From an optimization exercise on the open Yosys and OpenROAD flow, aimed at small area, a short achievable clock period and few clock cycles; shortcuts taken in it are not production practice.
Function was checked by simulation only, so behaviour that the tests miss may differ from the original.
Some runs may be left out. An edit can pass the tests and still lose a function that they never use.
Power and IR-drop figures of this design are not reliable: the tool's default activity estimate is inflated in some of its runs.

--- design/flow/run.sh ---
#!/bin/bash
# synth_recipe.tcl (not shown) runs the flow's synth.tcl, then flattens the netlist and writes it again
# the make line also repeats each setting of config.mk as NAME=value (left out here)
make -C /OpenROAD-flow-scripts/flow DESIGN_CONFIG=/design/flow/config.mk WORK_HOME=/design/flow/orfs CLKGATE_MAP_FILE= SYNTH_SCRIPT=/design/flow/synth_recipe.tcl finish
--- design/flow/design.v ---
`timescale 1ns / 1ps
module instruction_fetch (
    input   [32-1:0]     pc,          
    output  [11-1:0]  pc_aligned   
);
reg [11-1:0]  pc_aligned_reg;
reg [32-1:0]     pc_mask;
assign pc_aligned = pc_aligned_reg >> 2;
always @(*) begin
    pc_mask         =   (pc & 32'hfffffffc);
    pc_aligned_reg  =   pc_mask[0+:11];
end
endmodule
`timescale 1ns / 1ps
module program_counter (
    input                       clk,
    input                       rst_n,
    input   [32-1:0]     target_pc,
    input                       pc_src,
    input                       stall,
    output  [32-1:0]     pc
);
reg [32-1:0] pc_reg;
assign pc = pc_reg;
always @(posedge clk or negedge rst_n) begin
    if (rst_n == 1'd0) begin
        pc_reg  <=  32'h00000000;
    end
    else if (stall == 1'b1) begin
        pc_reg  <=  pc_reg;
    end
    else if (pc_src == 1'b1) begin
        pc_reg  <=  target_pc;
    end
    else begin
        pc_reg  <=  pc_reg + 32'd4;
    end
end
endmodule
`timescale 1ns / 1ps
module stage_ifid (
    input                       clk,
    input                       rst_n,
    input   [32-1:0]     current_pc_i,
    input   [32-1:0]   instruction_i,
    input                       stall,
    input                       flush,
    output  [32-1:0]     current_pc_o,
    output  [32-1:0]   instruction_o
);
reg [32-1:0]     current_pc_o_reg;
reg [32-1:0]   instruction_o_reg;
assign current_pc_o = current_pc_o_reg;
assign instruction_o = instruction_o_reg;
always @(posedge clk or negedge rst_n) begin
    if (rst_n == 1'd0) begin
        current_pc_o_reg    <=  32'h00000000;
    end
    else if (stall == 1'b1 || flush == 1'b1) begin
        current_pc_o_reg    <=  current_pc_o_reg;
    end
    else begin
        current_pc_o_reg    <=  current_pc_i;
    end
end
always @(posedge clk or negedge rst_n) begin
    if (rst_n == 1'd0) begin
        instruction_o_reg   <=  32'h00000000;
    end
    else if (stall == 1'b1) begin
        instruction_o_reg   <=  instruction_o_reg;
    end
    else if (flush == 1'b1) begin
        instruction_o_reg   <=  32'h00000013;
    end
    else begin
        instruction_o_reg   <=  instruction_i;
    end
end
endmodule
`timescale 1ns / 1ps
module instruction_decode (
    input   [32-1:0]       instruction,
    output                          branch_jump,
    output                          alu_src,
    output  [4-1:0]      alu_op,
    output                          mem_write,
    output                          mem_read,
    output  [3-1:0]   mem_mode,
    output                          mem_to_reg,
    output                          reg_write,
    output  [5-1:0]      reg_dest,
    output  [5-1:0]      reg_rs1,
    output                          reg_read1,
    output  [5-1:0]      reg_rs2,
    output                          reg_read2,
    output  [32-1:0]       imm,
    output                          env_exception,
    output                          bp_exception
);
reg                             branch_jump_reg;
reg                             alu_src_reg;
reg     [4-1:0]      alu_op_reg;
reg                             mem_write_reg;
reg                             mem_read_reg;
reg     [3-1:0]   mem_mode_reg;
reg                             mem_to_reg_reg;
reg                             reg_write_reg;
reg     [5-1:0]      reg_dest_reg;
reg     [5-1:0]      reg_rs1_reg;
reg                             reg_read1_reg;
reg     [5-1:0]      reg_rs2_reg;
reg                             reg_read2_reg;
reg     [32-1:0]       imm_reg;
reg                             env_exception_reg;
reg                             bp_exception_reg;
wire    [7-1:0]         opcode;
wire    [3-1:0]      funct3;
wire    [7-1:0]      funct7;
wire    [5-1:0]      rs1;
wire    [5-1:0]      rs2;
wire    [5-1:0]      rd;
wire    [32-1:0]       i_imm;       
wire    [32-1:0]       s_imm;       
wire    [32-1:0]       b_imm;       
wire    [32-1:0]       u_imm;       
wire    [32-1:0]       j_imm;       
assign  branch_jump     = branch_jump_reg;
assign  alu_src         = alu_src_reg;
assign  alu_op          = alu_op_reg;
assign  mem_write       = mem_write_reg;
assign  mem_read        = mem_read_reg;
assign  mem_mode        = mem_mode_reg;
assign  mem_to_reg      = mem_to_reg_reg;
assign  reg_write       = reg_write_reg;
assign  reg_dest        = reg_dest_reg;
assign  reg_rs1         = reg_rs1_reg;
assign  reg_read1       = reg_read1_reg;
assign  reg_rs2         = reg_rs2_reg;
assign  reg_read2       = reg_read2_reg;
assign  imm             = imm_reg;
assign  env_exception   = env_exception_reg;
assign  bp_exception    = bp_exception_reg;
assign  opcode          =   instruction[6:0];
assign  funct3          =   instruction[14:12];
assign  funct7          =   instruction[31:25];
assign  rs1             =   instruction[19:15];
assign  rs2             =   instruction[24:20];
assign  rd              =   instruction[11:7];
assign  i_imm           =   {{20{instruction[31]}},instruction[31:20]};
assign  s_imm           =   {{20{instruction[31]}},instruction[31:25],
                            instruction[11:7]};
assign  b_imm           =   {{20{instruction[31]}},instruction[7],
                            instruction[30:25],instruction[11:8],1'b0};
assign  u_imm           =   {instruction[31:12],12'd0};
assign  j_imm           =   {{12{instruction[31]}},instruction[19:12],
                            instruction[20],instruction[30:21],1'b0};
always @(*) begin
    if (opcode == 7'b1101111 || opcode == 7'b1100111 || opcode == 7'b1100011) begin
        branch_jump_reg =   1'b1;
    end
    else begin
        branch_jump_reg =   1'b0;
    end
end
always @(*) begin
    if (opcode == 7'b1100011 || opcode == 7'b0110011) begin
        alu_src_reg     =   1'b0;
    end
    else begin
        alu_src_reg     =   1'b1;
    end
end
always @(*) begin
    case (opcode)
        7'b0110111:                        alu_op_reg  =   4'd0;
        7'b0010111:                      alu_op_reg  =   4'd14;
        7'b1101111:                        alu_op_reg  =   4'd14;
        7'b1100111:                       alu_op_reg  =   4'd14;
        7'b1100011:      begin
            case (funct3)
                3'b000:             alu_op_reg  =   4'd10;
                3'b001:             alu_op_reg  =   4'd11;
                3'b100:             alu_op_reg  =   4'd8;
                3'b101:             alu_op_reg  =   4'd12;
                3'b110:            alu_op_reg  =   4'd9;
                3'b111:            alu_op_reg  =   4'd13;
                default :               alu_op_reg  =   4'd0;
            endcase
        end
        7'b0000011:                          alu_op_reg  =   4'd0;
        7'b0100011:                          alu_op_reg  =   4'd0;
        7'b0010011:      begin
            case (funct3)    
                3'b000:            alu_op_reg  =   4'd0;
                3'b010:            alu_op_reg  =   4'd8;
                3'b011:           alu_op_reg  =   4'd9;
                3'b100:            alu_op_reg  =   4'd4;
                3'b110:             alu_op_reg  =   4'd3;
                3'b111:            alu_op_reg  =   4'd2;
                3'b001:            alu_op_reg  =   4'd5;
                3'b101:    begin    
                    case (funct7)
                        7'b0000000:    alu_op_reg  =   4'd6;
                        7'b0100000:    alu_op_reg  =   4'd7;
                        default :       alu_op_reg  =   4'd0;
                    endcase
                end
            endcase
        end
        7'b0110011:      begin
            case (funct3)    
                3'b000: begin
                    case (funct7)
                        7'b0000000:     alu_op_reg  =   4'd0;
                        7'b0100000:     alu_op_reg  =   4'd1;
                        default :       alu_op_reg  =   4'd0;
                    endcase
                end
                3'b001:             alu_op_reg  =   4'd5;
                3'b010:             alu_op_reg  =   4'd8;
                3'b011:            alu_op_reg  =   4'd9;
                3'b100:             alu_op_reg  =   4'd4;
                3'b101:     begin
                    case (funct7)
                        7'b0000000:     alu_op_reg  =   4'd6;
                        7'b0100000:     alu_op_reg  =   4'd7;
                        default :       alu_op_reg  =   4'd0;
                    endcase
                end
                3'b110:              alu_op_reg  =   4'd3;
                3'b111:             alu_op_reg  =   4'd2;
            endcase
        end
        7'b0001111:                      alu_op_reg  =   4'd0;
        7'b1110011:                          alu_op_reg  =   4'd0;
        default :                       alu_op_reg  =   4'd0;
    endcase
end
always @(*) begin
    if (opcode == 7'b0100011) begin
        mem_write_reg   =   1'b1;
    end
    else begin
        mem_write_reg   =   1'b0;
    end
end
always @(*) begin
    if (opcode == 7'b0000011) begin
        mem_read_reg    =   1'b1;
    end
    else begin
        mem_read_reg    =   1'b0;
    end
end
always @(*) begin
    if (opcode == 7'b0000011 || opcode == 7'b0100011) begin
        case (funct3)
            3'b000: mem_mode_reg    =   3'd0;
            3'b001: mem_mode_reg    =   3'd1;
            3'b010: mem_mode_reg    =   3'd2;
            3'b100: mem_mode_reg    =   3'd3;
            3'b101: mem_mode_reg    =   3'd4;
            default :   mem_mode_reg    =   3'd0;
        endcase
    end
    else begin
        mem_mode_reg    =   3'd0;
    end
end
always @(*) begin
    if (opcode == 7'b0000011) begin
        mem_to_reg_reg  =   1'b1;
    end
    else begin
        mem_to_reg_reg  =   1'b0;
    end
end
always @(*) begin
    case (opcode)
        7'b0110111:    reg_write_reg   =   1'b1;
        7'b0010111:  reg_write_reg   =   1'b1;
        7'b1101111:    reg_write_reg   =   1'b1;
        7'b1100111:   reg_write_reg   =   1'b1;
        7'b0000011:      reg_write_reg   =   1'b1;
        7'b0010011:      reg_write_reg   =   1'b1;
        7'b0110011:      reg_write_reg   =   1'b1;
        7'b0001111:  reg_write_reg   =   1'b1;
        default :   reg_write_reg   =   1'b0;
    endcase
end
always @(*) begin
    case (opcode)
        7'b0110111:    reg_dest_reg    =   rd;
        7'b0010111:  reg_dest_reg    =   rd;
        7'b1101111:    reg_dest_reg    =   rd;
        7'b1100111:   reg_dest_reg    =   rd;
        7'b0000011:      reg_dest_reg    =   rd;
        7'b0010011:      reg_dest_reg    =   rd;
        7'b0110011:      reg_dest_reg    =   rd;
        7'b0001111:  reg_dest_reg    =   rd;
        default :   reg_dest_reg    =   5'd0;
    endcase
end
always @(*) begin
    case (opcode)
        7'b1100111:   reg_rs1_reg =   rs1;
        7'b1100011:      reg_rs1_reg =   rs1;
        7'b0000011:      reg_rs1_reg =   rs1;
        7'b0100011:      reg_rs1_reg =   rs1;
        7'b0010011:      reg_rs1_reg =   rs1;
        7'b0110011:      reg_rs1_reg =   rs1;
        7'b0001111:  reg_rs1_reg =   rs1;
        default :   reg_rs1_reg =   5'd0;
    endcase
end
always @(*) begin
    case (opcode)
        7'b1100111:   reg_read1_reg   =   1'b1;
        7'b1100011:      reg_read1_reg   =   1'b1;
        7'b0000011:      reg_read1_reg   =   1'b1;
        7'b0100011:      reg_read1_reg   =   1'b1;
        7'b0010011:      reg_read1_reg   =   1'b1;
        7'b0110011:      reg_read1_reg   =   1'b1;
        7'b0001111:  reg_read1_reg   =   1'b1;
        default :   reg_read1_reg   =   1'b0;
    endcase
end
always @(*) begin
    case (opcode)
        7'b1100011:      reg_rs2_reg =   rs2;
        7'b0100011:      reg_rs2_reg =   rs2;
        7'b0110011:      reg_rs2_reg =   rs2;
        default :   reg_rs2_reg =   5'd0;
    endcase
end
always @(*) begin
    case (opcode)
        7'b1100011:      reg_read2_reg   =   1'b1;
        7'b0100011:      reg_read2_reg   =   1'b1;
        7'b0110011:      reg_read2_reg   =   1'b1;
        default :   reg_read2_reg   =   1'b0;
    endcase
end
always @(*) begin
    case (opcode)
        7'b0110111:    imm_reg =   u_imm;
        7'b0010111:  imm_reg =   u_imm;
        7'b1101111:    imm_reg =   j_imm;
        7'b1100111:   imm_reg =   i_imm;
        7'b1100011:      imm_reg =   b_imm;
        7'b0000011:      imm_reg =   i_imm;
        7'b0100011:      imm_reg =   s_imm;
        7'b0010011:      imm_reg =   i_imm;
        default :   imm_reg =   32'h00000000;
    endcase
end
always @(*) begin
    if (instruction == 32'h00000073) begin
        env_exception_reg   =   1'b1;
    end
    else begin
        env_exception_reg   =   1'b0;
    end
end
always @(*) begin
    if (instruction == 32'h00100073) begin
        bp_exception_reg    =   1'b1;
    end
    else begin
        bp_exception_reg    =   1'b0;
    end
end
endmodule
`timescale 1ns / 1ps
module hazard_detection (
    input   [5-1:0]  id_rs1,
    input                       id_read1,
    input   [5-1:0]  id_rs2,
    input                       id_read2,
    input   [5-1:0]  idex_reg_rd,
    input                       idex_mem_read,
    input                       idex_reg_write,
    input   [5-1:0]  exmem_reg_rd,
    input                       exmem_mem_read,
    input   [32-1:0]   instruction,
    input                       env_exception,
    input                       bp_exception,
    output                      stall
);
reg                     stall_reg;
wire    [7-1:0] opcode;
assign stall    = stall_reg;
assign opcode   = instruction[6:0];
always @(*) begin
    if (env_exception == 1'b1) begin
        stall_reg   =   1'b1;
    end
    else if (bp_exception == 1'b1) begin
        stall_reg   =   1'b1;
    end
    else if (idex_mem_read == 1'b1 && 
            ((id_rs1 == idex_reg_rd && id_read1 == 1'b1) ||
             (id_rs2 == idex_reg_rd && id_read2 == 1'b1))) begin
        stall_reg   =   1'b1;
    end
    else if (opcode == 7'b1100111 || opcode == 7'b1100011) begin
        if (idex_reg_write == 1'b1 &&
            ((id_rs1 == idex_reg_rd && id_read1 == 1'b1) ||
            (id_rs2 == idex_reg_rd && id_read2 == 1'b1))) begin
            stall_reg   =   1'b1;
        end
        else if (exmem_mem_read == 1'b1 &&
            ((id_rs1 == exmem_reg_rd && id_read1 == 1'b1) ||
            (id_rs2 == exmem_reg_rd && id_read2 == 1'b1))) begin
            stall_reg   =   1'b1;
        end
        else begin
            stall_reg   =   1'b0;
        end
    end
    else begin
        stall_reg   =   1'b0;
    end
end
endmodule
`timescale 1ns / 1ps
module id_branch_jump (
    input                       alu_src,
    input   [4-1:0]  alu_op,
    input                       branch_jump,
    input   [32-1:0]     current_pc,
    input                       id_reg_read1,
    input   [5-1:0]  id_reg_rs1,
    input   [5-1:0]  id_reg_rs2,
    input   [5-1:0]  exmem_reg_dest,
    input   [5-1:0]  memwb_reg_dest,
    input                       exmem_reg_write,
    input                       memwb_reg_write,
    input   [32-1:0]   exmem_reg_wdata,
    input   [32-1:0]   wb_reg_wdata,
    input   [32-1:0]   reg_rdata1,
    input   [32-1:0]   reg_rdata2,
    input   [32-1:0]   imm,
    output  [32-1:0]     target_pc,
    output                      flush_pipeline,
    output                      pc_src
);
reg     [32-1:0]     target_pc_reg;
reg                         flush_pipeline_reg;
reg                         pc_src_reg;
wire    [32-1:0]   operand1;
reg     [32-1:0]   operand2;
reg     [32-1:0]   forwarding_rs1;
reg     [32-1:0]   forwarding_rs2;
reg     [32-1:0]   alu_result;
reg                         branch_flag;
assign target_pc        = target_pc_reg;
assign flush_pipeline   = flush_pipeline_reg;
assign pc_src           = pc_src_reg;
always @(*) begin
    if (exmem_reg_write == 1'b1 && 
        (exmem_reg_dest != 5'd0) &&
        (exmem_reg_dest == id_reg_rs1)) begin
        forwarding_rs1  =   exmem_reg_wdata;
    end
    else if (memwb_reg_write == 1'b1 && 
            (memwb_reg_dest != 5'd0) &&
            (memwb_reg_dest == id_reg_rs1)) begin
        forwarding_rs1  =   wb_reg_wdata;
    end
    else begin
        forwarding_rs1  =   reg_rdata1;
    end
end
always @(*) begin
    if (exmem_reg_write == 1'b1 && 
        (exmem_reg_dest != 5'd0) &&
        (exmem_reg_dest == id_reg_rs2)) begin
        forwarding_rs2  =   exmem_reg_wdata;
    end
    else if (memwb_reg_write == 1'b1 && 
            (memwb_reg_dest != 5'd0) &&
            (memwb_reg_dest == id_reg_rs2)) begin
        forwarding_rs2  =   wb_reg_wdata;
    end
    else begin
        forwarding_rs2  =   reg_rdata2;
    end
end
assign operand1 = forwarding_rs1;
always @(*) begin
    if (alu_src == 1'b1) begin
        operand2    =   imm;
    end
    else begin
        operand2    =   forwarding_rs2;
    end
end
always @(*) begin
    case (alu_op)
        4'd10:    branch_flag =   (operand1 == operand2);
        4'd11:   branch_flag =   (operand1 != operand2);
        4'd8:    begin    
                    branch_flag =   ({~operand1[31],operand1[30:0]} <
                                    {~operand2[31],operand2[30:0]});
        end
        4'd12:    begin    
                    branch_flag =   ({~operand1[31],operand1[30:0]} >=
                                    {~operand2[31],operand2[30:0]});
        end
        4'd9:   branch_flag =   (operand1 < operand2);
        4'd13:   branch_flag =   (operand1 >= operand2);
        default :   branch_flag =   1'b0;
    endcase
end
always @(*) begin
    if (branch_jump == 1'b1) begin
        if (alu_op == 4'd14 && id_reg_read1 == 1'b1) begin
            target_pc_reg   =   (operand1 + imm) & 32'hfffffffe;
        end
        else begin
            target_pc_reg   =   current_pc + imm;
        end
    end
    else begin
        target_pc_reg   =   32'h00000000;
    end
end
always @(*) begin
    if (branch_jump == 1'b1) begin
        if (alu_op == 4'd14) begin
            flush_pipeline_reg  =   1'b1;       
        end
        else begin
            flush_pipeline_reg  =   branch_flag;     
        end
    end
    else begin
        flush_pipeline_reg  =   1'b0;
    end
end
always @(*) begin
    if (branch_jump == 1'b1) begin
        if (alu_op == 4'd14) begin
            pc_src_reg  =   1'b1;   
        end
        else begin
            pc_src_reg  =   branch_flag;     
        end
    end
    else begin
        pc_src_reg  =   1'b0;
    end
end
endmodule
`timescale 1ns / 1ps
module id_control (
    input                           id_alu_src,
    input   [4-1:0]      id_alu_op,
    input                           id_mem_write,
    input                           id_mem_read,
    input   [3-1:0]   id_mem_mode,
    input                           id_mem_to_reg,
    input                           id_reg_write,
    input                           stall,
    output                          alu_src,
    output  [4-1:0]      alu_op,
    output                          mem_write,
    output                          mem_read,
    output  [3-1:0]   mem_mode,
    output                          mem_to_reg,
    output                          reg_write
);
reg                         alu_src_reg;
reg [4-1:0]      alu_op_reg;
reg                         mem_write_reg;
reg                         mem_read_reg;
reg [3-1:0]   mem_mode_reg;
reg                         mem_to_reg_reg;
reg                         reg_write_reg;
assign alu_src      = alu_src_reg;
assign alu_op       = alu_op_reg;
assign mem_write    = mem_write_reg;
assign mem_read     = mem_read_reg;
assign mem_mode     = mem_mode_reg;
assign mem_to_reg   = mem_to_reg_reg;
assign reg_write    = reg_write_reg;
always @(*) begin
    if (stall == 1'b1) begin
        alu_src_reg     =   1'b0;    
        alu_op_reg      =   4'd0;        
        mem_write_reg   =   1'b0;     
        mem_read_reg    =   1'b0;     
        mem_mode_reg    =   3'd0;       
        mem_to_reg_reg  =   1'b0;     
        reg_write_reg   =   1'b0;     
    end
    else begin
        alu_src_reg     =   id_alu_src;      
        alu_op_reg      =   id_alu_op;       
        mem_write_reg   =   id_mem_write;    
        mem_read_reg    =   id_mem_read;     
        mem_mode_reg    =   id_mem_mode;     
        mem_to_reg_reg  =   id_mem_to_reg;   
        reg_write_reg   =   id_reg_write;    
    end
end
endmodule
`timescale 1ns / 1ps
module stage_idex (
    input                           clk,     
    input                           rst_n,   
    input   [32-1:0]         pc_i,
    input                           branch_jump_i,
    input                           alu_src_i,
    input   [4-1:0]      alu_op_i,
    input                           mem_write_i,
    input                           mem_read_i,
    input   [3-1:0]   mem_mode_i,
    input                           mem_to_reg_i,
    input                           reg_write_i,
    input   [32-1:0]       reg_rdata1_i,    
    input   [32-1:0]       reg_rdata2_i,    
    input   [32-1:0]       imm_i,          
    input   [5-1:0]      rs1_i,           
    input   [5-1:0]      rs2_i,           
    input   [5-1:0]      rd_i,            
    output  [32-1:0]         pc_o,
    output                          branch_jump_o,
    output                          alu_src_o,
    output  [4-1:0]      alu_op_o,
    output                          mem_write_o,
    output                          mem_read_o,
    output  [3-1:0]   mem_mode_o,
    output                          mem_to_reg_o,
    output                          reg_write_o,
    output  [32-1:0]       reg_rdata1_o,    
    output  [32-1:0]       reg_rdata2_o,    
    output  [32-1:0]       imm_o,          
    output  [5-1:0]      rs1_o,           
    output  [5-1:0]      rs2_o,           
    output  [5-1:0]      rd_o            
);
reg [32-1:0]         pc_o_reg;
reg                         branch_jump_o_reg;
reg                         alu_src_o_reg;
reg [4-1:0]      alu_op_o_reg;
reg                         mem_write_o_reg;
reg                         mem_read_o_reg;
reg [3-1:0]   mem_mode_o_reg;
reg                         mem_to_reg_o_reg;
reg                         reg_write_o_reg;
reg [32-1:0]       reg_rdata1_o_reg;
reg [32-1:0]       reg_rdata2_o_reg;
reg [32-1:0]       imm_o_reg;
reg [5-1:0]      rs1_o_reg;
reg [5-1:0]      rs2_o_reg;
reg [5-1:0]      rd_o_reg;
assign pc_o             =  pc_o_reg;
assign branch_jump_o    =  branch_jump_o_reg;
assign alu_src_o        =  alu_src_o_reg;
assign alu_op_o         =  alu_op_o_reg;
assign mem_write_o      =  mem_write_o_reg;
assign mem_read_o       =  mem_read_o_reg;
assign mem_mode_o       =  mem_mode_o_reg;
assign mem_to_reg_o     =  mem_to_reg_o_reg;
assign reg_write_o      =  reg_write_o_reg;
assign reg_rdata1_o     =  reg_rdata1_o_reg;
assign reg_rdata2_o     =  reg_rdata2_o_reg;
assign imm_o            =  imm_o_reg;
assign rs1_o            =  rs1_o_reg;
assign rs2_o            =  rs2_o_reg;
assign rd_o             =  rd_o_reg;
always @(posedge clk or negedge rst_n) begin
    if (rst_n == 1'd0) begin
        pc_o_reg            <=  32'h00000000;
        branch_jump_o_reg   <=  1'b0;
        alu_src_o_reg       <=  1'b0;
        alu_op_o_reg        <=  4'd0;
        mem_write_o_reg     <=  1'b0;
        mem_read_o_reg      <=  1'b0;
        mem_mode_o_reg      <=  3'd0;
        mem_to_reg_o_reg    <=  1'b0;
        reg_write_o_reg     <=  1'b0;
        reg_rdata1_o_reg    <=  1'b0;
        reg_rdata2_o_reg    <=  1'b0;
        imm_o_reg           <=  32'h00000000;
        rs1_o_reg           <=  5'd0;
        rs2_o_reg           <=  5'd0;
        rd_o_reg            <=  5'd0;
    end
    else begin
        pc_o_reg            <=  pc_i;
        branch_jump_o_reg   <=  branch_jump_i;
        alu_src_o_reg       <=  alu_src_i;
        alu_op_o_reg        <=  alu_op_i;
        mem_write_o_reg     <=  mem_write_i;
        mem_read_o_reg      <=  mem_read_i;
        mem_mode_o_reg      <=  mem_mode_i;
        mem_to_reg_o_reg    <=  mem_to_reg_i;
        reg_write_o_reg     <=  reg_write_i;
        reg_rdata1_o_reg    <=  reg_rdata1_i;
        reg_rdata2_o_reg    <=  reg_rdata2_i;
        imm_o_reg           <=  imm_i;
        rs1_o_reg           <=  rs1_i;
        rs2_o_reg           <=  rs2_i;
        rd_o_reg            <=  rd_i;
    end
end
endmodule
`timescale 1ns / 1ps
module execution (
    input   [32-1:0]     pc,
    input                       branch_jump,
    input                       alu_src,     
    input   [4-1:0]  alu_op,
    input   [32-1:0]   imm,
    input   [32-1:0]   reg_rdata1,
    input   [32-1:0]   reg_rdata2,
    input   [5-1:0]  rs1,
    input   [5-1:0]  rs2,
    input                       exmem_reg_write,
    input                       memwb_reg_write,
    input   [5-1:0]  exmem_reg_rd,
    input   [5-1:0]  memwb_reg_rd,
    input   [32-1:0]   exmem_reg_wdata,
    input   [32-1:0]   wb_reg_wdata,
    output  [32-1:0]   alu_result,  
    output  [32-1:0]   mem_wdata    
);
reg     [32-1:0]   alu_result_reg;  
wire    [32-1:0]   operand1;
reg     [32-1:0]   operand2;
reg     [32-1:0]   forwarding_rs1;
reg     [32-1:0]   forwarding_rs2;
assign  alu_result  = alu_result_reg;
always @(*) begin
    if (exmem_reg_write == 1'b1 && 
        (exmem_reg_rd != 5'd0) &&
        (exmem_reg_rd == rs1)) begin
        forwarding_rs1  =   exmem_reg_wdata;
    end
    else if (memwb_reg_write == 1'b1 && 
            (memwb_reg_rd != 5'd0) &&
            (memwb_reg_rd == rs1)) begin
        forwarding_rs1  =   wb_reg_wdata;
    end
    else begin
        forwarding_rs1  =   reg_rdata1;
    end
end
always @(*) begin
    if (exmem_reg_write == 1'b1 && 
        (exmem_reg_rd != 5'd0) &&
        (exmem_reg_rd == rs2)) begin
        forwarding_rs2  =   exmem_reg_wdata;
    end
    else if (memwb_reg_write == 1'b1 && 
            (memwb_reg_rd != 5'd0) &&
            (memwb_reg_rd == rs2)) begin
        forwarding_rs2  =   wb_reg_wdata;
    end
    else begin
        forwarding_rs2  =   reg_rdata2;
    end
end
assign  operand1    = forwarding_rs1;
always @(*) begin
    if (alu_src == 1'b1) begin
        operand2    =   imm;
    end
    else begin
        operand2    =   forwarding_rs2;
    end
end
always @(*) begin
    case (alu_op)
        4'd0:   alu_result_reg  =   operand1 + operand2;
        4'd1:   alu_result_reg  =   operand1 - operand2;
        4'd2:   alu_result_reg  =   operand1 & operand2;
        4'd3:    alu_result_reg  =   operand1 | operand2;
        4'd4:   alu_result_reg  =   operand1 ^ operand2;
        4'd5:   alu_result_reg  =   operand1 << operand2[4:0];
        4'd6:   alu_result_reg  =   operand1 >> operand2[4:0];
        4'd7:   alu_result_reg  =   (operand1 >> operand2[4:0]) | 
                                ({32{operand1[31]}} << (32 - operand2[4:0]));
        4'd8:    begin
                    alu_result_reg  =   ({~operand1[31],operand1[30:0]} <
                                        {~operand2[31],operand2[30:0]});
        end
        4'd9:   alu_result_reg  =   (operand1 < operand2);
        4'd14: begin
            if (branch_jump) begin
                    alu_result_reg  =   pc + 4;          
            end
            else begin
                    alu_result_reg  =   pc + operand2;   
            end
        end
        default :   alu_result_reg  =   32'h00000000;
    endcase
end
assign  mem_wdata   = forwarding_rs2;
endmodule
`timescale 1ns / 1ps
module stage_exmem (
    input                           clk,     
    input                           rst_n,   
    input                           mem_write_i,
    input                           mem_read_i,
    input   [3-1:0]   mem_mode_i,
    input                           mem_to_reg_i,
    input   [32-1:0]       alu_result_i,
    input   [32-1:0]       mem_wdata_i,
    input   [5-1:0]      rd_i,
    input                           reg_write_i,
    output                          mem_write_o,
    output                          mem_read_o,
    output  [3-1:0]   mem_mode_o,
    output                          mem_to_reg_o,
    output  [32-1:0]       alu_result_o,
    output  [32-1:0]       mem_wdata_o,
    output  [5-1:0]      rd_o,
    output                          reg_write_o
);
reg                         mem_write_o_reg;
reg                         mem_read_o_reg;
reg [3-1:0]   mem_mode_o_reg;
reg                         mem_to_reg_o_reg;
reg [32-1:0]       alu_result_o_reg;
reg [32-1:0]       mem_wdata_o_reg;
reg [5-1:0]      rd_o_reg;
reg                         reg_write_o_reg;
assign mem_write_o  =   mem_write_o_reg;
assign mem_read_o   =   mem_read_o_reg;
assign mem_mode_o   =   mem_mode_o_reg;
assign mem_to_reg_o =   mem_to_reg_o_reg;
assign alu_result_o =   alu_result_o_reg;
assign mem_wdata_o  =   mem_wdata_o_reg;
assign rd_o         =   rd_o_reg;
assign reg_write_o  =   reg_write_o_reg;
always @(posedge clk or negedge rst_n) begin
    if (rst_n == 1'd0) begin
        mem_write_o_reg     <=  1'b0;
        mem_read_o_reg      <=  1'b0;
        mem_mode_o_reg      <=  3'd0;
        mem_to_reg_o_reg    <=  1'b0;
        alu_result_o_reg    <=  32'h00000000;
        mem_wdata_o_reg     <=  32'h00000000;
        rd_o_reg            <=  5'd0;
        reg_write_o_reg     <=  1'b0;
    end
    else begin
        mem_write_o_reg     <=  mem_write_i;
        mem_read_o_reg      <=  mem_read_i;
        mem_mode_o_reg      <=  mem_mode_i;
        mem_to_reg_o_reg    <=  mem_to_reg_i;
        alu_result_o_reg    <=  alu_result_i;
        mem_wdata_o_reg     <=  mem_wdata_i;
        rd_o_reg            <=  rd_i;
        reg_write_o_reg     <=  reg_write_i;
    end
end
endmodule
`timescale 1ns / 1ps
module memory_access (
    input   [32-1:0]       mem_wdata,
    input   [32-1:0]       mem_addr,
    input   [3-1:0]   mem_mode,
    input                           mem_write,
    input                           mem_read,
    output  [9-1:0]      dcache_addr,
    output                          dcache_ceb,
    output  [4-1:0]      dcache_bweb,
    output  [32-1:0]       dcache_wdata
);
reg [9-1:0]  dcache_addr_reg;
reg                     dcache_ceb_reg;
reg [4-1:0]  dcache_bweb_reg;
reg [32-1:0]   dcache_wdata_reg;
assign  dcache_addr     =   dcache_addr_reg;
assign  dcache_ceb      =   dcache_ceb_reg;
assign  dcache_bweb     =   dcache_bweb_reg;
assign  dcache_wdata    =   dcache_wdata_reg;
always @(*) begin
    if (mem_write == 1'b1 || mem_read == 1'b1) begin
        dcache_addr_reg =   (mem_addr[9-1:0] >> 2);
    end
    else begin
        dcache_addr_reg =   9'd0;
    end
end
always @(*) begin
    if (mem_write == 1'b1 || mem_read == 1'b1) begin
        dcache_ceb_reg  =   1'b1;
    end
    else begin
        dcache_ceb_reg  =   1'b0;
    end
end
always @(*) begin
    if (mem_write == 1'b1) begin
        case (mem_mode)
            3'd0:  begin
                case (mem_addr[1:0])     
                    2'b00:      dcache_bweb_reg     =   4'b0001;
                    2'b01:      dcache_bweb_reg     =   4'b0010;
                    2'b10:      dcache_bweb_reg     =   4'b0100;
                    2'b11:      dcache_bweb_reg     =   4'b1000;
                endcase
            end
            3'd1: begin
                case (mem_addr[1:0])     
                    2'b00:      dcache_bweb_reg     =   4'b0011;
                    2'b10:      dcache_bweb_reg     =   4'b1100;
                    default :   dcache_bweb_reg     =   4'b0000;
                endcase
            end
            3'd2:  dcache_bweb_reg =   4'b1111;
            default :   dcache_bweb_reg =   4'b0000;
        endcase
    end
    else begin
        dcache_bweb_reg =   4'b0000;
    end
end
always @(*) begin
    if (mem_write == 1'b1) begin
        case (mem_mode)
            3'd0:  begin
                case (mem_addr[1:0])
                    2'b00:  dcache_wdata_reg    =   mem_wdata;
                    2'b01:  dcache_wdata_reg    =   mem_wdata << 8;
                    2'b10:  dcache_wdata_reg    =   mem_wdata << 16;
                    2'b11:  dcache_wdata_reg    =   mem_wdata << 24;
                endcase
            end
            3'd1: begin
                case (mem_addr[1:0])
                    2'b00:  dcache_wdata_reg    =   mem_wdata;
                    2'b10:  dcache_wdata_reg    =   mem_wdata << 16;
                    default : dcache_wdata_reg  =   32'h00000000;
                endcase
            end
            3'd2:  begin
                dcache_wdata_reg    =   mem_wdata;
            end
            default :   dcache_wdata_reg    =   32'h00000000;
        endcase
    end
    else begin
        dcache_wdata_reg    =   32'h00000000;
    end
end
endmodule
`timescale 1ns / 1ps
module stage_memwb (
    input                           clk,     
    input                           rst_n,   
    input                           mem_read_i,
    input   [3-1:0]   mem_mode_i,
    input                           mem_to_reg_i,
    input   [5-1:0]      rd_i,
    input   [32-1:0]       alu_result_i,
    input                           reg_write_i,
    output                          mem_read_o,
    output  [3-1:0]   mem_mode_o,
    output                          mem_to_reg_o,
    output  [5-1:0]      rd_o,
    output  [32-1:0]       alu_result_o,
    output                          reg_write_o
);
reg                         mem_read_o_reg;
reg [3-1:0]   mem_mode_o_reg;
reg                         mem_to_reg_o_reg;
reg [5-1:0]      rd_o_reg;
reg [32-1:0]       alu_result_o_reg;
reg                         reg_write_o_reg;
assign mem_read_o   =   mem_read_o_reg;
assign mem_mode_o   =   mem_mode_o_reg;
assign mem_to_reg_o =   mem_to_reg_o_reg;
assign rd_o         =   rd_o_reg;
assign alu_result_o =   alu_result_o_reg;
assign reg_write_o  =   reg_write_o_reg;
always @(posedge clk or negedge rst_n) begin
    if (rst_n == 1'd0) begin
        mem_read_o_reg      <=  1'b0;
        mem_mode_o_reg      <=  3'd0;
        mem_to_reg_o_reg    <=  1'b0;
        rd_o_reg            <=  5'd0;
        alu_result_o_reg    <=  32'h00000000;
        reg_write_o_reg     <=  1'b0;
    end
    else begin
        mem_read_o_reg      <=  mem_read_i;
        mem_mode_o_reg      <=  mem_mode_i;
        mem_to_reg_o_reg    <=  mem_to_reg_i;
        rd_o_reg            <=  rd_i;
        alu_result_o_reg    <=  alu_result_i;
        reg_write_o_reg     <=  reg_write_i;
    end
end
endmodule
`timescale 1ns / 1ps
module writeback (
    input                           mem_read,
    input   [3-1:0]   mem_mode,    
    input                           mem_to_reg,
    input   [5-1:0]      rd,
    input   [32-1:0]       alu_result,
    input                           reg_web,
    input   [32-1:0]       mem_rdata,
    output                          reg_write,   
    output  [5-1:0]      reg_waddr,   
    output  [32-1:0]       reg_wdata
);
reg                     reg_write_reg;
reg [5-1:0]  reg_waddr_reg;
reg [32-1:0]   reg_wdata_reg;
assign reg_write = reg_write_reg;
assign reg_waddr = reg_waddr_reg;
assign reg_wdata = reg_wdata_reg;
always @(*) begin
    if (reg_web == 1'b1) begin
        reg_write_reg   =   1'b1;
    end
    else begin
        reg_write_reg   =   1'b0;
    end
end
always @(*) begin
    if (reg_web == 1'b1) begin
        reg_waddr_reg   =   rd;
    end
    else begin
        reg_waddr_reg   =   5'd0;
    end
end
always @(*) begin
    if (reg_web == 1'b1) begin
        if (mem_to_reg == 1'b1 && mem_read == 1'b1) begin
            case (mem_mode)
                3'd0:      begin
                    case (alu_result[1:0])  
                        2'b00:  reg_wdata_reg   =
                                    {{24{mem_rdata[7]}},mem_rdata[7:0]};
                        2'b01:  reg_wdata_reg   =
                                    {{24{mem_rdata[15]}},mem_rdata[15:8]};
                        2'b10:  reg_wdata_reg   =
                                    {{24{mem_rdata[23]}},mem_rdata[23:16]};
                        2'b11:  reg_wdata_reg   =
                                    {{24{mem_rdata[31]}},mem_rdata[31:24]};
                    endcase
                end
                3'd1:     begin
                    case (alu_result[1:0])  
                        2'b00:  reg_wdata_reg   =
                                    {{16{mem_rdata[15]}},mem_rdata[15:0]};
                        2'b10:  reg_wdata_reg   =
                                    {{16{mem_rdata[31]}},mem_rdata[31:16]};
                        default : reg_wdata_reg =   32'h00000000;
                    endcase
                end
                3'd2:      begin
                                reg_wdata_reg   =   mem_rdata;
                end
                3'd3:     begin
                    case (alu_result[1:0])  
                        2'b00:  reg_wdata_reg   =   {24'd0,mem_rdata[7:0]};
                        2'b01:  reg_wdata_reg   =   {24'd0,mem_rdata[15:8]};
                        2'b10:  reg_wdata_reg   =   {24'd0,mem_rdata[23:16]};
                        2'b11:  reg_wdata_reg   =   {24'd0,mem_rdata[31:24]};
                    endcase
                end
                3'd4:    begin
                    case (alu_result[1:0])  
                        2'b00:  reg_wdata_reg   =   {16'd0,mem_rdata[15:0]};
                        2'b10:  reg_wdata_reg   =   {16'd0,mem_rdata[31:16]};
                        default : reg_wdata_reg =   32'h00000000;
                    endcase
                end
                default :       reg_wdata_reg   =   32'h00000000;
            endcase
        end
        else begin
            reg_wdata_reg   =   alu_result;
        end
    end
    else begin
        reg_wdata_reg   =   32'h00000000;
    end
end
endmodule
`timescale 1ns / 1ps
module regfile (
    input                       clk,     
    input                       rst_n,   
    input   [5-1:0]  rs1_addr,
    input   [5-1:0]  rs2_addr,
    input                       rs1_en,  
    input                       rs2_en,
    input   [5-1:0]  waddr,
    input   [32-1:0]   wdata,
    input                       wen,  
    output  [32-1:0]   rs1_data,
    output  [32-1:0]   rs2_data
);
reg [32-1:0]   rf_mem [0:32-1];
reg [32-1:0]   rs1_data_reg;
reg [32-1:0]   rs2_data_reg;
integer                 i;   
assign rs1_data = rs1_data_reg;
assign rs2_data = rs2_data_reg;
always @(posedge clk or negedge rst_n) begin
    if (rst_n == 1'd0) begin
        for ( i = 0; i < 32; i = i + 1) begin
            rf_mem[i] <= 32'h00000000;
        end
    end
    else if ((wen == 1'b1) && (waddr != 5'd0)) begin
        rf_mem[waddr] <= wdata;
    end
end
always @(*) begin
    if (rs1_en == 1'b1) begin
        if ((wen == 1'b1) && (waddr != 5'd0) && 
            (waddr == rs1_addr)) begin
            rs1_data_reg    =   wdata;
        end
        else begin
            rs1_data_reg    =   rf_mem[rs1_addr];
        end
    end
    else begin
        rs1_data_reg = 32'h00000000;
    end
end
always @(*) begin
    if (rs2_en == 1'b1) begin
        if ((wen == 1'b1) && (waddr != 5'd0) && 
            (waddr == rs2_addr)) begin
            rs2_data_reg    =   wdata;
        end
        else begin
            rs2_data_reg    =   rf_mem[rs2_addr];
        end
    end
    else begin
        rs2_data_reg = 32'h00000000;
    end
end
endmodule
`timescale 1ns / 1ps
module cpu_top (
    input                       clk,
    input                       rst_n,
    output  [32-1:0]     ext_pc,
    input   [32-1:0]   imem_rdata,
    output  [9-1:0]  dmem_addr,
    output                      dmem_en,
    output  [4-1:0]  dmem_we,
    output  [32-1:0]   dmem_wdata,
    input   [32-1:0]   dmem_rdata
);
wire    [32-1:0]         target_pc;
wire                            pc_src;
wire                            stall;
wire    [32-1:0]         pc;
wire    [11-1:0]      pc_aligned;
wire    [32-1:0]       instruction;
wire                            flush;
wire    [32-1:0]         ifid_pc;
wire    [32-1:0]       ifid_instruction;
wire                            id_branch_jump;
wire                            id_alu_src;
wire    [4-1:0]      id_alu_op;
wire                            id_mem_write;
wire                            id_mem_read;
wire    [3-1:0]   id_mem_mode;
wire                            id_mem_to_reg;
wire                            id_reg_write;
wire    [5-1:0]      id_reg_dest;
wire    [5-1:0]      id_reg_rs1;
wire                            id_reg_read1;
wire    [5-1:0]      id_reg_rs2;
wire                            id_reg_read2;
wire    [32-1:0]       id_imm;
wire                            env_exception;
wire                            bp_exception;
wire                            control_alu_src;
wire    [4-1:0]      control_alu_op;
wire                            control_mem_write;
wire                            control_mem_read;
wire    [3-1:0]   control_mem_mode;
wire                            control_mem_to_reg;
wire                            control_reg_write;
wire    [32-1:0]         idex_pc;
wire                            idex_branch_jump;
wire                            idex_alu_src;
wire    [4-1:0]      idex_alu_op;
wire                            idex_mem_write;
wire                            idex_mem_read;
wire    [3-1:0]   idex_mem_mode;
wire                            idex_mem_to_reg;
wire                            idex_reg_write;
wire    [32-1:0]       idex_reg_rdata1;
wire    [32-1:0]       idex_reg_rdata2;
wire    [32-1:0]       idex_imm;
wire    [5-1:0]      idex_rs1;
wire    [5-1:0]      idex_rs2;
wire    [5-1:0]      idex_reg_rd;
wire    [32-1:0]       alu_result;
wire    [32-1:0]       mem_wdata;
wire                            exmem_mem_write;
wire                            exmem_mem_read;
wire    [3-1:0]   exmem_mem_mode;
wire                            exmem_mem_to_reg;
wire    [32-1:0]       exmem_alu_result;
wire    [32-1:0]       exmem_mem_wdata;
wire    [5-1:0]      exmem_reg_dest;
wire                            exmem_reg_write;
wire    [9-1:0]      mem_dcache_addr;
wire                            mem_dcache_ceb;
wire                            mem_dcache_web;
wire    [4-1:0]      mem_dcache_bweb;
wire    [32-1:0]       mem_dcache_wdata;
wire    [32-1:0]       mem_rdata;
wire                            memwb_mem_read;
wire    [3-1:0]   memwb_mem_mode;
wire                            memwb_mem_to_reg;
wire    [5-1:0]      memwb_reg_dest;
wire    [32-1:0]       memwb_alu_result;
wire                            memwb_reg_write;
wire    [32-1:0]       memwb_mem_rdata;
wire                            wb_reg_write;
wire    [5-1:0]      wb_reg_waddr;
wire    [32-1:0]       wb_reg_wdata;
wire    [32-1:0]       rs1_data;
wire    [32-1:0]       rs2_data;
wire    [32-1:0]       dcache_dout;
wire                            clk_cpu;
assign ext_pc       = pc;
program_counter u_program_counter(
    .clk       ( clk_cpu   ),
    .rst_n     ( rst_n     ),
    .target_pc ( target_pc ),
    .pc_src    ( pc_src    ),
    .stall     ( stall     ),
    .pc        ( pc        )
);
instruction_fetch u_instruction_fetch(
    .pc         ( pc            ),
    .pc_aligned ( pc_aligned    )
);
stage_ifid u_stage_ifid(
    .clk           ( clk_cpu          ),
    .rst_n         ( rst_n            ),
    .current_pc_i  ( pc               ),
    .instruction_i ( instruction      ),
    .stall         ( stall            ),
    .flush         ( flush            ),
    .current_pc_o  ( ifid_pc          ),
    .instruction_o ( ifid_instruction )
);
instruction_decode u_instruction_decode(
    .instruction   ( ifid_instruction ),
    .branch_jump   ( id_branch_jump   ),
    .alu_src       ( id_alu_src       ),
    .alu_op        ( id_alu_op        ),
    .mem_write     ( id_mem_write     ),
    .mem_read      ( id_mem_read      ),
    .mem_mode      ( id_mem_mode      ),
    .mem_to_reg    ( id_mem_to_reg    ),
    .reg_write     ( id_reg_write     ),
    .reg_dest      ( id_reg_dest      ),
    .reg_rs1       ( id_reg_rs1       ),
    .reg_read1     ( id_reg_read1     ),
    .reg_rs2       ( id_reg_rs2       ),
    .reg_read2     ( id_reg_read2     ),
    .imm           ( id_imm           ),
    .env_exception ( env_exception    ),
    .bp_exception  ( bp_exception     )
);
hazard_detection u_hazard_detection(
    .id_rs1         ( id_reg_rs1       ),
    .id_read1       ( id_reg_read1     ),
    .id_rs2         ( id_reg_rs2       ),
    .id_read2       ( id_reg_read2     ),
    .idex_reg_rd    ( idex_reg_rd      ),
    .idex_mem_read  ( idex_mem_read    ),
    .idex_reg_write ( idex_reg_write   ),
    .exmem_reg_rd   ( exmem_reg_dest   ),
    .exmem_mem_read ( exmem_mem_read   ),
    .instruction    ( ifid_instruction ),
    .env_exception  ( env_exception    ),
    .bp_exception   ( bp_exception     ),
    .stall          ( stall            )
);
id_branch_jump u_id_branch_jump(
    .alu_src         ( id_alu_src       ),
    .alu_op          ( id_alu_op        ),
    .branch_jump     ( id_branch_jump   ),
    .current_pc      ( ifid_pc          ),
    .id_reg_read1    ( id_reg_read1     ),
    .id_reg_rs1      ( id_reg_rs1       ),
    .id_reg_rs2      ( id_reg_rs2       ),
    .exmem_reg_dest  ( exmem_reg_dest   ),
    .memwb_reg_dest  ( memwb_reg_dest   ),
    .exmem_reg_write ( exmem_reg_write  ),
    .memwb_reg_write ( memwb_reg_write  ),
    .exmem_reg_wdata ( exmem_alu_result ),
    .wb_reg_wdata    ( wb_reg_wdata     ),
    .reg_rdata1      ( rs1_data         ),
    .reg_rdata2      ( rs2_data         ),
    .imm             ( id_imm           ),
    .target_pc       ( target_pc        ),
    .flush_pipeline  ( flush            ),
    .pc_src          ( pc_src           )
);
id_control u_id_control(
    .id_alu_src     ( id_alu_src          ),
    .id_alu_op      ( id_alu_op           ),
    .id_mem_write   ( id_mem_write        ),
    .id_mem_read    ( id_mem_read         ),
    .id_mem_mode    ( id_mem_mode         ),
    .id_mem_to_reg  ( id_mem_to_reg       ),
    .id_reg_write   ( id_reg_write        ),
    .stall          ( stall               ),
    .alu_src        ( control_alu_src     ),
    .alu_op         ( control_alu_op      ),
    .mem_write      ( control_mem_write   ),
    .mem_read       ( control_mem_read    ),
    .mem_mode       ( control_mem_mode    ),
    .mem_to_reg     ( control_mem_to_reg  ),
    .reg_write      ( control_reg_write   )
);
stage_idex u_stage_idex(
    .clk           ( clk_cpu            ),
    .rst_n         ( rst_n              ),
    .pc_i          ( ifid_pc            ),
    .branch_jump_i ( id_branch_jump     ),
    .alu_src_i     ( control_alu_src    ),
    .alu_op_i      ( control_alu_op     ),
    .mem_write_i   ( control_mem_write  ),
    .mem_read_i    ( control_mem_read   ),
    .mem_mode_i    ( control_mem_mode   ),
    .mem_to_reg_i  ( control_mem_to_reg ),
    .reg_write_i   ( control_reg_write  ),
    .reg_rdata1_i  ( rs1_data           ),
    .reg_rdata2_i  ( rs2_data           ),
    .imm_i         ( id_imm             ),
    .rs1_i         ( id_reg_rs1         ),
    .rs2_i         ( id_reg_rs2         ),
    .rd_i          ( id_reg_dest        ),
    .pc_o          ( idex_pc            ),
    .branch_jump_o ( idex_branch_jump   ),
    .alu_src_o     ( idex_alu_src       ),
    .alu_op_o      ( idex_alu_op        ),
    .mem_write_o   ( idex_mem_write     ),
    .mem_read_o    ( idex_mem_read      ),
    .mem_mode_o    ( idex_mem_mode      ),
    .mem_to_reg_o  ( idex_mem_to_reg    ),
    .reg_write_o   ( idex_reg_write     ),
    .reg_rdata1_o  ( idex_reg_rdata1    ),
    .reg_rdata2_o  ( idex_reg_rdata2    ),
    .imm_o         ( idex_imm           ),
    .rs1_o         ( idex_rs1           ),
    .rs2_o         ( idex_rs2           ),
    .rd_o          ( idex_reg_rd        )
);
execution u_execution(
    .pc              ( idex_pc          ),
    .branch_jump     ( idex_branch_jump ),
    .alu_src         ( idex_alu_src     ),
    .alu_op          ( idex_alu_op      ),
    .imm             ( idex_imm         ),
    .reg_rdata1      ( idex_reg_rdata1  ),
    .reg_rdata2      ( idex_reg_rdata2  ),
    .rs1             ( idex_rs1         ),
    .rs2             ( idex_rs2         ),
    .exmem_reg_write ( exmem_reg_write  ),
    .memwb_reg_write ( memwb_reg_write  ),
    .exmem_reg_rd    ( exmem_reg_dest   ),
    .memwb_reg_rd    ( memwb_reg_dest   ),
    .exmem_reg_wdata ( exmem_alu_result ),
    .wb_reg_wdata    ( wb_reg_wdata     ),
    .alu_result      ( alu_result       ),
    .mem_wdata       ( mem_wdata        )
);
stage_exmem u_stage_exmem(
    .clk          ( clk_cpu          ),
    .rst_n        ( rst_n            ),
    .mem_write_i  ( idex_mem_write   ),
    .mem_read_i   ( idex_mem_read    ),
    .mem_mode_i   ( idex_mem_mode    ),
    .mem_to_reg_i ( idex_mem_to_reg  ),
    .alu_result_i ( alu_result       ),
    .mem_wdata_i  ( mem_wdata        ),
    .rd_i         ( idex_reg_rd      ),
    .reg_write_i  ( idex_reg_write   ),
    .mem_write_o  ( exmem_mem_write  ),
    .mem_read_o   ( exmem_mem_read   ),
    .mem_mode_o   ( exmem_mem_mode   ),
    .mem_to_reg_o ( exmem_mem_to_reg ),
    .alu_result_o ( exmem_alu_result ),
    .mem_wdata_o  ( exmem_mem_wdata  ),
    .rd_o         ( exmem_reg_dest   ),
    .reg_write_o  ( exmem_reg_write  )
);
memory_access u_memory_access(
    .mem_wdata    ( exmem_mem_wdata  ),
    .mem_addr     ( exmem_alu_result ),
    .mem_mode     ( exmem_mem_mode   ),
    .mem_write    ( exmem_mem_write  ),
    .mem_read     ( exmem_mem_read   ),
    .dcache_addr  ( mem_dcache_addr  ),
    .dcache_ceb   ( mem_dcache_ceb   ),
    .dcache_bweb  ( mem_dcache_bweb  ),
    .dcache_wdata ( mem_dcache_wdata )
);
stage_memwb u_stage_memwb(
    .clk          ( clk_cpu          ),
    .rst_n        ( rst_n            ),
    .mem_read_i   ( exmem_mem_read   ),
    .mem_mode_i   ( exmem_mem_mode   ),
    .mem_to_reg_i ( exmem_mem_to_reg ),
    .rd_i         ( exmem_reg_dest   ),
    .alu_result_i ( exmem_alu_result ),
    .reg_write_i  ( exmem_reg_write  ),
    .mem_read_o   ( memwb_mem_read   ),
    .mem_mode_o   ( memwb_mem_mode   ),
    .mem_to_reg_o ( memwb_mem_to_reg ),
    .rd_o         ( memwb_reg_dest   ),
    .alu_result_o ( memwb_alu_result ),
    .reg_write_o  ( memwb_reg_write  )
);
writeback u_writeback(
    .mem_read   ( memwb_mem_read   ),
    .mem_mode   ( memwb_mem_mode   ),
    .mem_to_reg ( memwb_mem_to_reg ),
    .rd         ( memwb_reg_dest   ),
    .alu_result ( memwb_alu_result ),
    .reg_web    ( memwb_reg_write  ),
    .mem_rdata  ( dcache_dout      ),
    .reg_write  ( wb_reg_write     ),
    .reg_waddr  ( wb_reg_waddr     ),
    .reg_wdata  ( wb_reg_wdata     )
);
regfile u_regfile(
    .clk      ( clk_cpu      ),
    .rst_n    ( rst_n        ),
    .rs1_addr ( id_reg_rs1   ),
    .rs2_addr ( id_reg_rs2   ),
    .rs1_en   ( id_reg_read1 ),
    .rs2_en   ( id_reg_read2 ),
    .waddr    ( wb_reg_waddr ),
    .wdata    ( wb_reg_wdata ),
    .wen      ( wb_reg_write ),
    .rs1_data ( rs1_data     ),
    .rs2_data ( rs2_data     )
);
assign instruction      = imem_rdata;
assign dmem_addr        = mem_dcache_addr;
assign dmem_en          = mem_dcache_ceb;
assign dmem_we          = mem_dcache_bweb;
assign dmem_wdata       = mem_dcache_wdata;
assign dcache_dout      = dmem_rdata;
assign clk_cpu          = clk;
endmodule
--- design/flow/constraint.sdc ---
create_clock -name core_clock -period 10.0 [get_ports {clk}]
set_input_delay 2.0000 -clock core_clock [delete_from_list [all_inputs] [get_ports {clk}]]
set_output_delay 2.0000 -clock core_clock [all_outputs]
set_load 0.01 [all_outputs]
--- design/flow/config.mk ---
export PLATFORM = sky130hd
export DESIGN_NAME = cpu_top
export DESIGN_NICKNAME = cpu_top
export VERILOG_FILES = /design/flow/design.v
export SDC_FILE = /design/flow/constraint.sdc
export NUM_CORES = 4
export LEC_CHECK = 0
export CAP_MARGIN = 20
export CORE_MARGIN = 2
export CORE_UTILIZATION = 30
export PLACE_DENSITY = 0.45
export SLEW_MARGIN = 20
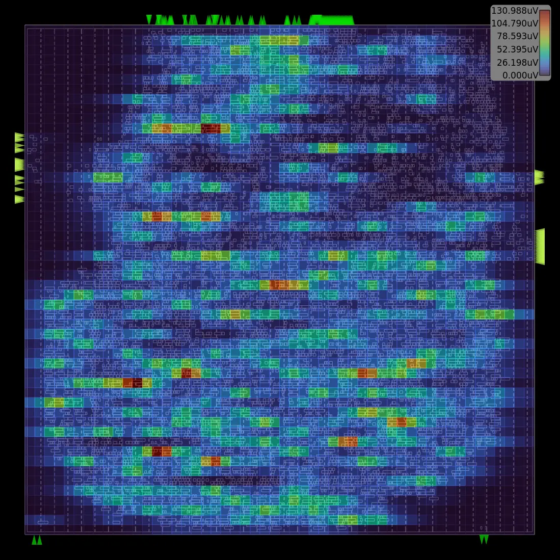
Run 1: IR drop map

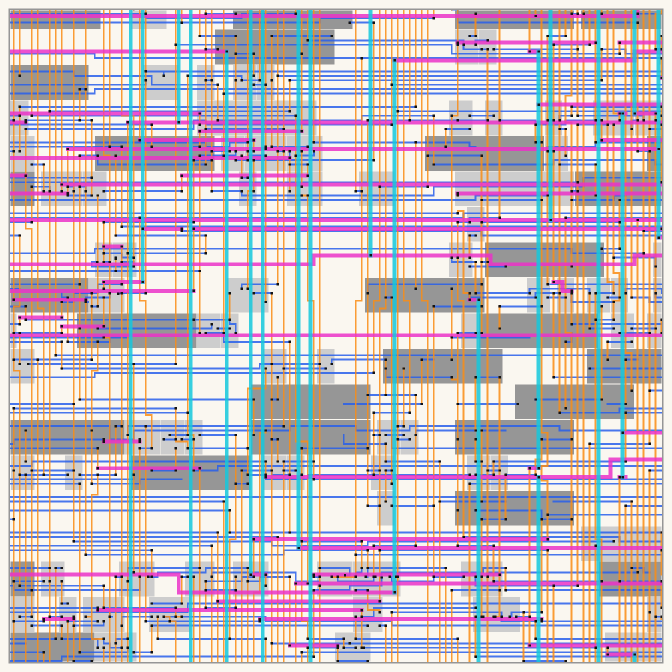
Run 1: layout detail
Window x 235 to 285, y 131 to 181 um. Cells in grey, sequential cells in the stronger grey; small squares are vias.
Blue marks metal 1. Cyan marks metal 4. Orange marks metal 2. Magenta marks metal 3.
98 logic cells have their middle in the window. Most frequent: dfrtp_1 (25), nand2_1 (20), o21ai_0 (20). Sequential cells in the window: 25. Netlist names of flops here include u_regfile.rf_mem (25).

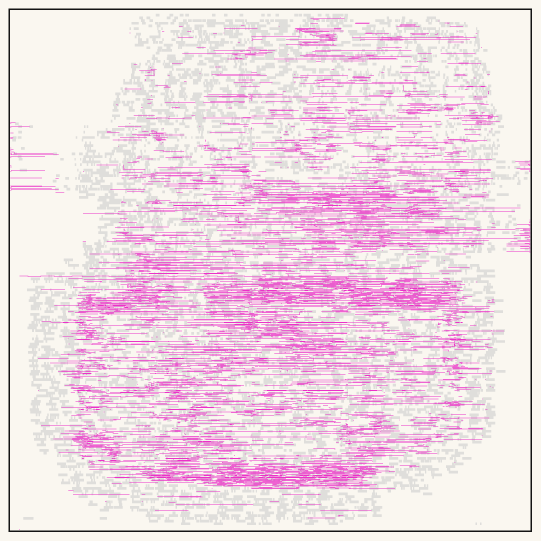
Run 1: M3 wires
(1 px per um)
The layer carries 59.8 mm of wire. The wires run mostly horizontal.

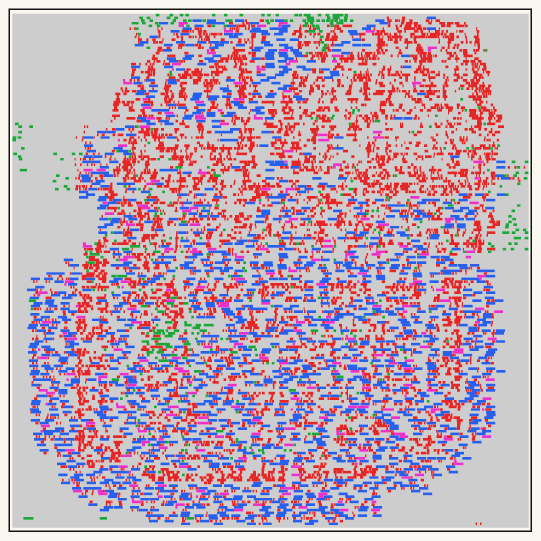
Run 1: cells coloured by class
(1 px per um) Fill, decap, tap and diode cells in grey.
Green marks remaining buffers and delay cells, cells 477, share of their area 5.1%. Magenta marks clock drivers and dummy loads, cells 303, share of their area 6.5%. Red marks combinational and other logic, cells 6947, share of their area 49%. Blue marks sequential cells, cells 1392, share of their area 40%.
post-layout util: 34.89%
fraction of area in registers: 37.63%
Final Cell Area: 0.09257 sq mm
row count: 189

## run 1: layout make-up
class                      count  area (sq um)
fill                       27250        172800
multi-input combinational   6784         42420
sequential                  1392         34830
clock buffer                 229          4735
timing repair buffer         477          4481
tap                         3533          4420
clock inverter                74          1031
inverter                     163         616.8
antenna                       13         32.53
## run 1: worst reg2reg max path, delay by kind of cell, from the launching register on
kind / cells / cell delay [ps]
AND/OR/NAND/NOR: 13 / 4800
AO/OA/AOI/OAI: 9 / 2900
buffers and inverters: 2 / 630
flip-flops: 1 / 540
adder cells (fa/ha/maj): 1 / 260
## run 1: per-layer routing
layer | vias up | GRT usage, % | share of wire [%]
met3 | 1494 | 11.61 | 12
met5 | - | 0.05265 | 0.036
li1 | 33380 | - | -
met1 | 41030 | 47.42 | 42
met2 | 6062 | 48.14 | 40
met4 | 24 | 17.61 | 6.2
## run 1: through the flow
step                      worst slack (ps)
after floorplan                       3165
after global placement                1115
after detailed placement              1123
after CTS                             1175
after global routing                 601.1
final                                697.7
==> flow_summary.toml, run 1 <==
[clock_network]
clk_pin_slew_ps = 60
clockBufferDepth = 3
cts_buffers = 168
cts_resized = 0
htree_levels = 4
post-cts-setup-buffers = 0
holdBufCountCts = 0

[finish]
drive_gt1_share_pct = 10.31
nNetsFinal = 9283
max_flop_register = "u_regfile.rf_mem"
finalNonFillerCells = 12670
largest_reg_flops = 1024
final_cell_mix = "nand2_1 (1506), dfrtp_1 (1392), o21ai_0 (1376)"
layout_commonest_cell = "nand2_1"

[routing]
routed_wl_um = 484500
routed_via_density = 6.473
firstDrtPassIters = 13
wl_per_cell_um = 38.25

[synth]
yosysMostFrequentCell = "nand2_1"
synth.ff_latch_count = 1392
netlist.area_leader.share_pct = 43.52
synth_xor_area_share_pct = 1.748
ys_top_cells_by_count = "nand2_1 (1529), dfrtp_1 (1392), o21ai_0 (1382)"
synth_top_family_by_area = "compound AO/OA/AOI/OAI gates"
yosys_most_used_dff = "dfrtp_1"
synth_area_leader_cell = "dfrtp_1"
synth_area_leaders = "dfrtp_1 (44%), o21ai_0 (8.6%), nand2_1 (7.2%)"
ys_types = 104

[timing]
finalSetupViolCount = 0
worst_pin_slew_ps = 1367
post-route-period-util_pct = 93.02
period_minus_slack_ps = 9302
slew_viol_final = 0
skew_ps = 81.54
rsz0062_at_grt = "false"
max_freq_mhz = 107.5
holdWs_ps = 346.9

[run_status]
outcome = "no timing/DRC/antenna violations"

[worst_setup_path]
crit_path_max_fanout = 75
path_delay_family = "simple AND/OR/NAND/NOR gates"
crit_buf_inv = 2
slowest_stage = "nor2b_1"
crit_arrival_ps = 10000
critPathLaunchType = "register"
crit_end = "u_program_counter.pc_reg[24]"
r2r-end = "u_program_counter.pc_reg[24]"
slowest_delay_ps = 930
critPathKind = "reg -> reg"
reg2reg_slack_ps = 700
worstSetupPathDepth = 25
cp_common_cell = "o21ai_0"

[place]
hpwl_um = 326600
globalplace.congestion = 0.9913
placed_cells = 12350

[global_route]
grt_first_pass_wirelength_um = 657500
antenna_found_initial = 35
grt_pass1_vias = 76570
overflow = 0
grt_max_degree = 151

[min_path]
hp-class = "reg -> reg"
min_path_cells = 0

[floorplanning]
die_h_um = 520.5
ios = 144
die_area_sq_mm = 0.2710
initial_core_util_pct = 30.17
die_x_um = 520.5
core_area_sq_mm = 0.2653

[job]
maxCapViolations = 0
Run 1, congestion heat map:
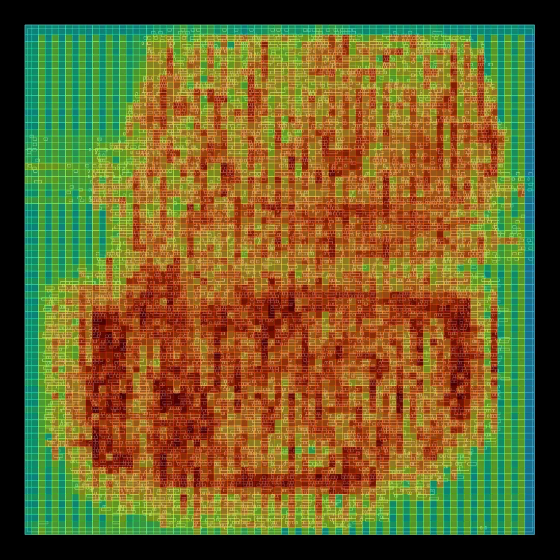

--- run 2 (changed files replaced; the others as in run 1) ---
==> design/flow/design.v <==
`timescale 1ns / 1ps
module cpu_top (
    input               clk,
    input               rst_n,
    output      [31:0]  ext_pc,
    input       [31:0]  imem_rdata,
    output      [8:0]   dmem_addr,
    output              dmem_en,
    output      [3:0]   dmem_we,
    output      [31:0]  dmem_wdata,
    input       [31:0]  dmem_rdata
);
reg  [31:0] pc_f;
reg         d_valid;
reg  [31:0] d_ins;
reg  [31:0] d_pc;
reg         e_wen, e_ld, e_mem, e_jalr;
reg  [3:0]  e_we;
reg  [4:0]  e_rd;
reg  [31:0] e_a, e_b;
reg  [11:0] e_imm;
reg         e_fa_m, e_fa_w, e_fb_m, e_fb_w;
reg  [3:0]  e_op;
reg         e_sub;
reg  [6:0]  e_ea;           
reg  [1:0]  e_off;          
reg  [2:0]  e_f3;
reg         m_wen, m_ld;
reg  [4:0]  m_rd;
reg  [31:0] m_res;
reg  [1:0]  m_off;
reg  [2:0]  m_f3;
reg         w_wen;
reg  [4:0]  w_rd;
reg  [31:0] w_res;
reg  [31:0] rf [1:31];
wire [31:0] alu_sum;
localparam OP_ADD  = 4'd0,  OP_SLT = 4'd1, OP_SLTU = 4'd2, OP_XOR = 4'd3,
           OP_OR   = 4'd4,  OP_AND = 4'd5, OP_SLL  = 4'd6, OP_SRL = 4'd7,
           OP_SRA  = 4'd8,  OP_PASSB = 4'd9;
wire [6:0] opc = d_ins[6:0];
wire [2:0] f3  = d_ins[14:12];
wire [4:0] rd  = d_ins[11:7];
wire [4:0] rs1 = d_ins[19:15];
wire [4:0] rs2 = d_ins[24:20];
wire is_lui   = (opc == 7'b0110111);
wire is_auipc = (opc == 7'b0010111);
wire is_jal   = (opc == 7'b1101111);
wire is_jalr  = (opc == 7'b1100111);
wire is_br    = (opc == 7'b1100011);
wire is_ld    = (opc == 7'b0000011);
wire is_st    = (opc == 7'b0100011);
wire is_opi   = (opc == 7'b0010011);
wire is_op    = (opc == 7'b0110011);
wire is_halt  = (d_ins == 32'h00000073) || (d_ins == 32'h00100073);
wire use1 = is_jalr | is_br | is_ld | is_st | is_opi | is_op;
wire use2 = is_br | is_st | is_op;
wire need1_d = is_br | is_ld | is_st;      
wire need2_d = is_br;                      
wire wr    = (is_lui | is_auipc | is_jal | is_jalr | is_ld | is_opi | is_op) &&
             (rd != 5'd0);
wire [31:0] imm_i = {{20{d_ins[31]}}, d_ins[31:20]};
wire [31:0] imm_s = {{20{d_ins[31]}}, d_ins[31:25], d_ins[11:7]};
wire [31:0] imm_b = {{20{d_ins[31]}}, d_ins[7], d_ins[30:25], d_ins[11:8], 1'b0};
wire [31:0] imm_u = {d_ins[31:12], 12'd0};
wire [31:0] imm_j = {{12{d_ins[31]}}, d_ins[19:12], d_ins[20], d_ins[30:21], 1'b0};
wire [31:0] rf1 = (rs1 == 5'd0) ? 32'd0 : rf[rs1];
wire [31:0] rf2 = (rs2 == 5'd0) ? 32'd0 : rf[rs2];
wire m1 = m_wen && !m_ld && (m_rd == rs1);
wire m2 = m_wen && !m_ld && (m_rd == rs2);
wire w1 = w_wen && (w_rd == rs1);
wire w2 = w_wen && (w_rd == rs2);
wire [31:0] v1 = m1 ? m_res : w1 ? w_res : rf1;
wire [31:0] v2 = m2 ? m_res : w2 ? w_res : rf2;
wire e1  = e_wen && (e_rd == rs1);
wire e2  = e_wen && (e_rd == rs2);
wire ml1 = m_wen && m_ld && (m_rd == rs1);
wire ml2 = m_wen && m_ld && (m_rd == rs2);
wire ld_use = e_ld && ((use1 && e1) || (use2 && e2));
wire d_dep  = (need1_d && (e1 || ml1)) || (need2_d && (e2 || ml2));
wire e_jr   = e_jalr;                     
wire hold   = d_valid && (ld_use || d_dep || is_halt);
wire        eq  = (v1 == v2);
wire        ltu = (v1 < v2);
wire        lts = ({~v1[31], v1[30:0]} < {~v2[31], v2[30:0]});
reg         cond;
always @(*) begin
    case (f3)
        3'b000:  cond = eq;
        3'b001:  cond = !eq;
        3'b100:  cond = lts;
        3'b101:  cond = !lts;
        3'b110:  cond = ltu;
        3'b111:  cond = !ltu;
        default: cond = 1'b0;
    endcase
end
wire [31:0] tgt     = d_pc + (is_jal ? imm_j : is_auipc ? imm_u : imm_b);
wire        d_taken = d_valid && (is_jal || (is_br && cond));
wire [8:0]  ea = v1[8:0] + (is_st ? imm_s[8:0] : imm_i[8:0]);
reg  [3:0]  we;
always @(*) begin
    case (f3[1:0])
        2'b00:   we = 4'b0001 << ea[1:0];
        2'b01:   we = (ea[1:0] == 2'b00) ? 4'b0011 :
                      (ea[1:0] == 2'b10) ? 4'b1100 : 4'b0000;
        2'b10:   we = 4'b1111;
        default: we = 4'b0001 << ea[1:0];
    endcase
end
reg [3:0] aop;
reg       asub;
always @(*) begin
    aop  = OP_ADD;
    asub = 1'b0;
    if (is_opi || is_op) begin
        case (f3)
            3'b000: begin aop = OP_ADD; asub = is_op & d_ins[30]; end
            3'b010: begin aop = OP_SLT;  asub = 1'b1; end
            3'b011: begin aop = OP_SLTU; asub = 1'b1; end
            3'b100: aop = OP_XOR;
            3'b110: aop = OP_OR;
            3'b111: aop = OP_AND;
            3'b001: aop = OP_SLL;
            3'b101: aop = d_ins[30] ? OP_SRA : OP_SRL;
        endcase
    end else begin
        aop = OP_PASSB;
    end
end
reg [31:0] bsel;
always @(*) begin
    if (is_op || is_st)            bsel = v2;
    else if (is_lui)               bsel = imm_u;
    else if (is_auipc)             bsel = tgt;
    else if (is_jal || is_jalr)    bsel = pc_f;         
    else                           bsel = imm_i;
end
wire pass = d_valid && !hold && !e_jr;
always @(posedge clk or negedge rst_n) begin
    if (!rst_n) begin
        pc_f    <= 32'd0;
        d_valid <= 1'b0;
    end else begin
        if (e_jr) begin
            pc_f    <= {alu_sum[31:1], 1'b0};
            d_valid <= 1'b0;
        end else if (!hold) begin
            if (d_taken) begin
                pc_f    <= tgt;
                d_valid <= 1'b0;
            end else begin
                pc_f    <= pc_f + 32'd4;
                d_valid <= 1'b1;
            end
        end
    end
end
always @(posedge clk) begin
    if (!hold) begin
        d_ins <= imem_rdata;
        d_pc  <= pc_f;
    end
end
always @(posedge clk or negedge rst_n) begin
    if (!rst_n) begin
        e_wen  <= 1'b0;
        e_ld   <= 1'b0;
        e_mem  <= 1'b0;
        e_jalr <= 1'b0;
        e_we   <= 4'd0;
    end else begin
        e_wen  <= pass & wr;
        e_ld   <= pass & is_ld;
        e_mem  <= pass & (is_ld | is_st);
        e_jalr <= pass & is_jalr;
        e_we   <= (pass & is_st) ? we : 4'd0;
    end
end
always @(posedge clk) begin
    e_rd   <= rd;
    e_a    <= v1;
    e_b    <= bsel;
    e_imm  <= d_ins[31:20];
    e_op   <= aop;
    e_sub  <= asub;
    e_fa_m <= use1 && e1;
    e_fa_w <= use1 && !e1 && ml1;
    e_fb_m <= (is_op || is_st) && e2;
    e_fb_w <= (is_op || is_st) && !e2 && ml2;
    e_ea   <= ea[8:2];
    e_off  <= ea[1:0];
    e_f3   <= f3;
end
wire [31:0] a = e_fa_m ? m_res : e_fa_w ? w_res : e_a;
wire [31:0] b = e_fb_m ? m_res : e_fb_w ? w_res : e_b;
wire [31:0] add_b   = e_jalr ? {{20{e_imm[11]}}, e_imm} : (e_sub ? ~b : b);
wire [32:0] alu_sum33 = {1'b0, a} + {1'b0, add_b} + {32'd0, e_sub};
assign alu_sum = alu_sum33[31:0];
wire        sltu_r  = ~alu_sum33[32];
wire        slt_r   = (a[31] ^ b[31]) ? a[31] : alu_sum[31];
wire        is_sll = (e_op == OP_SLL);
wire        fill   = (e_op == OP_SRA) & a[31];
reg  [31:0] sh_in, sh_rev;
integer k;
always @(*) begin
    for (k = 0; k < 32; k = k + 1) sh_in[k] = is_sll ? a[31-k] : a[k];
end
wire [31:0] sh1 = b[0] ? {{1{fill}},  sh_in[31:1]}  : sh_in;
wire [31:0] sh2 = b[1] ? {{2{fill}},  sh1[31:2]}    : sh1;
wire [31:0] sh4 = b[2] ? {{4{fill}},  sh2[31:4]}    : sh2;
wire [31:0] sh8 = b[3] ? {{8{fill}},  sh4[31:8]}    : sh4;
wire [31:0] shr = b[4] ? {{16{fill}}, sh8[31:16]}   : sh8;
always @(*) begin
    for (k = 0; k < 32; k = k + 1) sh_rev[k] = shr[31-k];
end
reg  [31:0] alu;
always @(*) begin
    case (e_op)
        OP_ADD:   alu = alu_sum;
        OP_SLT:   alu = {31'd0, slt_r};
        OP_SLTU:  alu = {31'd0, sltu_r};
        OP_XOR:   alu = a ^ b;
        OP_OR:    alu = a | b;
        OP_AND:   alu = a & b;
        OP_SLL:   alu = sh_rev;
        OP_SRL:   alu = shr;
        OP_SRA:   alu = shr;
        default:  alu = b;
    endcase
end
assign ext_pc     = pc_f;
assign dmem_addr  = {2'b00, e_ea};
assign dmem_en    = e_mem;
assign dmem_we    = e_we;
assign dmem_wdata = (e_f3[1:0] == 2'b00) ? {4{b[7:0]}} :
                    (e_f3[1:0] == 2'b01) ? {2{b[15:0]}} : b;
always @(posedge clk or negedge rst_n) begin
    if (!rst_n) begin
        m_wen <= 1'b0;
        m_ld  <= 1'b0;
    end else begin
        m_wen <= e_wen;
        m_ld  <= e_ld;
    end
end
always @(posedge clk) begin
    m_rd  <= e_rd;
    m_res <= alu;
    m_off <= e_off;
    m_f3  <= e_f3;
end
reg [31:0] ldata;
always @(*) begin
    case (m_f3[1:0])
        2'b00: begin
            case (m_off)
                2'b00: ldata = {{24{dmem_rdata[7]  & ~m_f3[2]}}, dmem_rdata[7:0]};
                2'b01: ldata = {{24{dmem_rdata[15] & ~m_f3[2]}}, dmem_rdata[15:8]};
                2'b10: ldata = {{24{dmem_rdata[23] & ~m_f3[2]}}, dmem_rdata[23:16]};
                2'b11: ldata = {{24{dmem_rdata[31] & ~m_f3[2]}}, dmem_rdata[31:24]};
            endcase
        end
        2'b01: begin
            case (m_off)
                2'b00:   ldata = {{16{dmem_rdata[15] & ~m_f3[2]}}, dmem_rdata[15:0]};
                2'b10:   ldata = {{16{dmem_rdata[31] & ~m_f3[2]}}, dmem_rdata[31:16]};
                default: ldata = 32'd0;
            endcase
        end
        2'b10:   ldata = dmem_rdata;
        default: begin
            case (m_off)
                2'b00: ldata = {{24{dmem_rdata[7]  & ~m_f3[2]}}, dmem_rdata[7:0]};
                2'b01: ldata = {{24{dmem_rdata[15] & ~m_f3[2]}}, dmem_rdata[15:8]};
                2'b10: ldata = {{24{dmem_rdata[23] & ~m_f3[2]}}, dmem_rdata[23:16]};
                2'b11: ldata = {{24{dmem_rdata[31] & ~m_f3[2]}}, dmem_rdata[31:24]};
            endcase
        end
    endcase
end
always @(posedge clk or negedge rst_n) begin
    if (!rst_n) w_wen <= 1'b0;
    else        w_wen <= m_wen;
end
always @(posedge clk) begin
    w_rd  <= m_rd;
    w_res <= m_ld ? ldata : m_res;
end
always @(posedge clk) begin
    if (w_wen) rf[w_rd] <= w_res;
end
endmodule
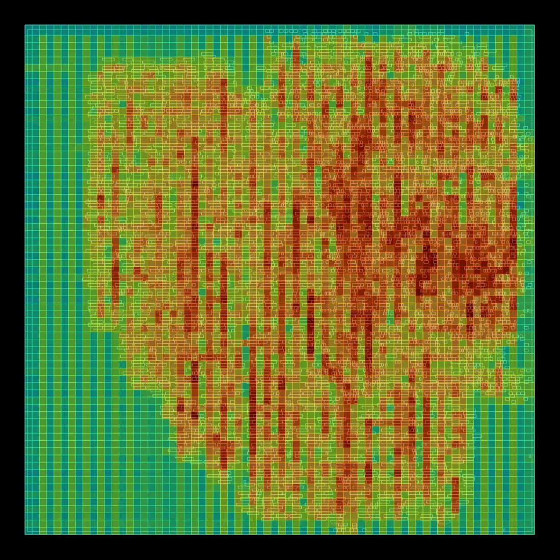
Run 2: congestion heat map
grt met1 use: 30.23%
Global Route Usage Sum: 22.90%
gr busiest metal: met2

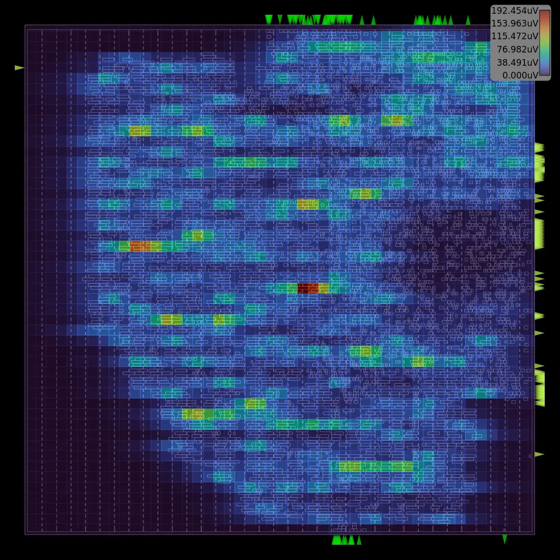
Run 2: IR drop map

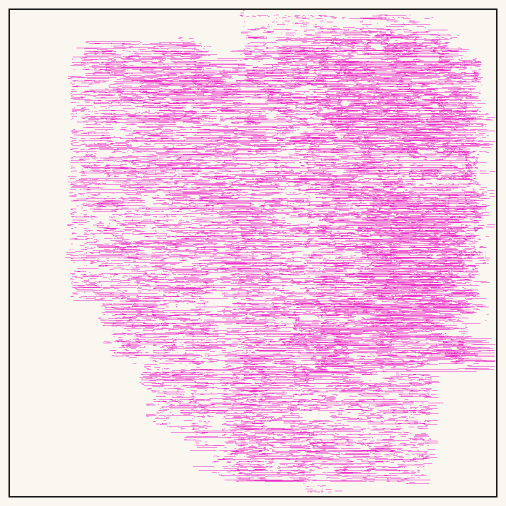
Run 2: M1 wires
(1 px per um)
The layer holds 42% of the routed length. The wires run mostly horizontal. 5063 nets have wire on it. The longest straight run is 126 um. The layer carries 115 mm of wire.

==> flow_summary.toml, run 2 <==
[timing]
finalSetupViolCount = 0
period_minus_slack_ps = 7441
post-route-period-util_pct = 74.41
max_freq_mhz = 134.4
skew_ps = 41.74
holdWs_ps = 333.0

[worst_setup_path]
critPathKind = "reg -> reg"
slowest_stage = "dfxtp_4"
crit_buf_inv = 2
reg2reg_slack_ps = 2560
slowest_delay_ps = 930
crit_end = "pc_f[2]"
crit_arrival_ps = 8180
r2r-end = "pc_f[2]"

[routing]
route.met3.wl_um = 16980
routed_via_density = 5.761
wl_met1_um = 114600

[synth]
yosysMostFrequentCell = "edfxtp_1"
synth_xor_area_share_pct = 1.735
yosys_most_used_dff = "edfxtp_1"
synth.ff_latch_count = 1291

[clock_network]
clk_pin_slew_ps = 60
cts_buffers = 150
post-cts-setup-buffers = 0
cts_resized = 0

[place]
globalplace.congestion = 0.9739
hpwl_um = 181800

[floorplanning]
die_area_sq_mm = 0.2361
initial_core_util_pct = 30.24
die_h_um = 485.9
die_x_um = 485.9

[finish]
final_cell_mix = "edfxtp_1 (1056), mux4_2 (566), a21oi_1 (320)"
fin_area_sq_mm = 0.08019
fill_cells = 22170
nNetsFinal = 5338
drive_gt1_share_pct = 22.58
largest_reg_flops = 992

[global_route]
grt_max_degree = 127
grt_pass1_vias = 47040
use_met3_pct = 3.611

[run_status]
outcome = "no timing/DRC/antenna violations"

[min_path]
hp-class = "reg -> reg"
Testbench counts for the RTL of run 2, summed over its fixed seeds: cycles 73,843.
[run 2: cell types whose count changed in the layout (fill, tap and decap cells not counted), sizes merged, moves of 343 or more]
cell | before | now
dfrtp | 1392 | 44
nand2 | 1529 | 268
o21ai | 1390 | 228
edfxtp | 0 | 1056
mux4 | 8 | 566
a22oi | 403 | 60
[run 2: stage by stage]
stage	cells	utilization (%)
detailed placement	7970	32.75
CTS	8242	34.81
global route	8242	34.81
finish	8246	34.81
global placement	7967	32.72
floorplan	4972	-
[run 2: final cells by class]
type	count	area (sq um)	area share, %
Clock inverter	78	698.2	0.8707
Multi-Input combinational cell	3208	31480	39.25
Sequential cell	1291	36680	45.74
Tap cell	3026	3786	4.721
Clock buffer	194	4051	5.052
Timing Repair Buffer	343	3105	3.873
Inverter	102	382.9	0.4775
Antenna cell	4	10.01	0.01248
Run 2, layout detail:
Window x 218 to 268, y 121 to 171 um. Cells in grey, sequential cells in the stronger grey; small squares are vias.
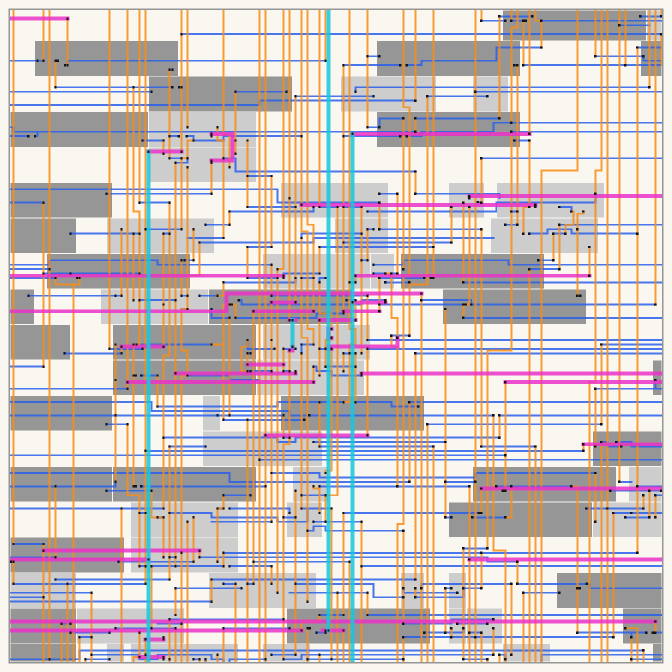

==> inputs of run 3 (changes only) <==
--- a/design/flow/design.v
+++ b/design/flow/design.v
@@ -16,2 +16,11 @@
 reg  [31:0] d_pc;
+reg  [31:1] d_s1, d_s2;      
+reg  [31:1] f_s1, f_s2;
+integer q;
+always @(*) begin
+    for (q = 1; q < 32; q = q + 1) begin
+        f_s1[q] = (imem_rdata[19:15] == q);
+        f_s2[q] = (imem_rdata[24:20] == q);
+    end
+end
 reg         e_wen, e_ld, e_mem, e_jalr;
@@ -27,2 +36,3 @@
 reg  [2:0]  e_f3;
+reg  [31:0] e_sd;           
 reg         m_wen, m_ld;
@@ -37,2 +47,3 @@
 wire [31:0] alu_sum;
+reg  [31:0] ldata;
 localparam OP_ADD  = 4'd0,  OP_SLT = 4'd1, OP_SLTU = 4'd2, OP_XOR = 4'd3,
@@ -66,4 +77,12 @@
 wire [31:0] imm_j = {{12{d_ins[31]}}, d_ins[19:12], d_ins[20], d_ins[30:21], 1'b0};
-wire [31:0] rf1 = (rs1 == 5'd0) ? 32'd0 : rf[rs1];
-wire [31:0] rf2 = (rs2 == 5'd0) ? 32'd0 : rf[rs2];
+reg  [31:0] rf1, rf2;
+integer r;
+always @(*) begin
+    rf1 = 32'd0;
+    rf2 = 32'd0;
+    for (r = 1; r < 32; r = r + 1) begin
+        rf1 = rf1 | ({32{d_s1[r]}} & rf[r]);
+        rf2 = rf2 | ({32{d_s2[r]}} & rf[r]);
+    end
+end
 wire m1 = m_wen && !m_ld && (m_rd == rs1);
@@ -79,3 +98,4 @@
 wire ld_use = e_ld && ((use1 && e1) || (use2 && e2));
-wire d_dep  = (need1_d && (e1 || ml1)) || (need2_d && (e2 || ml2));
+wire d_dep  = (need1_d && (e1 || ml1)) || (need2_d && (e2 || ml2)) ||
+              (is_st && e2);           
 wire e_jr   = e_jalr;                     
@@ -132,3 +152,3 @@
 always @(*) begin
-    if (is_op || is_st)            bsel = v2;
+    if (is_op)                     bsel = v2;
     else if (is_lui)               bsel = imm_u;
@@ -139,2 +159,5 @@
 wire pass = d_valid && !hold && !e_jr;
+wire [31:0] sd = ml2 ? ldata : v2;
+wire        redir = d_taken && !hold && !e_jr;
+wire [31:0] pc_nt = e_jr ? {alu_sum[31:1], 1'b0} : hold ? pc_f : pc_f + 32'd4;
 always @(posedge clk or negedge rst_n) begin
@@ -144,14 +167,4 @@
     end else begin
-        if (e_jr) begin
-            pc_f    <= {alu_sum[31:1], 1'b0};
-            d_valid <= 1'b0;
-        end else if (!hold) begin
-            if (d_taken) begin
-                pc_f    <= tgt;
-                d_valid <= 1'b0;
-            end else begin
-                pc_f    <= pc_f + 32'd4;
-                d_valid <= 1'b1;
-            end
-        end
+        pc_f    <= redir ? tgt : pc_nt;
+        d_valid <= !e_jr && (hold ? d_valid : !redir);
     end
@@ -161,2 +174,4 @@
         d_ins <= imem_rdata;
+        d_s1  <= f_s1;
+        d_s2  <= f_s2;
         d_pc  <= pc_f;
@@ -188,4 +203,6 @@
     e_fa_w <= use1 && !e1 && ml1;
-    e_fb_m <= (is_op || is_st) && e2;
-    e_fb_w <= (is_op || is_st) && !e2 && ml2;
+    e_fb_m <= is_op && e2;
+    e_fb_w <= is_op && !e2 && ml2;
+    e_sd   <= (f3[1:0] == 2'b00) ? {4{sd[7:0]}} :
+              (f3[1:0] == 2'b01) ? {2{sd[15:0]}} : sd;
     e_ea   <= ea[8:2];
@@ -235,4 +252,3 @@
 assign dmem_we    = e_we;
-assign dmem_wdata = (e_f3[1:0] == 2'b00) ? {4{b[7:0]}} :
-                    (e_f3[1:0] == 2'b01) ? {2{b[15:0]}} : b;
+assign dmem_wdata = e_sd;
 always @(posedge clk or negedge rst_n) begin
@@ -252,3 +268,2 @@
 end
-reg [31:0] ldata;
 always @(*) begin
--- a/design/flow/config.mk
+++ b/design/flow/config.mk
@@ -7,2 +7,3 @@
 export LEC_CHECK = 0
+export ABC_AREA = 1
 export CAP_MARGIN = 20
@@ -11,2 +12,3 @@
 export PLACE_DENSITY = 0.45
+export SETUP_SLACK_MARGIN = 5
 export SLEW_MARGIN = 20
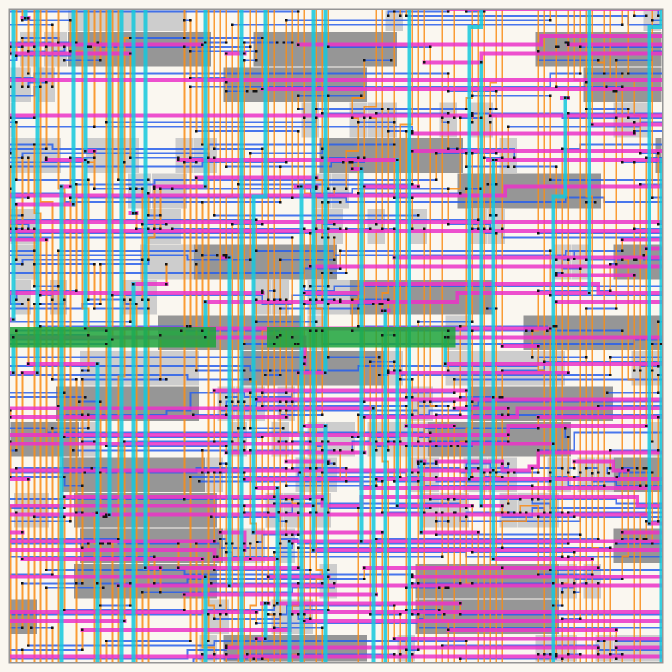
Run 3: layout detail
Window x 221 to 271, y 123 to 173 um. Cells in grey, sequential cells in the stronger grey; small squares are vias.
Orange marks metal 2. Blue marks metal 1. Cyan marks metal 4. Green marks metal 5. Magenta marks metal 3.
Sequential cells in the window: 22. Most frequent: nand2_1 (41), edfxtp_1 (22), nand4_1 (7). Netlist names of flops here include rf (22). 105 logic cells have their middle in the window.

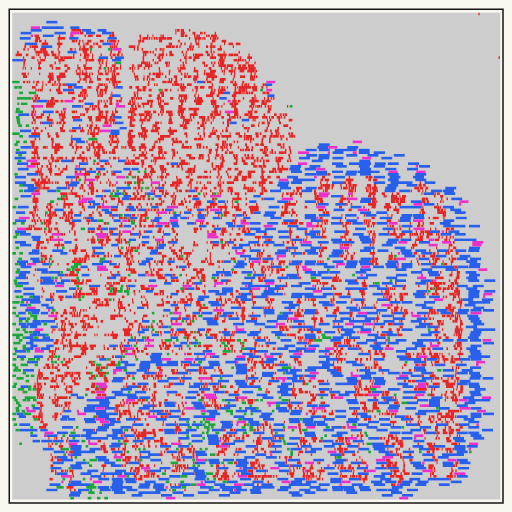
Run 3: cells coloured by class
(1 px per um) Fill, decap, tap and diode cells in grey.
Blue marks sequential cells, cells 1375, share of their area 48%. Red marks combinational and other logic, cells 6204, share of their area 39%. Green marks remaining buffers and delay cells, cells 463, share of their area 5.4%. Magenta marks clock drivers and dummy loads, cells 301, share of their area 6.8%.
row count: 179
Core Area: 0.2374 sq mm
post-layout util: 35.65%
Final Cell Area: 0.08462 sq mm
fraction of area in registers: 46.03%

==> flow_summary.toml, run 3 <==
[clock_network]
htree_levels = 4
clk_pin_slew_ps = 60
holdBufCountCts = 0

[worst_setup_path]
slowest_delay_ps = 670
critPathKind = "reg -> reg"
critPathLaunchType = "register"
crit_buf_inv = 4
path_delay_family = "simple AND/OR/NAND/NOR gates"
slowest_stage = "edfxtp_1"
cp_common_cell = "nand2_1"
crit_path_max_fanout = 28

[global_route]
grt_use_met2_pct = 48.73
grtUsageTotal_pct = 32.82
use_met3_pct = 8.934
grt_first_pass_wirelength_um = 551400
antenna_found_initial = 22
grt_pass1_vias = 65340
busiest_layer = "met2"
grtUsageMet1_pct = 43.65
overflow = 0

[finish]
layout_commonest_cell = "nand2_1"
multi_input_cells = 5631
multi_input_area_share_pct = 35.03
multi_input_area_sq_mm = 0.02964
num-clock-buffers = 208
buffer_area_share_pct = 5.100
seq_cell_count = 1375
nNetsFinal = 8450
dominant_cells = "sequential cells"
non_clock_buffer_count = 463
diodes = 11
drive_gt1_share_pct = 9.673
max_flop_register = "rf"

[synth]
ys_types = 72
synth_area_leaders = "edfxtp_1 (47%), nand2_1 (14%), dfxtp_1 (6.0%)"
synth_xor_area_share_pct = 1.029
netlist.area_leader.share_pct = 46.95
synth_top_family_by_area = "simple AND/OR/NAND/NOR gates"
yosys_most_used_dff = "edfxtp_1"
yosysMostFrequentCell = "nand2_1"

[routing]
route.met3.wl_um = 50970
wl_met2_um = 174000
routed_wl_um = 413900
routed_via_density = 5.982
wl_per_cell_um = 35.92
wl_met1_um = 162300
routed.top_layer = "met5"

[run_status]
outcome = "no timing/DRC/antenna violations"

[timing]
post-route-period-util_pct = 49.75
period_minus_slack_ps = 4975
worst_pin_slew_ps = 1233
max_freq_mhz = 201.0
slew_viol_final = 0
rsz0062_at_grt = "true"
finalSetupViolCount = 0

[floorplanning]
ios = 144
die_h_um = 492.2
die_x_um = 492.2
die_area_sq_mm = 0.2423
initial_core_util_pct = 30.12

[min_path]
hp-class = "reg -> reg"

[place]
placed_cells = 11120
globalplace.congestion = 0.9750
pre_cts_slack_ps = 3201

[job]
maxCapViolations = 0
Testbench counts for the RTL of run 3, summed over its fixed seeds: cycles 73,960.
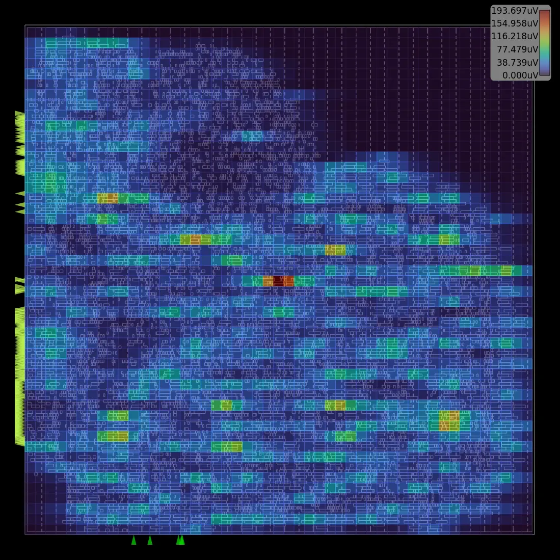
Run 3: IR drop map

## run 3: changes by cell type after synthesis, moves of 79 or more
| cell | previous run | this run |
|---|---|---|
| a21oi_1 | 320 | 241 |
| a221oi_1 | 35 | 199 |
| a22o_1 | 11 | 115 |
| inv_1 | 100 | 546 |
| mux2_2 | 93 | 0 |
| mux2i_1 | 275 | 1 |
| mux4_2 | 566 | 0 |
| nand2_1 | 268 | 2584 |
| nand3_1 | 57 | 664 |
| nand4_1 | 23 | 294 |
| nor2_1 | 298 | 413 |
| o21ai_0 | 214 | 355 |
| xnor2_1 | 94 | 14 |
## run 3: final timing paths
| check | from | to | slack [ps] | cells past startpoint |
|---|---|---|---|---|
| setup / recovery | d_s2[26] | pc_f[18] | 5020 | 27 |
| hold / removal | e_off[0] | m_off[0] | 330 | 0 |
| setup reg to reg | d_s2[26] | pc_f[18] | 5020 | 27 |
| hold reg to reg | e_off[0] | m_off[0] | 330 | 0 |
| max in group asynchronous | rst_n | m_ld | 8140 | 2 |
| min in group asynchronous | rst_n | pc_f[13] | 1320 | 2 |
## run 3: timing repair
action	in CTS	in global routing
buffers inserted	48	34
cloned	2	6
gates resized for setup	102	139
setup endpoints to repair	68	68
pin swaps	16	24
Run 3, congestion heat map:
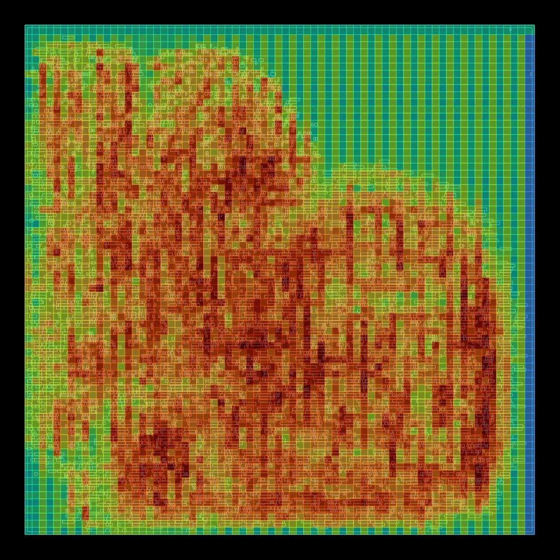

==> inputs of run 4 (changes only) <==
--- a/design/flow/design.v
+++ b/design/flow/design.v
@@ -1 +1,10 @@
+module rf_ao222 (
+    input  [2:0]  s,
+    input  [31:0] a,
+    input  [31:0] b,
+    input  [31:0] c,
+    output [31:0] yn
+);
+assign yn = ~(({32{s[0]}} & a) | ({32{s[1]}} & b) | ({32{s[2]}} & c));
+endmodule
 `timescale 1ns / 1ps
@@ -77,12 +86,18 @@
 wire [31:0] imm_j = {{12{d_ins[31]}}, d_ins[19:12], d_ins[20], d_ins[30:21], 1'b0};
-reg  [31:0] rf1, rf2;
-integer r;
-always @(*) begin
-    rf1 = 32'd0;
-    rf2 = 32'd0;
-    for (r = 1; r < 32; r = r + 1) begin
-        rf1 = rf1 | ({32{d_s1[r]}} & rf[r]);
-        rf2 = rf2 | ({32{d_s2[r]}} & rf[r]);
+wire [31:0] rf1, rf2;
+wire [31:0] yn1 [0:9];
+wire [31:0] yn2 [0:9];
+genvar gi;
+generate
+    for (gi = 0; gi < 10; gi = gi + 1) begin : g_rd
+        rf_ao222 u_r1 (.s(d_s1[3*gi+3:3*gi+1]), .a(rf[3*gi+1]), .b(rf[3*gi+2]),
+                       .c(rf[3*gi+3]), .yn(yn1[gi]));
+        rf_ao222 u_r2 (.s(d_s2[3*gi+3:3*gi+1]), .a(rf[3*gi+1]), .b(rf[3*gi+2]),
+                       .c(rf[3*gi+3]), .yn(yn2[gi]));
     end
-end
+endgenerate
+assign rf1 = ~(yn1[0] & yn1[1] & yn1[2] & yn1[3] & yn1[4] & yn1[5] & yn1[6] &
+               yn1[7] & yn1[8] & yn1[9]) | ({32{d_s1[31]}} & rf[31]);
+assign rf2 = ~(yn2[0] & yn2[1] & yn2[2] & yn2[3] & yn2[4] & yn2[5] & yn2[6] &
+               yn2[7] & yn2[8] & yn2[9]) | ({32{d_s2[31]}} & rf[31]);
 wire m1 = m_wen && !m_ld && (m_rd == rs1);
--- a/design/flow/config.mk
+++ b/design/flow/config.mk
@@ -7,3 +7,2 @@
 export LEC_CHECK = 0
-export ABC_AREA = 1
 export CAP_MARGIN = 20
@@ -14 +13,2 @@
 export SLEW_MARGIN = 20
+export SYNTH_HIERARCHICAL = 1
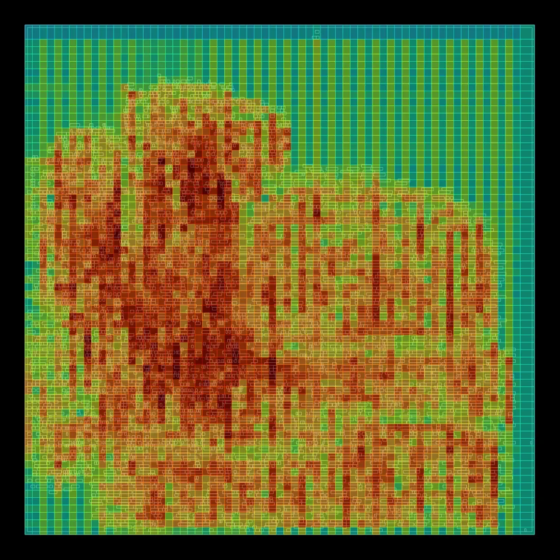
Run 4: congestion heat map
routing usage on met2: 40.80%
post-DR wirelength/cell: 35.96 um
GR Layer Usage met3: 5.874%
grt met1 use: 35.27%

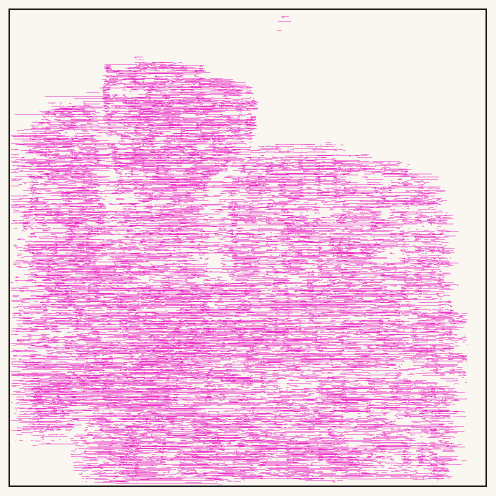
Run 4: M1 wires
(1 px per um)
The layer holds 39% of the routed length. The longest straight run is 186 um. 5584 nets have wire on it.

==> flow_summary.toml, run 4 <==
[timing]
setup_ws_ps = 4209
skew_ps = 41.23
finalSetupViolCount = 0
period_minus_slack_ps = 5791
holdWs_ps = 317.4
worst_pin_slew_ps = 1161
max_freq_mhz = 172.7

[worst_setup_path]
critPathKind = "reg -> reg"
r2r-end = "pc_f[29]"
reg2reg_slack_ps = 4210
rr_worst_depth = 22
crit_end = "pc_f[29]"
critPathLaunchType = "register"
crit_path_start = "d_s1[16]"
slowest_stage = "a2111oi_4"
cp_common_cell = "buf_6"
crit_path_max_fanout = 16

[routing]
wl_met2_um = 138200
routed_via_density = 6.185
route.met3.wl_um = 33730
firstDrtPassIters = 11

[place]
globalplace.congestion = 0.9609
placed_cells = 8308
pre_cts_slack_ps = 3560

[finish]
layout_commonest_cell = "edfxtp_1"
multi_input_area_sq_mm = 0.02651
nNetsFinal = 5872
max_flop_register = "rf"
final_core_util_pct = 35.99
fill_cells = 21760
fin_area_sq_mm = 0.07976
drive_gt1_share_pct = 15.97
largest_reg_flops = 992

[min_path]
min_path_cells = 0
hold_end = "m_off[0]"
hold_start = "e_off[0]"

[job]
maxCapViolations = 0

[global_route]
overflow = 0
grt_pass1_vias = 51510
grt_max_degree = 78
grt_first_pass_wirelength_um = 423300

[synth]
synth_top_family_by_area = "compound AO/OA/AOI/OAI gates"
synth_area_leaders = "edfxtp_1 (50%), a222oi_1 (9.7%), dfxtp_1 (6.4%)"
synth.ff_latch_count = 1375
synth_xor_area_share_pct = 1.969
yosys_most_used_dff = "edfxtp_1"
netlist.area_leader.share_pct = 50.32
ys_types = 93
yosysMostFrequentCell = "edfxtp_1"
ys_top_cells_by_count = "edfxtp_1 (1118), a222oi_1 (646), nand2_1 (399)"

[clock_network]
clk_pin_slew_ps = 70
cts_resized = 223
holdBufCountCts = 0
cts_buffers = 152
post-cts-setup-buffers = 80

[floorplanning]
core_area_sq_mm = 0.2217
die_h_um = 475.6
die_x_um = 475.6
rows = 173

[run_status]
outcome = "no timing/DRC/antenna violations"
Testbench counts for the RTL of run 4, summed over its fixed seeds: cycles 73,960.
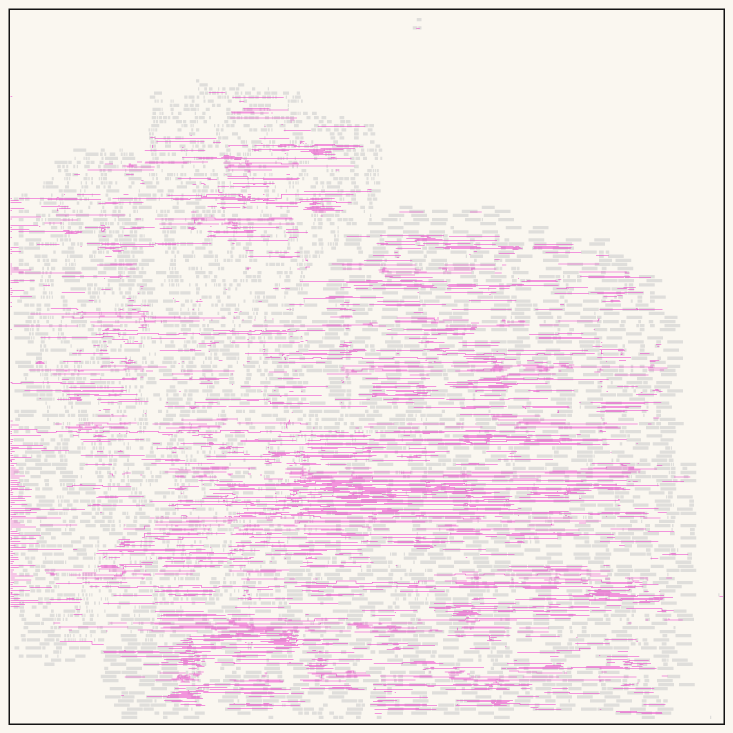
Run 4: M3 wires
(1.5 px per um)
The longest straight run is 220 um. 1032 nets have wire on it.
via count: 54010
WL final: 314000 um

run 4: changes by cell type after synthesis, sizes merged, moves of 93 or more:
cell,change
nand4,-152
a22o,-112
a222oi,+646
clkbuf,-93
nand2,-2191
mux2i,+193
a21oi,+97
inv,-431
nand3,-616
buf,+107
o21ai,-153
a221oi,-171
run 4: worst max-delay path, delay by kind of cell (launching register included):
family          cells  cell delay (ps)
mux                 1              230
simple gates        5             1120
compound gates     11             2960
buf+inv             4              600
fa+ha+maj           1              330
flops               1              440
run 4: cell type report:
class / count / area share, %
Timing Repair Buffer: 520 / 6.447
Clock inverter: 84 / 0.8518
Antenna cell: 4 / 0.01255
Tap cell: 2975 / 4.667
Sequential cell: 1375 / 48.84
Inverter: 138 / 0.6573
Clock buffer: 194 / 5.286
Multi-Input combinational cell: 3442 / 33.23
Run 4, IR drop map:
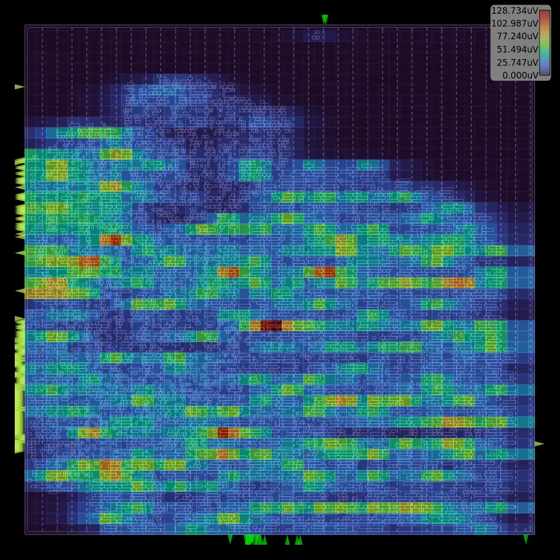

==> inputs of run 5 (changes only) <==
==> design/flow/flow/run.sh (new file) <==
#!/bin/bash
set -euo pipefail
MARGIN=$(cat flow/margin.txt)
bash standard.sh finish SETUP_SLACK_MARGIN=$MARGIN > flow_make.log 2>&1
==> design/flow/flow/margin.txt (new file) <==
6
==> design/flow/standard.sh (new file) <==
#!/bin/bash
# synth_recipe.tcl (not shown) runs the flow's synth.tcl, then flattens the netlist and writes it again
# the make line also repeats each setting of config.mk as NAME=value (left out here)
make -C /OpenROAD-flow-scripts/flow DESIGN_CONFIG=/design/flow/config.mk WORK_HOME=/design/flow/orfs CLKGATE_MAP_FILE= SYNTH_SCRIPT=/design/flow/synth_recipe.tcl "${@:-finish}"
--- a/design/flow/config.mk
+++ b/design/flow/config.mk
@@ -11,3 +11,2 @@
 export PLACE_DENSITY = 0.45
-export SETUP_SLACK_MARGIN = 5
 export SLEW_MARGIN = 20
removed: design/flow/run.sh
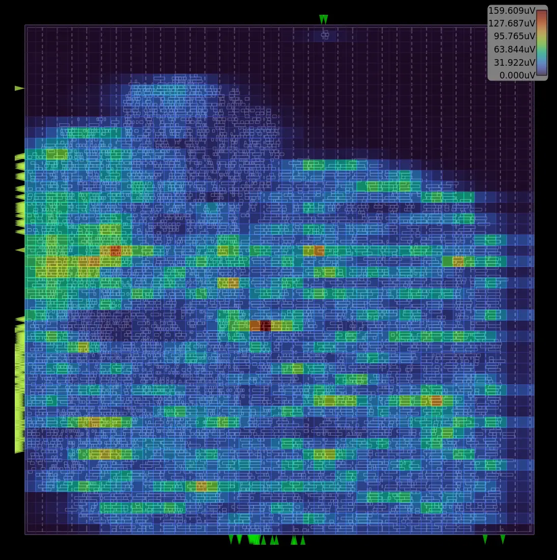
Run 5: IR drop map

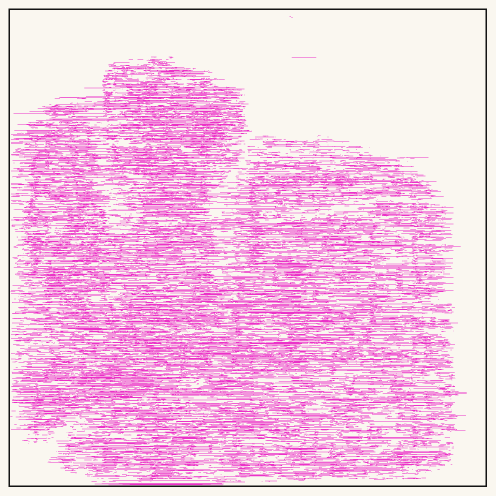
Run 5: M1 wires
(1 px per um)
The layer holds 39% of the routed length. The longest straight run is 151 um. The wires run mostly horizontal.

==> flow_summary.toml, run 5 <==
[run_status]
outcome = "no timing/DRC/antenna violations"

[finish]
non_clock_buffer_count = 667
final-clk-cell-share_pct = 6.170
multi_input_area_share_pct = 33.73
fill_cells = 21400
multi_input_area_sq_mm = 0.02812
fin_area_sq_mm = 0.08334
seq-cell-share_pct = 46.79
multi_input_cells = 3444
num-clock-buffers = 185
final_cell_mix = "edfxtp_1 (1118), a222oi_1 (646), nand2_1 (382)"
max_flop_register = "rf"
inv_count = 139
drive_gt1_share_pct = 21.94
finalNonFillerCells = 8888
buffer_area_share_pct = 8.176
dominant_cells = "sequential cells"
largest_reg_flops = 992
seq_area_sq_mm = 0.03899
nNetsFinal = 6022
diodes = 10
seq_cell_count = 1375
layout_commonest_cell = "edfxtp_1"

[min_path]
hold_start = "e_f3[2]"
hold_end = "m_f3[2]"
hp-class = "reg -> reg"
min_path_cells = 0

[synth]
ys_warn_count = 7
ys_seq_area_share_pct = 58.36
synth.ff_latch_count = 1375
ys_top_cells_by_count = "edfxtp_1 (1118), a222oi_1 (646), nand2_1 (399)"
synth_edf_count = 1118
synth_area_leader_cell = "edfxtp_1"
ys_types = 93
synth_area_leaders = "edfxtp_1 (50%), a222oi_1 (9.7%), dfxtp_1 (6.4%)"
yosys_most_used_dff = "edfxtp_1"
netlist.area_leader.share_pct = 50.32

[floorplanning]
rows = 173
ios = 144
die_x_um = 475.6
n_tap_cell = 2975
initial_core_util_pct = 30.10
core_area_sq_mm = 0.2217
die_h_um = 475.6

[routing]
vias = 55550
wl_met1_um = 125600
wl_met2_um = 139500
route.met3.wl_um = 34530
firstDrtPassIters = 12
routed_via_density = 6.250
routed_wl_um = 320000
routed.top_layer = "met5"

[worst_setup_path]
critPathLaunchType = "register"
r2r-start = "d_s2[25]"
rr_worst_depth = 22
crit_path_start = "d_s2[25]"
crit_buf_inv = 6
slowest_delay_ps = 710
slowest_stage = "nand4_1"
crit_arrival_ps = 6350
critPathKind = "reg -> reg"
r2r-end = "pc_f[18]"
crit_path_max_fanout = 9
path_delay_family = "compound AO/OA/AOI/OAI gates"
reg2reg_slack_ps = 4350

[timing]
hold_viol_final = 0
period_minus_slack_ps = 5650
finalSetupViolCount = 0
setup_ws_ps = 4350
post-route-period-util_pct = 56.50
holdWs_ps = 325.8
slew_viol_final = 0
max_freq_mhz = 177.0
skew_ps = 43.82
rsz0062_at_grt = "true"

[clock_network]
htree_levels = 4
cts_tree = "yes"
clockBufferDepth = 3
clk_pin_slew_ps = 60
cts_buffers = 152
holdBufCountCts = 0

[global_route]
antenna_found_initial = 24
grt_first_pass_wirelength_um = 432500
grt_pass1_vias = 52720
overflow = 0

[job]
maxCapViolations = 0

[place]
placed_cells = 8305
pre_cts_slack_ps = 3397
globalplace.congestion = 0.9366
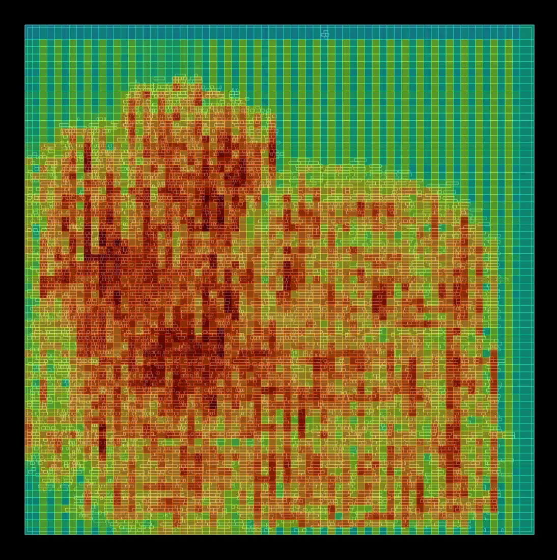
Run 5: congestion heat map
post-layout util: 37.60%
post-DR wirelength/cell: 36.01 um
GR Layer Usage met3: 6.205%
routing usage on met2: 41.34%
Global Route Usage Sum: 27.25%

## run 5: kinds of logic after synthesis
family	Yosys count	share of synthesized area, %
AO/OA/AOI/OAI	1649	19.17
XOR/XNOR	150	1.969
adder cells (fa/ha/maj)	177	3.364
buffers and inverters	549	4.701
flip-flops	1375	58.36
multiplexers	263	4.187
other	1	0.005620
AND/OR/NAND/NOR	1201	8.251
## run 5: worst max path at each step
stage | endpoint | cells after the start
after CTS | pc_f[11] | 22
after floorplan | pc_f[23] | 23
after detailed placement | pc_f[25] | 19
final | pc_f[18] | 22
after global placement | pc_f[25] | 19
after global routing | pc_f[13] | 21
## run 5: timing repair
item | 4_1_cts | 5_1_grt
pin swaps | 174 | 168
hold endpoints to repair | 0 | 0
gates cloned | 25 | 7
buffers inserted | 196 | 67
resized for setup | 565 | 180
endpoints found under the setup margin | 187 | 132
## run 5: layer usage
metal | up-vias | track usage [%]
li1 | 22850 | -
met1 | 28260 | 35.90
met2 | 3719 | 41.34
met3 | 711 | 6.205
met4 | 10 | 14.95
met5 | - | 0
## run 5: per-module statistics from Yosys (local to each module, per instance)
module    cells inside  times used  flops+latches  cell area (sq um)
rf_ao222            41          20              0              402.9
cpu_top           4545           1           1375              58670
Run 5, layout detail:
Window x 213 to 263, y 118 to 168 um. Cells in grey, sequential cells in the stronger grey; small squares are vias.
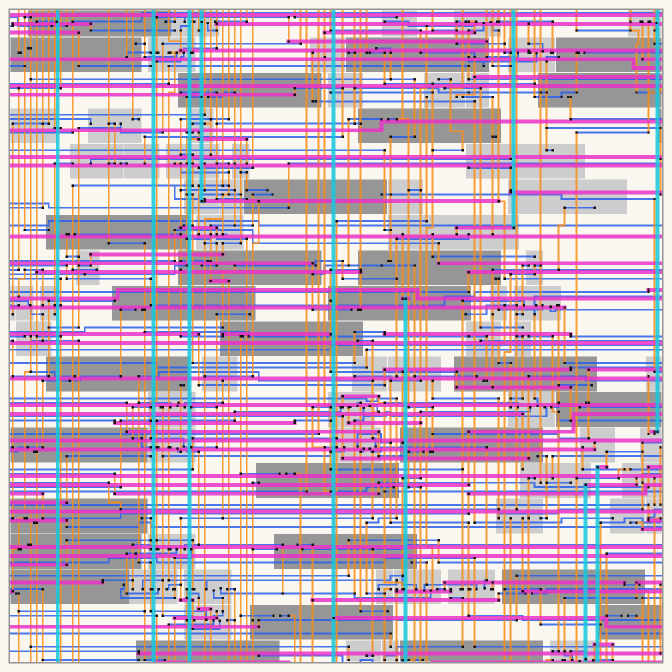

## Run 6: files that changed since run 5, shown whole
removed: design/flow/flow/run.sh
removed: design/flow/flow/margin.txt
removed: design/flow/standard.sh
==> design/flow/design.v <==
module rf_ao222 (
    input  [2:0]  s,
    input  [31:0] a,
    input  [31:0] b,
    input  [31:0] c,
    output [31:0] yn
);
assign yn = ~(({32{s[0]}} & a) | ({32{s[1]}} & b) | ({32{s[2]}} & c));
endmodule
`timescale 1ns / 1ps
module cpu_top (
    input               clk,
    input               rst_n,
    output      [31:0]  ext_pc,
    input       [31:0]  imem_rdata,
    output      [8:0]   dmem_addr,
    output              dmem_en,
    output      [3:0]   dmem_we,
    output      [31:0]  dmem_wdata,
    input       [31:0]  dmem_rdata
);
reg  [31:0] pc_f;
reg         d_valid;
reg  [31:0] d_ins;
reg  [31:0] d_pc;
reg  [33:1] d_s1, d_s2;
reg         e_wen, e_ld, e_mem, e_jalr;
reg         e_beq, e_bne, e_blt, e_bge, e_bltu, e_bgeu;
reg  [3:0]  e_we;
reg  [4:0]  e_rd;
reg  [31:0] e_a, e_b;
reg  [31:0] e_sd;            
reg         e_fa_m, e_fb_m;  
reg         e_sub;
reg         e_r_add, e_r_slt, e_r_sltu, e_r_xor, e_r_or, e_r_and;
reg         e_r_sll, e_r_sr, e_r_b, e_r_link;
reg         e_sra;
reg  [6:0]  e_ea;            
reg  [1:0]  e_off;           
reg  [2:0]  e_f3;
reg         m_wen, m_ld;
reg  [4:0]  m_rd;
reg  [31:0] m_res;
reg  [1:0]  m_off;
reg  [2:0]  m_f3;
reg         w_wen;
reg  [4:0]  w_rd;
reg  [31:0] w_res;
reg  [31:0] rf [1:31];
wire [31:0] alu_sum;
wire        e_jr;
reg  [31:0] ldata;
wire [6:0] opc = d_ins[6:0];
wire [2:0] f3  = d_ins[14:12];
wire [4:0] rd  = d_ins[11:7];
wire [4:0] rs1 = d_ins[19:15];
wire [4:0] rs2 = d_ins[24:20];
wire is_lui   = (opc == 7'b0110111);
wire is_auipc = (opc == 7'b0010111);
wire is_jal   = (opc == 7'b1101111);
wire is_jalr  = (opc == 7'b1100111);
wire is_br    = (opc == 7'b1100011);
wire is_ld    = (opc == 7'b0000011);
wire is_st    = (opc == 7'b0100011);
wire is_opi   = (opc == 7'b0010011);
wire is_op    = (opc == 7'b0110011);
wire is_halt  = (d_ins == 32'h00000073) || (d_ins == 32'h00100073);
wire use1    = is_jalr | is_br | is_ld | is_st | is_opi | is_op;
wire use2    = is_br | is_st | is_op;
wire need1_d = is_ld | is_st;              
wire wr      = (is_lui | is_auipc | is_jal | is_jalr | is_ld | is_opi | is_op) &&
               (rd != 5'd0);
wire [31:0] imm_i = {{20{d_ins[31]}}, d_ins[31:20]};
wire [31:0] imm_s = {{20{d_ins[31]}}, d_ins[31:25], d_ins[11:7]};
wire [31:0] imm_b = {{20{d_ins[31]}}, d_ins[7], d_ins[30:25], d_ins[11:8], 1'b0};
wire [31:0] imm_u = {d_ins[31:12], 12'd0};
wire [31:0] imm_j = {{12{d_ins[31]}}, d_ins[19:12], d_ins[20], d_ins[30:21], 1'b0};
wire [31:0] v1, v2;
wire [31:0] yn1 [0:10];
wire [31:0] yn2 [0:10];
genvar gi;
generate
    for (gi = 0; gi < 10; gi = gi + 1) begin : g_rd
        rf_ao222 u_r1 (.s(d_s1[3*gi+3:3*gi+1]), .a(rf[3*gi+1]), .b(rf[3*gi+2]),
                       .c(rf[3*gi+3]), .yn(yn1[gi]));
        rf_ao222 u_r2 (.s(d_s2[3*gi+3:3*gi+1]), .a(rf[3*gi+1]), .b(rf[3*gi+2]),
                       .c(rf[3*gi+3]), .yn(yn2[gi]));
    end
endgenerate
rf_ao222 u_r1x (.s(d_s1[33:31]), .a(rf[31]), .b(m_res), .c(w_res), .yn(yn1[10]));
rf_ao222 u_r2x (.s(d_s2[33:31]), .a(rf[31]), .b(m_res), .c(w_res), .yn(yn2[10]));
assign v1 = ~(yn1[0] & yn1[1] & yn1[2] & yn1[3] & yn1[4] & yn1[5] & yn1[6] &
              yn1[7] & yn1[8] & yn1[9] & yn1[10]);
assign v2 = ~(yn2[0] & yn2[1] & yn2[2] & yn2[3] & yn2[4] & yn2[5] & yn2[6] &
              yn2[7] & yn2[8] & yn2[9] & yn2[10]);
wire e1  = e_wen && (e_rd == rs1);
wire e2  = e_wen && (e_rd == rs2);
wire ml1 = m_wen && m_ld && (m_rd == rs1);
wire ml2 = m_wen && m_ld && (m_rd == rs2);
wire ld_use = e_ld && ((use1 && e1) || (use2 && e2));
wire d_dep  = (need1_d && (e1 || ml1)) ||
              (is_st && e2);             
wire hold   = d_valid && (ld_use || d_dep || is_halt);
wire [31:0] rv1 = ml1 ? ldata : v1;
wire [31:0] rv2 = ml2 ? ldata : v2;
wire [31:0] jal_tgt = d_pc + imm_j;
wire [31:0] br_tgt  = d_pc + imm_b;
wire        d_taken = d_valid && is_jal;
wire [8:0]  ea = v1[8:0] + (is_st ? imm_s[8:0] : imm_i[8:0]);
reg  [3:0]  we;
always @(*) begin
    case (f3[1:0])
        2'b00:   we = 4'b0001 << ea[1:0];
        2'b01:   we = (ea[1:0] == 2'b00) ? 4'b0011 :
                      (ea[1:0] == 2'b10) ? 4'b1100 : 4'b0000;
        2'b10:   we = 4'b1111;
        default: we = 4'b0001 << ea[1:0];
    endcase
end
wire alu_rr  = is_opi | is_op;
wire r_add   = (alu_rr & (f3 == 3'b000)) | is_auipc;
wire r_slt   = alu_rr & (f3 == 3'b010);
wire r_sltu  = alu_rr & (f3 == 3'b011);
wire r_xor   = alu_rr & (f3 == 3'b100);
wire r_or    = alu_rr & (f3 == 3'b110);
wire r_and   = alu_rr & (f3 == 3'b111);
wire r_sll   = alu_rr & (f3 == 3'b001);
wire r_sr    = alu_rr & (f3 == 3'b101);
wire r_b     = is_lui;
wire r_link  = is_jal | is_jalr;
wire pass = d_valid && !hold && !e_jr;     
wire        redir = d_taken && !hold;
wire [31:0] pc_nt = pc_f + {29'd0, !hold, 2'b00};
wire [31:0] pc_d  = redir ? jal_tgt : pc_nt;
wire [31:0] pc_e  = e_jalr ? {alu_sum[31:1], 1'b0} : e_sd;
always @(posedge clk or negedge rst_n) begin
    if (!rst_n) begin
        pc_f    <= 32'd0;
        d_valid <= 1'b0;
    end else begin
        pc_f    <= e_jr ? pc_e : pc_d;
        d_valid <= !e_jr && (hold ? d_valid : !redir);
    end
end
wire [4:0] n_rs1 = hold ? rs1 : imem_rdata[19:15];
wire [4:0] n_rs2 = hold ? rs2 : imem_rdata[24:20];
wire       n_e1  = e_wen && (e_rd == n_rs1);
wire       n_e2  = e_wen && (e_rd == n_rs2);
wire       n_m1  = m_wen && (m_rd == n_rs1);
wire       n_m2  = m_wen && (m_rd == n_rs2);
reg  [33:1] n_s1, n_s2;
integer q;
always @(*) begin
    for (q = 1; q < 32; q = q + 1) begin
        n_s1[q] = !n_e1 && !n_m1 && (n_rs1 == q);
        n_s2[q] = !n_e2 && !n_m2 && (n_rs2 == q);
    end
    n_s1[32] = n_e1 && !e_ld;
    n_s2[32] = n_e2 && !e_ld;
    n_s1[33] = !n_e1 && n_m1;
    n_s2[33] = !n_e2 && n_m2;
end
always @(posedge clk) begin
    if (!hold) begin
        d_ins <= imem_rdata;
        d_pc  <= pc_f;
    end
    d_s1 <= n_s1;
    d_s2 <= n_s2;
end
always @(posedge clk or negedge rst_n) begin
    if (!rst_n) begin
        e_wen  <= 1'b0;
        e_ld   <= 1'b0;
        e_mem  <= 1'b0;
        e_jalr <= 1'b0;
        e_beq  <= 1'b0;
        e_bne  <= 1'b0;
        e_blt  <= 1'b0;
        e_bge  <= 1'b0;
        e_bltu <= 1'b0;
        e_bgeu <= 1'b0;
        e_we   <= 4'd0;
    end else begin
        e_wen  <= pass & wr;
        e_ld   <= pass & is_ld;
        e_mem  <= pass & (is_ld | is_st);
        e_jalr <= pass & is_jalr;
        e_beq  <= pass & is_br & (f3 == 3'b000);
        e_bne  <= pass & is_br & (f3 == 3'b001);
        e_blt  <= pass & is_br & (f3 == 3'b100);
        e_bge  <= pass & is_br & (f3 == 3'b101);
        e_bltu <= pass & is_br & (f3 == 3'b110);
        e_bgeu <= pass & is_br & (f3 == 3'b111);
        e_we   <= (pass & is_st) ? we : 4'd0;
    end
end
always @(posedge clk) begin
    e_rd     <= rd;
    e_a      <= is_auipc ? d_pc : rv1;
    e_b      <= (is_op | is_br) ? rv2 : (is_lui | is_auipc) ? imm_u : imm_i;
    e_sd     <= is_br ? br_tgt :
                (is_jal | is_jalr) ? pc_f :               
                (f3[1:0] == 2'b00) ? {4{rv2[7:0]}} :
                (f3[1:0] == 2'b01) ? {2{rv2[15:0]}} : rv2;
    e_fa_m   <= use1 && e1;
    e_fb_m   <= (is_op | is_br) && e2;
    e_sub    <= is_op & d_ins[30] & (f3 == 3'b000);
    e_r_add  <= r_add;
    e_r_slt  <= r_slt;
    e_r_sltu <= r_sltu;
    e_r_xor  <= r_xor;
    e_r_or   <= r_or;
    e_r_and  <= r_and;
    e_r_sll  <= r_sll;
    e_r_sr   <= r_sr;
    e_r_b    <= r_b;
    e_r_link <= r_link;
    e_sra    <= d_ins[30];
    e_ea     <= ea[8:2];
    e_off    <= ea[1:0];
    e_f3     <= f3;
end
wire [31:0] a = e_fa_m ? m_res : e_a;
wire [31:0] b = e_fb_m ? m_res : e_b;
assign alu_sum = a + (b ^ {32{e_sub}}) + {31'd0, e_sub};
wire [31:0] bx = a ^ b;
wire        eq = ~|bx;
reg  [31:0] lt_l [0:5];
reg  [31:0] lt_e [0:5];
integer j, m;
always @(*) begin
    for (j = 0; j < 31; j = j + 1) begin
        lt_l[0][j] = ~a[j] & b[j];
        lt_e[0][j] = ~bx[j];
    end
    lt_l[0][31] = 1'b0;
    lt_e[0][31] = 1'b1;
    for (m = 1; m < 6; m = m + 1) begin
        for (j = 0; j < 32; j = j + 1) begin
            if (j < (32 >> m)) begin
                lt_l[m][j] = lt_l[m-1][2*j+1] | (lt_e[m-1][2*j+1] & lt_l[m-1][2*j]);
                lt_e[m][j] = lt_e[m-1][2*j+1] & lt_e[m-1][2*j];
            end else begin
                lt_l[m][j] = 1'b0;
                lt_e[m][j] = 1'b0;
            end
        end
    end
end
wire lt_lo = lt_l[5][0];
wire ltu   = (~a[31] & b[31]) | (~bx[31] & lt_lo);
wire lts   = ( a[31] & ~b[31]) | (~bx[31] & lt_lo);
assign e_jr = e_jalr | (e_beq & eq) | (e_bne & ~eq) | (e_blt & lts) |
              (e_bge & ~lts) | (e_bltu & ltu) | (e_bgeu & ~ltu);
wire        fill = e_r_sr & e_sra & a[31];
reg  [31:0] sh_in, sh_rev;
integer k;
always @(*) begin
    for (k = 0; k < 32; k = k + 1) sh_in[k] = e_r_sll ? a[31-k] : a[k];
end
wire [31:0] sh1 = b[0] ? {{1{fill}},  sh_in[31:1]}  : sh_in;
wire [31:0] sh2 = b[1] ? {{2{fill}},  sh1[31:2]}    : sh1;
wire [31:0] sh4 = b[2] ? {{4{fill}},  sh2[31:4]}    : sh2;
wire [31:0] sh8 = b[3] ? {{8{fill}},  sh4[31:8]}    : sh4;
wire [31:0] shr = b[4] ? {{16{fill}}, sh8[31:16]}   : sh8;
always @(*) begin
    for (k = 0; k < 32; k = k + 1) sh_rev[k] = shr[31-k];
end
wire [31:0] alu = ({32{e_r_add}}  & alu_sum) |
                  ({32{e_r_xor}}  & bx) |
                  ({32{e_r_or}}   & (a | b)) |
                  ({32{e_r_and}}  & (a & b)) |
                  ({32{e_r_sll}}  & sh_rev) |
                  ({32{e_r_sr}}   & shr) |
                  ({32{e_r_b}}    & b) |
                  ({32{e_r_link}} & e_sd) |
                  {31'd0, (e_r_slt & lts) | (e_r_sltu & ltu)};
assign ext_pc     = pc_f;
assign dmem_addr  = {2'b00, e_ea};
assign dmem_en    = e_mem;
assign dmem_we    = e_we;
assign dmem_wdata = e_sd;
always @(posedge clk or negedge rst_n) begin
    if (!rst_n) begin
        m_wen <= 1'b0;
        m_ld  <= 1'b0;
    end else begin
        m_wen <= e_wen;
        m_ld  <= e_ld;
    end
end
always @(posedge clk) begin
    m_rd  <= e_rd;
    m_res <= alu;
    m_off <= e_off;
    m_f3  <= e_f3;
end
always @(*) begin
    case (m_f3[1:0])
        2'b01: begin
            case (m_off)
                2'b00:   ldata = {{16{dmem_rdata[15] & ~m_f3[2]}}, dmem_rdata[15:0]};
                2'b10:   ldata = {{16{dmem_rdata[31] & ~m_f3[2]}}, dmem_rdata[31:16]};
                default: ldata = 32'd0;
            endcase
        end
        2'b10:   ldata = dmem_rdata;
        default: begin
            case (m_off)
                2'b00: ldata = {{24{dmem_rdata[7]  & ~m_f3[2]}}, dmem_rdata[7:0]};
                2'b01: ldata = {{24{dmem_rdata[15] & ~m_f3[2]}}, dmem_rdata[15:8]};
                2'b10: ldata = {{24{dmem_rdata[23] & ~m_f3[2]}}, dmem_rdata[23:16]};
                2'b11: ldata = {{24{dmem_rdata[31] & ~m_f3[2]}}, dmem_rdata[31:24]};
            endcase
        end
    endcase
end
always @(posedge clk or negedge rst_n) begin
    if (!rst_n) w_wen <= 1'b0;
    else        w_wen <= m_wen;
end
always @(posedge clk) begin
    w_rd  <= m_rd;
    w_res <= m_ld ? ldata : m_res;
end
always @(posedge clk) begin
    if (w_wen) rf[w_rd] <= w_res;
end
endmodule
==> design/flow/run.sh <==
#!/bin/bash
# synth_recipe.tcl (not shown) runs the flow's synth.tcl, then flattens the netlist and writes it again
# the make line also repeats each setting of config.mk as NAME=value (left out here)
make -C /OpenROAD-flow-scripts/flow DESIGN_CONFIG=/design/flow/config.mk WORK_HOME=/design/flow/orfs CLKGATE_MAP_FILE= SYNTH_SCRIPT=/design/flow/synth_recipe.tcl finish
==> design/flow/config.mk <==
export PLATFORM = sky130hd
export DESIGN_NAME = cpu_top
export DESIGN_NICKNAME = cpu_top
export VERILOG_FILES = /design/flow/design.v
export SDC_FILE = /design/flow/constraint.sdc
export NUM_CORES = 4
export LEC_CHECK = 0
export CAP_MARGIN = 20
export CORE_MARGIN = 2
export CORE_UTILIZATION = 30
export PLACE_DENSITY = 0.45
export SETUP_SLACK_MARGIN = 5
export SLEW_MARGIN = 20
export SYNTH_HIERARCHICAL = 1
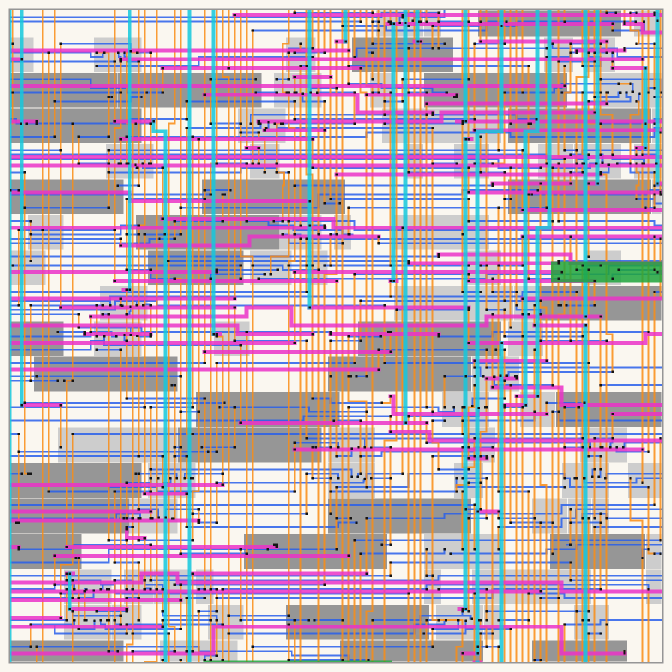
Run 6: layout detail
Window x 213 to 263, y 118 to 168 um. Cells in grey, sequential cells in the stronger grey; small squares are vias.
Cyan marks metal 4. Orange marks metal 2. Blue marks metal 1. Green marks metal 5. Magenta marks metal 3.
93 logic cells have their middle in the window. Most frequent: edfxtp_1 (24), a222oi_1 (22), buf_4 (9). Sequential cells in the window: 28. Netlist names of flops here include rf (24), w_res (3).

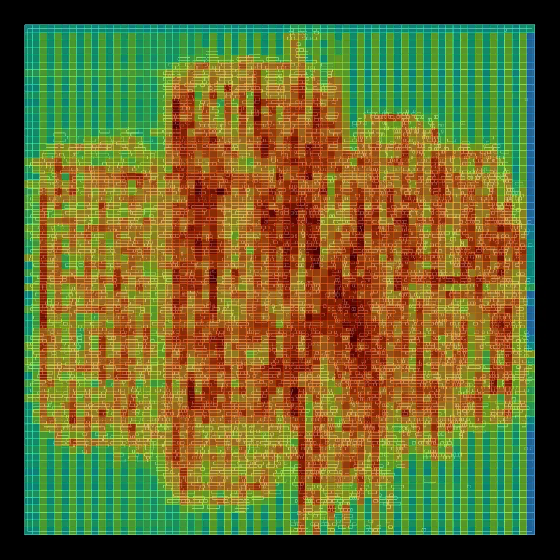
Run 6: congestion heat map
post-layout util: 34.63%
Global Route Usage Sum: 27.67%
grt met1 use: 35.72%
post-DR wirelength/cell: 38.80 um
routing usage on met2: 43.51%

==> flow_summary.toml, run 6 <==
[timing]
rsz0062_at_grt = "false"
finalSetupViolCount = 0
period_minus_slack_ps = 4938
post-route-period-util_pct = 49.38
worst_pin_slew_ps = 1194
hold_viol_final = 0
max_freq_mhz = 202.5
slew_viol_final = 0
holdWs_ps = 330.6
skew_ps = 61.51

[routing]
final_antenna_net_count = 0
routed.top_layer = "met5"
route.met3.wl_um = 36700
routed_wl_um = 328700
routed_via_density = 6.385
wl_met2_um = 148600
wl_met1_um = 126100
firstDrtPassIters = 13

[place]
placed_cells = 8156
hpwl_um = 219000
globalplace.congestion = 0.9541
pre_cts_slack_ps = 4640

[finish]
fill_cells = 21880
largest_reg_flops = 992
buffer_area_share_pct = 3.914
seq_area_sq_mm = 0.03847
non_clock_buffer_count = 354
seq-cell-share_pct = 50.02
fin_area_sq_mm = 0.07691
max_flop_register = "rf"
final_cell_mix = "edfxtp_1 (1056), a222oi_1 (707), nand2_1 (308)"
multi_input_area_share_pct = 33.67
seq_cell_count = 1378
multi_input_cells = 3344
finalNonFillerCells = 8470
num-clock-buffers = 210
multi_input_area_sq_mm = 0.02589
inv_count = 119
nNetsFinal = 5611
layout_commonest_cell = "edfxtp_1"
top_regs = "rf x992, d_s1 x33, d_s2 x33"
drive_gt1_share_pct = 12.16
diodes = 11
dominant_cells = "sequential cells"
final-clk-cell-share_pct = 6.938

[synth]
yosys_most_used_dff = "edfxtp_1"
ys_warn_count = 11
yosysMostFrequentCell = "edfxtp_1"
ys_top_cells_by_count = "edfxtp_1 (1056), a222oi_1 (707), nand2_1 (308)"
synth.ff_latch_count = 1378
ys_types = 97
synth_edf_count = 1056
ys_seq_area_share_pct = 57.38
synth_area_leader_cell = "edfxtp_1"

[global_route]
overflow = 0
grt_max_degree = 59
busiest_layer = "met2"
grt_pass1_vias = 50580
grt_first_pass_wirelength_um = 439000

[clock_network]
clockBufferDepth = 3
clk_pin_slew_ps = 60
holdBufCountCts = 0
htree_levels = 4
cts_tree = "yes"
cts_buffers = 158

[floorplanning]
die_area_sq_mm = 0.2269
n_tap_cell = 2975
ios = 144
rows = 173
die_h_um = 476.3
initial_core_util_pct = 30.14
die_x_um = 476.3

[run_status]
outcome = "no timing/DRC/antenna violations"

[min_path]
hold_start = "e_f3[1]"
hp-class = "reg -> reg"

[worst_setup_path]
cp-end-kind = "register"
crit_path_start = "e_fa_m"
crit_arrival_ps = 5600
critPathLaunchType = "register"
r2r-start = "e_fa_m"
slowest_delay_ps = 700
slowest_stage = "mux2i_1"

[job]
maxCapViolations = 0
Testbench counts for the RTL of run 6, summed over its fixed seeds: cycles 75,094.
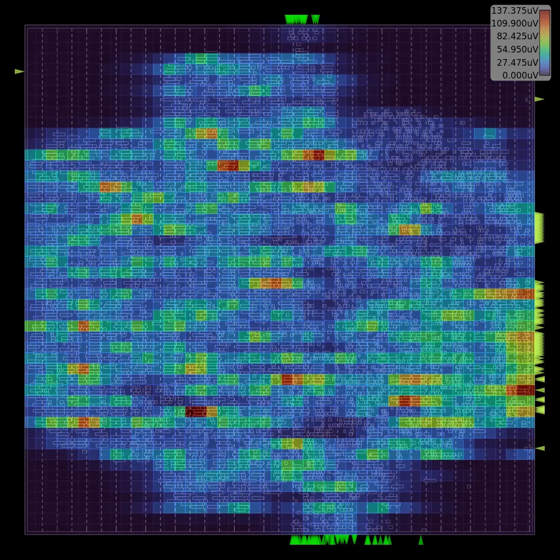
Run 6: IR drop map

run 6: what timing repair did:
action                     CTS  global route
buffers inserted             2             9
setup endpoints to repair   38            12
pin swaps                    1             0
resized for setup            7             4
gates cloned                 3             0
run 6: path summary, 6_finish.rpt:
kind                             end  cells past startpoint  slack [ps]
max                        m_res[29]                     14        5060
min                          m_f3[1]                      0         330
max reg2reg                m_res[29]                     14        5060
min reg2reg                  m_f3[1]                      0         330
max in group asynchronous       m_ld                      2        8020
min in group asynchronous    pc_f[5]                      2        1360
run 6: cells by family after synthesis:
group | share of synthesized area, %
compound gates | 19.51
xor+xnor | 2.447
fa+ha+maj | 3.597
buf+inv | 4.627
flops | 57.38
mux | 4.358
other cells | 0.005603
simple gates | 8.074
run 6: worst max-delay path: cells and delay by family (launching register included):
kind	cells	cell delay [ps]
simple gates	5	1340
compound gates	5	1180
fa+ha+maj	1	470
buf+inv	2	730
flops	1	320
mux	1	700
run 6: Yosys stat by module, one instance, submodules excluded:
module	copies in the design	cell area, sq um	flip-flops and latches	cells inside
cpu_top	1	58070	1378	4329
rf_ao222	22	402.9	0	41
Run 6, cells coloured by class:
(1 px per um) Fill, decap, tap and diode cells in grey.
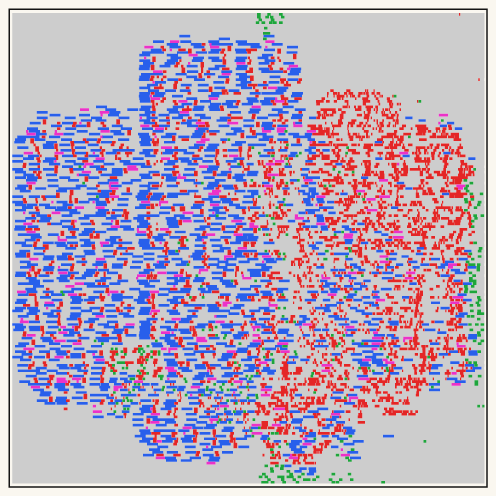

==> inputs of run 7 (changes only) <==
==> design/flow/flow/run.sh (new file) <==
#!/bin/bash
set -euo pipefail
MARGIN=$(cat flow/margin.txt)
bash standard.sh finish SETUP_SLACK_MARGIN=$MARGIN > flow_make.log 2>&1
==> design/flow/flow/margin.txt (new file) <==
6.5
==> design/flow/standard.sh (new file) <==
#!/bin/bash
# synth_recipe.tcl (not shown) runs the flow's synth.tcl, then flattens the netlist and writes it again
# the make line also repeats each setting of config.mk as NAME=value (left out here)
make -C /OpenROAD-flow-scripts/flow DESIGN_CONFIG=/design/flow/config.mk WORK_HOME=/design/flow/orfs CLKGATE_MAP_FILE= SYNTH_SCRIPT=/design/flow/synth_recipe.tcl "${@:-finish}"
--- a/design/flow/config.mk
+++ b/design/flow/config.mk
@@ -11,3 +11,2 @@
 export PLACE_DENSITY = 0.45
-export SETUP_SLACK_MARGIN = 5
 export SLEW_MARGIN = 20
removed: design/flow/run.sh
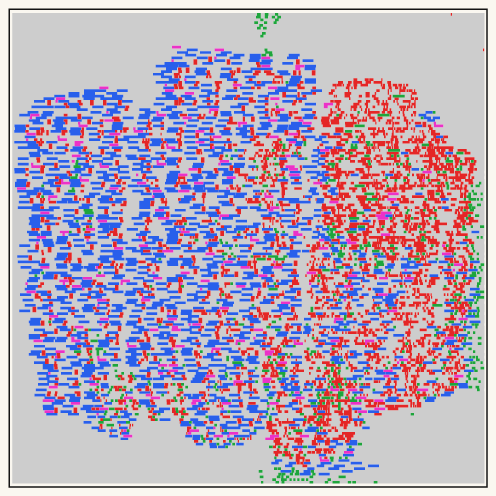
Run 7: cells coloured by class
(1 px per um) Fill, decap, tap and diode cells in grey.
Magenta marks clock drivers and dummy loads, cells 289, share of their area 6.5%. Blue marks sequential cells, cells 1378, share of their area 49%. Red marks combinational and other logic, cells 3472, share of their area 37%. Green marks remaining buffers and delay cells, cells 652, share of their area 7.6%.

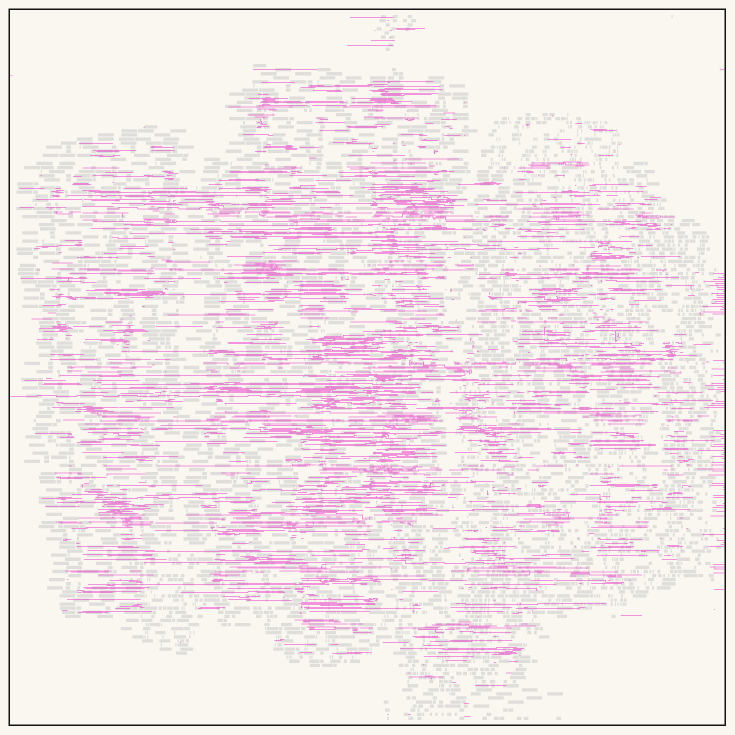
Run 7: M3 wires
(1.5 px per um)
The layer carries 35.8 mm of wire. The longest straight run is 210 um.
via count: 56620
WL final: 338400 um
GR Layer Usage met3: 6.017%

==> flow_summary.toml, run 7 <==
[min_path]
hold_end = "m_off[0]"
min_path_cells = 0
hp-class = "reg -> reg"
hold_start = "e_off[0]"

[clock_network]
htree_levels = 4
cts_tree = "yes"
cts_sinks = 1378
clk_pin_slew_ps = 70
post-cts-setup-buffers = 204
clockBufferDepth = 3
cts_buffers = 157
holdBufCountCts = 0
cts_resized = 732

[worst_setup_path]
critPathLaunchType = "register"
crit_path_start = "e_fb_m"
r2r-end = "pc_f[31]"
crit_path_max_fanout = 7
path_delay_family = "compound AO/OA/AOI/OAI gates"
slowest_delay_ps = 420
crit_buf_inv = 8
rr_worst_depth = 18
reg2reg_slack_ps = 6110
cp-end-kind = "register"
slowest_stage = "o31ai_1"
r2r-start = "e_fb_m"
crit_arrival_ps = 4610
critPathKind = "reg -> reg"

[finish]
fill_cells = 21600
final_core_util_pct = 37.04
seq_area_sq_mm = 0.03868
multi_input_area_sq_mm = 0.02831
max_flop_register = "rf"
largest_reg_flops = 992
fin_area_sq_mm = 0.08227
top_regs = "rf x992, d_s1 x33, d_s2 x33"
final_cell_mix = "edfxtp_1 (1056), a222oi_1 (707), buf_4 (424)"
drive_gt1_share_pct = 24.71
finalNonFillerCells = 8775
nNetsFinal = 5917
layout_commonest_cell = "edfxtp_1"

[routing]
routed.top_layer = "met5"
firstDrtPassIters = 15
route.met3.wl_um = 35780
wl_met2_um = 148700
wl_per_cell_um = 38.57
final_antenna_net_count = 0
routed_via_density = 6.452
wl_met1_um = 130500

[global_route]
grt_pass1_vias = 52590
grt_first_pass_wirelength_um = 449300
antenna_found_initial = 16
grt_max_degree = 57
overflow = 0
grtUsageTotal_pct = 28.20

[floorplanning]
ios = 144
die_area_sq_mm = 0.2269
die_h_um = 476.3
die_x_um = 476.3
rows = 173
initial_core_util_pct = 30.14
core_area_sq_mm = 0.2221

[timing]
worst_pin_slew_ps = 1098
setup_ws_ps = 6108
rsz0062_at_grt = "true"
period_minus_slack_ps = 3892
max_freq_mhz = 256.9
slew_viol_final = 0
hold_viol_final = 0
slew_headroom_pct = 25.84
post-route-period-util_pct = 38.92
skew_ps = 57.06
holdWs_ps = 327.9
finalSetupViolCount = 0

[synth]
synth_area_leaders = "edfxtp_1 (47%), a222oi_1 (11%), dfxtp_1 (8.1%)"
synth_compound_area_share_pct = 19.51
ys_types = 97
synth_area_leader_cell = "edfxtp_1"
ys_top_cells_by_count = "edfxtp_1 (1056), a222oi_1 (707), nand2_1 (308)"
ys_seq_area_share_pct = 57.38
synth-adder-area-share_pct = 3.597
synth.ff_latch_count = 1378
synth_edf_count = 1056
yosys_most_used_dff = "edfxtp_1"
synth_top_family_by_area = "compound AO/OA/AOI/OAI gates"
synthArstFlopShare_pct = 3.628
ys_warn_count = 11
netlist.area_leader.share_pct = 47.38
yosysMostFrequentCell = "edfxtp_1"
synth_mux_area_share_pct = 4.358
synth_xor_area_share_pct = 2.447
synth-simple-area-share_pct = 8.074

[place]
globalplace.congestion = 0.9758
placed_cells = 8160
pre_cts_slack_ps = 4833
hpwl_um = 218300

[job]
maxCapViolations = 0

[run_status]
outcome = "no timing/DRC/antenna violations"
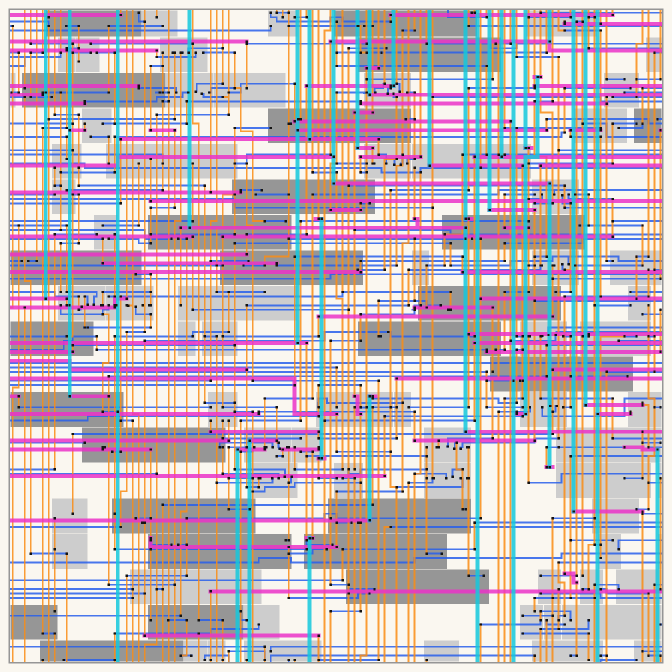
Run 7: layout detail
Window x 213 to 263, y 118 to 168 um. Cells in grey, sequential cells in the stronger grey; small squares are vias.
Cyan marks metal 4. Orange marks metal 2. Magenta marks metal 3. Blue marks metal 1.
Most frequent: edfxtp_1 (21), a222oi_1 (14), a21oi_1 (7). Sequential cells in the window: 23. Netlist names of flops here include rf (21), w_res (2). 83 logic cells have their middle in the window.

[run 7: area by class of cell]
| type | instances | share of cell area, % |
|---|---|---|
| Antenna cell | 9 | 0.02738 |
| Clock buffer | 211 | 5.337 |
| Clock inverter | 78 | 0.9034 |
| Inverter | 119 | 0.5597 |
| Multi-Input combinational cell | 3353 | 34.41 |
| Sequential cell | 1378 | 47.02 |
| Tap cell | 2975 | 4.525 |
| Timing Repair Buffer | 652 | 7.219 |
[run 7: metal layers]
layer	GRT usage, %	up-vias
met1	36.93	28780
met3	6.017	851
met5	0	-
li1	-	22730
met4	15.25	12
met2	43.50	4240
[run 7: worst max path at each step]
stage / end / slack, ps / cells past startpoint
floorplan: pc_f[31] / 5860 / 21
detailed placement: pc_f[30] / 4830 / 14
global route: pc_f[31] / 6020 / 19
finish: pc_f[31] / 6110 / 18
CTS: m_res[28] / 6110 / 15
global placement: pc_f[3] / 4790 / 14
Run 7, congestion heat map:
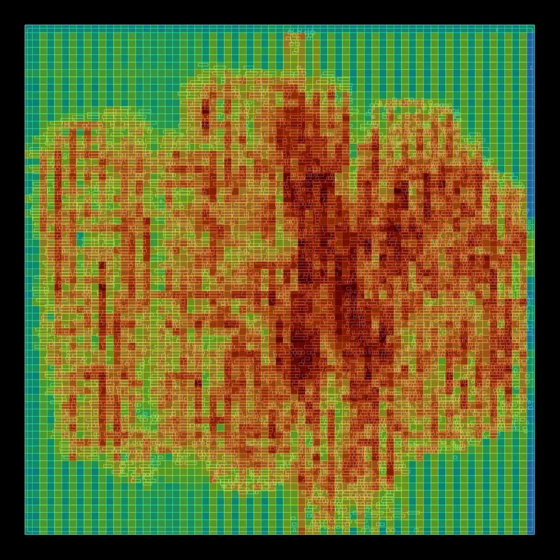

==> inputs of run 8 (changes only) <==
--- a/design/flow/config.mk
+++ b/design/flow/config.mk
@@ -10,2 +10,4 @@
 export CORE_UTILIZATION = 30
+export CTS_CLUSTER_DIAMETER = 70
+export CTS_CLUSTER_SIZE = 40
 export PLACE_DENSITY = 0.45
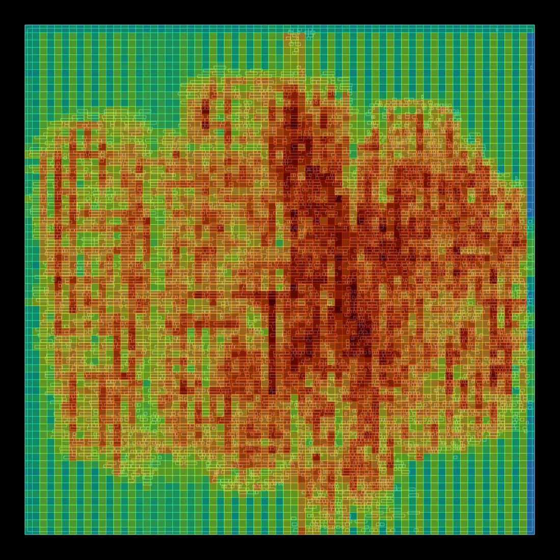
Run 8: congestion heat map
post-layout util: 36.68%
GR Layer Usage met3: 6.192%
post-DR wirelength/cell: 38.63 um
routing usage on met2: 43.62%

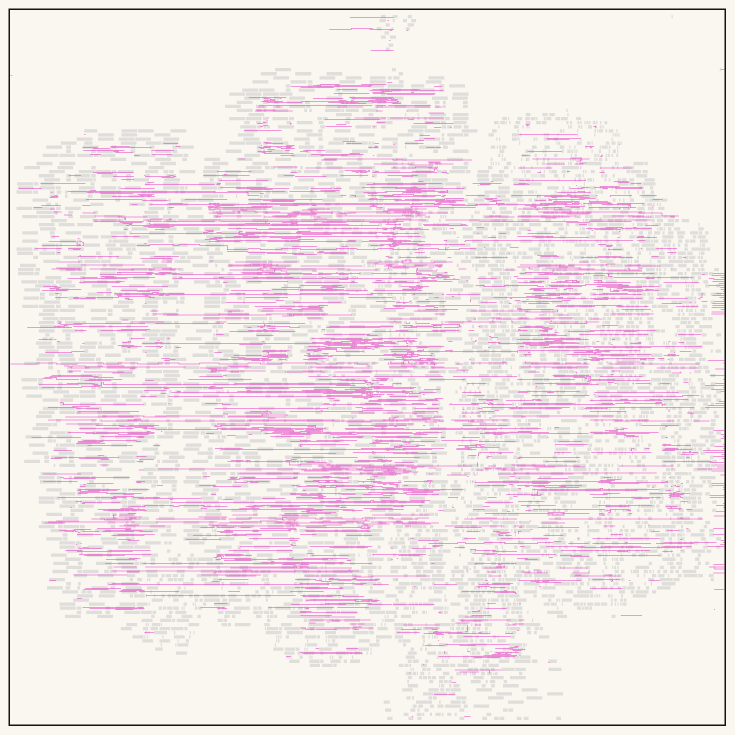
Run 8: M3 wires
(1.5 px per um)
The layer holds 11% of the routed length. 1113 nets have wire on it. The layer carries 37.0 mm of wire. The wires run mostly horizontal. The longest straight run is 210 um.
via count: 56090
WL final: 335700 um

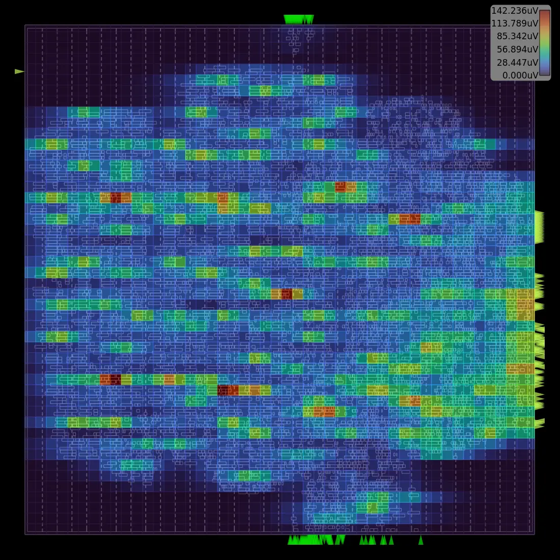
Run 8: IR drop map

==> flow_summary.toml, run 8 <==
[worst_setup_path]
rr_worst_depth = 15
slowest_stage = "dfxtp_4"
crit_path_max_fanout = 7
r2r-start = "e_fa_m"
crit_arrival_ps = 4610
crit_buf_inv = 4
crit_path_start = "e_fa_m"
worstSetupPathDepth = 15
crit_end = "pc_f[4]"
path_delay_family = "simple AND/OR/NAND/NOR gates"

[finish]
fill_cells = 21570
max_flop_register = "rf"
top_regs = "rf x992, d_s1 x33, d_s2 x33"
fin_area_sq_mm = 0.08145
largest_reg_flops = 992
layout_commonest_cell = "edfxtp_1"
final_cell_mix = "edfxtp_1 (1056), a222oi_1 (707), buf_4 (418)"
drive_gt1_share_pct = 24.65

[timing]
finalSetupViolCount = 0
setup_ws_ps = 6024
post-route-period-util_pct = 39.76
slew_viol_final = 0
rsz0062_at_grt = "true"
skew_ps = 69.80
hold_viol_final = 0
worst_pin_slew_ps = 1164
max_freq_mhz = 251.5

[floorplanning]
rows = 173
die_h_um = 476.3
ios = 144

[synth]
synth.ff_latch_count = 1378
synth_area_leaders = "edfxtp_1 (47%), a222oi_1 (11%), dfxtp_1 (8.1%)"
ys_seq_area_share_pct = 57.38
ys_types = 97
synth_edf_count = 1056

[routing]
firstDrtPassIters = 14
routed_via_density = 6.456
final_antenna_net_count = 0

[global_route]
grtUsageTotal_pct = 28.04
overflow = 0
grt_pass1_vias = 51860
antenna_found_initial = 16

[place]
placed_cells = 8160
globalplace.congestion = 0.9758
hpwl_um = 218300

[clock_network]
htree_levels = 3
cts_tree = "yes"
cts_buffers = 103

[run_status]
outcome = "no timing/DRC/antenna violations"

[min_path]
min_path_cells = 0
[run 8: cells by family (layout without fill, tap and decap cells)]
logic type	count (synthesis)	count (layout)	share of synthesized area (%)
AO/OA/AOI/OAI	1609	1609	19.51
other	1	8	0.005603
adder cells (fa/ha/maj)	190	190	3.597
AND/OR/NAND/NOR	1110	1121	8.074
multiplexers	243	244	4.358
buffers and inverters	513	977	4.627
flip-flops	1378	1378	57.38
XOR/XNOR	187	187	2.447
[run 8: what timing repair did]
| action | in CTS | in global routing |
|---|---|---|
| buffers inserted | 208 | 94 |
| cloned | 22 | 4 |
| resized for setup | 644 | 286 |
| pin swaps | 95 | 96 |
| endpoints found under the setup margin | 342 | 170 |
[run 8: layout make-up]
class | instances | area (sq um) | area share [%]
antenna | 6 | 15.01 | 0.01843
clock inverter | 85 | 1003 | 1.232
multi-input combinational | 3353 | 28690 | 35.22
timing repair buffer | 663 | 6206 | 7.619
clock buffer | 110 | 2688 | 3.300
sequential | 1378 | 38670 | 47.48
tap | 2975 | 3722 | 4.570
inverter | 119 | 456.7 | 0.5607
[run 8: routing by layer]
layer  track usage [%]  part of all wire (%)
met4             14.29                   6.4
met5                 0                 0.029
met2             43.62                    44
met3             6.192                    11
met1             36.62                    38
Run 8, layout detail:
Window x 213 to 263, y 118 to 168 um. Cells in grey, sequential cells in the stronger grey; small squares are vias.
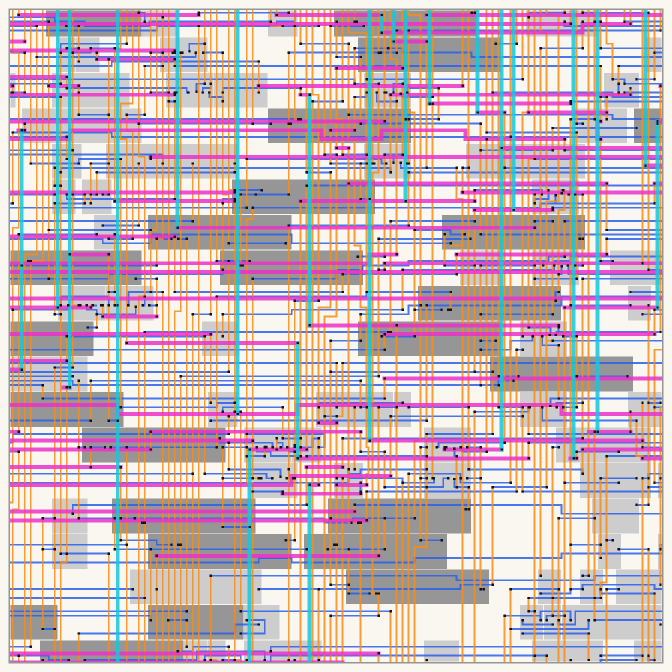

==> inputs of run 9 (changes only) <==
==> design/flow/flow/margin.txt (replaced) <==
7
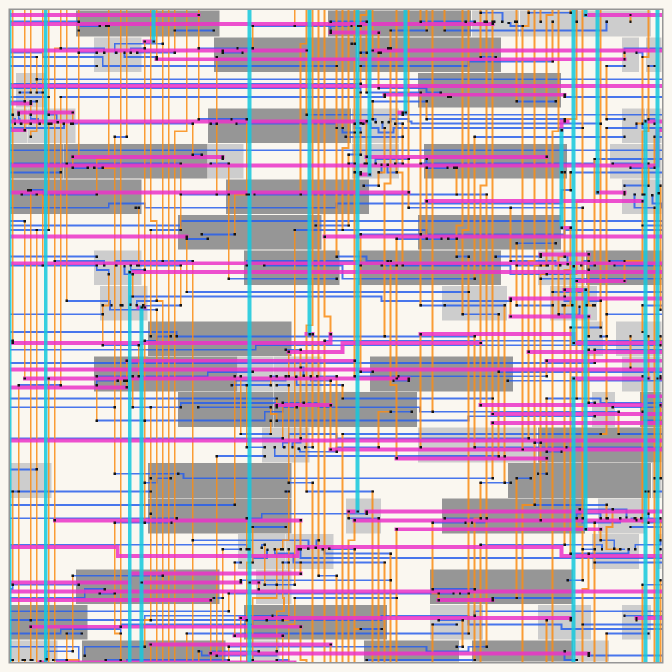
Run 9: layout detail
Window x 213 to 263, y 118 to 168 um. Cells in grey, sequential cells in the stronger grey; small squares are vias.
Blue marks metal 1. Magenta marks metal 3. Cyan marks metal 4. Orange marks metal 2.
Netlist names of flops here include rf (28), w_res (3), d_s2 (2). Most frequent: edfxtp_1 (28), a222oi_1 (17), buf_4 (6). 69 logic cells have their middle in the window. Sequential cells in the window: 33.

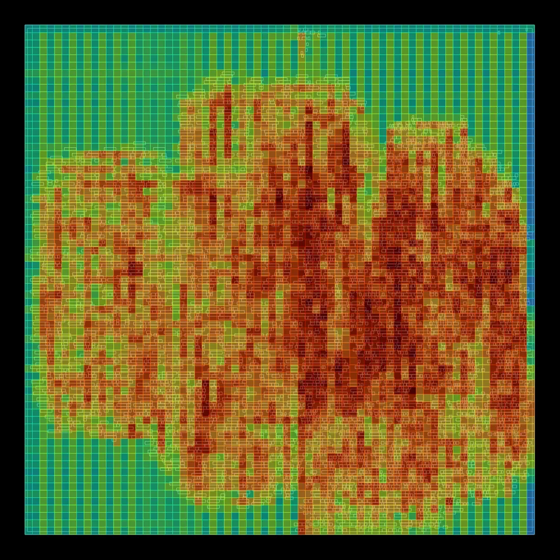
Run 9: congestion heat map
GR Layer Usage met3: 7.523%
post-layout util: 38.56%
post-DR wirelength/cell: 39.94 um
routing usage on met2: 45.44%

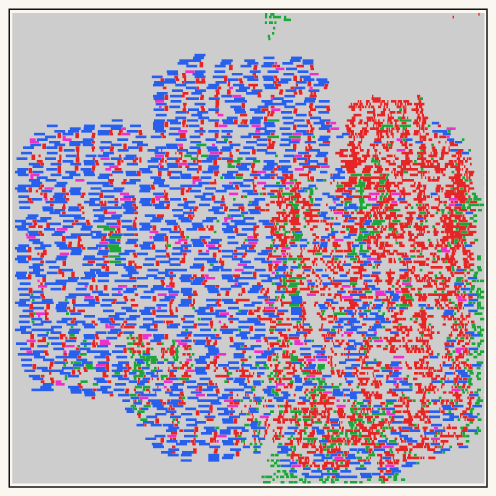
Run 9: cells coloured by class
(1 px per um) Fill, decap, tap and diode cells in grey.
Red marks combinational and other logic, cells 3471, share of their area 38%. Green marks remaining buffers and delay cells, cells 813, share of their area 11%. Magenta marks clock drivers and dummy loads, cells 192, share of their area 4.5%. Blue marks sequential cells, cells 1378, share of their area 47%.
row count: 173
Core Area: 0.2221 sq mm
Final Cell Area: 0.08564 sq mm

==> flow_summary.toml, run 9 <==
[run_status]
outcome = "no timing/DRC/antenna violations"

[timing]
slew_viol_final = 0
rsz0062_at_grt = "true"
max_freq_mhz = 252.0
worst_pin_slew_ps = 1119

[finish]
largest_reg_flops = 992
multi_input_area_sq_mm = 0.03037
max_flop_register = "rf"
layout_commonest_cell = "edfxtp_1"
non_clock_buffer_count = 813
seq-cell-share_pct = 45.18
fill_cells = 21190
seq_area_sq_mm = 0.03869
inv_count = 120
final_cell_mix = "edfxtp_1 (1056), a222oi_1 (707), buf_4 (461)"
final-clk-cell-share_pct = 4.344

[worst_setup_path]
cp-end-kind = "register"
critPathLaunchType = "register"
crit_path_max_fanout = 12
crit_path_start = "e_fa_m"
r2r-end = "m_res[24]"
rr_worst_depth = 14

[place]
placed_cells = 8145
pre_cts_slack_ps = 4804
hpwl_um = 220200

[routing]
wl_met2_um = 155500
firstDrtPassIters = 14
wl_met1_um = 131200
routed.top_layer = "met5"
vias = 56940
final_antenna_net_count = 0

[min_path]
hold_start = "e_f3[0]"

[synth]
ys_top_cells_by_count = "edfxtp_1 (1056), a222oi_1 (707), nand2_1 (308)"
netlist.area_leader.share_pct = 47.38
synth_area_leader_cell = "edfxtp_1"
ys_types = 97

[global_route]
grt_pass1_vias = 53450
grtUsageTotal_pct = 29.58
grtUsageMet1_pct = 37.46
antenna_found_initial = 11

[clock_network]
cts_buffers = 101
cts_tree = "yes"
clockBufferDepth = 3
cts_sinks = 1378
htree_levels = 3

[floorplanning]
die_x_um = 476.3
die_area_sq_mm = 0.2269
ios = 144
n_tap_cell = 2975
run 9: cells by family (layout without fill, tap and decap cells):
logic type	after synthesis	after routing	synth area share (%)
other	1	9	0.005603
AND/OR/NAND/NOR	1110	1119	8.074
adder cells (fa/ha/maj)	190	190	3.597
buffers and inverters	513	1125	4.627
AO/OA/AOI/OAI	1609	1609	19.51
flip-flops	1378	1378	57.38
XOR/XNOR	187	187	2.447
multiplexers	243	244	4.358
run 9: timing repair:
action	in CTS	in global routing
pin swaps	198	170
gates cloned	45	1
resized for setup	1365	320
buffers inserted	347	99
setup endpoints to repair	419	306
run 9: worst max-delay path: stages (launching register included):
cell	delay, ps
dfxtp_4	430
bufbuf_16	350
mux2i_2	360
inv_1	180
ha_4	320
or2_2	280
a21oi_1	180
a21oi_1	120
a211o_1	340
o221a_2	300
buf_4	140
buf_6	110
a21oi_4	120
xnor2_2	110
a221o_1	390
Run 9, IR drop map:
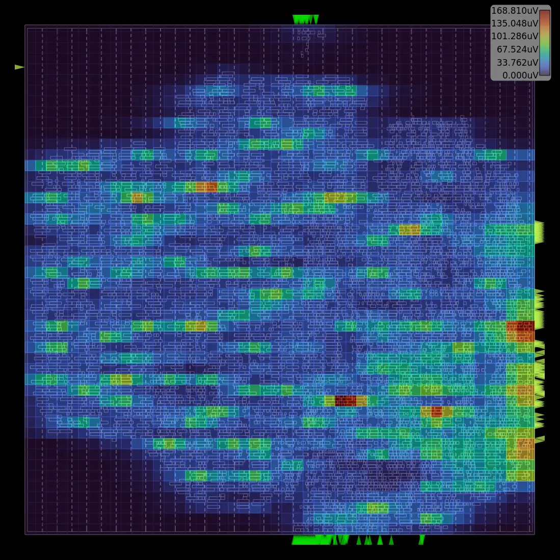

==> inputs of run 10 (changes only) <==
==> design/flow/flow/margin.txt (replaced) <==
6.0
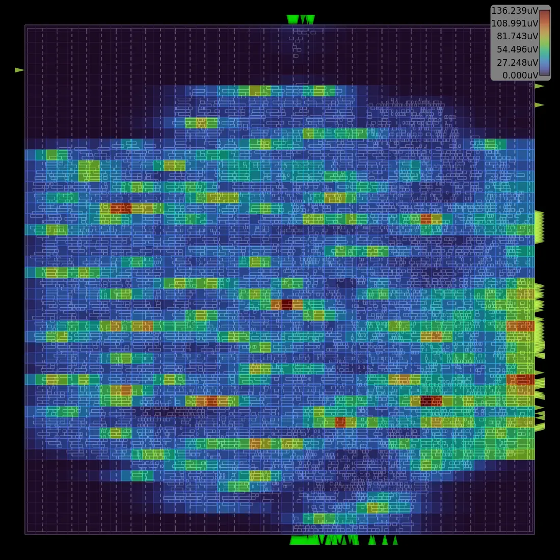
Run 10: IR drop map

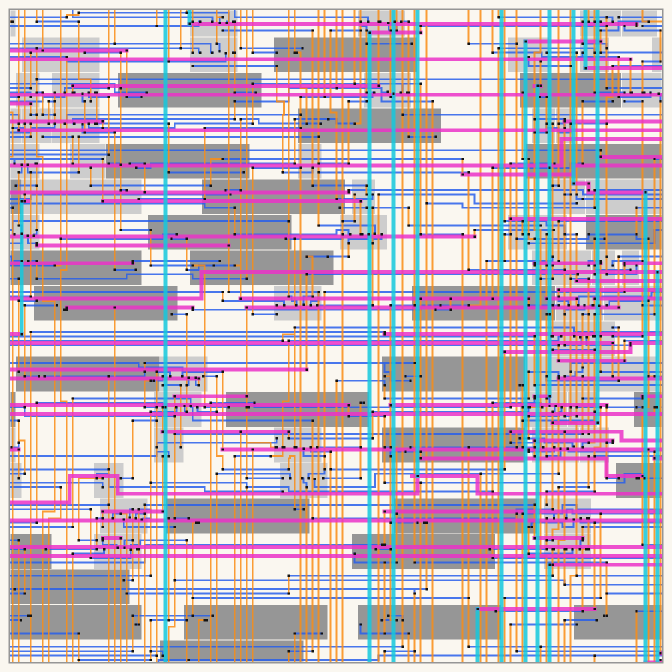
Run 10: layout detail
Window x 213 to 263, y 118 to 168 um. Cells in grey, sequential cells in the stronger grey; small squares are vias.
Magenta marks metal 3. Cyan marks metal 4. Blue marks metal 1. Orange marks metal 2.
79 logic cells have their middle in the window. Most frequent: edfxtp_1 (24), a222oi_1 (23), nand4_1 (5). Netlist names of flops here include rf (24), w_res (2). Sequential cells in the window: 26.

==> flow_summary.toml, run 10 <==
[floorplanning]
die_h_um = 476.3
n_tap_cell = 2975
die_area_sq_mm = 0.2269

[finish]
seq_cell_count = 1378
buffer_area_share_pct = 5.179
final_core_util_pct = 34.81
num-clock-buffers = 105
fill_cells = 21870
top_regs = "rf x992, d_s1 x33, d_s2 x33"
nNetsFinal = 5642
multi_input_area_sq_mm = 0.02677
inv_count = 120
seq_area_sq_mm = 0.03855
multi_input_area_share_pct = 34.63
layout_commonest_cell = "edfxtp_1"
final_cell_mix = "edfxtp_1 (1056), a222oi_1 (707), nand2_1 (304)"

[clock_network]
cts_resized = 190
htree_levels = 3
cts_buffers = 101
clk_pin_slew_ps = 100

[timing]
slew_viol_final = 0
holdWs_ps = 333.6
slew_headroom_pct = 18.25
post-route-period-util_pct = 40.21
finalSetupViolCount = 0
hold_viol_final = 0
period_minus_slack_ps = 4021

[synth]
ys_warn_count = 11
ys_top_cells_by_count = "edfxtp_1 (1056), a222oi_1 (707), nand2_1 (308)"
synth-simple-area-share_pct = 8.074
synth-adder-area-share_pct = 3.597
yosysMostFrequentCell = "edfxtp_1"
synth.ff_latch_count = 1378

[worst_setup_path]
slowest_stage = "mux4_2"
r2r-end = "m_res[28]"

[place]
hpwl_um = 214200

[global_route]
antenna_found_initial = 22

[routing]
firstDrtPassIters = 11

[min_path]
hold_end = "m_off[0]"

[run_status]
outcome = "no timing/DRC/antenna violations"
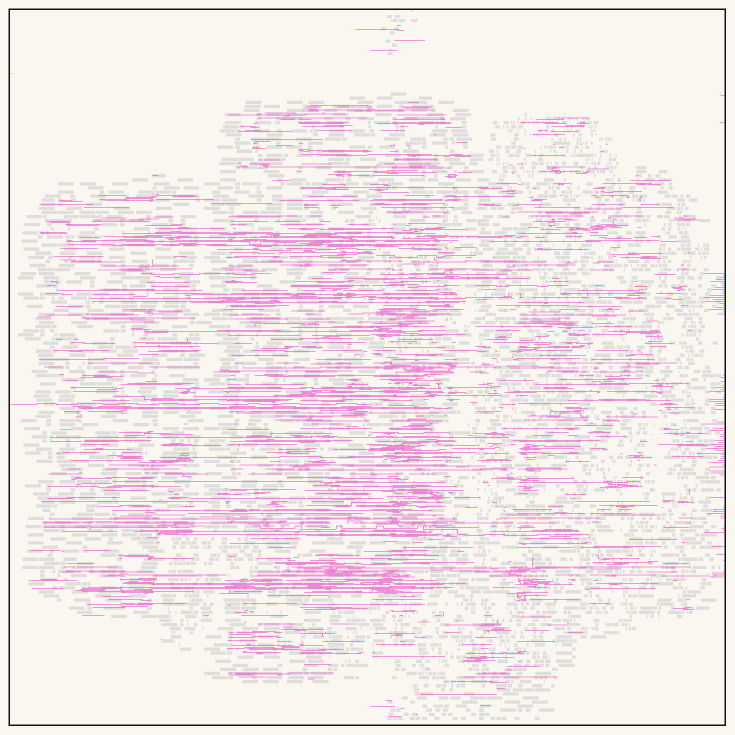
Run 10: M3 wires
(1.5 px per um)
The wires run mostly horizontal. The longest straight run is 237 um. 1017 nets have wire on it. The layer holds 11% of the routed length.
WL final: 329200 um
GR Layer Usage met3: 6.946%
via count: 54460

-- run 10: cell count changes in the layout (fill, tap and decap cells not counted), moves of 47 or more --
cell | previous run | this run
a21oi_1 | 184 | 239
buf_12 | 72 | 11
buf_4 | 461 | 270
buf_6 | 173 | 7
clkdlybuf4s50_1 | 24 | 133
mux2i_1 | 87 | 134
nand2_1 | 254 | 304
nor2_1 | 210 | 264
o21ai_0 | 77 | 182
o21ai_1 | 86 | 20
-- run 10: logic make-up (layout without fill, tap and decap cells) --
| logic type | after synthesis | after routing |
|---|---|---|
| fa+ha+maj | 190 | 190 |
| compound gates | 1609 | 1609 |
| buf+inv | 513 | 748 |
| other cells | 1 | 14 |
| flops | 1378 | 1378 |
| mux | 243 | 243 |
| xor+xnor | 187 | 187 |
| simple gates | 1110 | 1114 |
-- run 10: per-layer routing --
metal	vias up	wire length [um]	part of all wire (%)	GRT usage, %
met3	715	37110	11	6.946
met2	3886	143900	44	42.17
met4	6	20730	6.3	14.54
met1	27760	127400	39	36.09
met5	-	45	0.014	0
li1	22100	-	-	-
-- run 10: Yosys stat by module (local to each module, per instance) --
module | copies in the design | flops+latches | cell area [sq um]
cpu_top | 1 | 1378 | 58070
rf_ao222 | 22 | 0 | 402.9
==> inputs of run 11 (changes only) <==
==> design/flow/flow/margin.txt (replaced) <==
6.5
--- a/design/flow/config.mk
+++ b/design/flow/config.mk
@@ -9,6 +9,6 @@
 export CORE_MARGIN = 2
-export CORE_UTILIZATION = 30
+export CORE_UTILIZATION = 75
 export CTS_CLUSTER_DIAMETER = 70
 export CTS_CLUSTER_SIZE = 40
-export PLACE_DENSITY = 0.45
+export PLACE_DENSITY = 0.87
 export SLEW_MARGIN = 20
==> flow_summary.toml, run 11 <==
[synth]
syn_inst = 5231
netlist.area_leader.share_pct = 47.38
ys_seq_area_share_pct = 57.38
syn-cell-area_sq_mm = 0.06693
ys_warn_count = 11
syn_area_per_cell_sq_um = 12.79
ys_top_cells_by_count = "edfxtp_1 (1056), a222oi_1 (707), nand2_1 (308)"
synth_area_leaders = "edfxtp_1 (47%), a222oi_1 (11%), dfxtp_1 (8.1%)"
synth_area_leader_cell = "edfxtp_1"
synth.ff_latch_count = 1378
synth_edf_count = 1056
synthArstFlopShare_pct = 3.628
yosys_most_used_dff = "edfxtp_1"
yosysMostFrequentCell = "edfxtp_1"
ys_types = 97

[clock_network]
cts_buffers = 57
htree_levels = 2
cts_root_buf = "clkbuf_16"
clockBufferDepth = 3
cts_sinks = 1378

[global_route]
use_met3_pct = 73.62
grt_max_degree = 57
grt_use_met2_pct = 93.56
grtUsageMet1_pct = 82.95
busiest_layer = "met2"
grtUsageTotal_pct = 82.44
overflow = 16

[floorplanning]
die_x_um = 302.7
rows = 109
die_h_um = 302.7
ios = 144
initial_core_util_pct = 75.73

[place]
placed_cells = 6304
io_buffers = 141
hpwl_um = 190500
globalplace.congestion = 1.112

[run_status]
lastStage = "5_1_grt"
outcome = "aborted with a tool error"
stop_error = "[ERROR GRT-0232] Routing congestion too high. Check the congestion heatmap in the GUI."
-- run 11: per-stage QoR --
step	hold slack, ps	cell area [sq um]	setup slack [ps]
3_5_place_dp	312.1	69060	4588
2_1_floorplan	309.6	67550	5859
4_1_cts	341.3	74750	6031
3_3_place_gp	310.6	69030	4515
-- run 11: kinds of logic after synthesis --
family,Yosys count,synth area share (%)
compound gates,1609,19.51
buf+inv,513,4.627
simple gates,1110,8.074
mux,243,4.358
other cells,1,0.005603
flops,1378,57.38
xor+xnor,187,2.447
fa+ha+maj,190,3.597
-- run 11: worst max-delay path by stage --
stage	cells after the start	start	slack, ps	end
floorplan	21	d_ins[6]	5860	pc_f[31]
global placement	8	dmem_rdata[19]	4520	e_sd[11]
detailed placement	14	e_fb_m	4590	pc_f[27]
CTS	17	e_fb_m	6030	pc_f[28]
-- run 11: timing repair --
item	4_1_cts
setup endpoints to repair	360
pin swaps	83
setup buffers	191
cloned	16
gates resized for setup	502
hold buffers	0
==> inputs of run 12 (changes only) <==
==> design/flow/flow/run.sh (replaced) <==
#!/bin/bash
set -euo pipefail
MARGIN=$(cat flow/margin.txt)
bash standard.sh finish SETUP_SLACK_MARGIN=$MARGIN \
    "BUFFER_PORTS_ARGS=-buffer_cell sky130_fd_sc_hd__buf_2" > flow_make.log 2>&1
==> design/flow/flow/margin.txt (replaced) <==
6.0
--- a/design/flow/config.mk
+++ b/design/flow/config.mk
@@ -9,6 +9,6 @@
 export CORE_MARGIN = 2
-export CORE_UTILIZATION = 75
-export CTS_CLUSTER_DIAMETER = 70
-export CTS_CLUSTER_SIZE = 40
-export PLACE_DENSITY = 0.87
+export CORE_UTILIZATION = 30
+export CTS_CLUSTER_DIAMETER = 60
+export CTS_CLUSTER_SIZE = 30
+export PLACE_DENSITY = 0.45
 export SLEW_MARGIN = 20
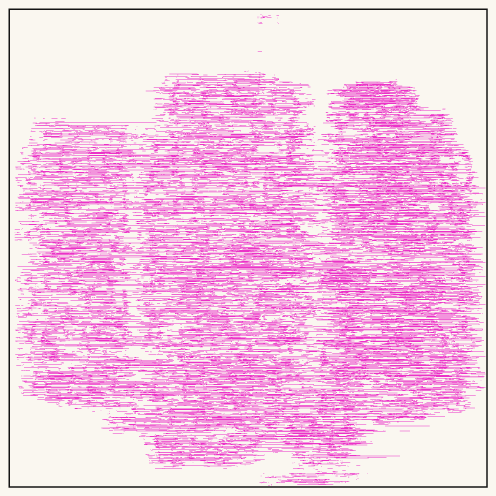
Run 12: M1 wires
(1 px per um)
The wires run mostly horizontal. The layer holds 39% of the routed length.

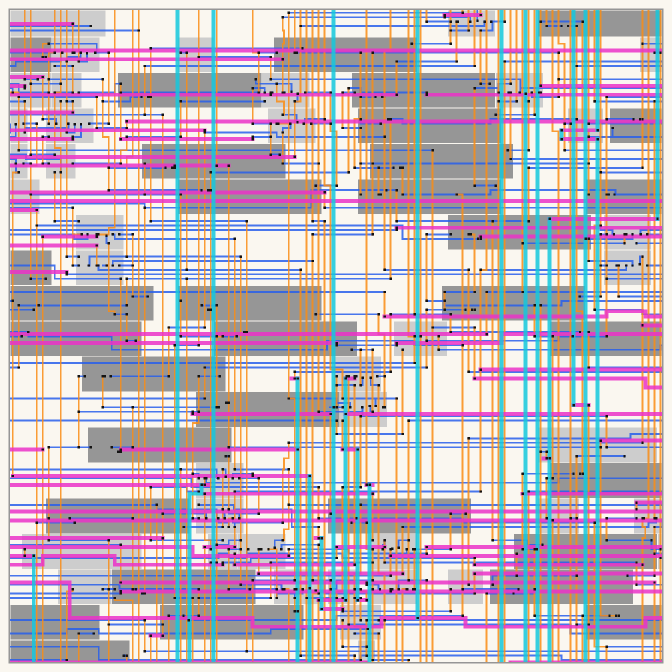
Run 12: layout detail
Window x 213 to 263, y 118 to 168 um. Cells in grey, sequential cells in the stronger grey; small squares are vias.
Orange marks metal 2. Cyan marks metal 4. Blue marks metal 1. Magenta marks metal 3.
Netlist names of flops here include rf (30). Sequential cells in the window: 30. Most frequent: edfxtp_1 (30), a222oi_1 (19), nand4_1 (4). 67 logic cells have their middle in the window.

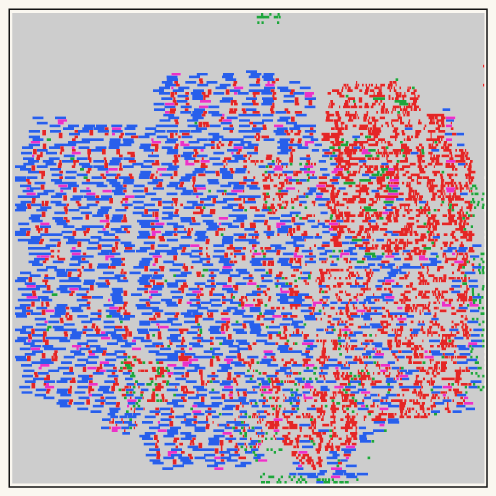
Run 12: cells coloured by class
(1 px per um) Fill, decap, tap and diode cells in grey.
Red marks combinational and other logic, cells 3466, share of their area 37%. Magenta marks clock drivers and dummy loads, cells 226, share of their area 5.7%. Blue marks sequential cells, cells 1378, share of their area 53%. Green marks remaining buffers and delay cells, cells 432, share of their area 4.5%.
post-layout util: 34.61%
fraction of area in registers: 50.10%
Final Cell Area: 0.07687 sq mm

==> flow_summary.toml, run 12 <==
[worst_setup_path]
reg2reg_slack_ps = 5870
cp-end-kind = "register"
path_cells = "buf_4, xor2_1, nor4_1, nor3b_4, buf_4, or4_1, o21ai_0, buf_4, o21ai_0"
crit_arrival_ps = 4710
critPathLaunchType = "register"
critPathKind = "reg -> reg"
cp_common_cell = "buf_4"
slowest_stage = "o21ai_0"
r2r-end = "e_b[2]"

[synth]
synth_area_leaders = "edfxtp_1 (47%), a222oi_1 (11%), dfxtp_1 (8.1%)"
syn_inst = 5231
ys_types = 97
yosys_most_used_dff = "edfxtp_1"
syn_area_per_cell_sq_um = 12.79
ys_seq_area_share_pct = 57.38
ys_warn_count = 11
yosysMostFrequentCell = "edfxtp_1"

[place]
place_area_sq_mm = 0.07081
globalplace.congestion = 0.9616
io_buffers = 141

[clock_network]
cts_buffers = 118
cts_tree = "yes"
holdBufCountCts = 0
cts_resized = 116
cts_sinks = 1378

[finish]
nNetsFinal = 5652
drive_gt1_share_pct = 18.28
multi_input_area_sq_mm = 0.02668
layout_commonest_cell = "edfxtp_1"
seq_area_sq_mm = 0.03851
top_regs = "rf x992, d_s1 x33, d_s2 x33"
finalNonFillerCells = 8483

[floorplanning]
die_x_um = 476.3
die_area_sq_mm = 0.2269
initial_core_util_pct = 30.14
die_h_um = 476.3
rows = 173
ios = 144

[timing]
worst_pin_slew_ps = 1155
max_freq_mhz = 241.8
post-route-period-util_pct = 41.35
period_minus_slack_ps = 4135

[run_status]
outcome = "no timing/DRC/antenna violations"

[min_path]
hold_end = "m_off[0]"
min_path_cells = 0
hp-class = "reg -> reg"

[global_route]
grtUsageTotal_pct = 27.28
overflow = 0
use_met3_pct = 6.631
[run 12: cell counts after synthesis]
No cell type changed its count.
[run 12: area by class of cell]
type | count | share of cell area, %
Timing Repair inverter | 2 | 0.01302
Clock buffer | 134 | 4.027
Timing Repair Buffer | 432 | 4.244
Sequential cell | 1378 | 50.10
Multi-Input combinational cell | 3345 | 34.71
Tap cell | 2975 | 4.843
Antenna cell | 6 | 0.01953
Clock inverter | 92 | 1.441
Inverter | 119 | 0.6007
[run 12: kinds of logic (layout without fill, tap and decap cells)]
family / count (synthesis) / count (layout) / share of synthesized area [%]
AO/OA/AOI/OAI: 1609 / 1609 / 19.51
XOR/XNOR: 187 / 187 / 2.447
adder cells (fa/ha/maj): 190 / 190 / 3.597
buffers and inverters: 513 / 779 / 4.627
flip-flops: 1378 / 1378 / 57.38
multiplexers: 243 / 243 / 4.358
other: 1 / 8 / 0.005603
AND/OR/NAND/NOR: 1110 / 1114 / 8.074
[run 12: layer usage]
metal | up-vias | share of wire (%)
met4 | 4 | 6.0
met1 | 27800 | 39
met5 | - | 0.014
met3 | 616 | 11
met2 | 3896 | 44
li1 | 22170 | -
Run 12, congestion heat map:
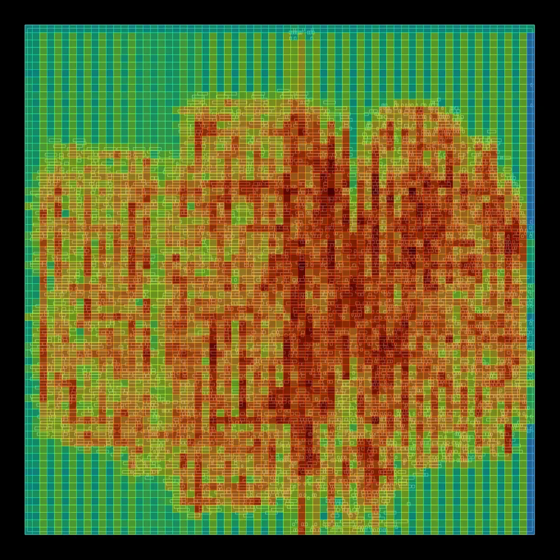

==> inputs of run 13 (changes only) <==
==> design/flow/flow/margin.txt (replaced) <==
6.2
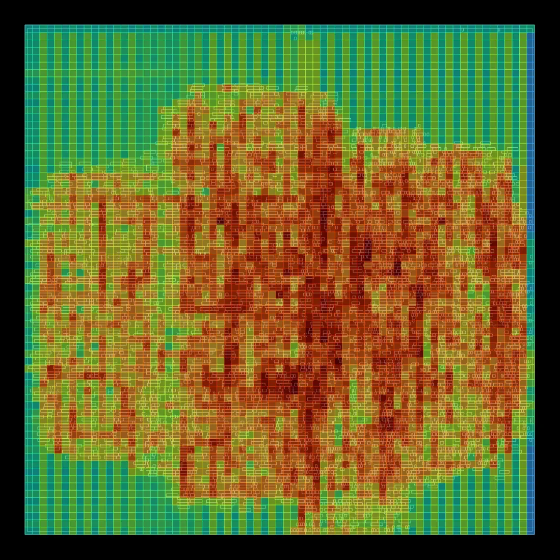
Run 13: congestion heat map
routing usage on met2: 42.98%
GR Layer Usage met3: 6.065%
post-DR wirelength/cell: 38.36 um

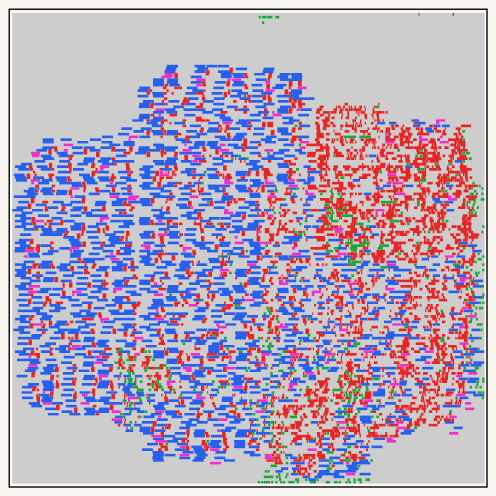
Run 13: cells coloured by class
(1 px per um) Fill, decap, tap and diode cells in grey.
Green marks remaining buffers and delay cells, cells 478, share of their area 5.0%. Red marks combinational and other logic, cells 3472, share of their area 37%. Magenta marks clock drivers and dummy loads, cells 220, share of their area 5.6%. Blue marks sequential cells, cells 1378, share of their area 52%.
fraction of area in registers: 49.39%
Final Cell Area: 0.07794 sq mm

==> flow_summary.toml, run 13 <==
[floorplanning]
core_area_sq_mm = 0.2221
die_area_sq_mm = 0.2269
rows = 173
die_x_um = 476.3
n_tap_cell = 2975

[clock_network]
cts_root_buf = "clkbuf_16"
htree_levels = 3
clockBufferDepth = 3
cts_sinks = 1378

[global_route]
grtUsageTotal_pct = 27.44
antenna_found_initial = 19

[routing]
routed.top_layer = "met5"
firstDrtPassIters = 14
routed_wl_um = 327200
final_antenna_net_count = 0
wl_met1_um = 123700

[synth]
syn_inst = 5231
synth.ff_latch_count = 1378
ys_types = 97
syn_area_per_cell_sq_um = 12.79
ys_seq_area_share_pct = 57.38
synthArstFlopShare_pct = 3.628
synth_area_leaders = "edfxtp_1 (47%), a222oi_1 (11%), dfxtp_1 (8.1%)"
syn-cell-area_sq_mm = 0.06693
yosys_most_used_dff = "edfxtp_1"

[min_path]
min_path_cells = 0
hp-class = "reg -> reg"
hold_start = "e_off[0]"

[finish]
multi_input_area_sq_mm = 0.02735
layout_commonest_cell = "edfxtp_1"
diodes = 7
nNetsFinal = 5701
dominant_cells = "sequential cells"
final-clk-cell-share_pct = 5.341
fill_cells = 21740
final_core_util_pct = 35.10
top_regs = "rf x992, d_s1 x33, d_s2 x33"
multi_input_cells = 3352

[timing]
setup_ws_ps = 5982
period_minus_slack_ps = 4018
max_freq_mhz = 248.9
worst_pin_slew_ps = 1180
holdWs_ps = 331.8
slew_viol_final = 0

[place]
io_buffers = 141
place_area_sq_mm = 0.07075
globalplace.congestion = 0.9685
pre_cts_slack_ps = 4481
placed_cells = 8150

[worst_setup_path]
cp-end-kind = "register"
crit_buf_inv = 3
path_delay_family = "compound AO/OA/AOI/OAI gates"
slowest_stage = "o41a_1"
path_cells = "buf_12, mux2i_4, buf_12, xnor2_2, ha_1, nor2b_4, o31a_1, o41a_1, o211ai_1, buf_4, nor3_4, o221a_4, a221o_1, xor2_4, a221o_1"
crit_path_max_fanout = 6
reg2reg_slack_ps = 5980

[run_status]
outcome = "no timing/DRC/antenna violations"
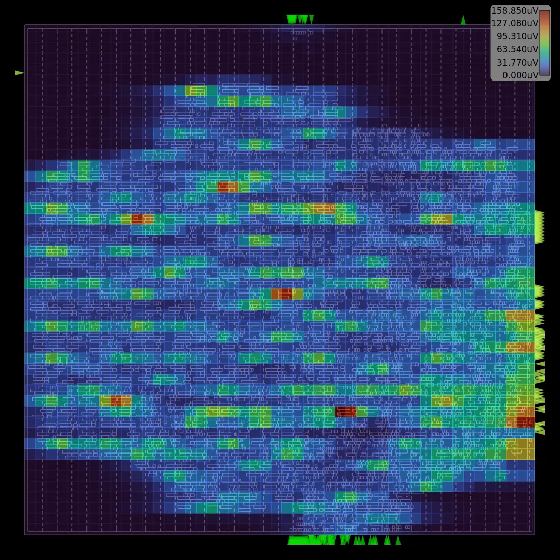
Run 13: IR drop map

## run 13: cell counts after synthesis
No cell type changed its count.
## run 13: per-module statistics from Yosys, one instance, submodules excluded
| module | area [sq um] | cells |
|---|---|---|
| rf_ao222 | 402.9 | 41 |
| cpu_top | 58070 | 4329 |
## run 13: worst max-delay path by stage
| stage | depth (start not counted) | end | slack [ps] | from |
|---|---|---|---|---|
| floorplan | 21 | pc_f[31] | 5860 | d_ins[6] |
| global placement | 12 | pc_f[15] | 4520 | e_fa_m |
| detailed placement | 12 | pc_f[30] | 4480 | e_fa_m |
| CTS | 18 | pc_f[31] | 6000 | d_ins[22] |
| global route | 15 | m_res[28] | 5920 | e_fb_m |
| finish | 15 | m_res[28] | 5980 | e_fb_m |
## run 13: what timing repair did
action,in CTS,in global routing
setup buffers,108,25
setup endpoints to repair,228,142
pin swaps,43,48
resized for setup,231,115
endpoints found under the hold margin,0,0
cloned,16,3
## run 13: cell families after synthesis
family | share of synthesized area (%)
AO/OA/AOI/OAI | 19.51
flip-flops | 57.38
AND/OR/NAND/NOR | 8.074
buffers and inverters | 4.627
multiplexers | 4.358
adder cells (fa/ha/maj) | 3.597
XOR/XNOR | 2.447
other | 0.005603
Run 13, layout detail:
Window x 213 to 263, y 118 to 168 um. Cells in grey, sequential cells in the stronger grey; small squares are vias.
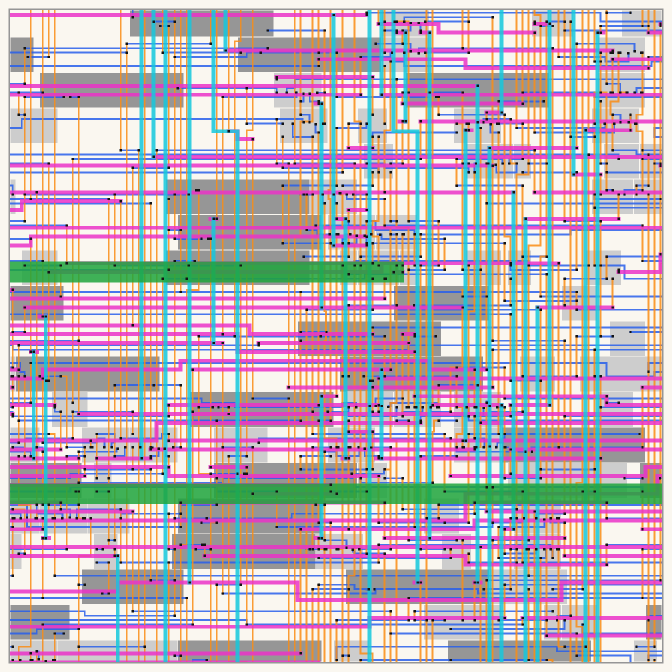

==> inputs of run 14 (changes only) <==
==> design/flow/flow/margin.txt (replaced) <==
6.0
--- a/design/flow/config.mk
+++ b/design/flow/config.mk
@@ -9,6 +9,6 @@
 export CORE_MARGIN = 2
-export CORE_UTILIZATION = 30
+export CORE_UTILIZATION = 40
 export CTS_CLUSTER_DIAMETER = 60
 export CTS_CLUSTER_SIZE = 30
-export PLACE_DENSITY = 0.45
+export PLACE_DENSITY = 0.55
 export SLEW_MARGIN = 20
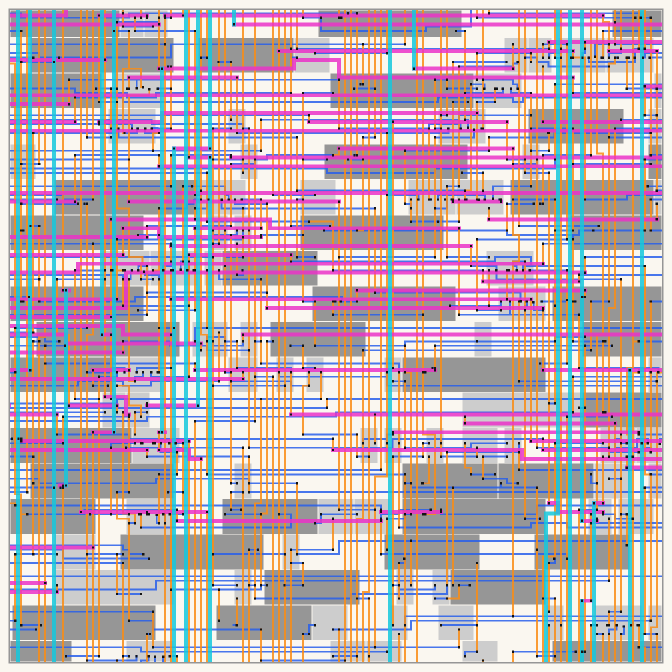
Run 14: layout detail
Window x 182 to 232, y 99 to 149 um. Cells in grey, sequential cells in the stronger grey; small squares are vias.
Blue marks metal 1. Magenta marks metal 3. Cyan marks metal 4. Orange marks metal 2.
Netlist names of flops here include rf (26), d_s1 (11). Most frequent: edfxtp_1 (26), a222oi_1 (19), nor2_1 (15). Sequential cells in the window: 38. 107 logic cells have their middle in the window.

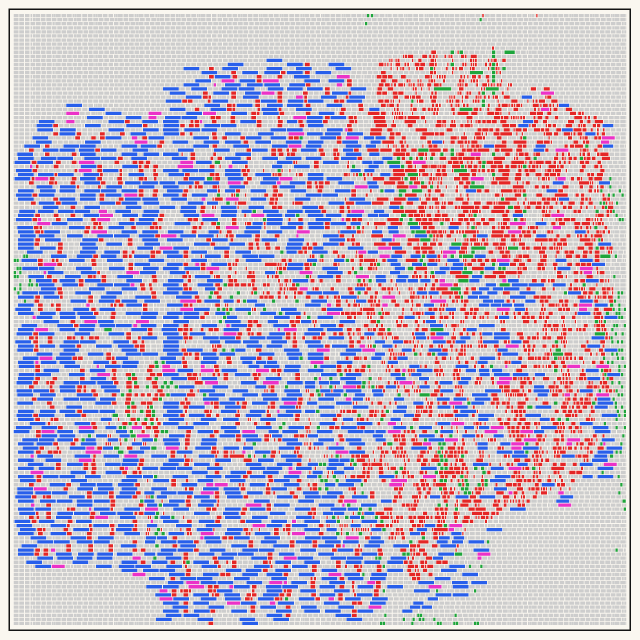
Run 14: cells coloured by class
(1.5 px per um) Fill, decap, tap and diode cells in grey.
Blue marks sequential cells, cells 1378, share of their area 52%. Red marks combinational and other logic, cells 3467, share of their area 37%. Green marks remaining buffers and delay cells, cells 475, share of their area 5.0%. Magenta marks clock drivers and dummy loads, cells 220, share of their area 5.9%.
fraction of area in registers: 50.17%
Final Cell Area: 0.07667 sq mm

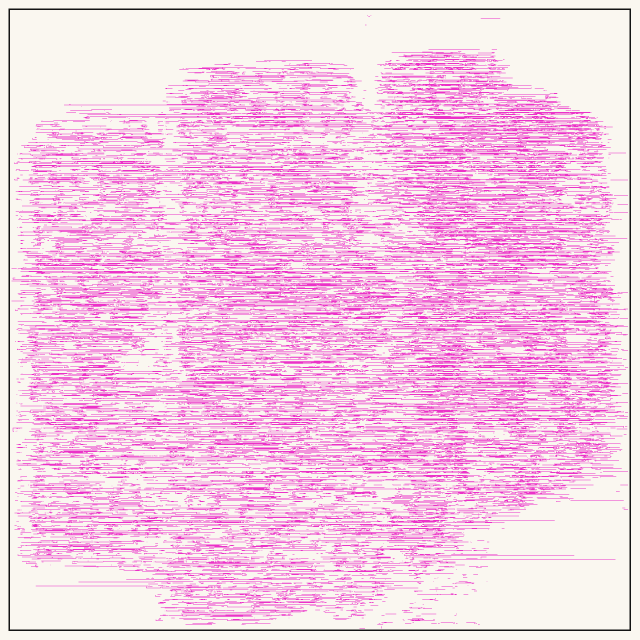
Run 14: M1 wires
(1.5 px per um)
The layer holds 36% of the routed length. The layer carries 113 mm of wire. The longest straight run is 143 um.

==> flow_summary.toml, run 14 <==
[finish]
final-clk-cell-share_pct = 5.640
multi_input_area_sq_mm = 0.02696
max_flop_register = "rf"
diodes = 12
layout_commonest_cell = "edfxtp_1"
largest_reg_flops = 992
num-clock-buffers = 132
final_cell_mix = "edfxtp_1 (1056), a222oi_1 (707), nand2_1 (306)"
final_core_util_pct = 46.01
top_regs = "rf x992, d_s1 x33, d_s2 x33"
inv_count = 119
finalNonFillerCells = 7756
buffer_area_share_pct = 4.793
nNetsFinal = 5693

[routing]
final_antenna_net_count = 0
firstDrtPassIters = 13
routed_via_density = 7.155
wl_met2_um = 132100
route.met3.wl_um = 43070
routed.top_layer = "met5"

[synth]
synth.ff_latch_count = 1378
ys_top_cells_by_count = "edfxtp_1 (1056), a222oi_1 (707), nand2_1 (308)"
syn_area_per_cell_sq_um = 12.79
ys_warn_count = 11
netlist.area_leader.share_pct = 47.38
syn_inst = 5231
synth_xor_area_share_pct = 2.447
synth_mux_area_share_pct = 4.358
synth_area_leader_cell = "edfxtp_1"
synth-simple-area-share_pct = 8.074
synth_compound_area_share_pct = 19.51
synthArstFlopShare_pct = 3.628
yosysMostFrequentCell = "edfxtp_1"
synth_edf_count = 1056
ys_types = 97

[timing]
slew_headroom_pct = 13.15
holdWs_ps = 322.8
max_freq_mhz = 243.2
period_minus_slack_ps = 4112
slew_viol_final = 0
skew_ps = 67.37
setup_ws_ps = 5888
finalSetupViolCount = 0

[clock_network]
cts_root_buf = "clkbuf_16"
clockBufferDepth = 3
clk_pin_slew_ps = 80
cts_sinks = 1378
holdBufCountCts = 0
htree_levels = 3

[floorplanning]
core_area_sq_mm = 0.1667
rows = 150
ios = 144
die_area_sq_mm = 0.1706
n_tap_cell = 2204

[global_route]
antenna_found_initial = 25
grt_max_degree = 56
grt_pass1_vias = 50670
overflow = 0
grtUsageTotal_pct = 34.92

[worst_setup_path]
r2r-end = "pc_f[16]"
crit_arrival_ps = 4760
path_cells = "buf_12, buf_12, mux2i_4, buf_12, clkinvlp_4, buf_12, ha_4, nor2b_4, o21bai_1, a21oi_2, o311ai_2, a31oi_1, or3_4, mux2i_4, buf_12, buf_12, or2_4, a211oi_2, a21oi_1"
slowest_delay_ps = 410
cp_common_cell = "buf_12"
crit_buf_inv = 7
critPathKind = "reg -> reg"
critPathLaunchType = "register"
crit_path_max_fanout = 8

[place]
hpwl_um = 200800
io_buffers = 141
placed_cells = 7376

[run_status]
outcome = "no timing/DRC/antenna violations"

[job]
maxCapViolations = 0

[min_path]
min_path_cells = 0
run 14: cell count changes in the layout (fill, tap and decap cells not counted), moves of 7 or more:
cell       delta
a21oi_1      +10
a21oi_2       -8
clkbuf_1      +7
clkbuf_16    +11
clkinv_8      -9
dfxtp_1      +23
dfxtp_2      -24
inv_6        -13
mux2i_1       +7
mux2i_2      -15
mux2i_4       +7
nor3_1        +7
o21ai_0      +17
o21ai_1      -11
run 14: how the worst max path moves through the flow:
stage	slack, ps	cells past startpoint	to
after floorplan	5860	21	pc_f[31]
after global placement	4650	12	pc_f[15]
after detailed placement	4640	12	pc_f[30]
after CTS	5990	11	e_we[0]
after global routing	5870	19	pc_f[16]
final	5890	19	pc_f[16]
run 14: what timing repair did:
item                       in CTS  in global routing
cloned                          9                  8
setup endpoints to repair     206                 73
resized for setup             113                154
pin swaps                      14                 42
buffers inserted               53                 78
run 14: layer usage:
metal  vias to the layer above  GRT usage (%)
met3                       905          10.11
met1                     27650          45.70
li1                      22250              -
met2                      4680          51.94
met4                        14          19.19
met5                         -              0
Run 14, congestion heat map:
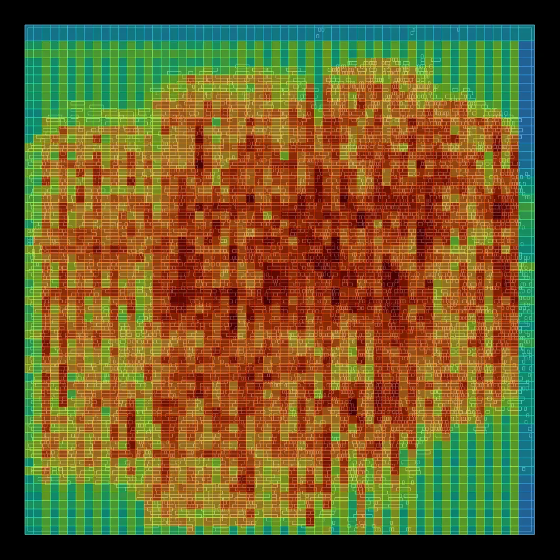

==> inputs of run 15 (changes only) <==
--- a/design/flow/design.v
+++ b/design/flow/design.v
@@ -9,2 +9,10 @@
 endmodule
+module rf_ao22 (
+    input  [1:0]  s,
+    input  [31:0] a,
+    input  [31:0] b,
+    output [31:0] yn
+);
+assign yn = ~(({32{s[0]}} & a) | ({32{s[1]}} & b));
+endmodule
 `timescale 1ns / 1ps
@@ -25,3 +33,3 @@
 reg  [31:0] d_pc;
-reg  [33:1] d_s1, d_s2;
+reg  [32:1] d_s1, d_s2;
 reg         e_wen, e_ld, e_mem, e_jalr;
@@ -45,5 +53,2 @@
 reg  [2:0]  m_f3;
-reg         w_wen;
-reg  [4:0]  w_rd;
-reg  [31:0] w_res;
 reg  [31:0] rf [1:31];
@@ -89,4 +94,4 @@
 endgenerate
-rf_ao222 u_r1x (.s(d_s1[33:31]), .a(rf[31]), .b(m_res), .c(w_res), .yn(yn1[10]));
-rf_ao222 u_r2x (.s(d_s2[33:31]), .a(rf[31]), .b(m_res), .c(w_res), .yn(yn2[10]));
+rf_ao22 u_r1x (.s(d_s1[32:31]), .a(rf[31]), .b(m_res), .yn(yn1[10]));
+rf_ao22 u_r2x (.s(d_s2[32:31]), .a(rf[31]), .b(m_res), .yn(yn2[10]));
 assign v1 = ~(yn1[0] & yn1[1] & yn1[2] & yn1[3] & yn1[4] & yn1[5] & yn1[6] &
@@ -148,5 +153,3 @@
 wire       n_e2  = e_wen && (e_rd == n_rs2);
-wire       n_m1  = m_wen && (m_rd == n_rs1);
-wire       n_m2  = m_wen && (m_rd == n_rs2);
-reg  [33:1] n_s1, n_s2;
+reg  [32:1] n_s1, n_s2;
 integer q;
@@ -154,4 +157,4 @@
     for (q = 1; q < 32; q = q + 1) begin
-        n_s1[q] = !n_e1 && !n_m1 && (n_rs1 == q);
-        n_s2[q] = !n_e2 && !n_m2 && (n_rs2 == q);
+        n_s1[q] = !n_e1 && (n_rs1 == q);
+        n_s2[q] = !n_e2 && (n_rs2 == q);
     end
@@ -159,4 +162,2 @@
     n_s2[32] = n_e2 && !e_ld;
-    n_s1[33] = !n_e1 && n_m1;
-    n_s2[33] = !n_e2 && n_m2;
 end
@@ -318,12 +319,4 @@
 end
-always @(posedge clk or negedge rst_n) begin
-    if (!rst_n) w_wen <= 1'b0;
-    else        w_wen <= m_wen;
-end
-always @(posedge clk) begin
-    w_rd  <= m_rd;
-    w_res <= m_ld ? ldata : m_res;
-end
 always @(posedge clk) begin
-    if (w_wen) rf[w_rd] <= w_res;
+    if (m_wen) rf[m_rd] <= m_ld ? ldata : m_res;
 end
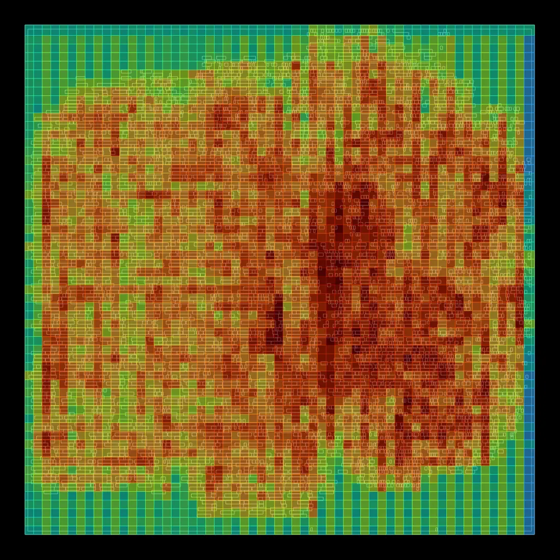
Run 15: congestion heat map
Global Route Usage Sum: 34.25%
post-DR wirelength/cell: 39.11 um

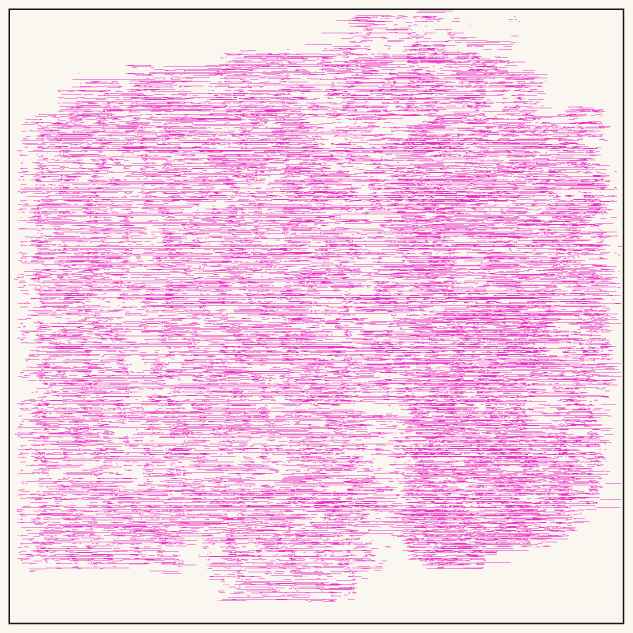
Run 15: M1 wires
(1.5 px per um)
The layer carries 111 mm of wire. The layer holds 37% of the routed length. The wires run mostly horizontal. The longest straight run is 141 um. 5307 nets have wire on it.
via count: 53790
grt met1 use: 45.98%
WL final: 298800 um

==> flow_summary.toml, run 15 <==
[worst_setup_path]
worstSetupPathDepth = 17
cp_common_cell = "buf_12"
path_delay_family = "simple AND/OR/NAND/NOR gates"
rr_worst_depth = 17
path_cells = "buf_12, buf_16, buf_8, buf_6, mux2i_4, ha_4, or4_4, or3_4, nor3_4, mux2_4, nor2_4, o2111ai_4, buf_12, buf_12, nor2_4, and3_4, and2_4"
slowest_delay_ps = 510
crit_path_max_fanout = 5
slowest_stage = "or4_4"
critPathKind = "reg -> reg"
r2r-end = "e_bge"
cp-end-kind = "register"
crit_buf_inv = 6
crit_path_start = "e_fa_m"
crit_arrival_ps = 4880

[routing]
final_antenna_net_count = 0
firstDrtPassIters = 13

[place]
io_buffers = 141
place_area_sq_mm = 0.06821
hpwl_um = 196500
globalplace.congestion = 1.003
pre_cts_slack_ps = 3985
placed_cells = 7229

[timing]
hold_viol_final = 0
max_freq_mhz = 239.7
slew_headroom_pct = 14.56
post-route-period-util_pct = 41.72
holdWs_ps = 350.6
worst_pin_slew_ps = 1246
period_minus_slack_ps = 4172
slew_viol_final = 0
skew_ps = 84.78
rsz0062_at_grt = "true"

[min_path]
hp-class = "reg -> reg"

[global_route]
grt_pass1_vias = 49140
grt_max_degree = 62
overflow = 0
grt_first_pass_wirelength_um = 404300

[finish]
multi_input_area_share_pct = 35.56
seq_cell_count = 1338
nNetsFinal = 5620
non_clock_buffer_count = 502
max_flop_register = "rf"
final_core_util_pct = 46.93
multi_input_area_sq_mm = 0.02714
drive_gt1_share_pct = 21.46
fin_area_sq_mm = 0.07631
final-clk-cell-share_pct = 5.326
buffer_area_share_pct = 5.531
multi_input_cells = 3277
finalNonFillerCells = 7641
seq-cell-share_pct = 49.34
fill_cells = 14680
largest_reg_flops = 992
final_cell_mix = "edfxtp_1 (1056), a222oi_1 (643), buf_4 (289)"
dominant_cells = "sequential cells"

[synth]
yosys_most_used_dff = "edfxtp_1"
synth.ff_latch_count = 1338
ys_top_cells_by_count = "edfxtp_1 (1056), a222oi_1 (643), nor2_1 (299)"
synth_area_leaders = "edfxtp_1 (48%), a222oi_1 (9.8%), dfxtp_1 (7.1%)"
synth_edf_count = 1056
syn_area_per_cell_sq_um = 12.77
ys_seq_area_share_pct = 57.43
syn-cell-area_sq_mm = 0.06547
synth_area_leader_cell = "edfxtp_1"
syn_inst = 5126
ys_types = 82
netlist.area_leader.share_pct = 48.43
yosysMostFrequentCell = "edfxtp_1"

[floorplanning]
initial_core_util_pct = 40.27
die_x_um = 408.6
ios = 144
core_area_sq_mm = 0.1626
rows = 148
die_area_sq_mm = 0.1669
n_tap_cell = 2175

[clock_network]
cts_buffers = 113
htree_levels = 3
clockBufferDepth = 3
cts_root_buf = "clkbuf_16"

[run_status]
outcome = "no timing/DRC/antenna violations"

[job]
maxCapViolations = 0
Testbench counts for the RTL of run 15, summed over its fixed seeds: cycles 75,094.
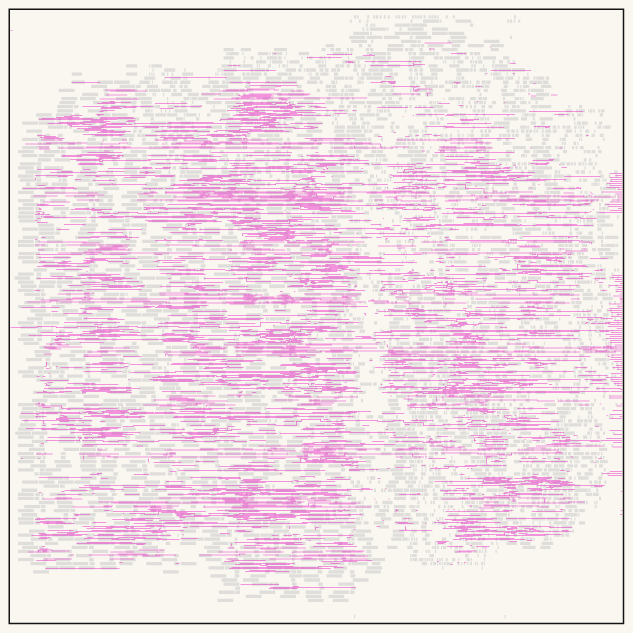
Run 15: M3 wires
(1.5 px per um)
The wires run mostly horizontal. The longest straight run is 200 um. The layer carries 39.6 mm of wire. 1192 nets have wire on it. The layer holds 13% of the routed length.
GR Layer Usage met3: 8.632%

[run 15: cell types whose count changed after synthesis, moves of 17 or more]
cell,delta
nor2b_1,-19
dfxtp_1,-39
o21ai_0,+19
o41ai_1,-23
a22oi_1,+51
nand2_1,-36
a222oi_1,-64
nor3_1,+17
mux2_2,+32
[run 15: logic make-up (layout without fill, tap and decap cells)]
kind of cell | count (synthesis) | in the layout | synth area share [%]
fa+ha+maj | 190 | 190 | 3.677
mux | 271 | 272 | 4.929
xor+xnor | 181 | 181 | 2.421
buf+inv | 520 | 846 | 4.650
other cells | 1 | 7 | 0.005728
compound gates | 1558 | 1560 | 18.98
simple gates | 1067 | 1072 | 7.906
flops | 1338 | 1338 | 57.43
[run 15: metal layers]
metal  share of wire (%)  GRT usage [%]  up-vias
li1                    -              -    21760
met1                  37          45.98    26820
met2                  43          51.35     4481
met3                  13          8.632      722
met4                 6.4          17.31       18
met5               0.048              0        -
[run 15: repair_timing]
action / in CTS / in global routing
pin swaps: 41 / 46
cloned: 21 / 3
endpoints found under the setup margin: 300 / 146
setup buffers: 121 / 50
gates resized for setup: 266 / 128
Run 15, cells coloured by class:
(1.5 px per um) Fill, decap, tap and diode cells in grey.
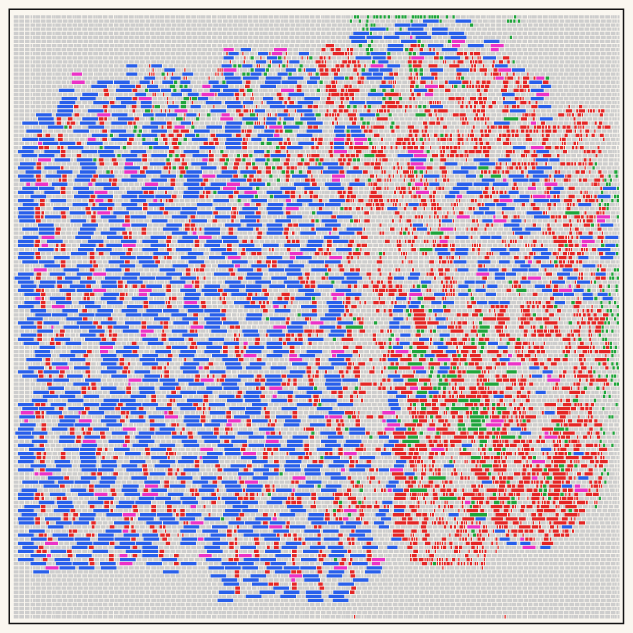

==> inputs of run 16 (changes only) <==
--- a/design/flow/config.mk
+++ b/design/flow/config.mk
@@ -9,6 +9,6 @@
 export CORE_MARGIN = 2
-export CORE_UTILIZATION = 40
+export CORE_UTILIZATION = 30
 export CTS_CLUSTER_DIAMETER = 60
 export CTS_CLUSTER_SIZE = 30
-export PLACE_DENSITY = 0.55
+export PLACE_DENSITY = 0.45
 export SLEW_MARGIN = 20
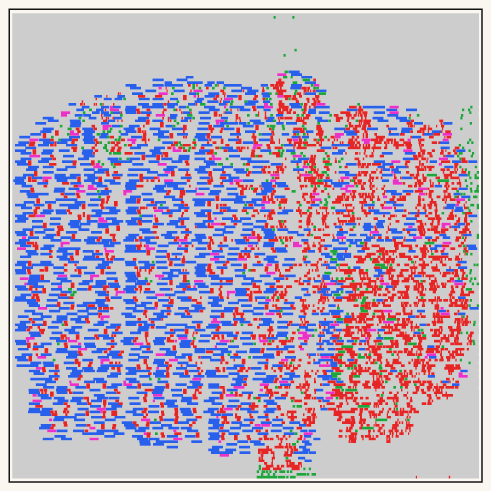
Run 16: cells coloured by class
(1 px per um) Fill, decap, tap and diode cells in grey.
Blue marks sequential cells, cells 1338, share of their area 52%. Magenta marks clock drivers and dummy loads, cells 221, share of their area 5.7%. Red marks combinational and other logic, cells 3405, share of their area 37%. Green marks remaining buffers and delay cells, cells 474, share of their area 5.1%.
fraction of area in registers: 49.32%
Core Area: 0.2170 sq mm
Final Cell Area: 0.07638 sq mm

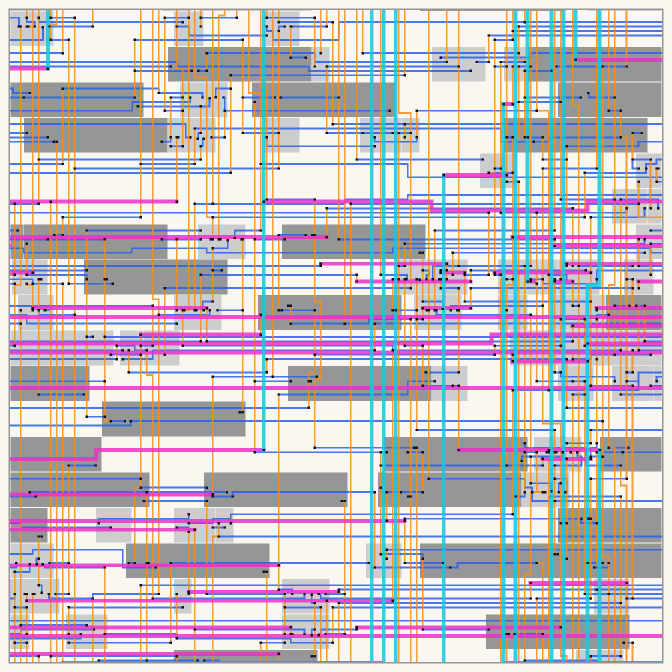
Run 16: layout detail
Window x 211 to 261, y 116 to 166 um. Cells in grey, sequential cells in the stronger grey; small squares are vias.
Magenta marks metal 3. Blue marks metal 1. Orange marks metal 2. Cyan marks metal 4.
Sequential cells in the window: 24. Most frequent: edfxtp_1 (24), a222oi_1 (14), buf_4 (6). 74 logic cells have their middle in the window. Netlist names of flops here include rf (24).

==> flow_summary.toml, run 16 <==
[run_status]
outcome = "no timing/DRC/antenna violations"

[timing]
finalSetupViolCount = 0
slew_viol_final = 0
holdWs_ps = 335.0
hold_viol_final = 0
post-route-period-util_pct = 41.36
worst_pin_slew_ps = 1197
rsz0062_at_grt = "true"
max_freq_mhz = 241.8
skew_ps = 106.8
period_minus_slack_ps = 4136

[synth]
ys_top_cells_by_count = "edfxtp_1 (1056), a222oi_1 (643), nor2_1 (299)"
synth_top_family_by_area = "compound AO/OA/AOI/OAI gates"
yosysMostFrequentCell = "edfxtp_1"
synth_area_leader_cell = "edfxtp_1"
synth_area_leaders = "edfxtp_1 (48%), a222oi_1 (9.8%), dfxtp_1 (7.1%)"
synth_mux_area_share_pct = 4.929
ys_warn_count = 11
syn_inst = 5126
synth_xor_area_share_pct = 2.421
synthArstFlopShare_pct = 3.662
synth.ff_latch_count = 1338
synth_compound_area_share_pct = 18.98
synth-simple-area-share_pct = 7.906
synth_edf_count = 1056
ys_seq_area_share_pct = 57.43
ys_types = 82
syn-cell-area_sq_mm = 0.06547
syn_area_per_cell_sq_um = 12.77

[place]
io_buffers = 141
placed_cells = 7929
globalplace.congestion = 0.9940
place_area_sq_mm = 0.06922
pre_cts_slack_ps = 4296
hpwl_um = 210800

[routing]
routed_via_density = 6.352
wl_met2_um = 141800
vias = 52770
routed_wl_um = 311500
routed.top_layer = "met5"
wl_met1_um = 121300
wl_per_cell_um = 37.50
final_antenna_net_count = 0
route.met3.wl_um = 31120
firstDrtPassIters = 13

[worst_setup_path]
path_cells = "buf_4, mux2i_2, ha_1, nor3_2, nand3_2, or3_4, nor3_4, mux2_4, nor2_4, o2111ai_4, buf_6, buf_12, nor2_4, and3_4, and2_4"
critPathKind = "reg -> reg"
reg2reg_slack_ps = 5860
crit_path_max_fanout = 7
crit_buf_inv = 3
cp_common_cell = "nor2_4"
crit_arrival_ps = 4800
slowest_stage = "mux2i_2"
critPathLaunchType = "register"
slowest_delay_ps = 490
path_delay_family = "simple AND/OR/NAND/NOR gates"
cp-end-kind = "register"

[floorplanning]
rows = 171
initial_core_util_pct = 30.18
die_area_sq_mm = 0.2220
ios = 144
die_x_um = 471.2
die_h_um = 471.2

[clock_network]
htree_levels = 3
cts_buffers = 116
cts_root_buf = "clkbuf_16"
cts_sinks = 1338
clockBufferDepth = 3
holdBufCountCts = 0
clk_pin_slew_ps = 80
cts_tree = "yes"

[finish]
fill_cells = 21250
nNetsFinal = 5591
final_cell_mix = "edfxtp_1 (1056), a222oi_1 (643), buf_4 (280)"
max_flop_register = "rf"
finalNonFillerCells = 8307
largest_reg_flops = 992
drive_gt1_share_pct = 20.60
final_core_util_pct = 35.21
layout_commonest_cell = "edfxtp_1"

[job]
maxCapViolations = 0

[global_route]
grtUsageTotal_pct = 26.81
grtUsageMet1_pct = 35.34
grt_first_pass_wirelength_um = 418000
overflow = 0
use_met3_pct = 4.907
grt_pass1_vias = 49390
grt_use_met2_pct = 42.84
busiest_layer = "met2"
antenna_found_initial = 21

[min_path]
hp-class = "reg -> reg"
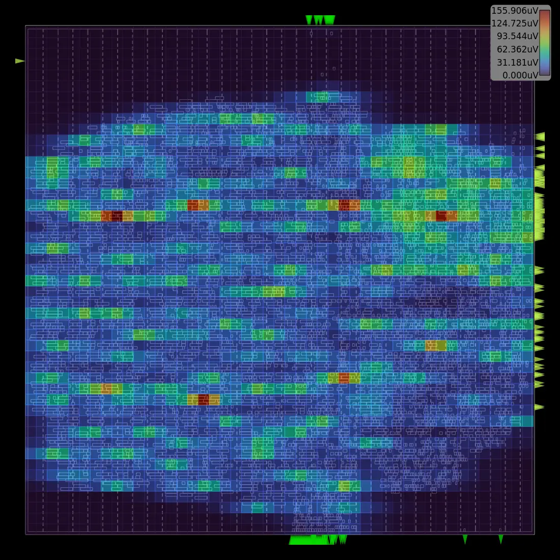
Run 16: IR drop map

## run 16: changes by cell type in the layout (fill, tap and decap cells not counted), moves of 8 or more
cell	previous run	this run
buf_4	289	280
a21oi_1	203	211
a211oi_2	19	6
buf_12	23	14
diode_2	5	15
dfxtp_1	202	184
dfxtp_2	29	46
a211oi_1	27	39
## run 16: what timing repair did
item	in CTS	in global routing
pin swaps	24	50
buffers inserted	91	33
setup endpoints to repair	159	132
cloned	17	1
gates resized for setup	203	128
## run 16: path summary, 6_finish.rpt
| check | startpoint | to | cells after the start |
|---|---|---|---|
| max | e_fa_m | e_blt | 15 |
| min reg2reg | e_off[0] | m_off[0] | 0 |
| min | e_off[0] | m_off[0] | 0 |
| max in group asynchronous | rst_n | e_blt | 2 |
| max reg2reg | e_fa_m | e_blt | 15 |
| min in group asynchronous | rst_n | pc_f[23] | 2 |
## run 16: area by class of cell
type	instances	area [sq um]	share of cell area, %
antenna	15	37.54	0.04914
tap	2854	3571	4.675
clock buffer	124	2985	3.908
timing repair buffer	474	3741	4.898
clock inverter	97	1140	1.492
multi-input combinational	3273	26740	35.01
sequential	1338	37670	49.32
inverter	132	498.0	0.6519
Run 16, M3 wires:
(1.5 px per um)
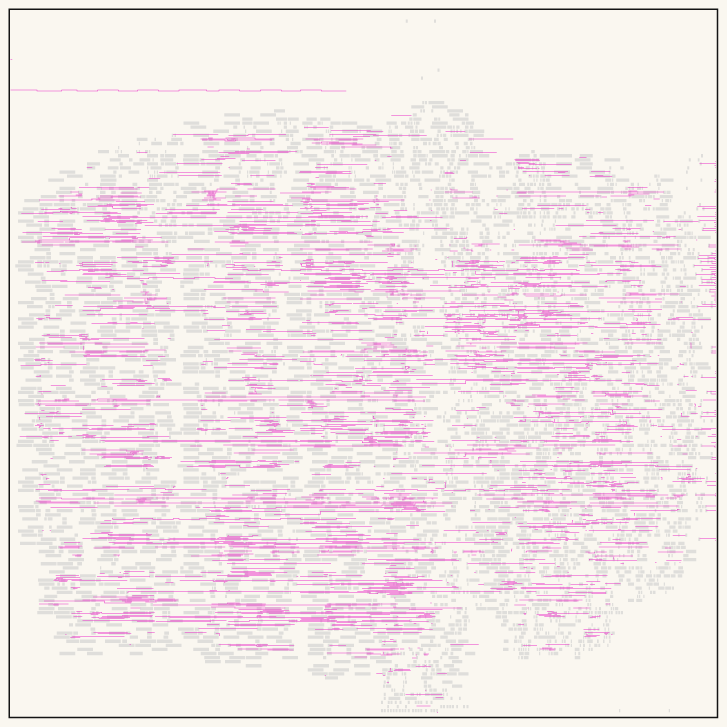

==> inputs of run 17 (changes only) <==
==> design/flow/flow/run.sh (replaced) <==
#!/bin/bash
set -euo pipefail
MARGIN=$(cat flow/margin.txt)
bash standard.sh finish SETUP_SLACK_MARGIN=$MARGIN > flow_make.log 2>&1
==> design/flow/flow/margin.txt (replaced) <==
6.5
--- a/design/flow/config.mk
+++ b/design/flow/config.mk
@@ -10,4 +10,4 @@
 export CORE_UTILIZATION = 30
-export CTS_CLUSTER_DIAMETER = 60
-export CTS_CLUSTER_SIZE = 30
+export CTS_CLUSTER_DIAMETER = 70
+export CTS_CLUSTER_SIZE = 40
 export PLACE_DENSITY = 0.45
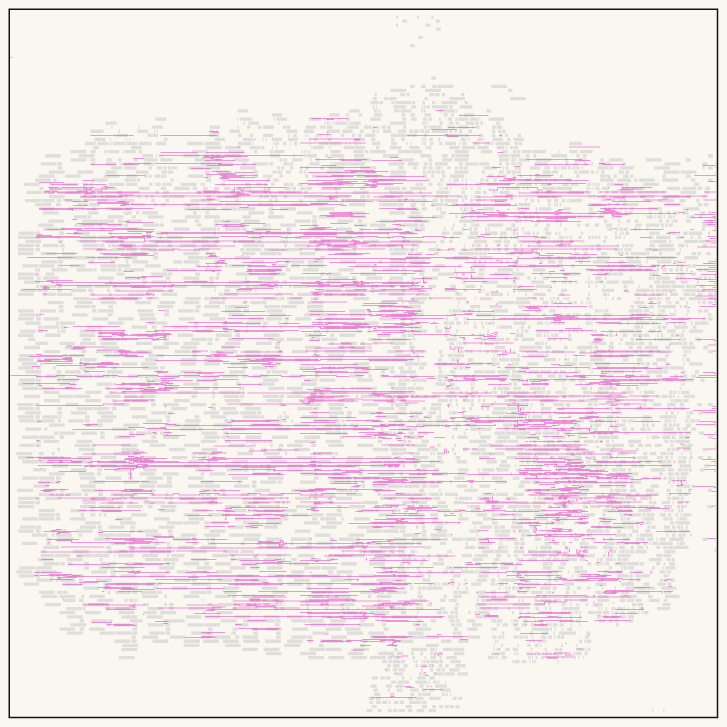
Run 17: M3 wires
(1.5 px per um)
The wires run mostly horizontal. The layer holds 10% of the routed length. The layer carries 33.5 mm of wire.

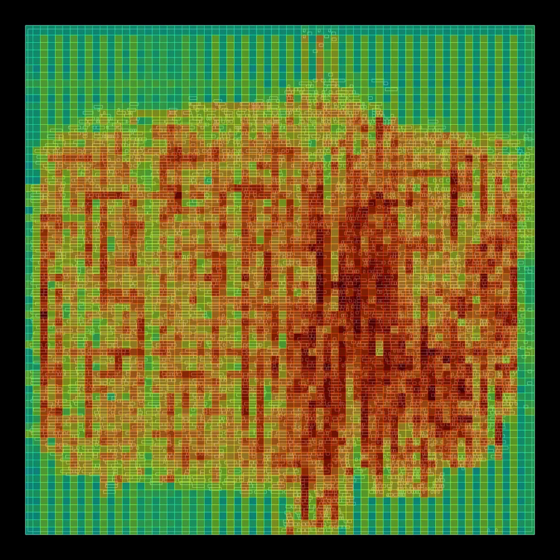
Run 17: congestion heat map
GR Layer Usage met3: 6.060%
routing usage on met2: 42.04%
post-DR wirelength/cell: 37.86 um

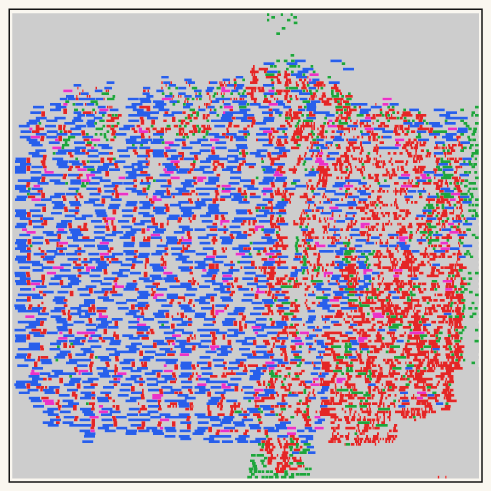
Run 17: cells coloured by class
(1 px per um) Fill, decap, tap and diode cells in grey.
Green marks remaining buffers and delay cells, cells 660, share of their area 8.5%. Red marks combinational and other logic, cells 3403, share of their area 38%. Blue marks sequential cells, cells 1338, share of their area 49%. Magenta marks clock drivers and dummy loads, cells 193, share of their area 4.9%.
fraction of area in registers: 46.88%
row count: 171

==> flow_summary.toml, run 17 <==
[run_status]
outcome = "no timing/DRC/antenna violations"

[synth]
syn_inst = 5126
netlist.area_leader.share_pct = 48.43
synth_area_leaders = "edfxtp_1 (48%), a222oi_1 (9.8%), dfxtp_1 (7.1%)"
synth_mux_area_share_pct = 4.929
synthArstFlopShare_pct = 3.662
ys_top_cells_by_count = "edfxtp_1 (1056), a222oi_1 (643), nor2_1 (299)"
ys_warn_count = 11
yosys_most_used_dff = "edfxtp_1"
synth.ff_latch_count = 1338
syn_area_per_cell_sq_um = 12.77
synth-simple-area-share_pct = 7.906
synth_edf_count = 1056
synth_area_leader_cell = "edfxtp_1"

[finish]
max_flop_register = "rf"
largest_reg_flops = 992

[worst_setup_path]
crit_arrival_ps = 4790
cp_common_cell = "buf_6"
cp-end-kind = "register"
critPathLaunchType = "register"
slowest_stage = "or4_1"
path_delay_family = "simple AND/OR/NAND/NOR gates"

[timing]
setup_ws_ps = 5874
worst_pin_slew_ps = 1127
max_freq_mhz = 242.3
post-route-period-util_pct = 41.26
slew_headroom_pct = 24.36

[routing]
routed.top_layer = "met5"
routed_wl_um = 320500
wl_met2_um = 140500
firstDrtPassIters = 11

[place]
place_area_sq_mm = 0.07040
io_buffers = 141

[global_route]
grtUsageTotal_pct = 27.61
grt_first_pass_wirelength_um = 429700

[floorplanning]
die_area_sq_mm = 0.2220
initial_core_util_pct = 30.18

[job]
maxCapViolations = 0

[clock_network]
cts_sinks = 1338
clockBufferDepth = 3
[run 17: cell type report]
class | count | area (sq um)
fill | 20890 | 136200
sequential | 1338 | 37840
multi-input combinational | 3271 | 28410
timing repair buffer | 660 | 6585
tap | 2854 | 3571
clock buffer | 112 | 2716
clock inverter | 81 | 1046
inverter | 132 | 504.2
antenna | 17 | 42.54
[run 17: path summary, 6_finish.rpt]
check	from	to	slack, ps	cells after the start
worst max-delay path	e_fa_m	pc_f[5]	5870	15
worst min-delay path	e_f3[1]	m_f3[1]	330	0
worst max register to register	e_fa_m	pc_f[5]	5870	15
worst min register to register	e_f3[1]	m_f3[1]	330	0
max in group asynchronous	rst_n	e_we[2]	8030	2
min in group asynchronous	rst_n	pc_f[5]	1390	2
[run 17: stage by stage]
step | cells | util, % | hold WS, ps
after detailed placement | 7922 | 32.45 | 314.7
after CTS | 8388 | 36.41 | 322.1
after floorplan | 5127 | - | 309.6
final | 8465 | 37.21 | 326.0
after global placement | 7922 | 32.44 | 316.4
after global routing | 8453 | 37.19 | 337.9
[run 17: timing repair]
item,CTS,global route
setup buffers,245,54
pin swaps,104,109
cloned,28,5
gates resized for setup,757,250
setup endpoints to repair,1090,333

==> layout pictures side by side <==
M1 wires.
(1 px per um)
Plate I
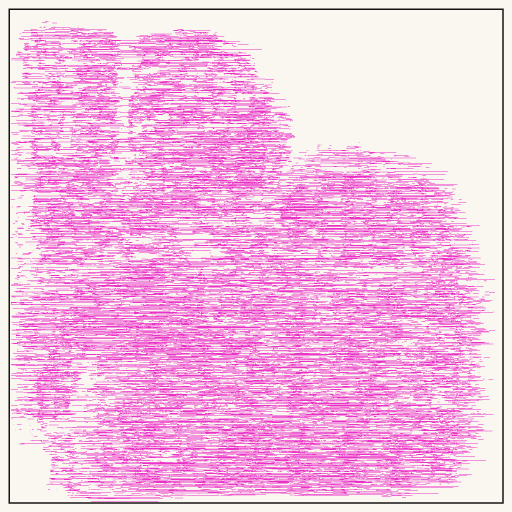
Plate II
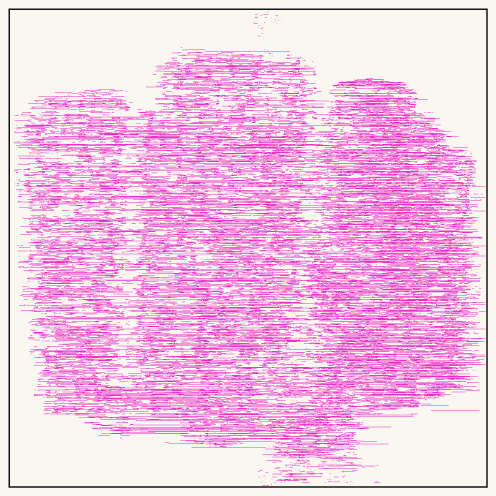
Plate III
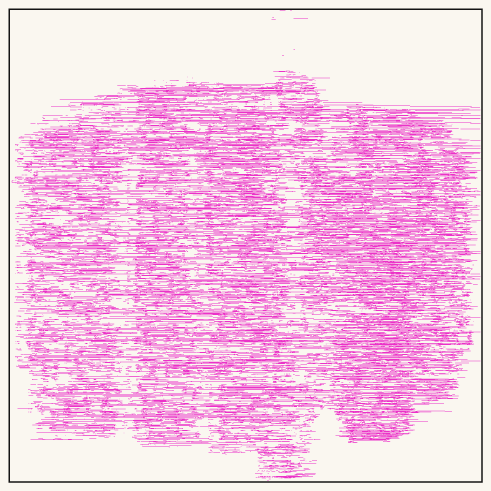
Plate IV
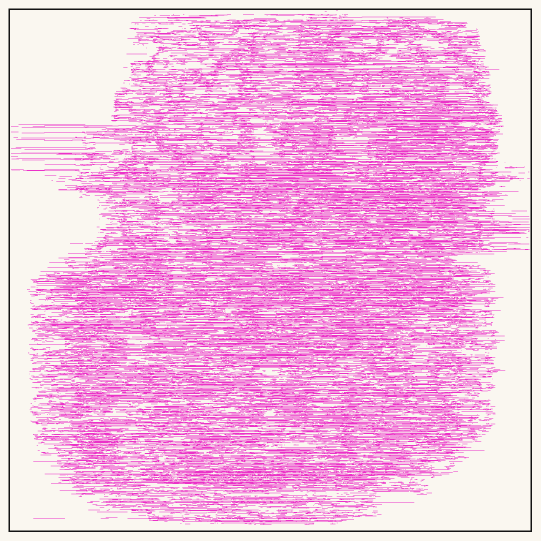
Plate V
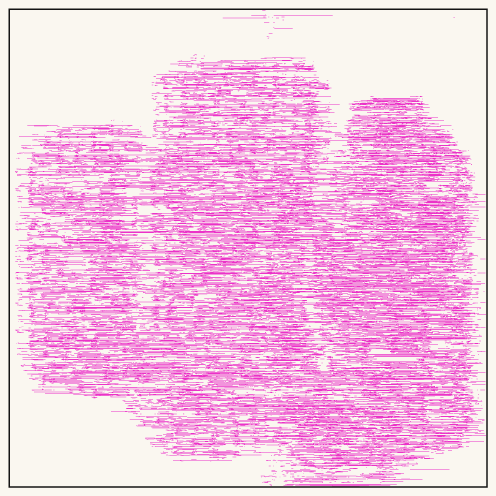
Plate III is run 16.
Plate I is run 3.
Plate V is run 9.
Plate II is run 7.
Plate IV is run 1.

Key to Plate IV:
The layer carries 201 mm of wire. The longest straight run is 154 um.

afterwards: timing with drivers on the ports:
The flow's constraints put no driver on any port. The routed layouts listed below were extracted and timed again, unchanged, in two steps.
Step 1 assumes that a clkbuf_16 drives the clock port and a buf_2 every other input.
Step 2, shift: input delay + t, output delay - t, t = (earliest + latest rising clock arrival at the registers) / 2. This alone moves slack from input paths to output paths.
Three values: ideal ports, drivers, drivers and shift; two values: the first two.
run | shift t [ns] | setup WS [ns] | worst setup path after step 2 | slew at the worst register clock pin (ns) | cell pins on the clock port's net
run 1 | 0.956 | 0.698 / 0.698 / 0.698 | register to register | 0.07 / 0.07 | 1
run 2 | 0.908 | 2.559 / 2.559 / 2.559 | register to register | 0.07 / 0.07 | 1
run 3 | 0.905 | 5.025 / 5.025 / 5.025 | register to register | 0.07 / 0.07 | 1
run 4 | 0.887 | 4.209 / 4.209 / 4.209 | register to register | 0.07 / 0.07 | 1
run 5 | 0.892 | 4.350 / 4.350 / 4.350 | register to register | 0.07 / 0.07 | 1
run 6 | 0.897 | 5.062 / 5.062 / 4.542 | input to register | 0.07 / 0.07 | 1
run 7 | 0.899 | 6.108 / 6.108 / 5.540 | input to register | 0.07 / 0.07 | 1
run 8 | 0.879 | 6.024 / 6.024 / 5.527 | input to register | 0.11 / 0.11 | 1
run 9 | 0.881 | 6.032 / 6.032 / 5.819 | input to register | 0.10 / 0.10 | 1
run 10 | 0.879 | 5.979 / 5.917 / 5.168 | input to register | 0.12 / 0.12 | 1
run 12 | 0.887 | 5.865 / 5.865 / 5.144 | input to register | 0.10 / 0.10 | 1
run 13 | 0.885 | 5.982 / 5.982 / 5.437 | input to register | 0.09 / 0.09 | 1
run 14 | 0.880 | 5.888 / 5.888 / 5.233 | input to register | 0.09 / 0.09 | 1
run 15 | 0.852 | 5.828 / 5.828 / 5.117 | input to register | 0.10 / 0.10 | 1
run 16 | 0.852 | 5.864 / 5.864 / 5.172 | input to register | 0.09 / 0.09 | 1
run 17 | 0.859 | 5.874 / 5.874 / 5.554 | input to register | 0.10 / 0.10 | 1
After both steps setup and hold are still met in every run listed. For run 10, which loses most, drivers alone change the setup slack by -0.062 ns; drivers and shift together by -0.811 ns.
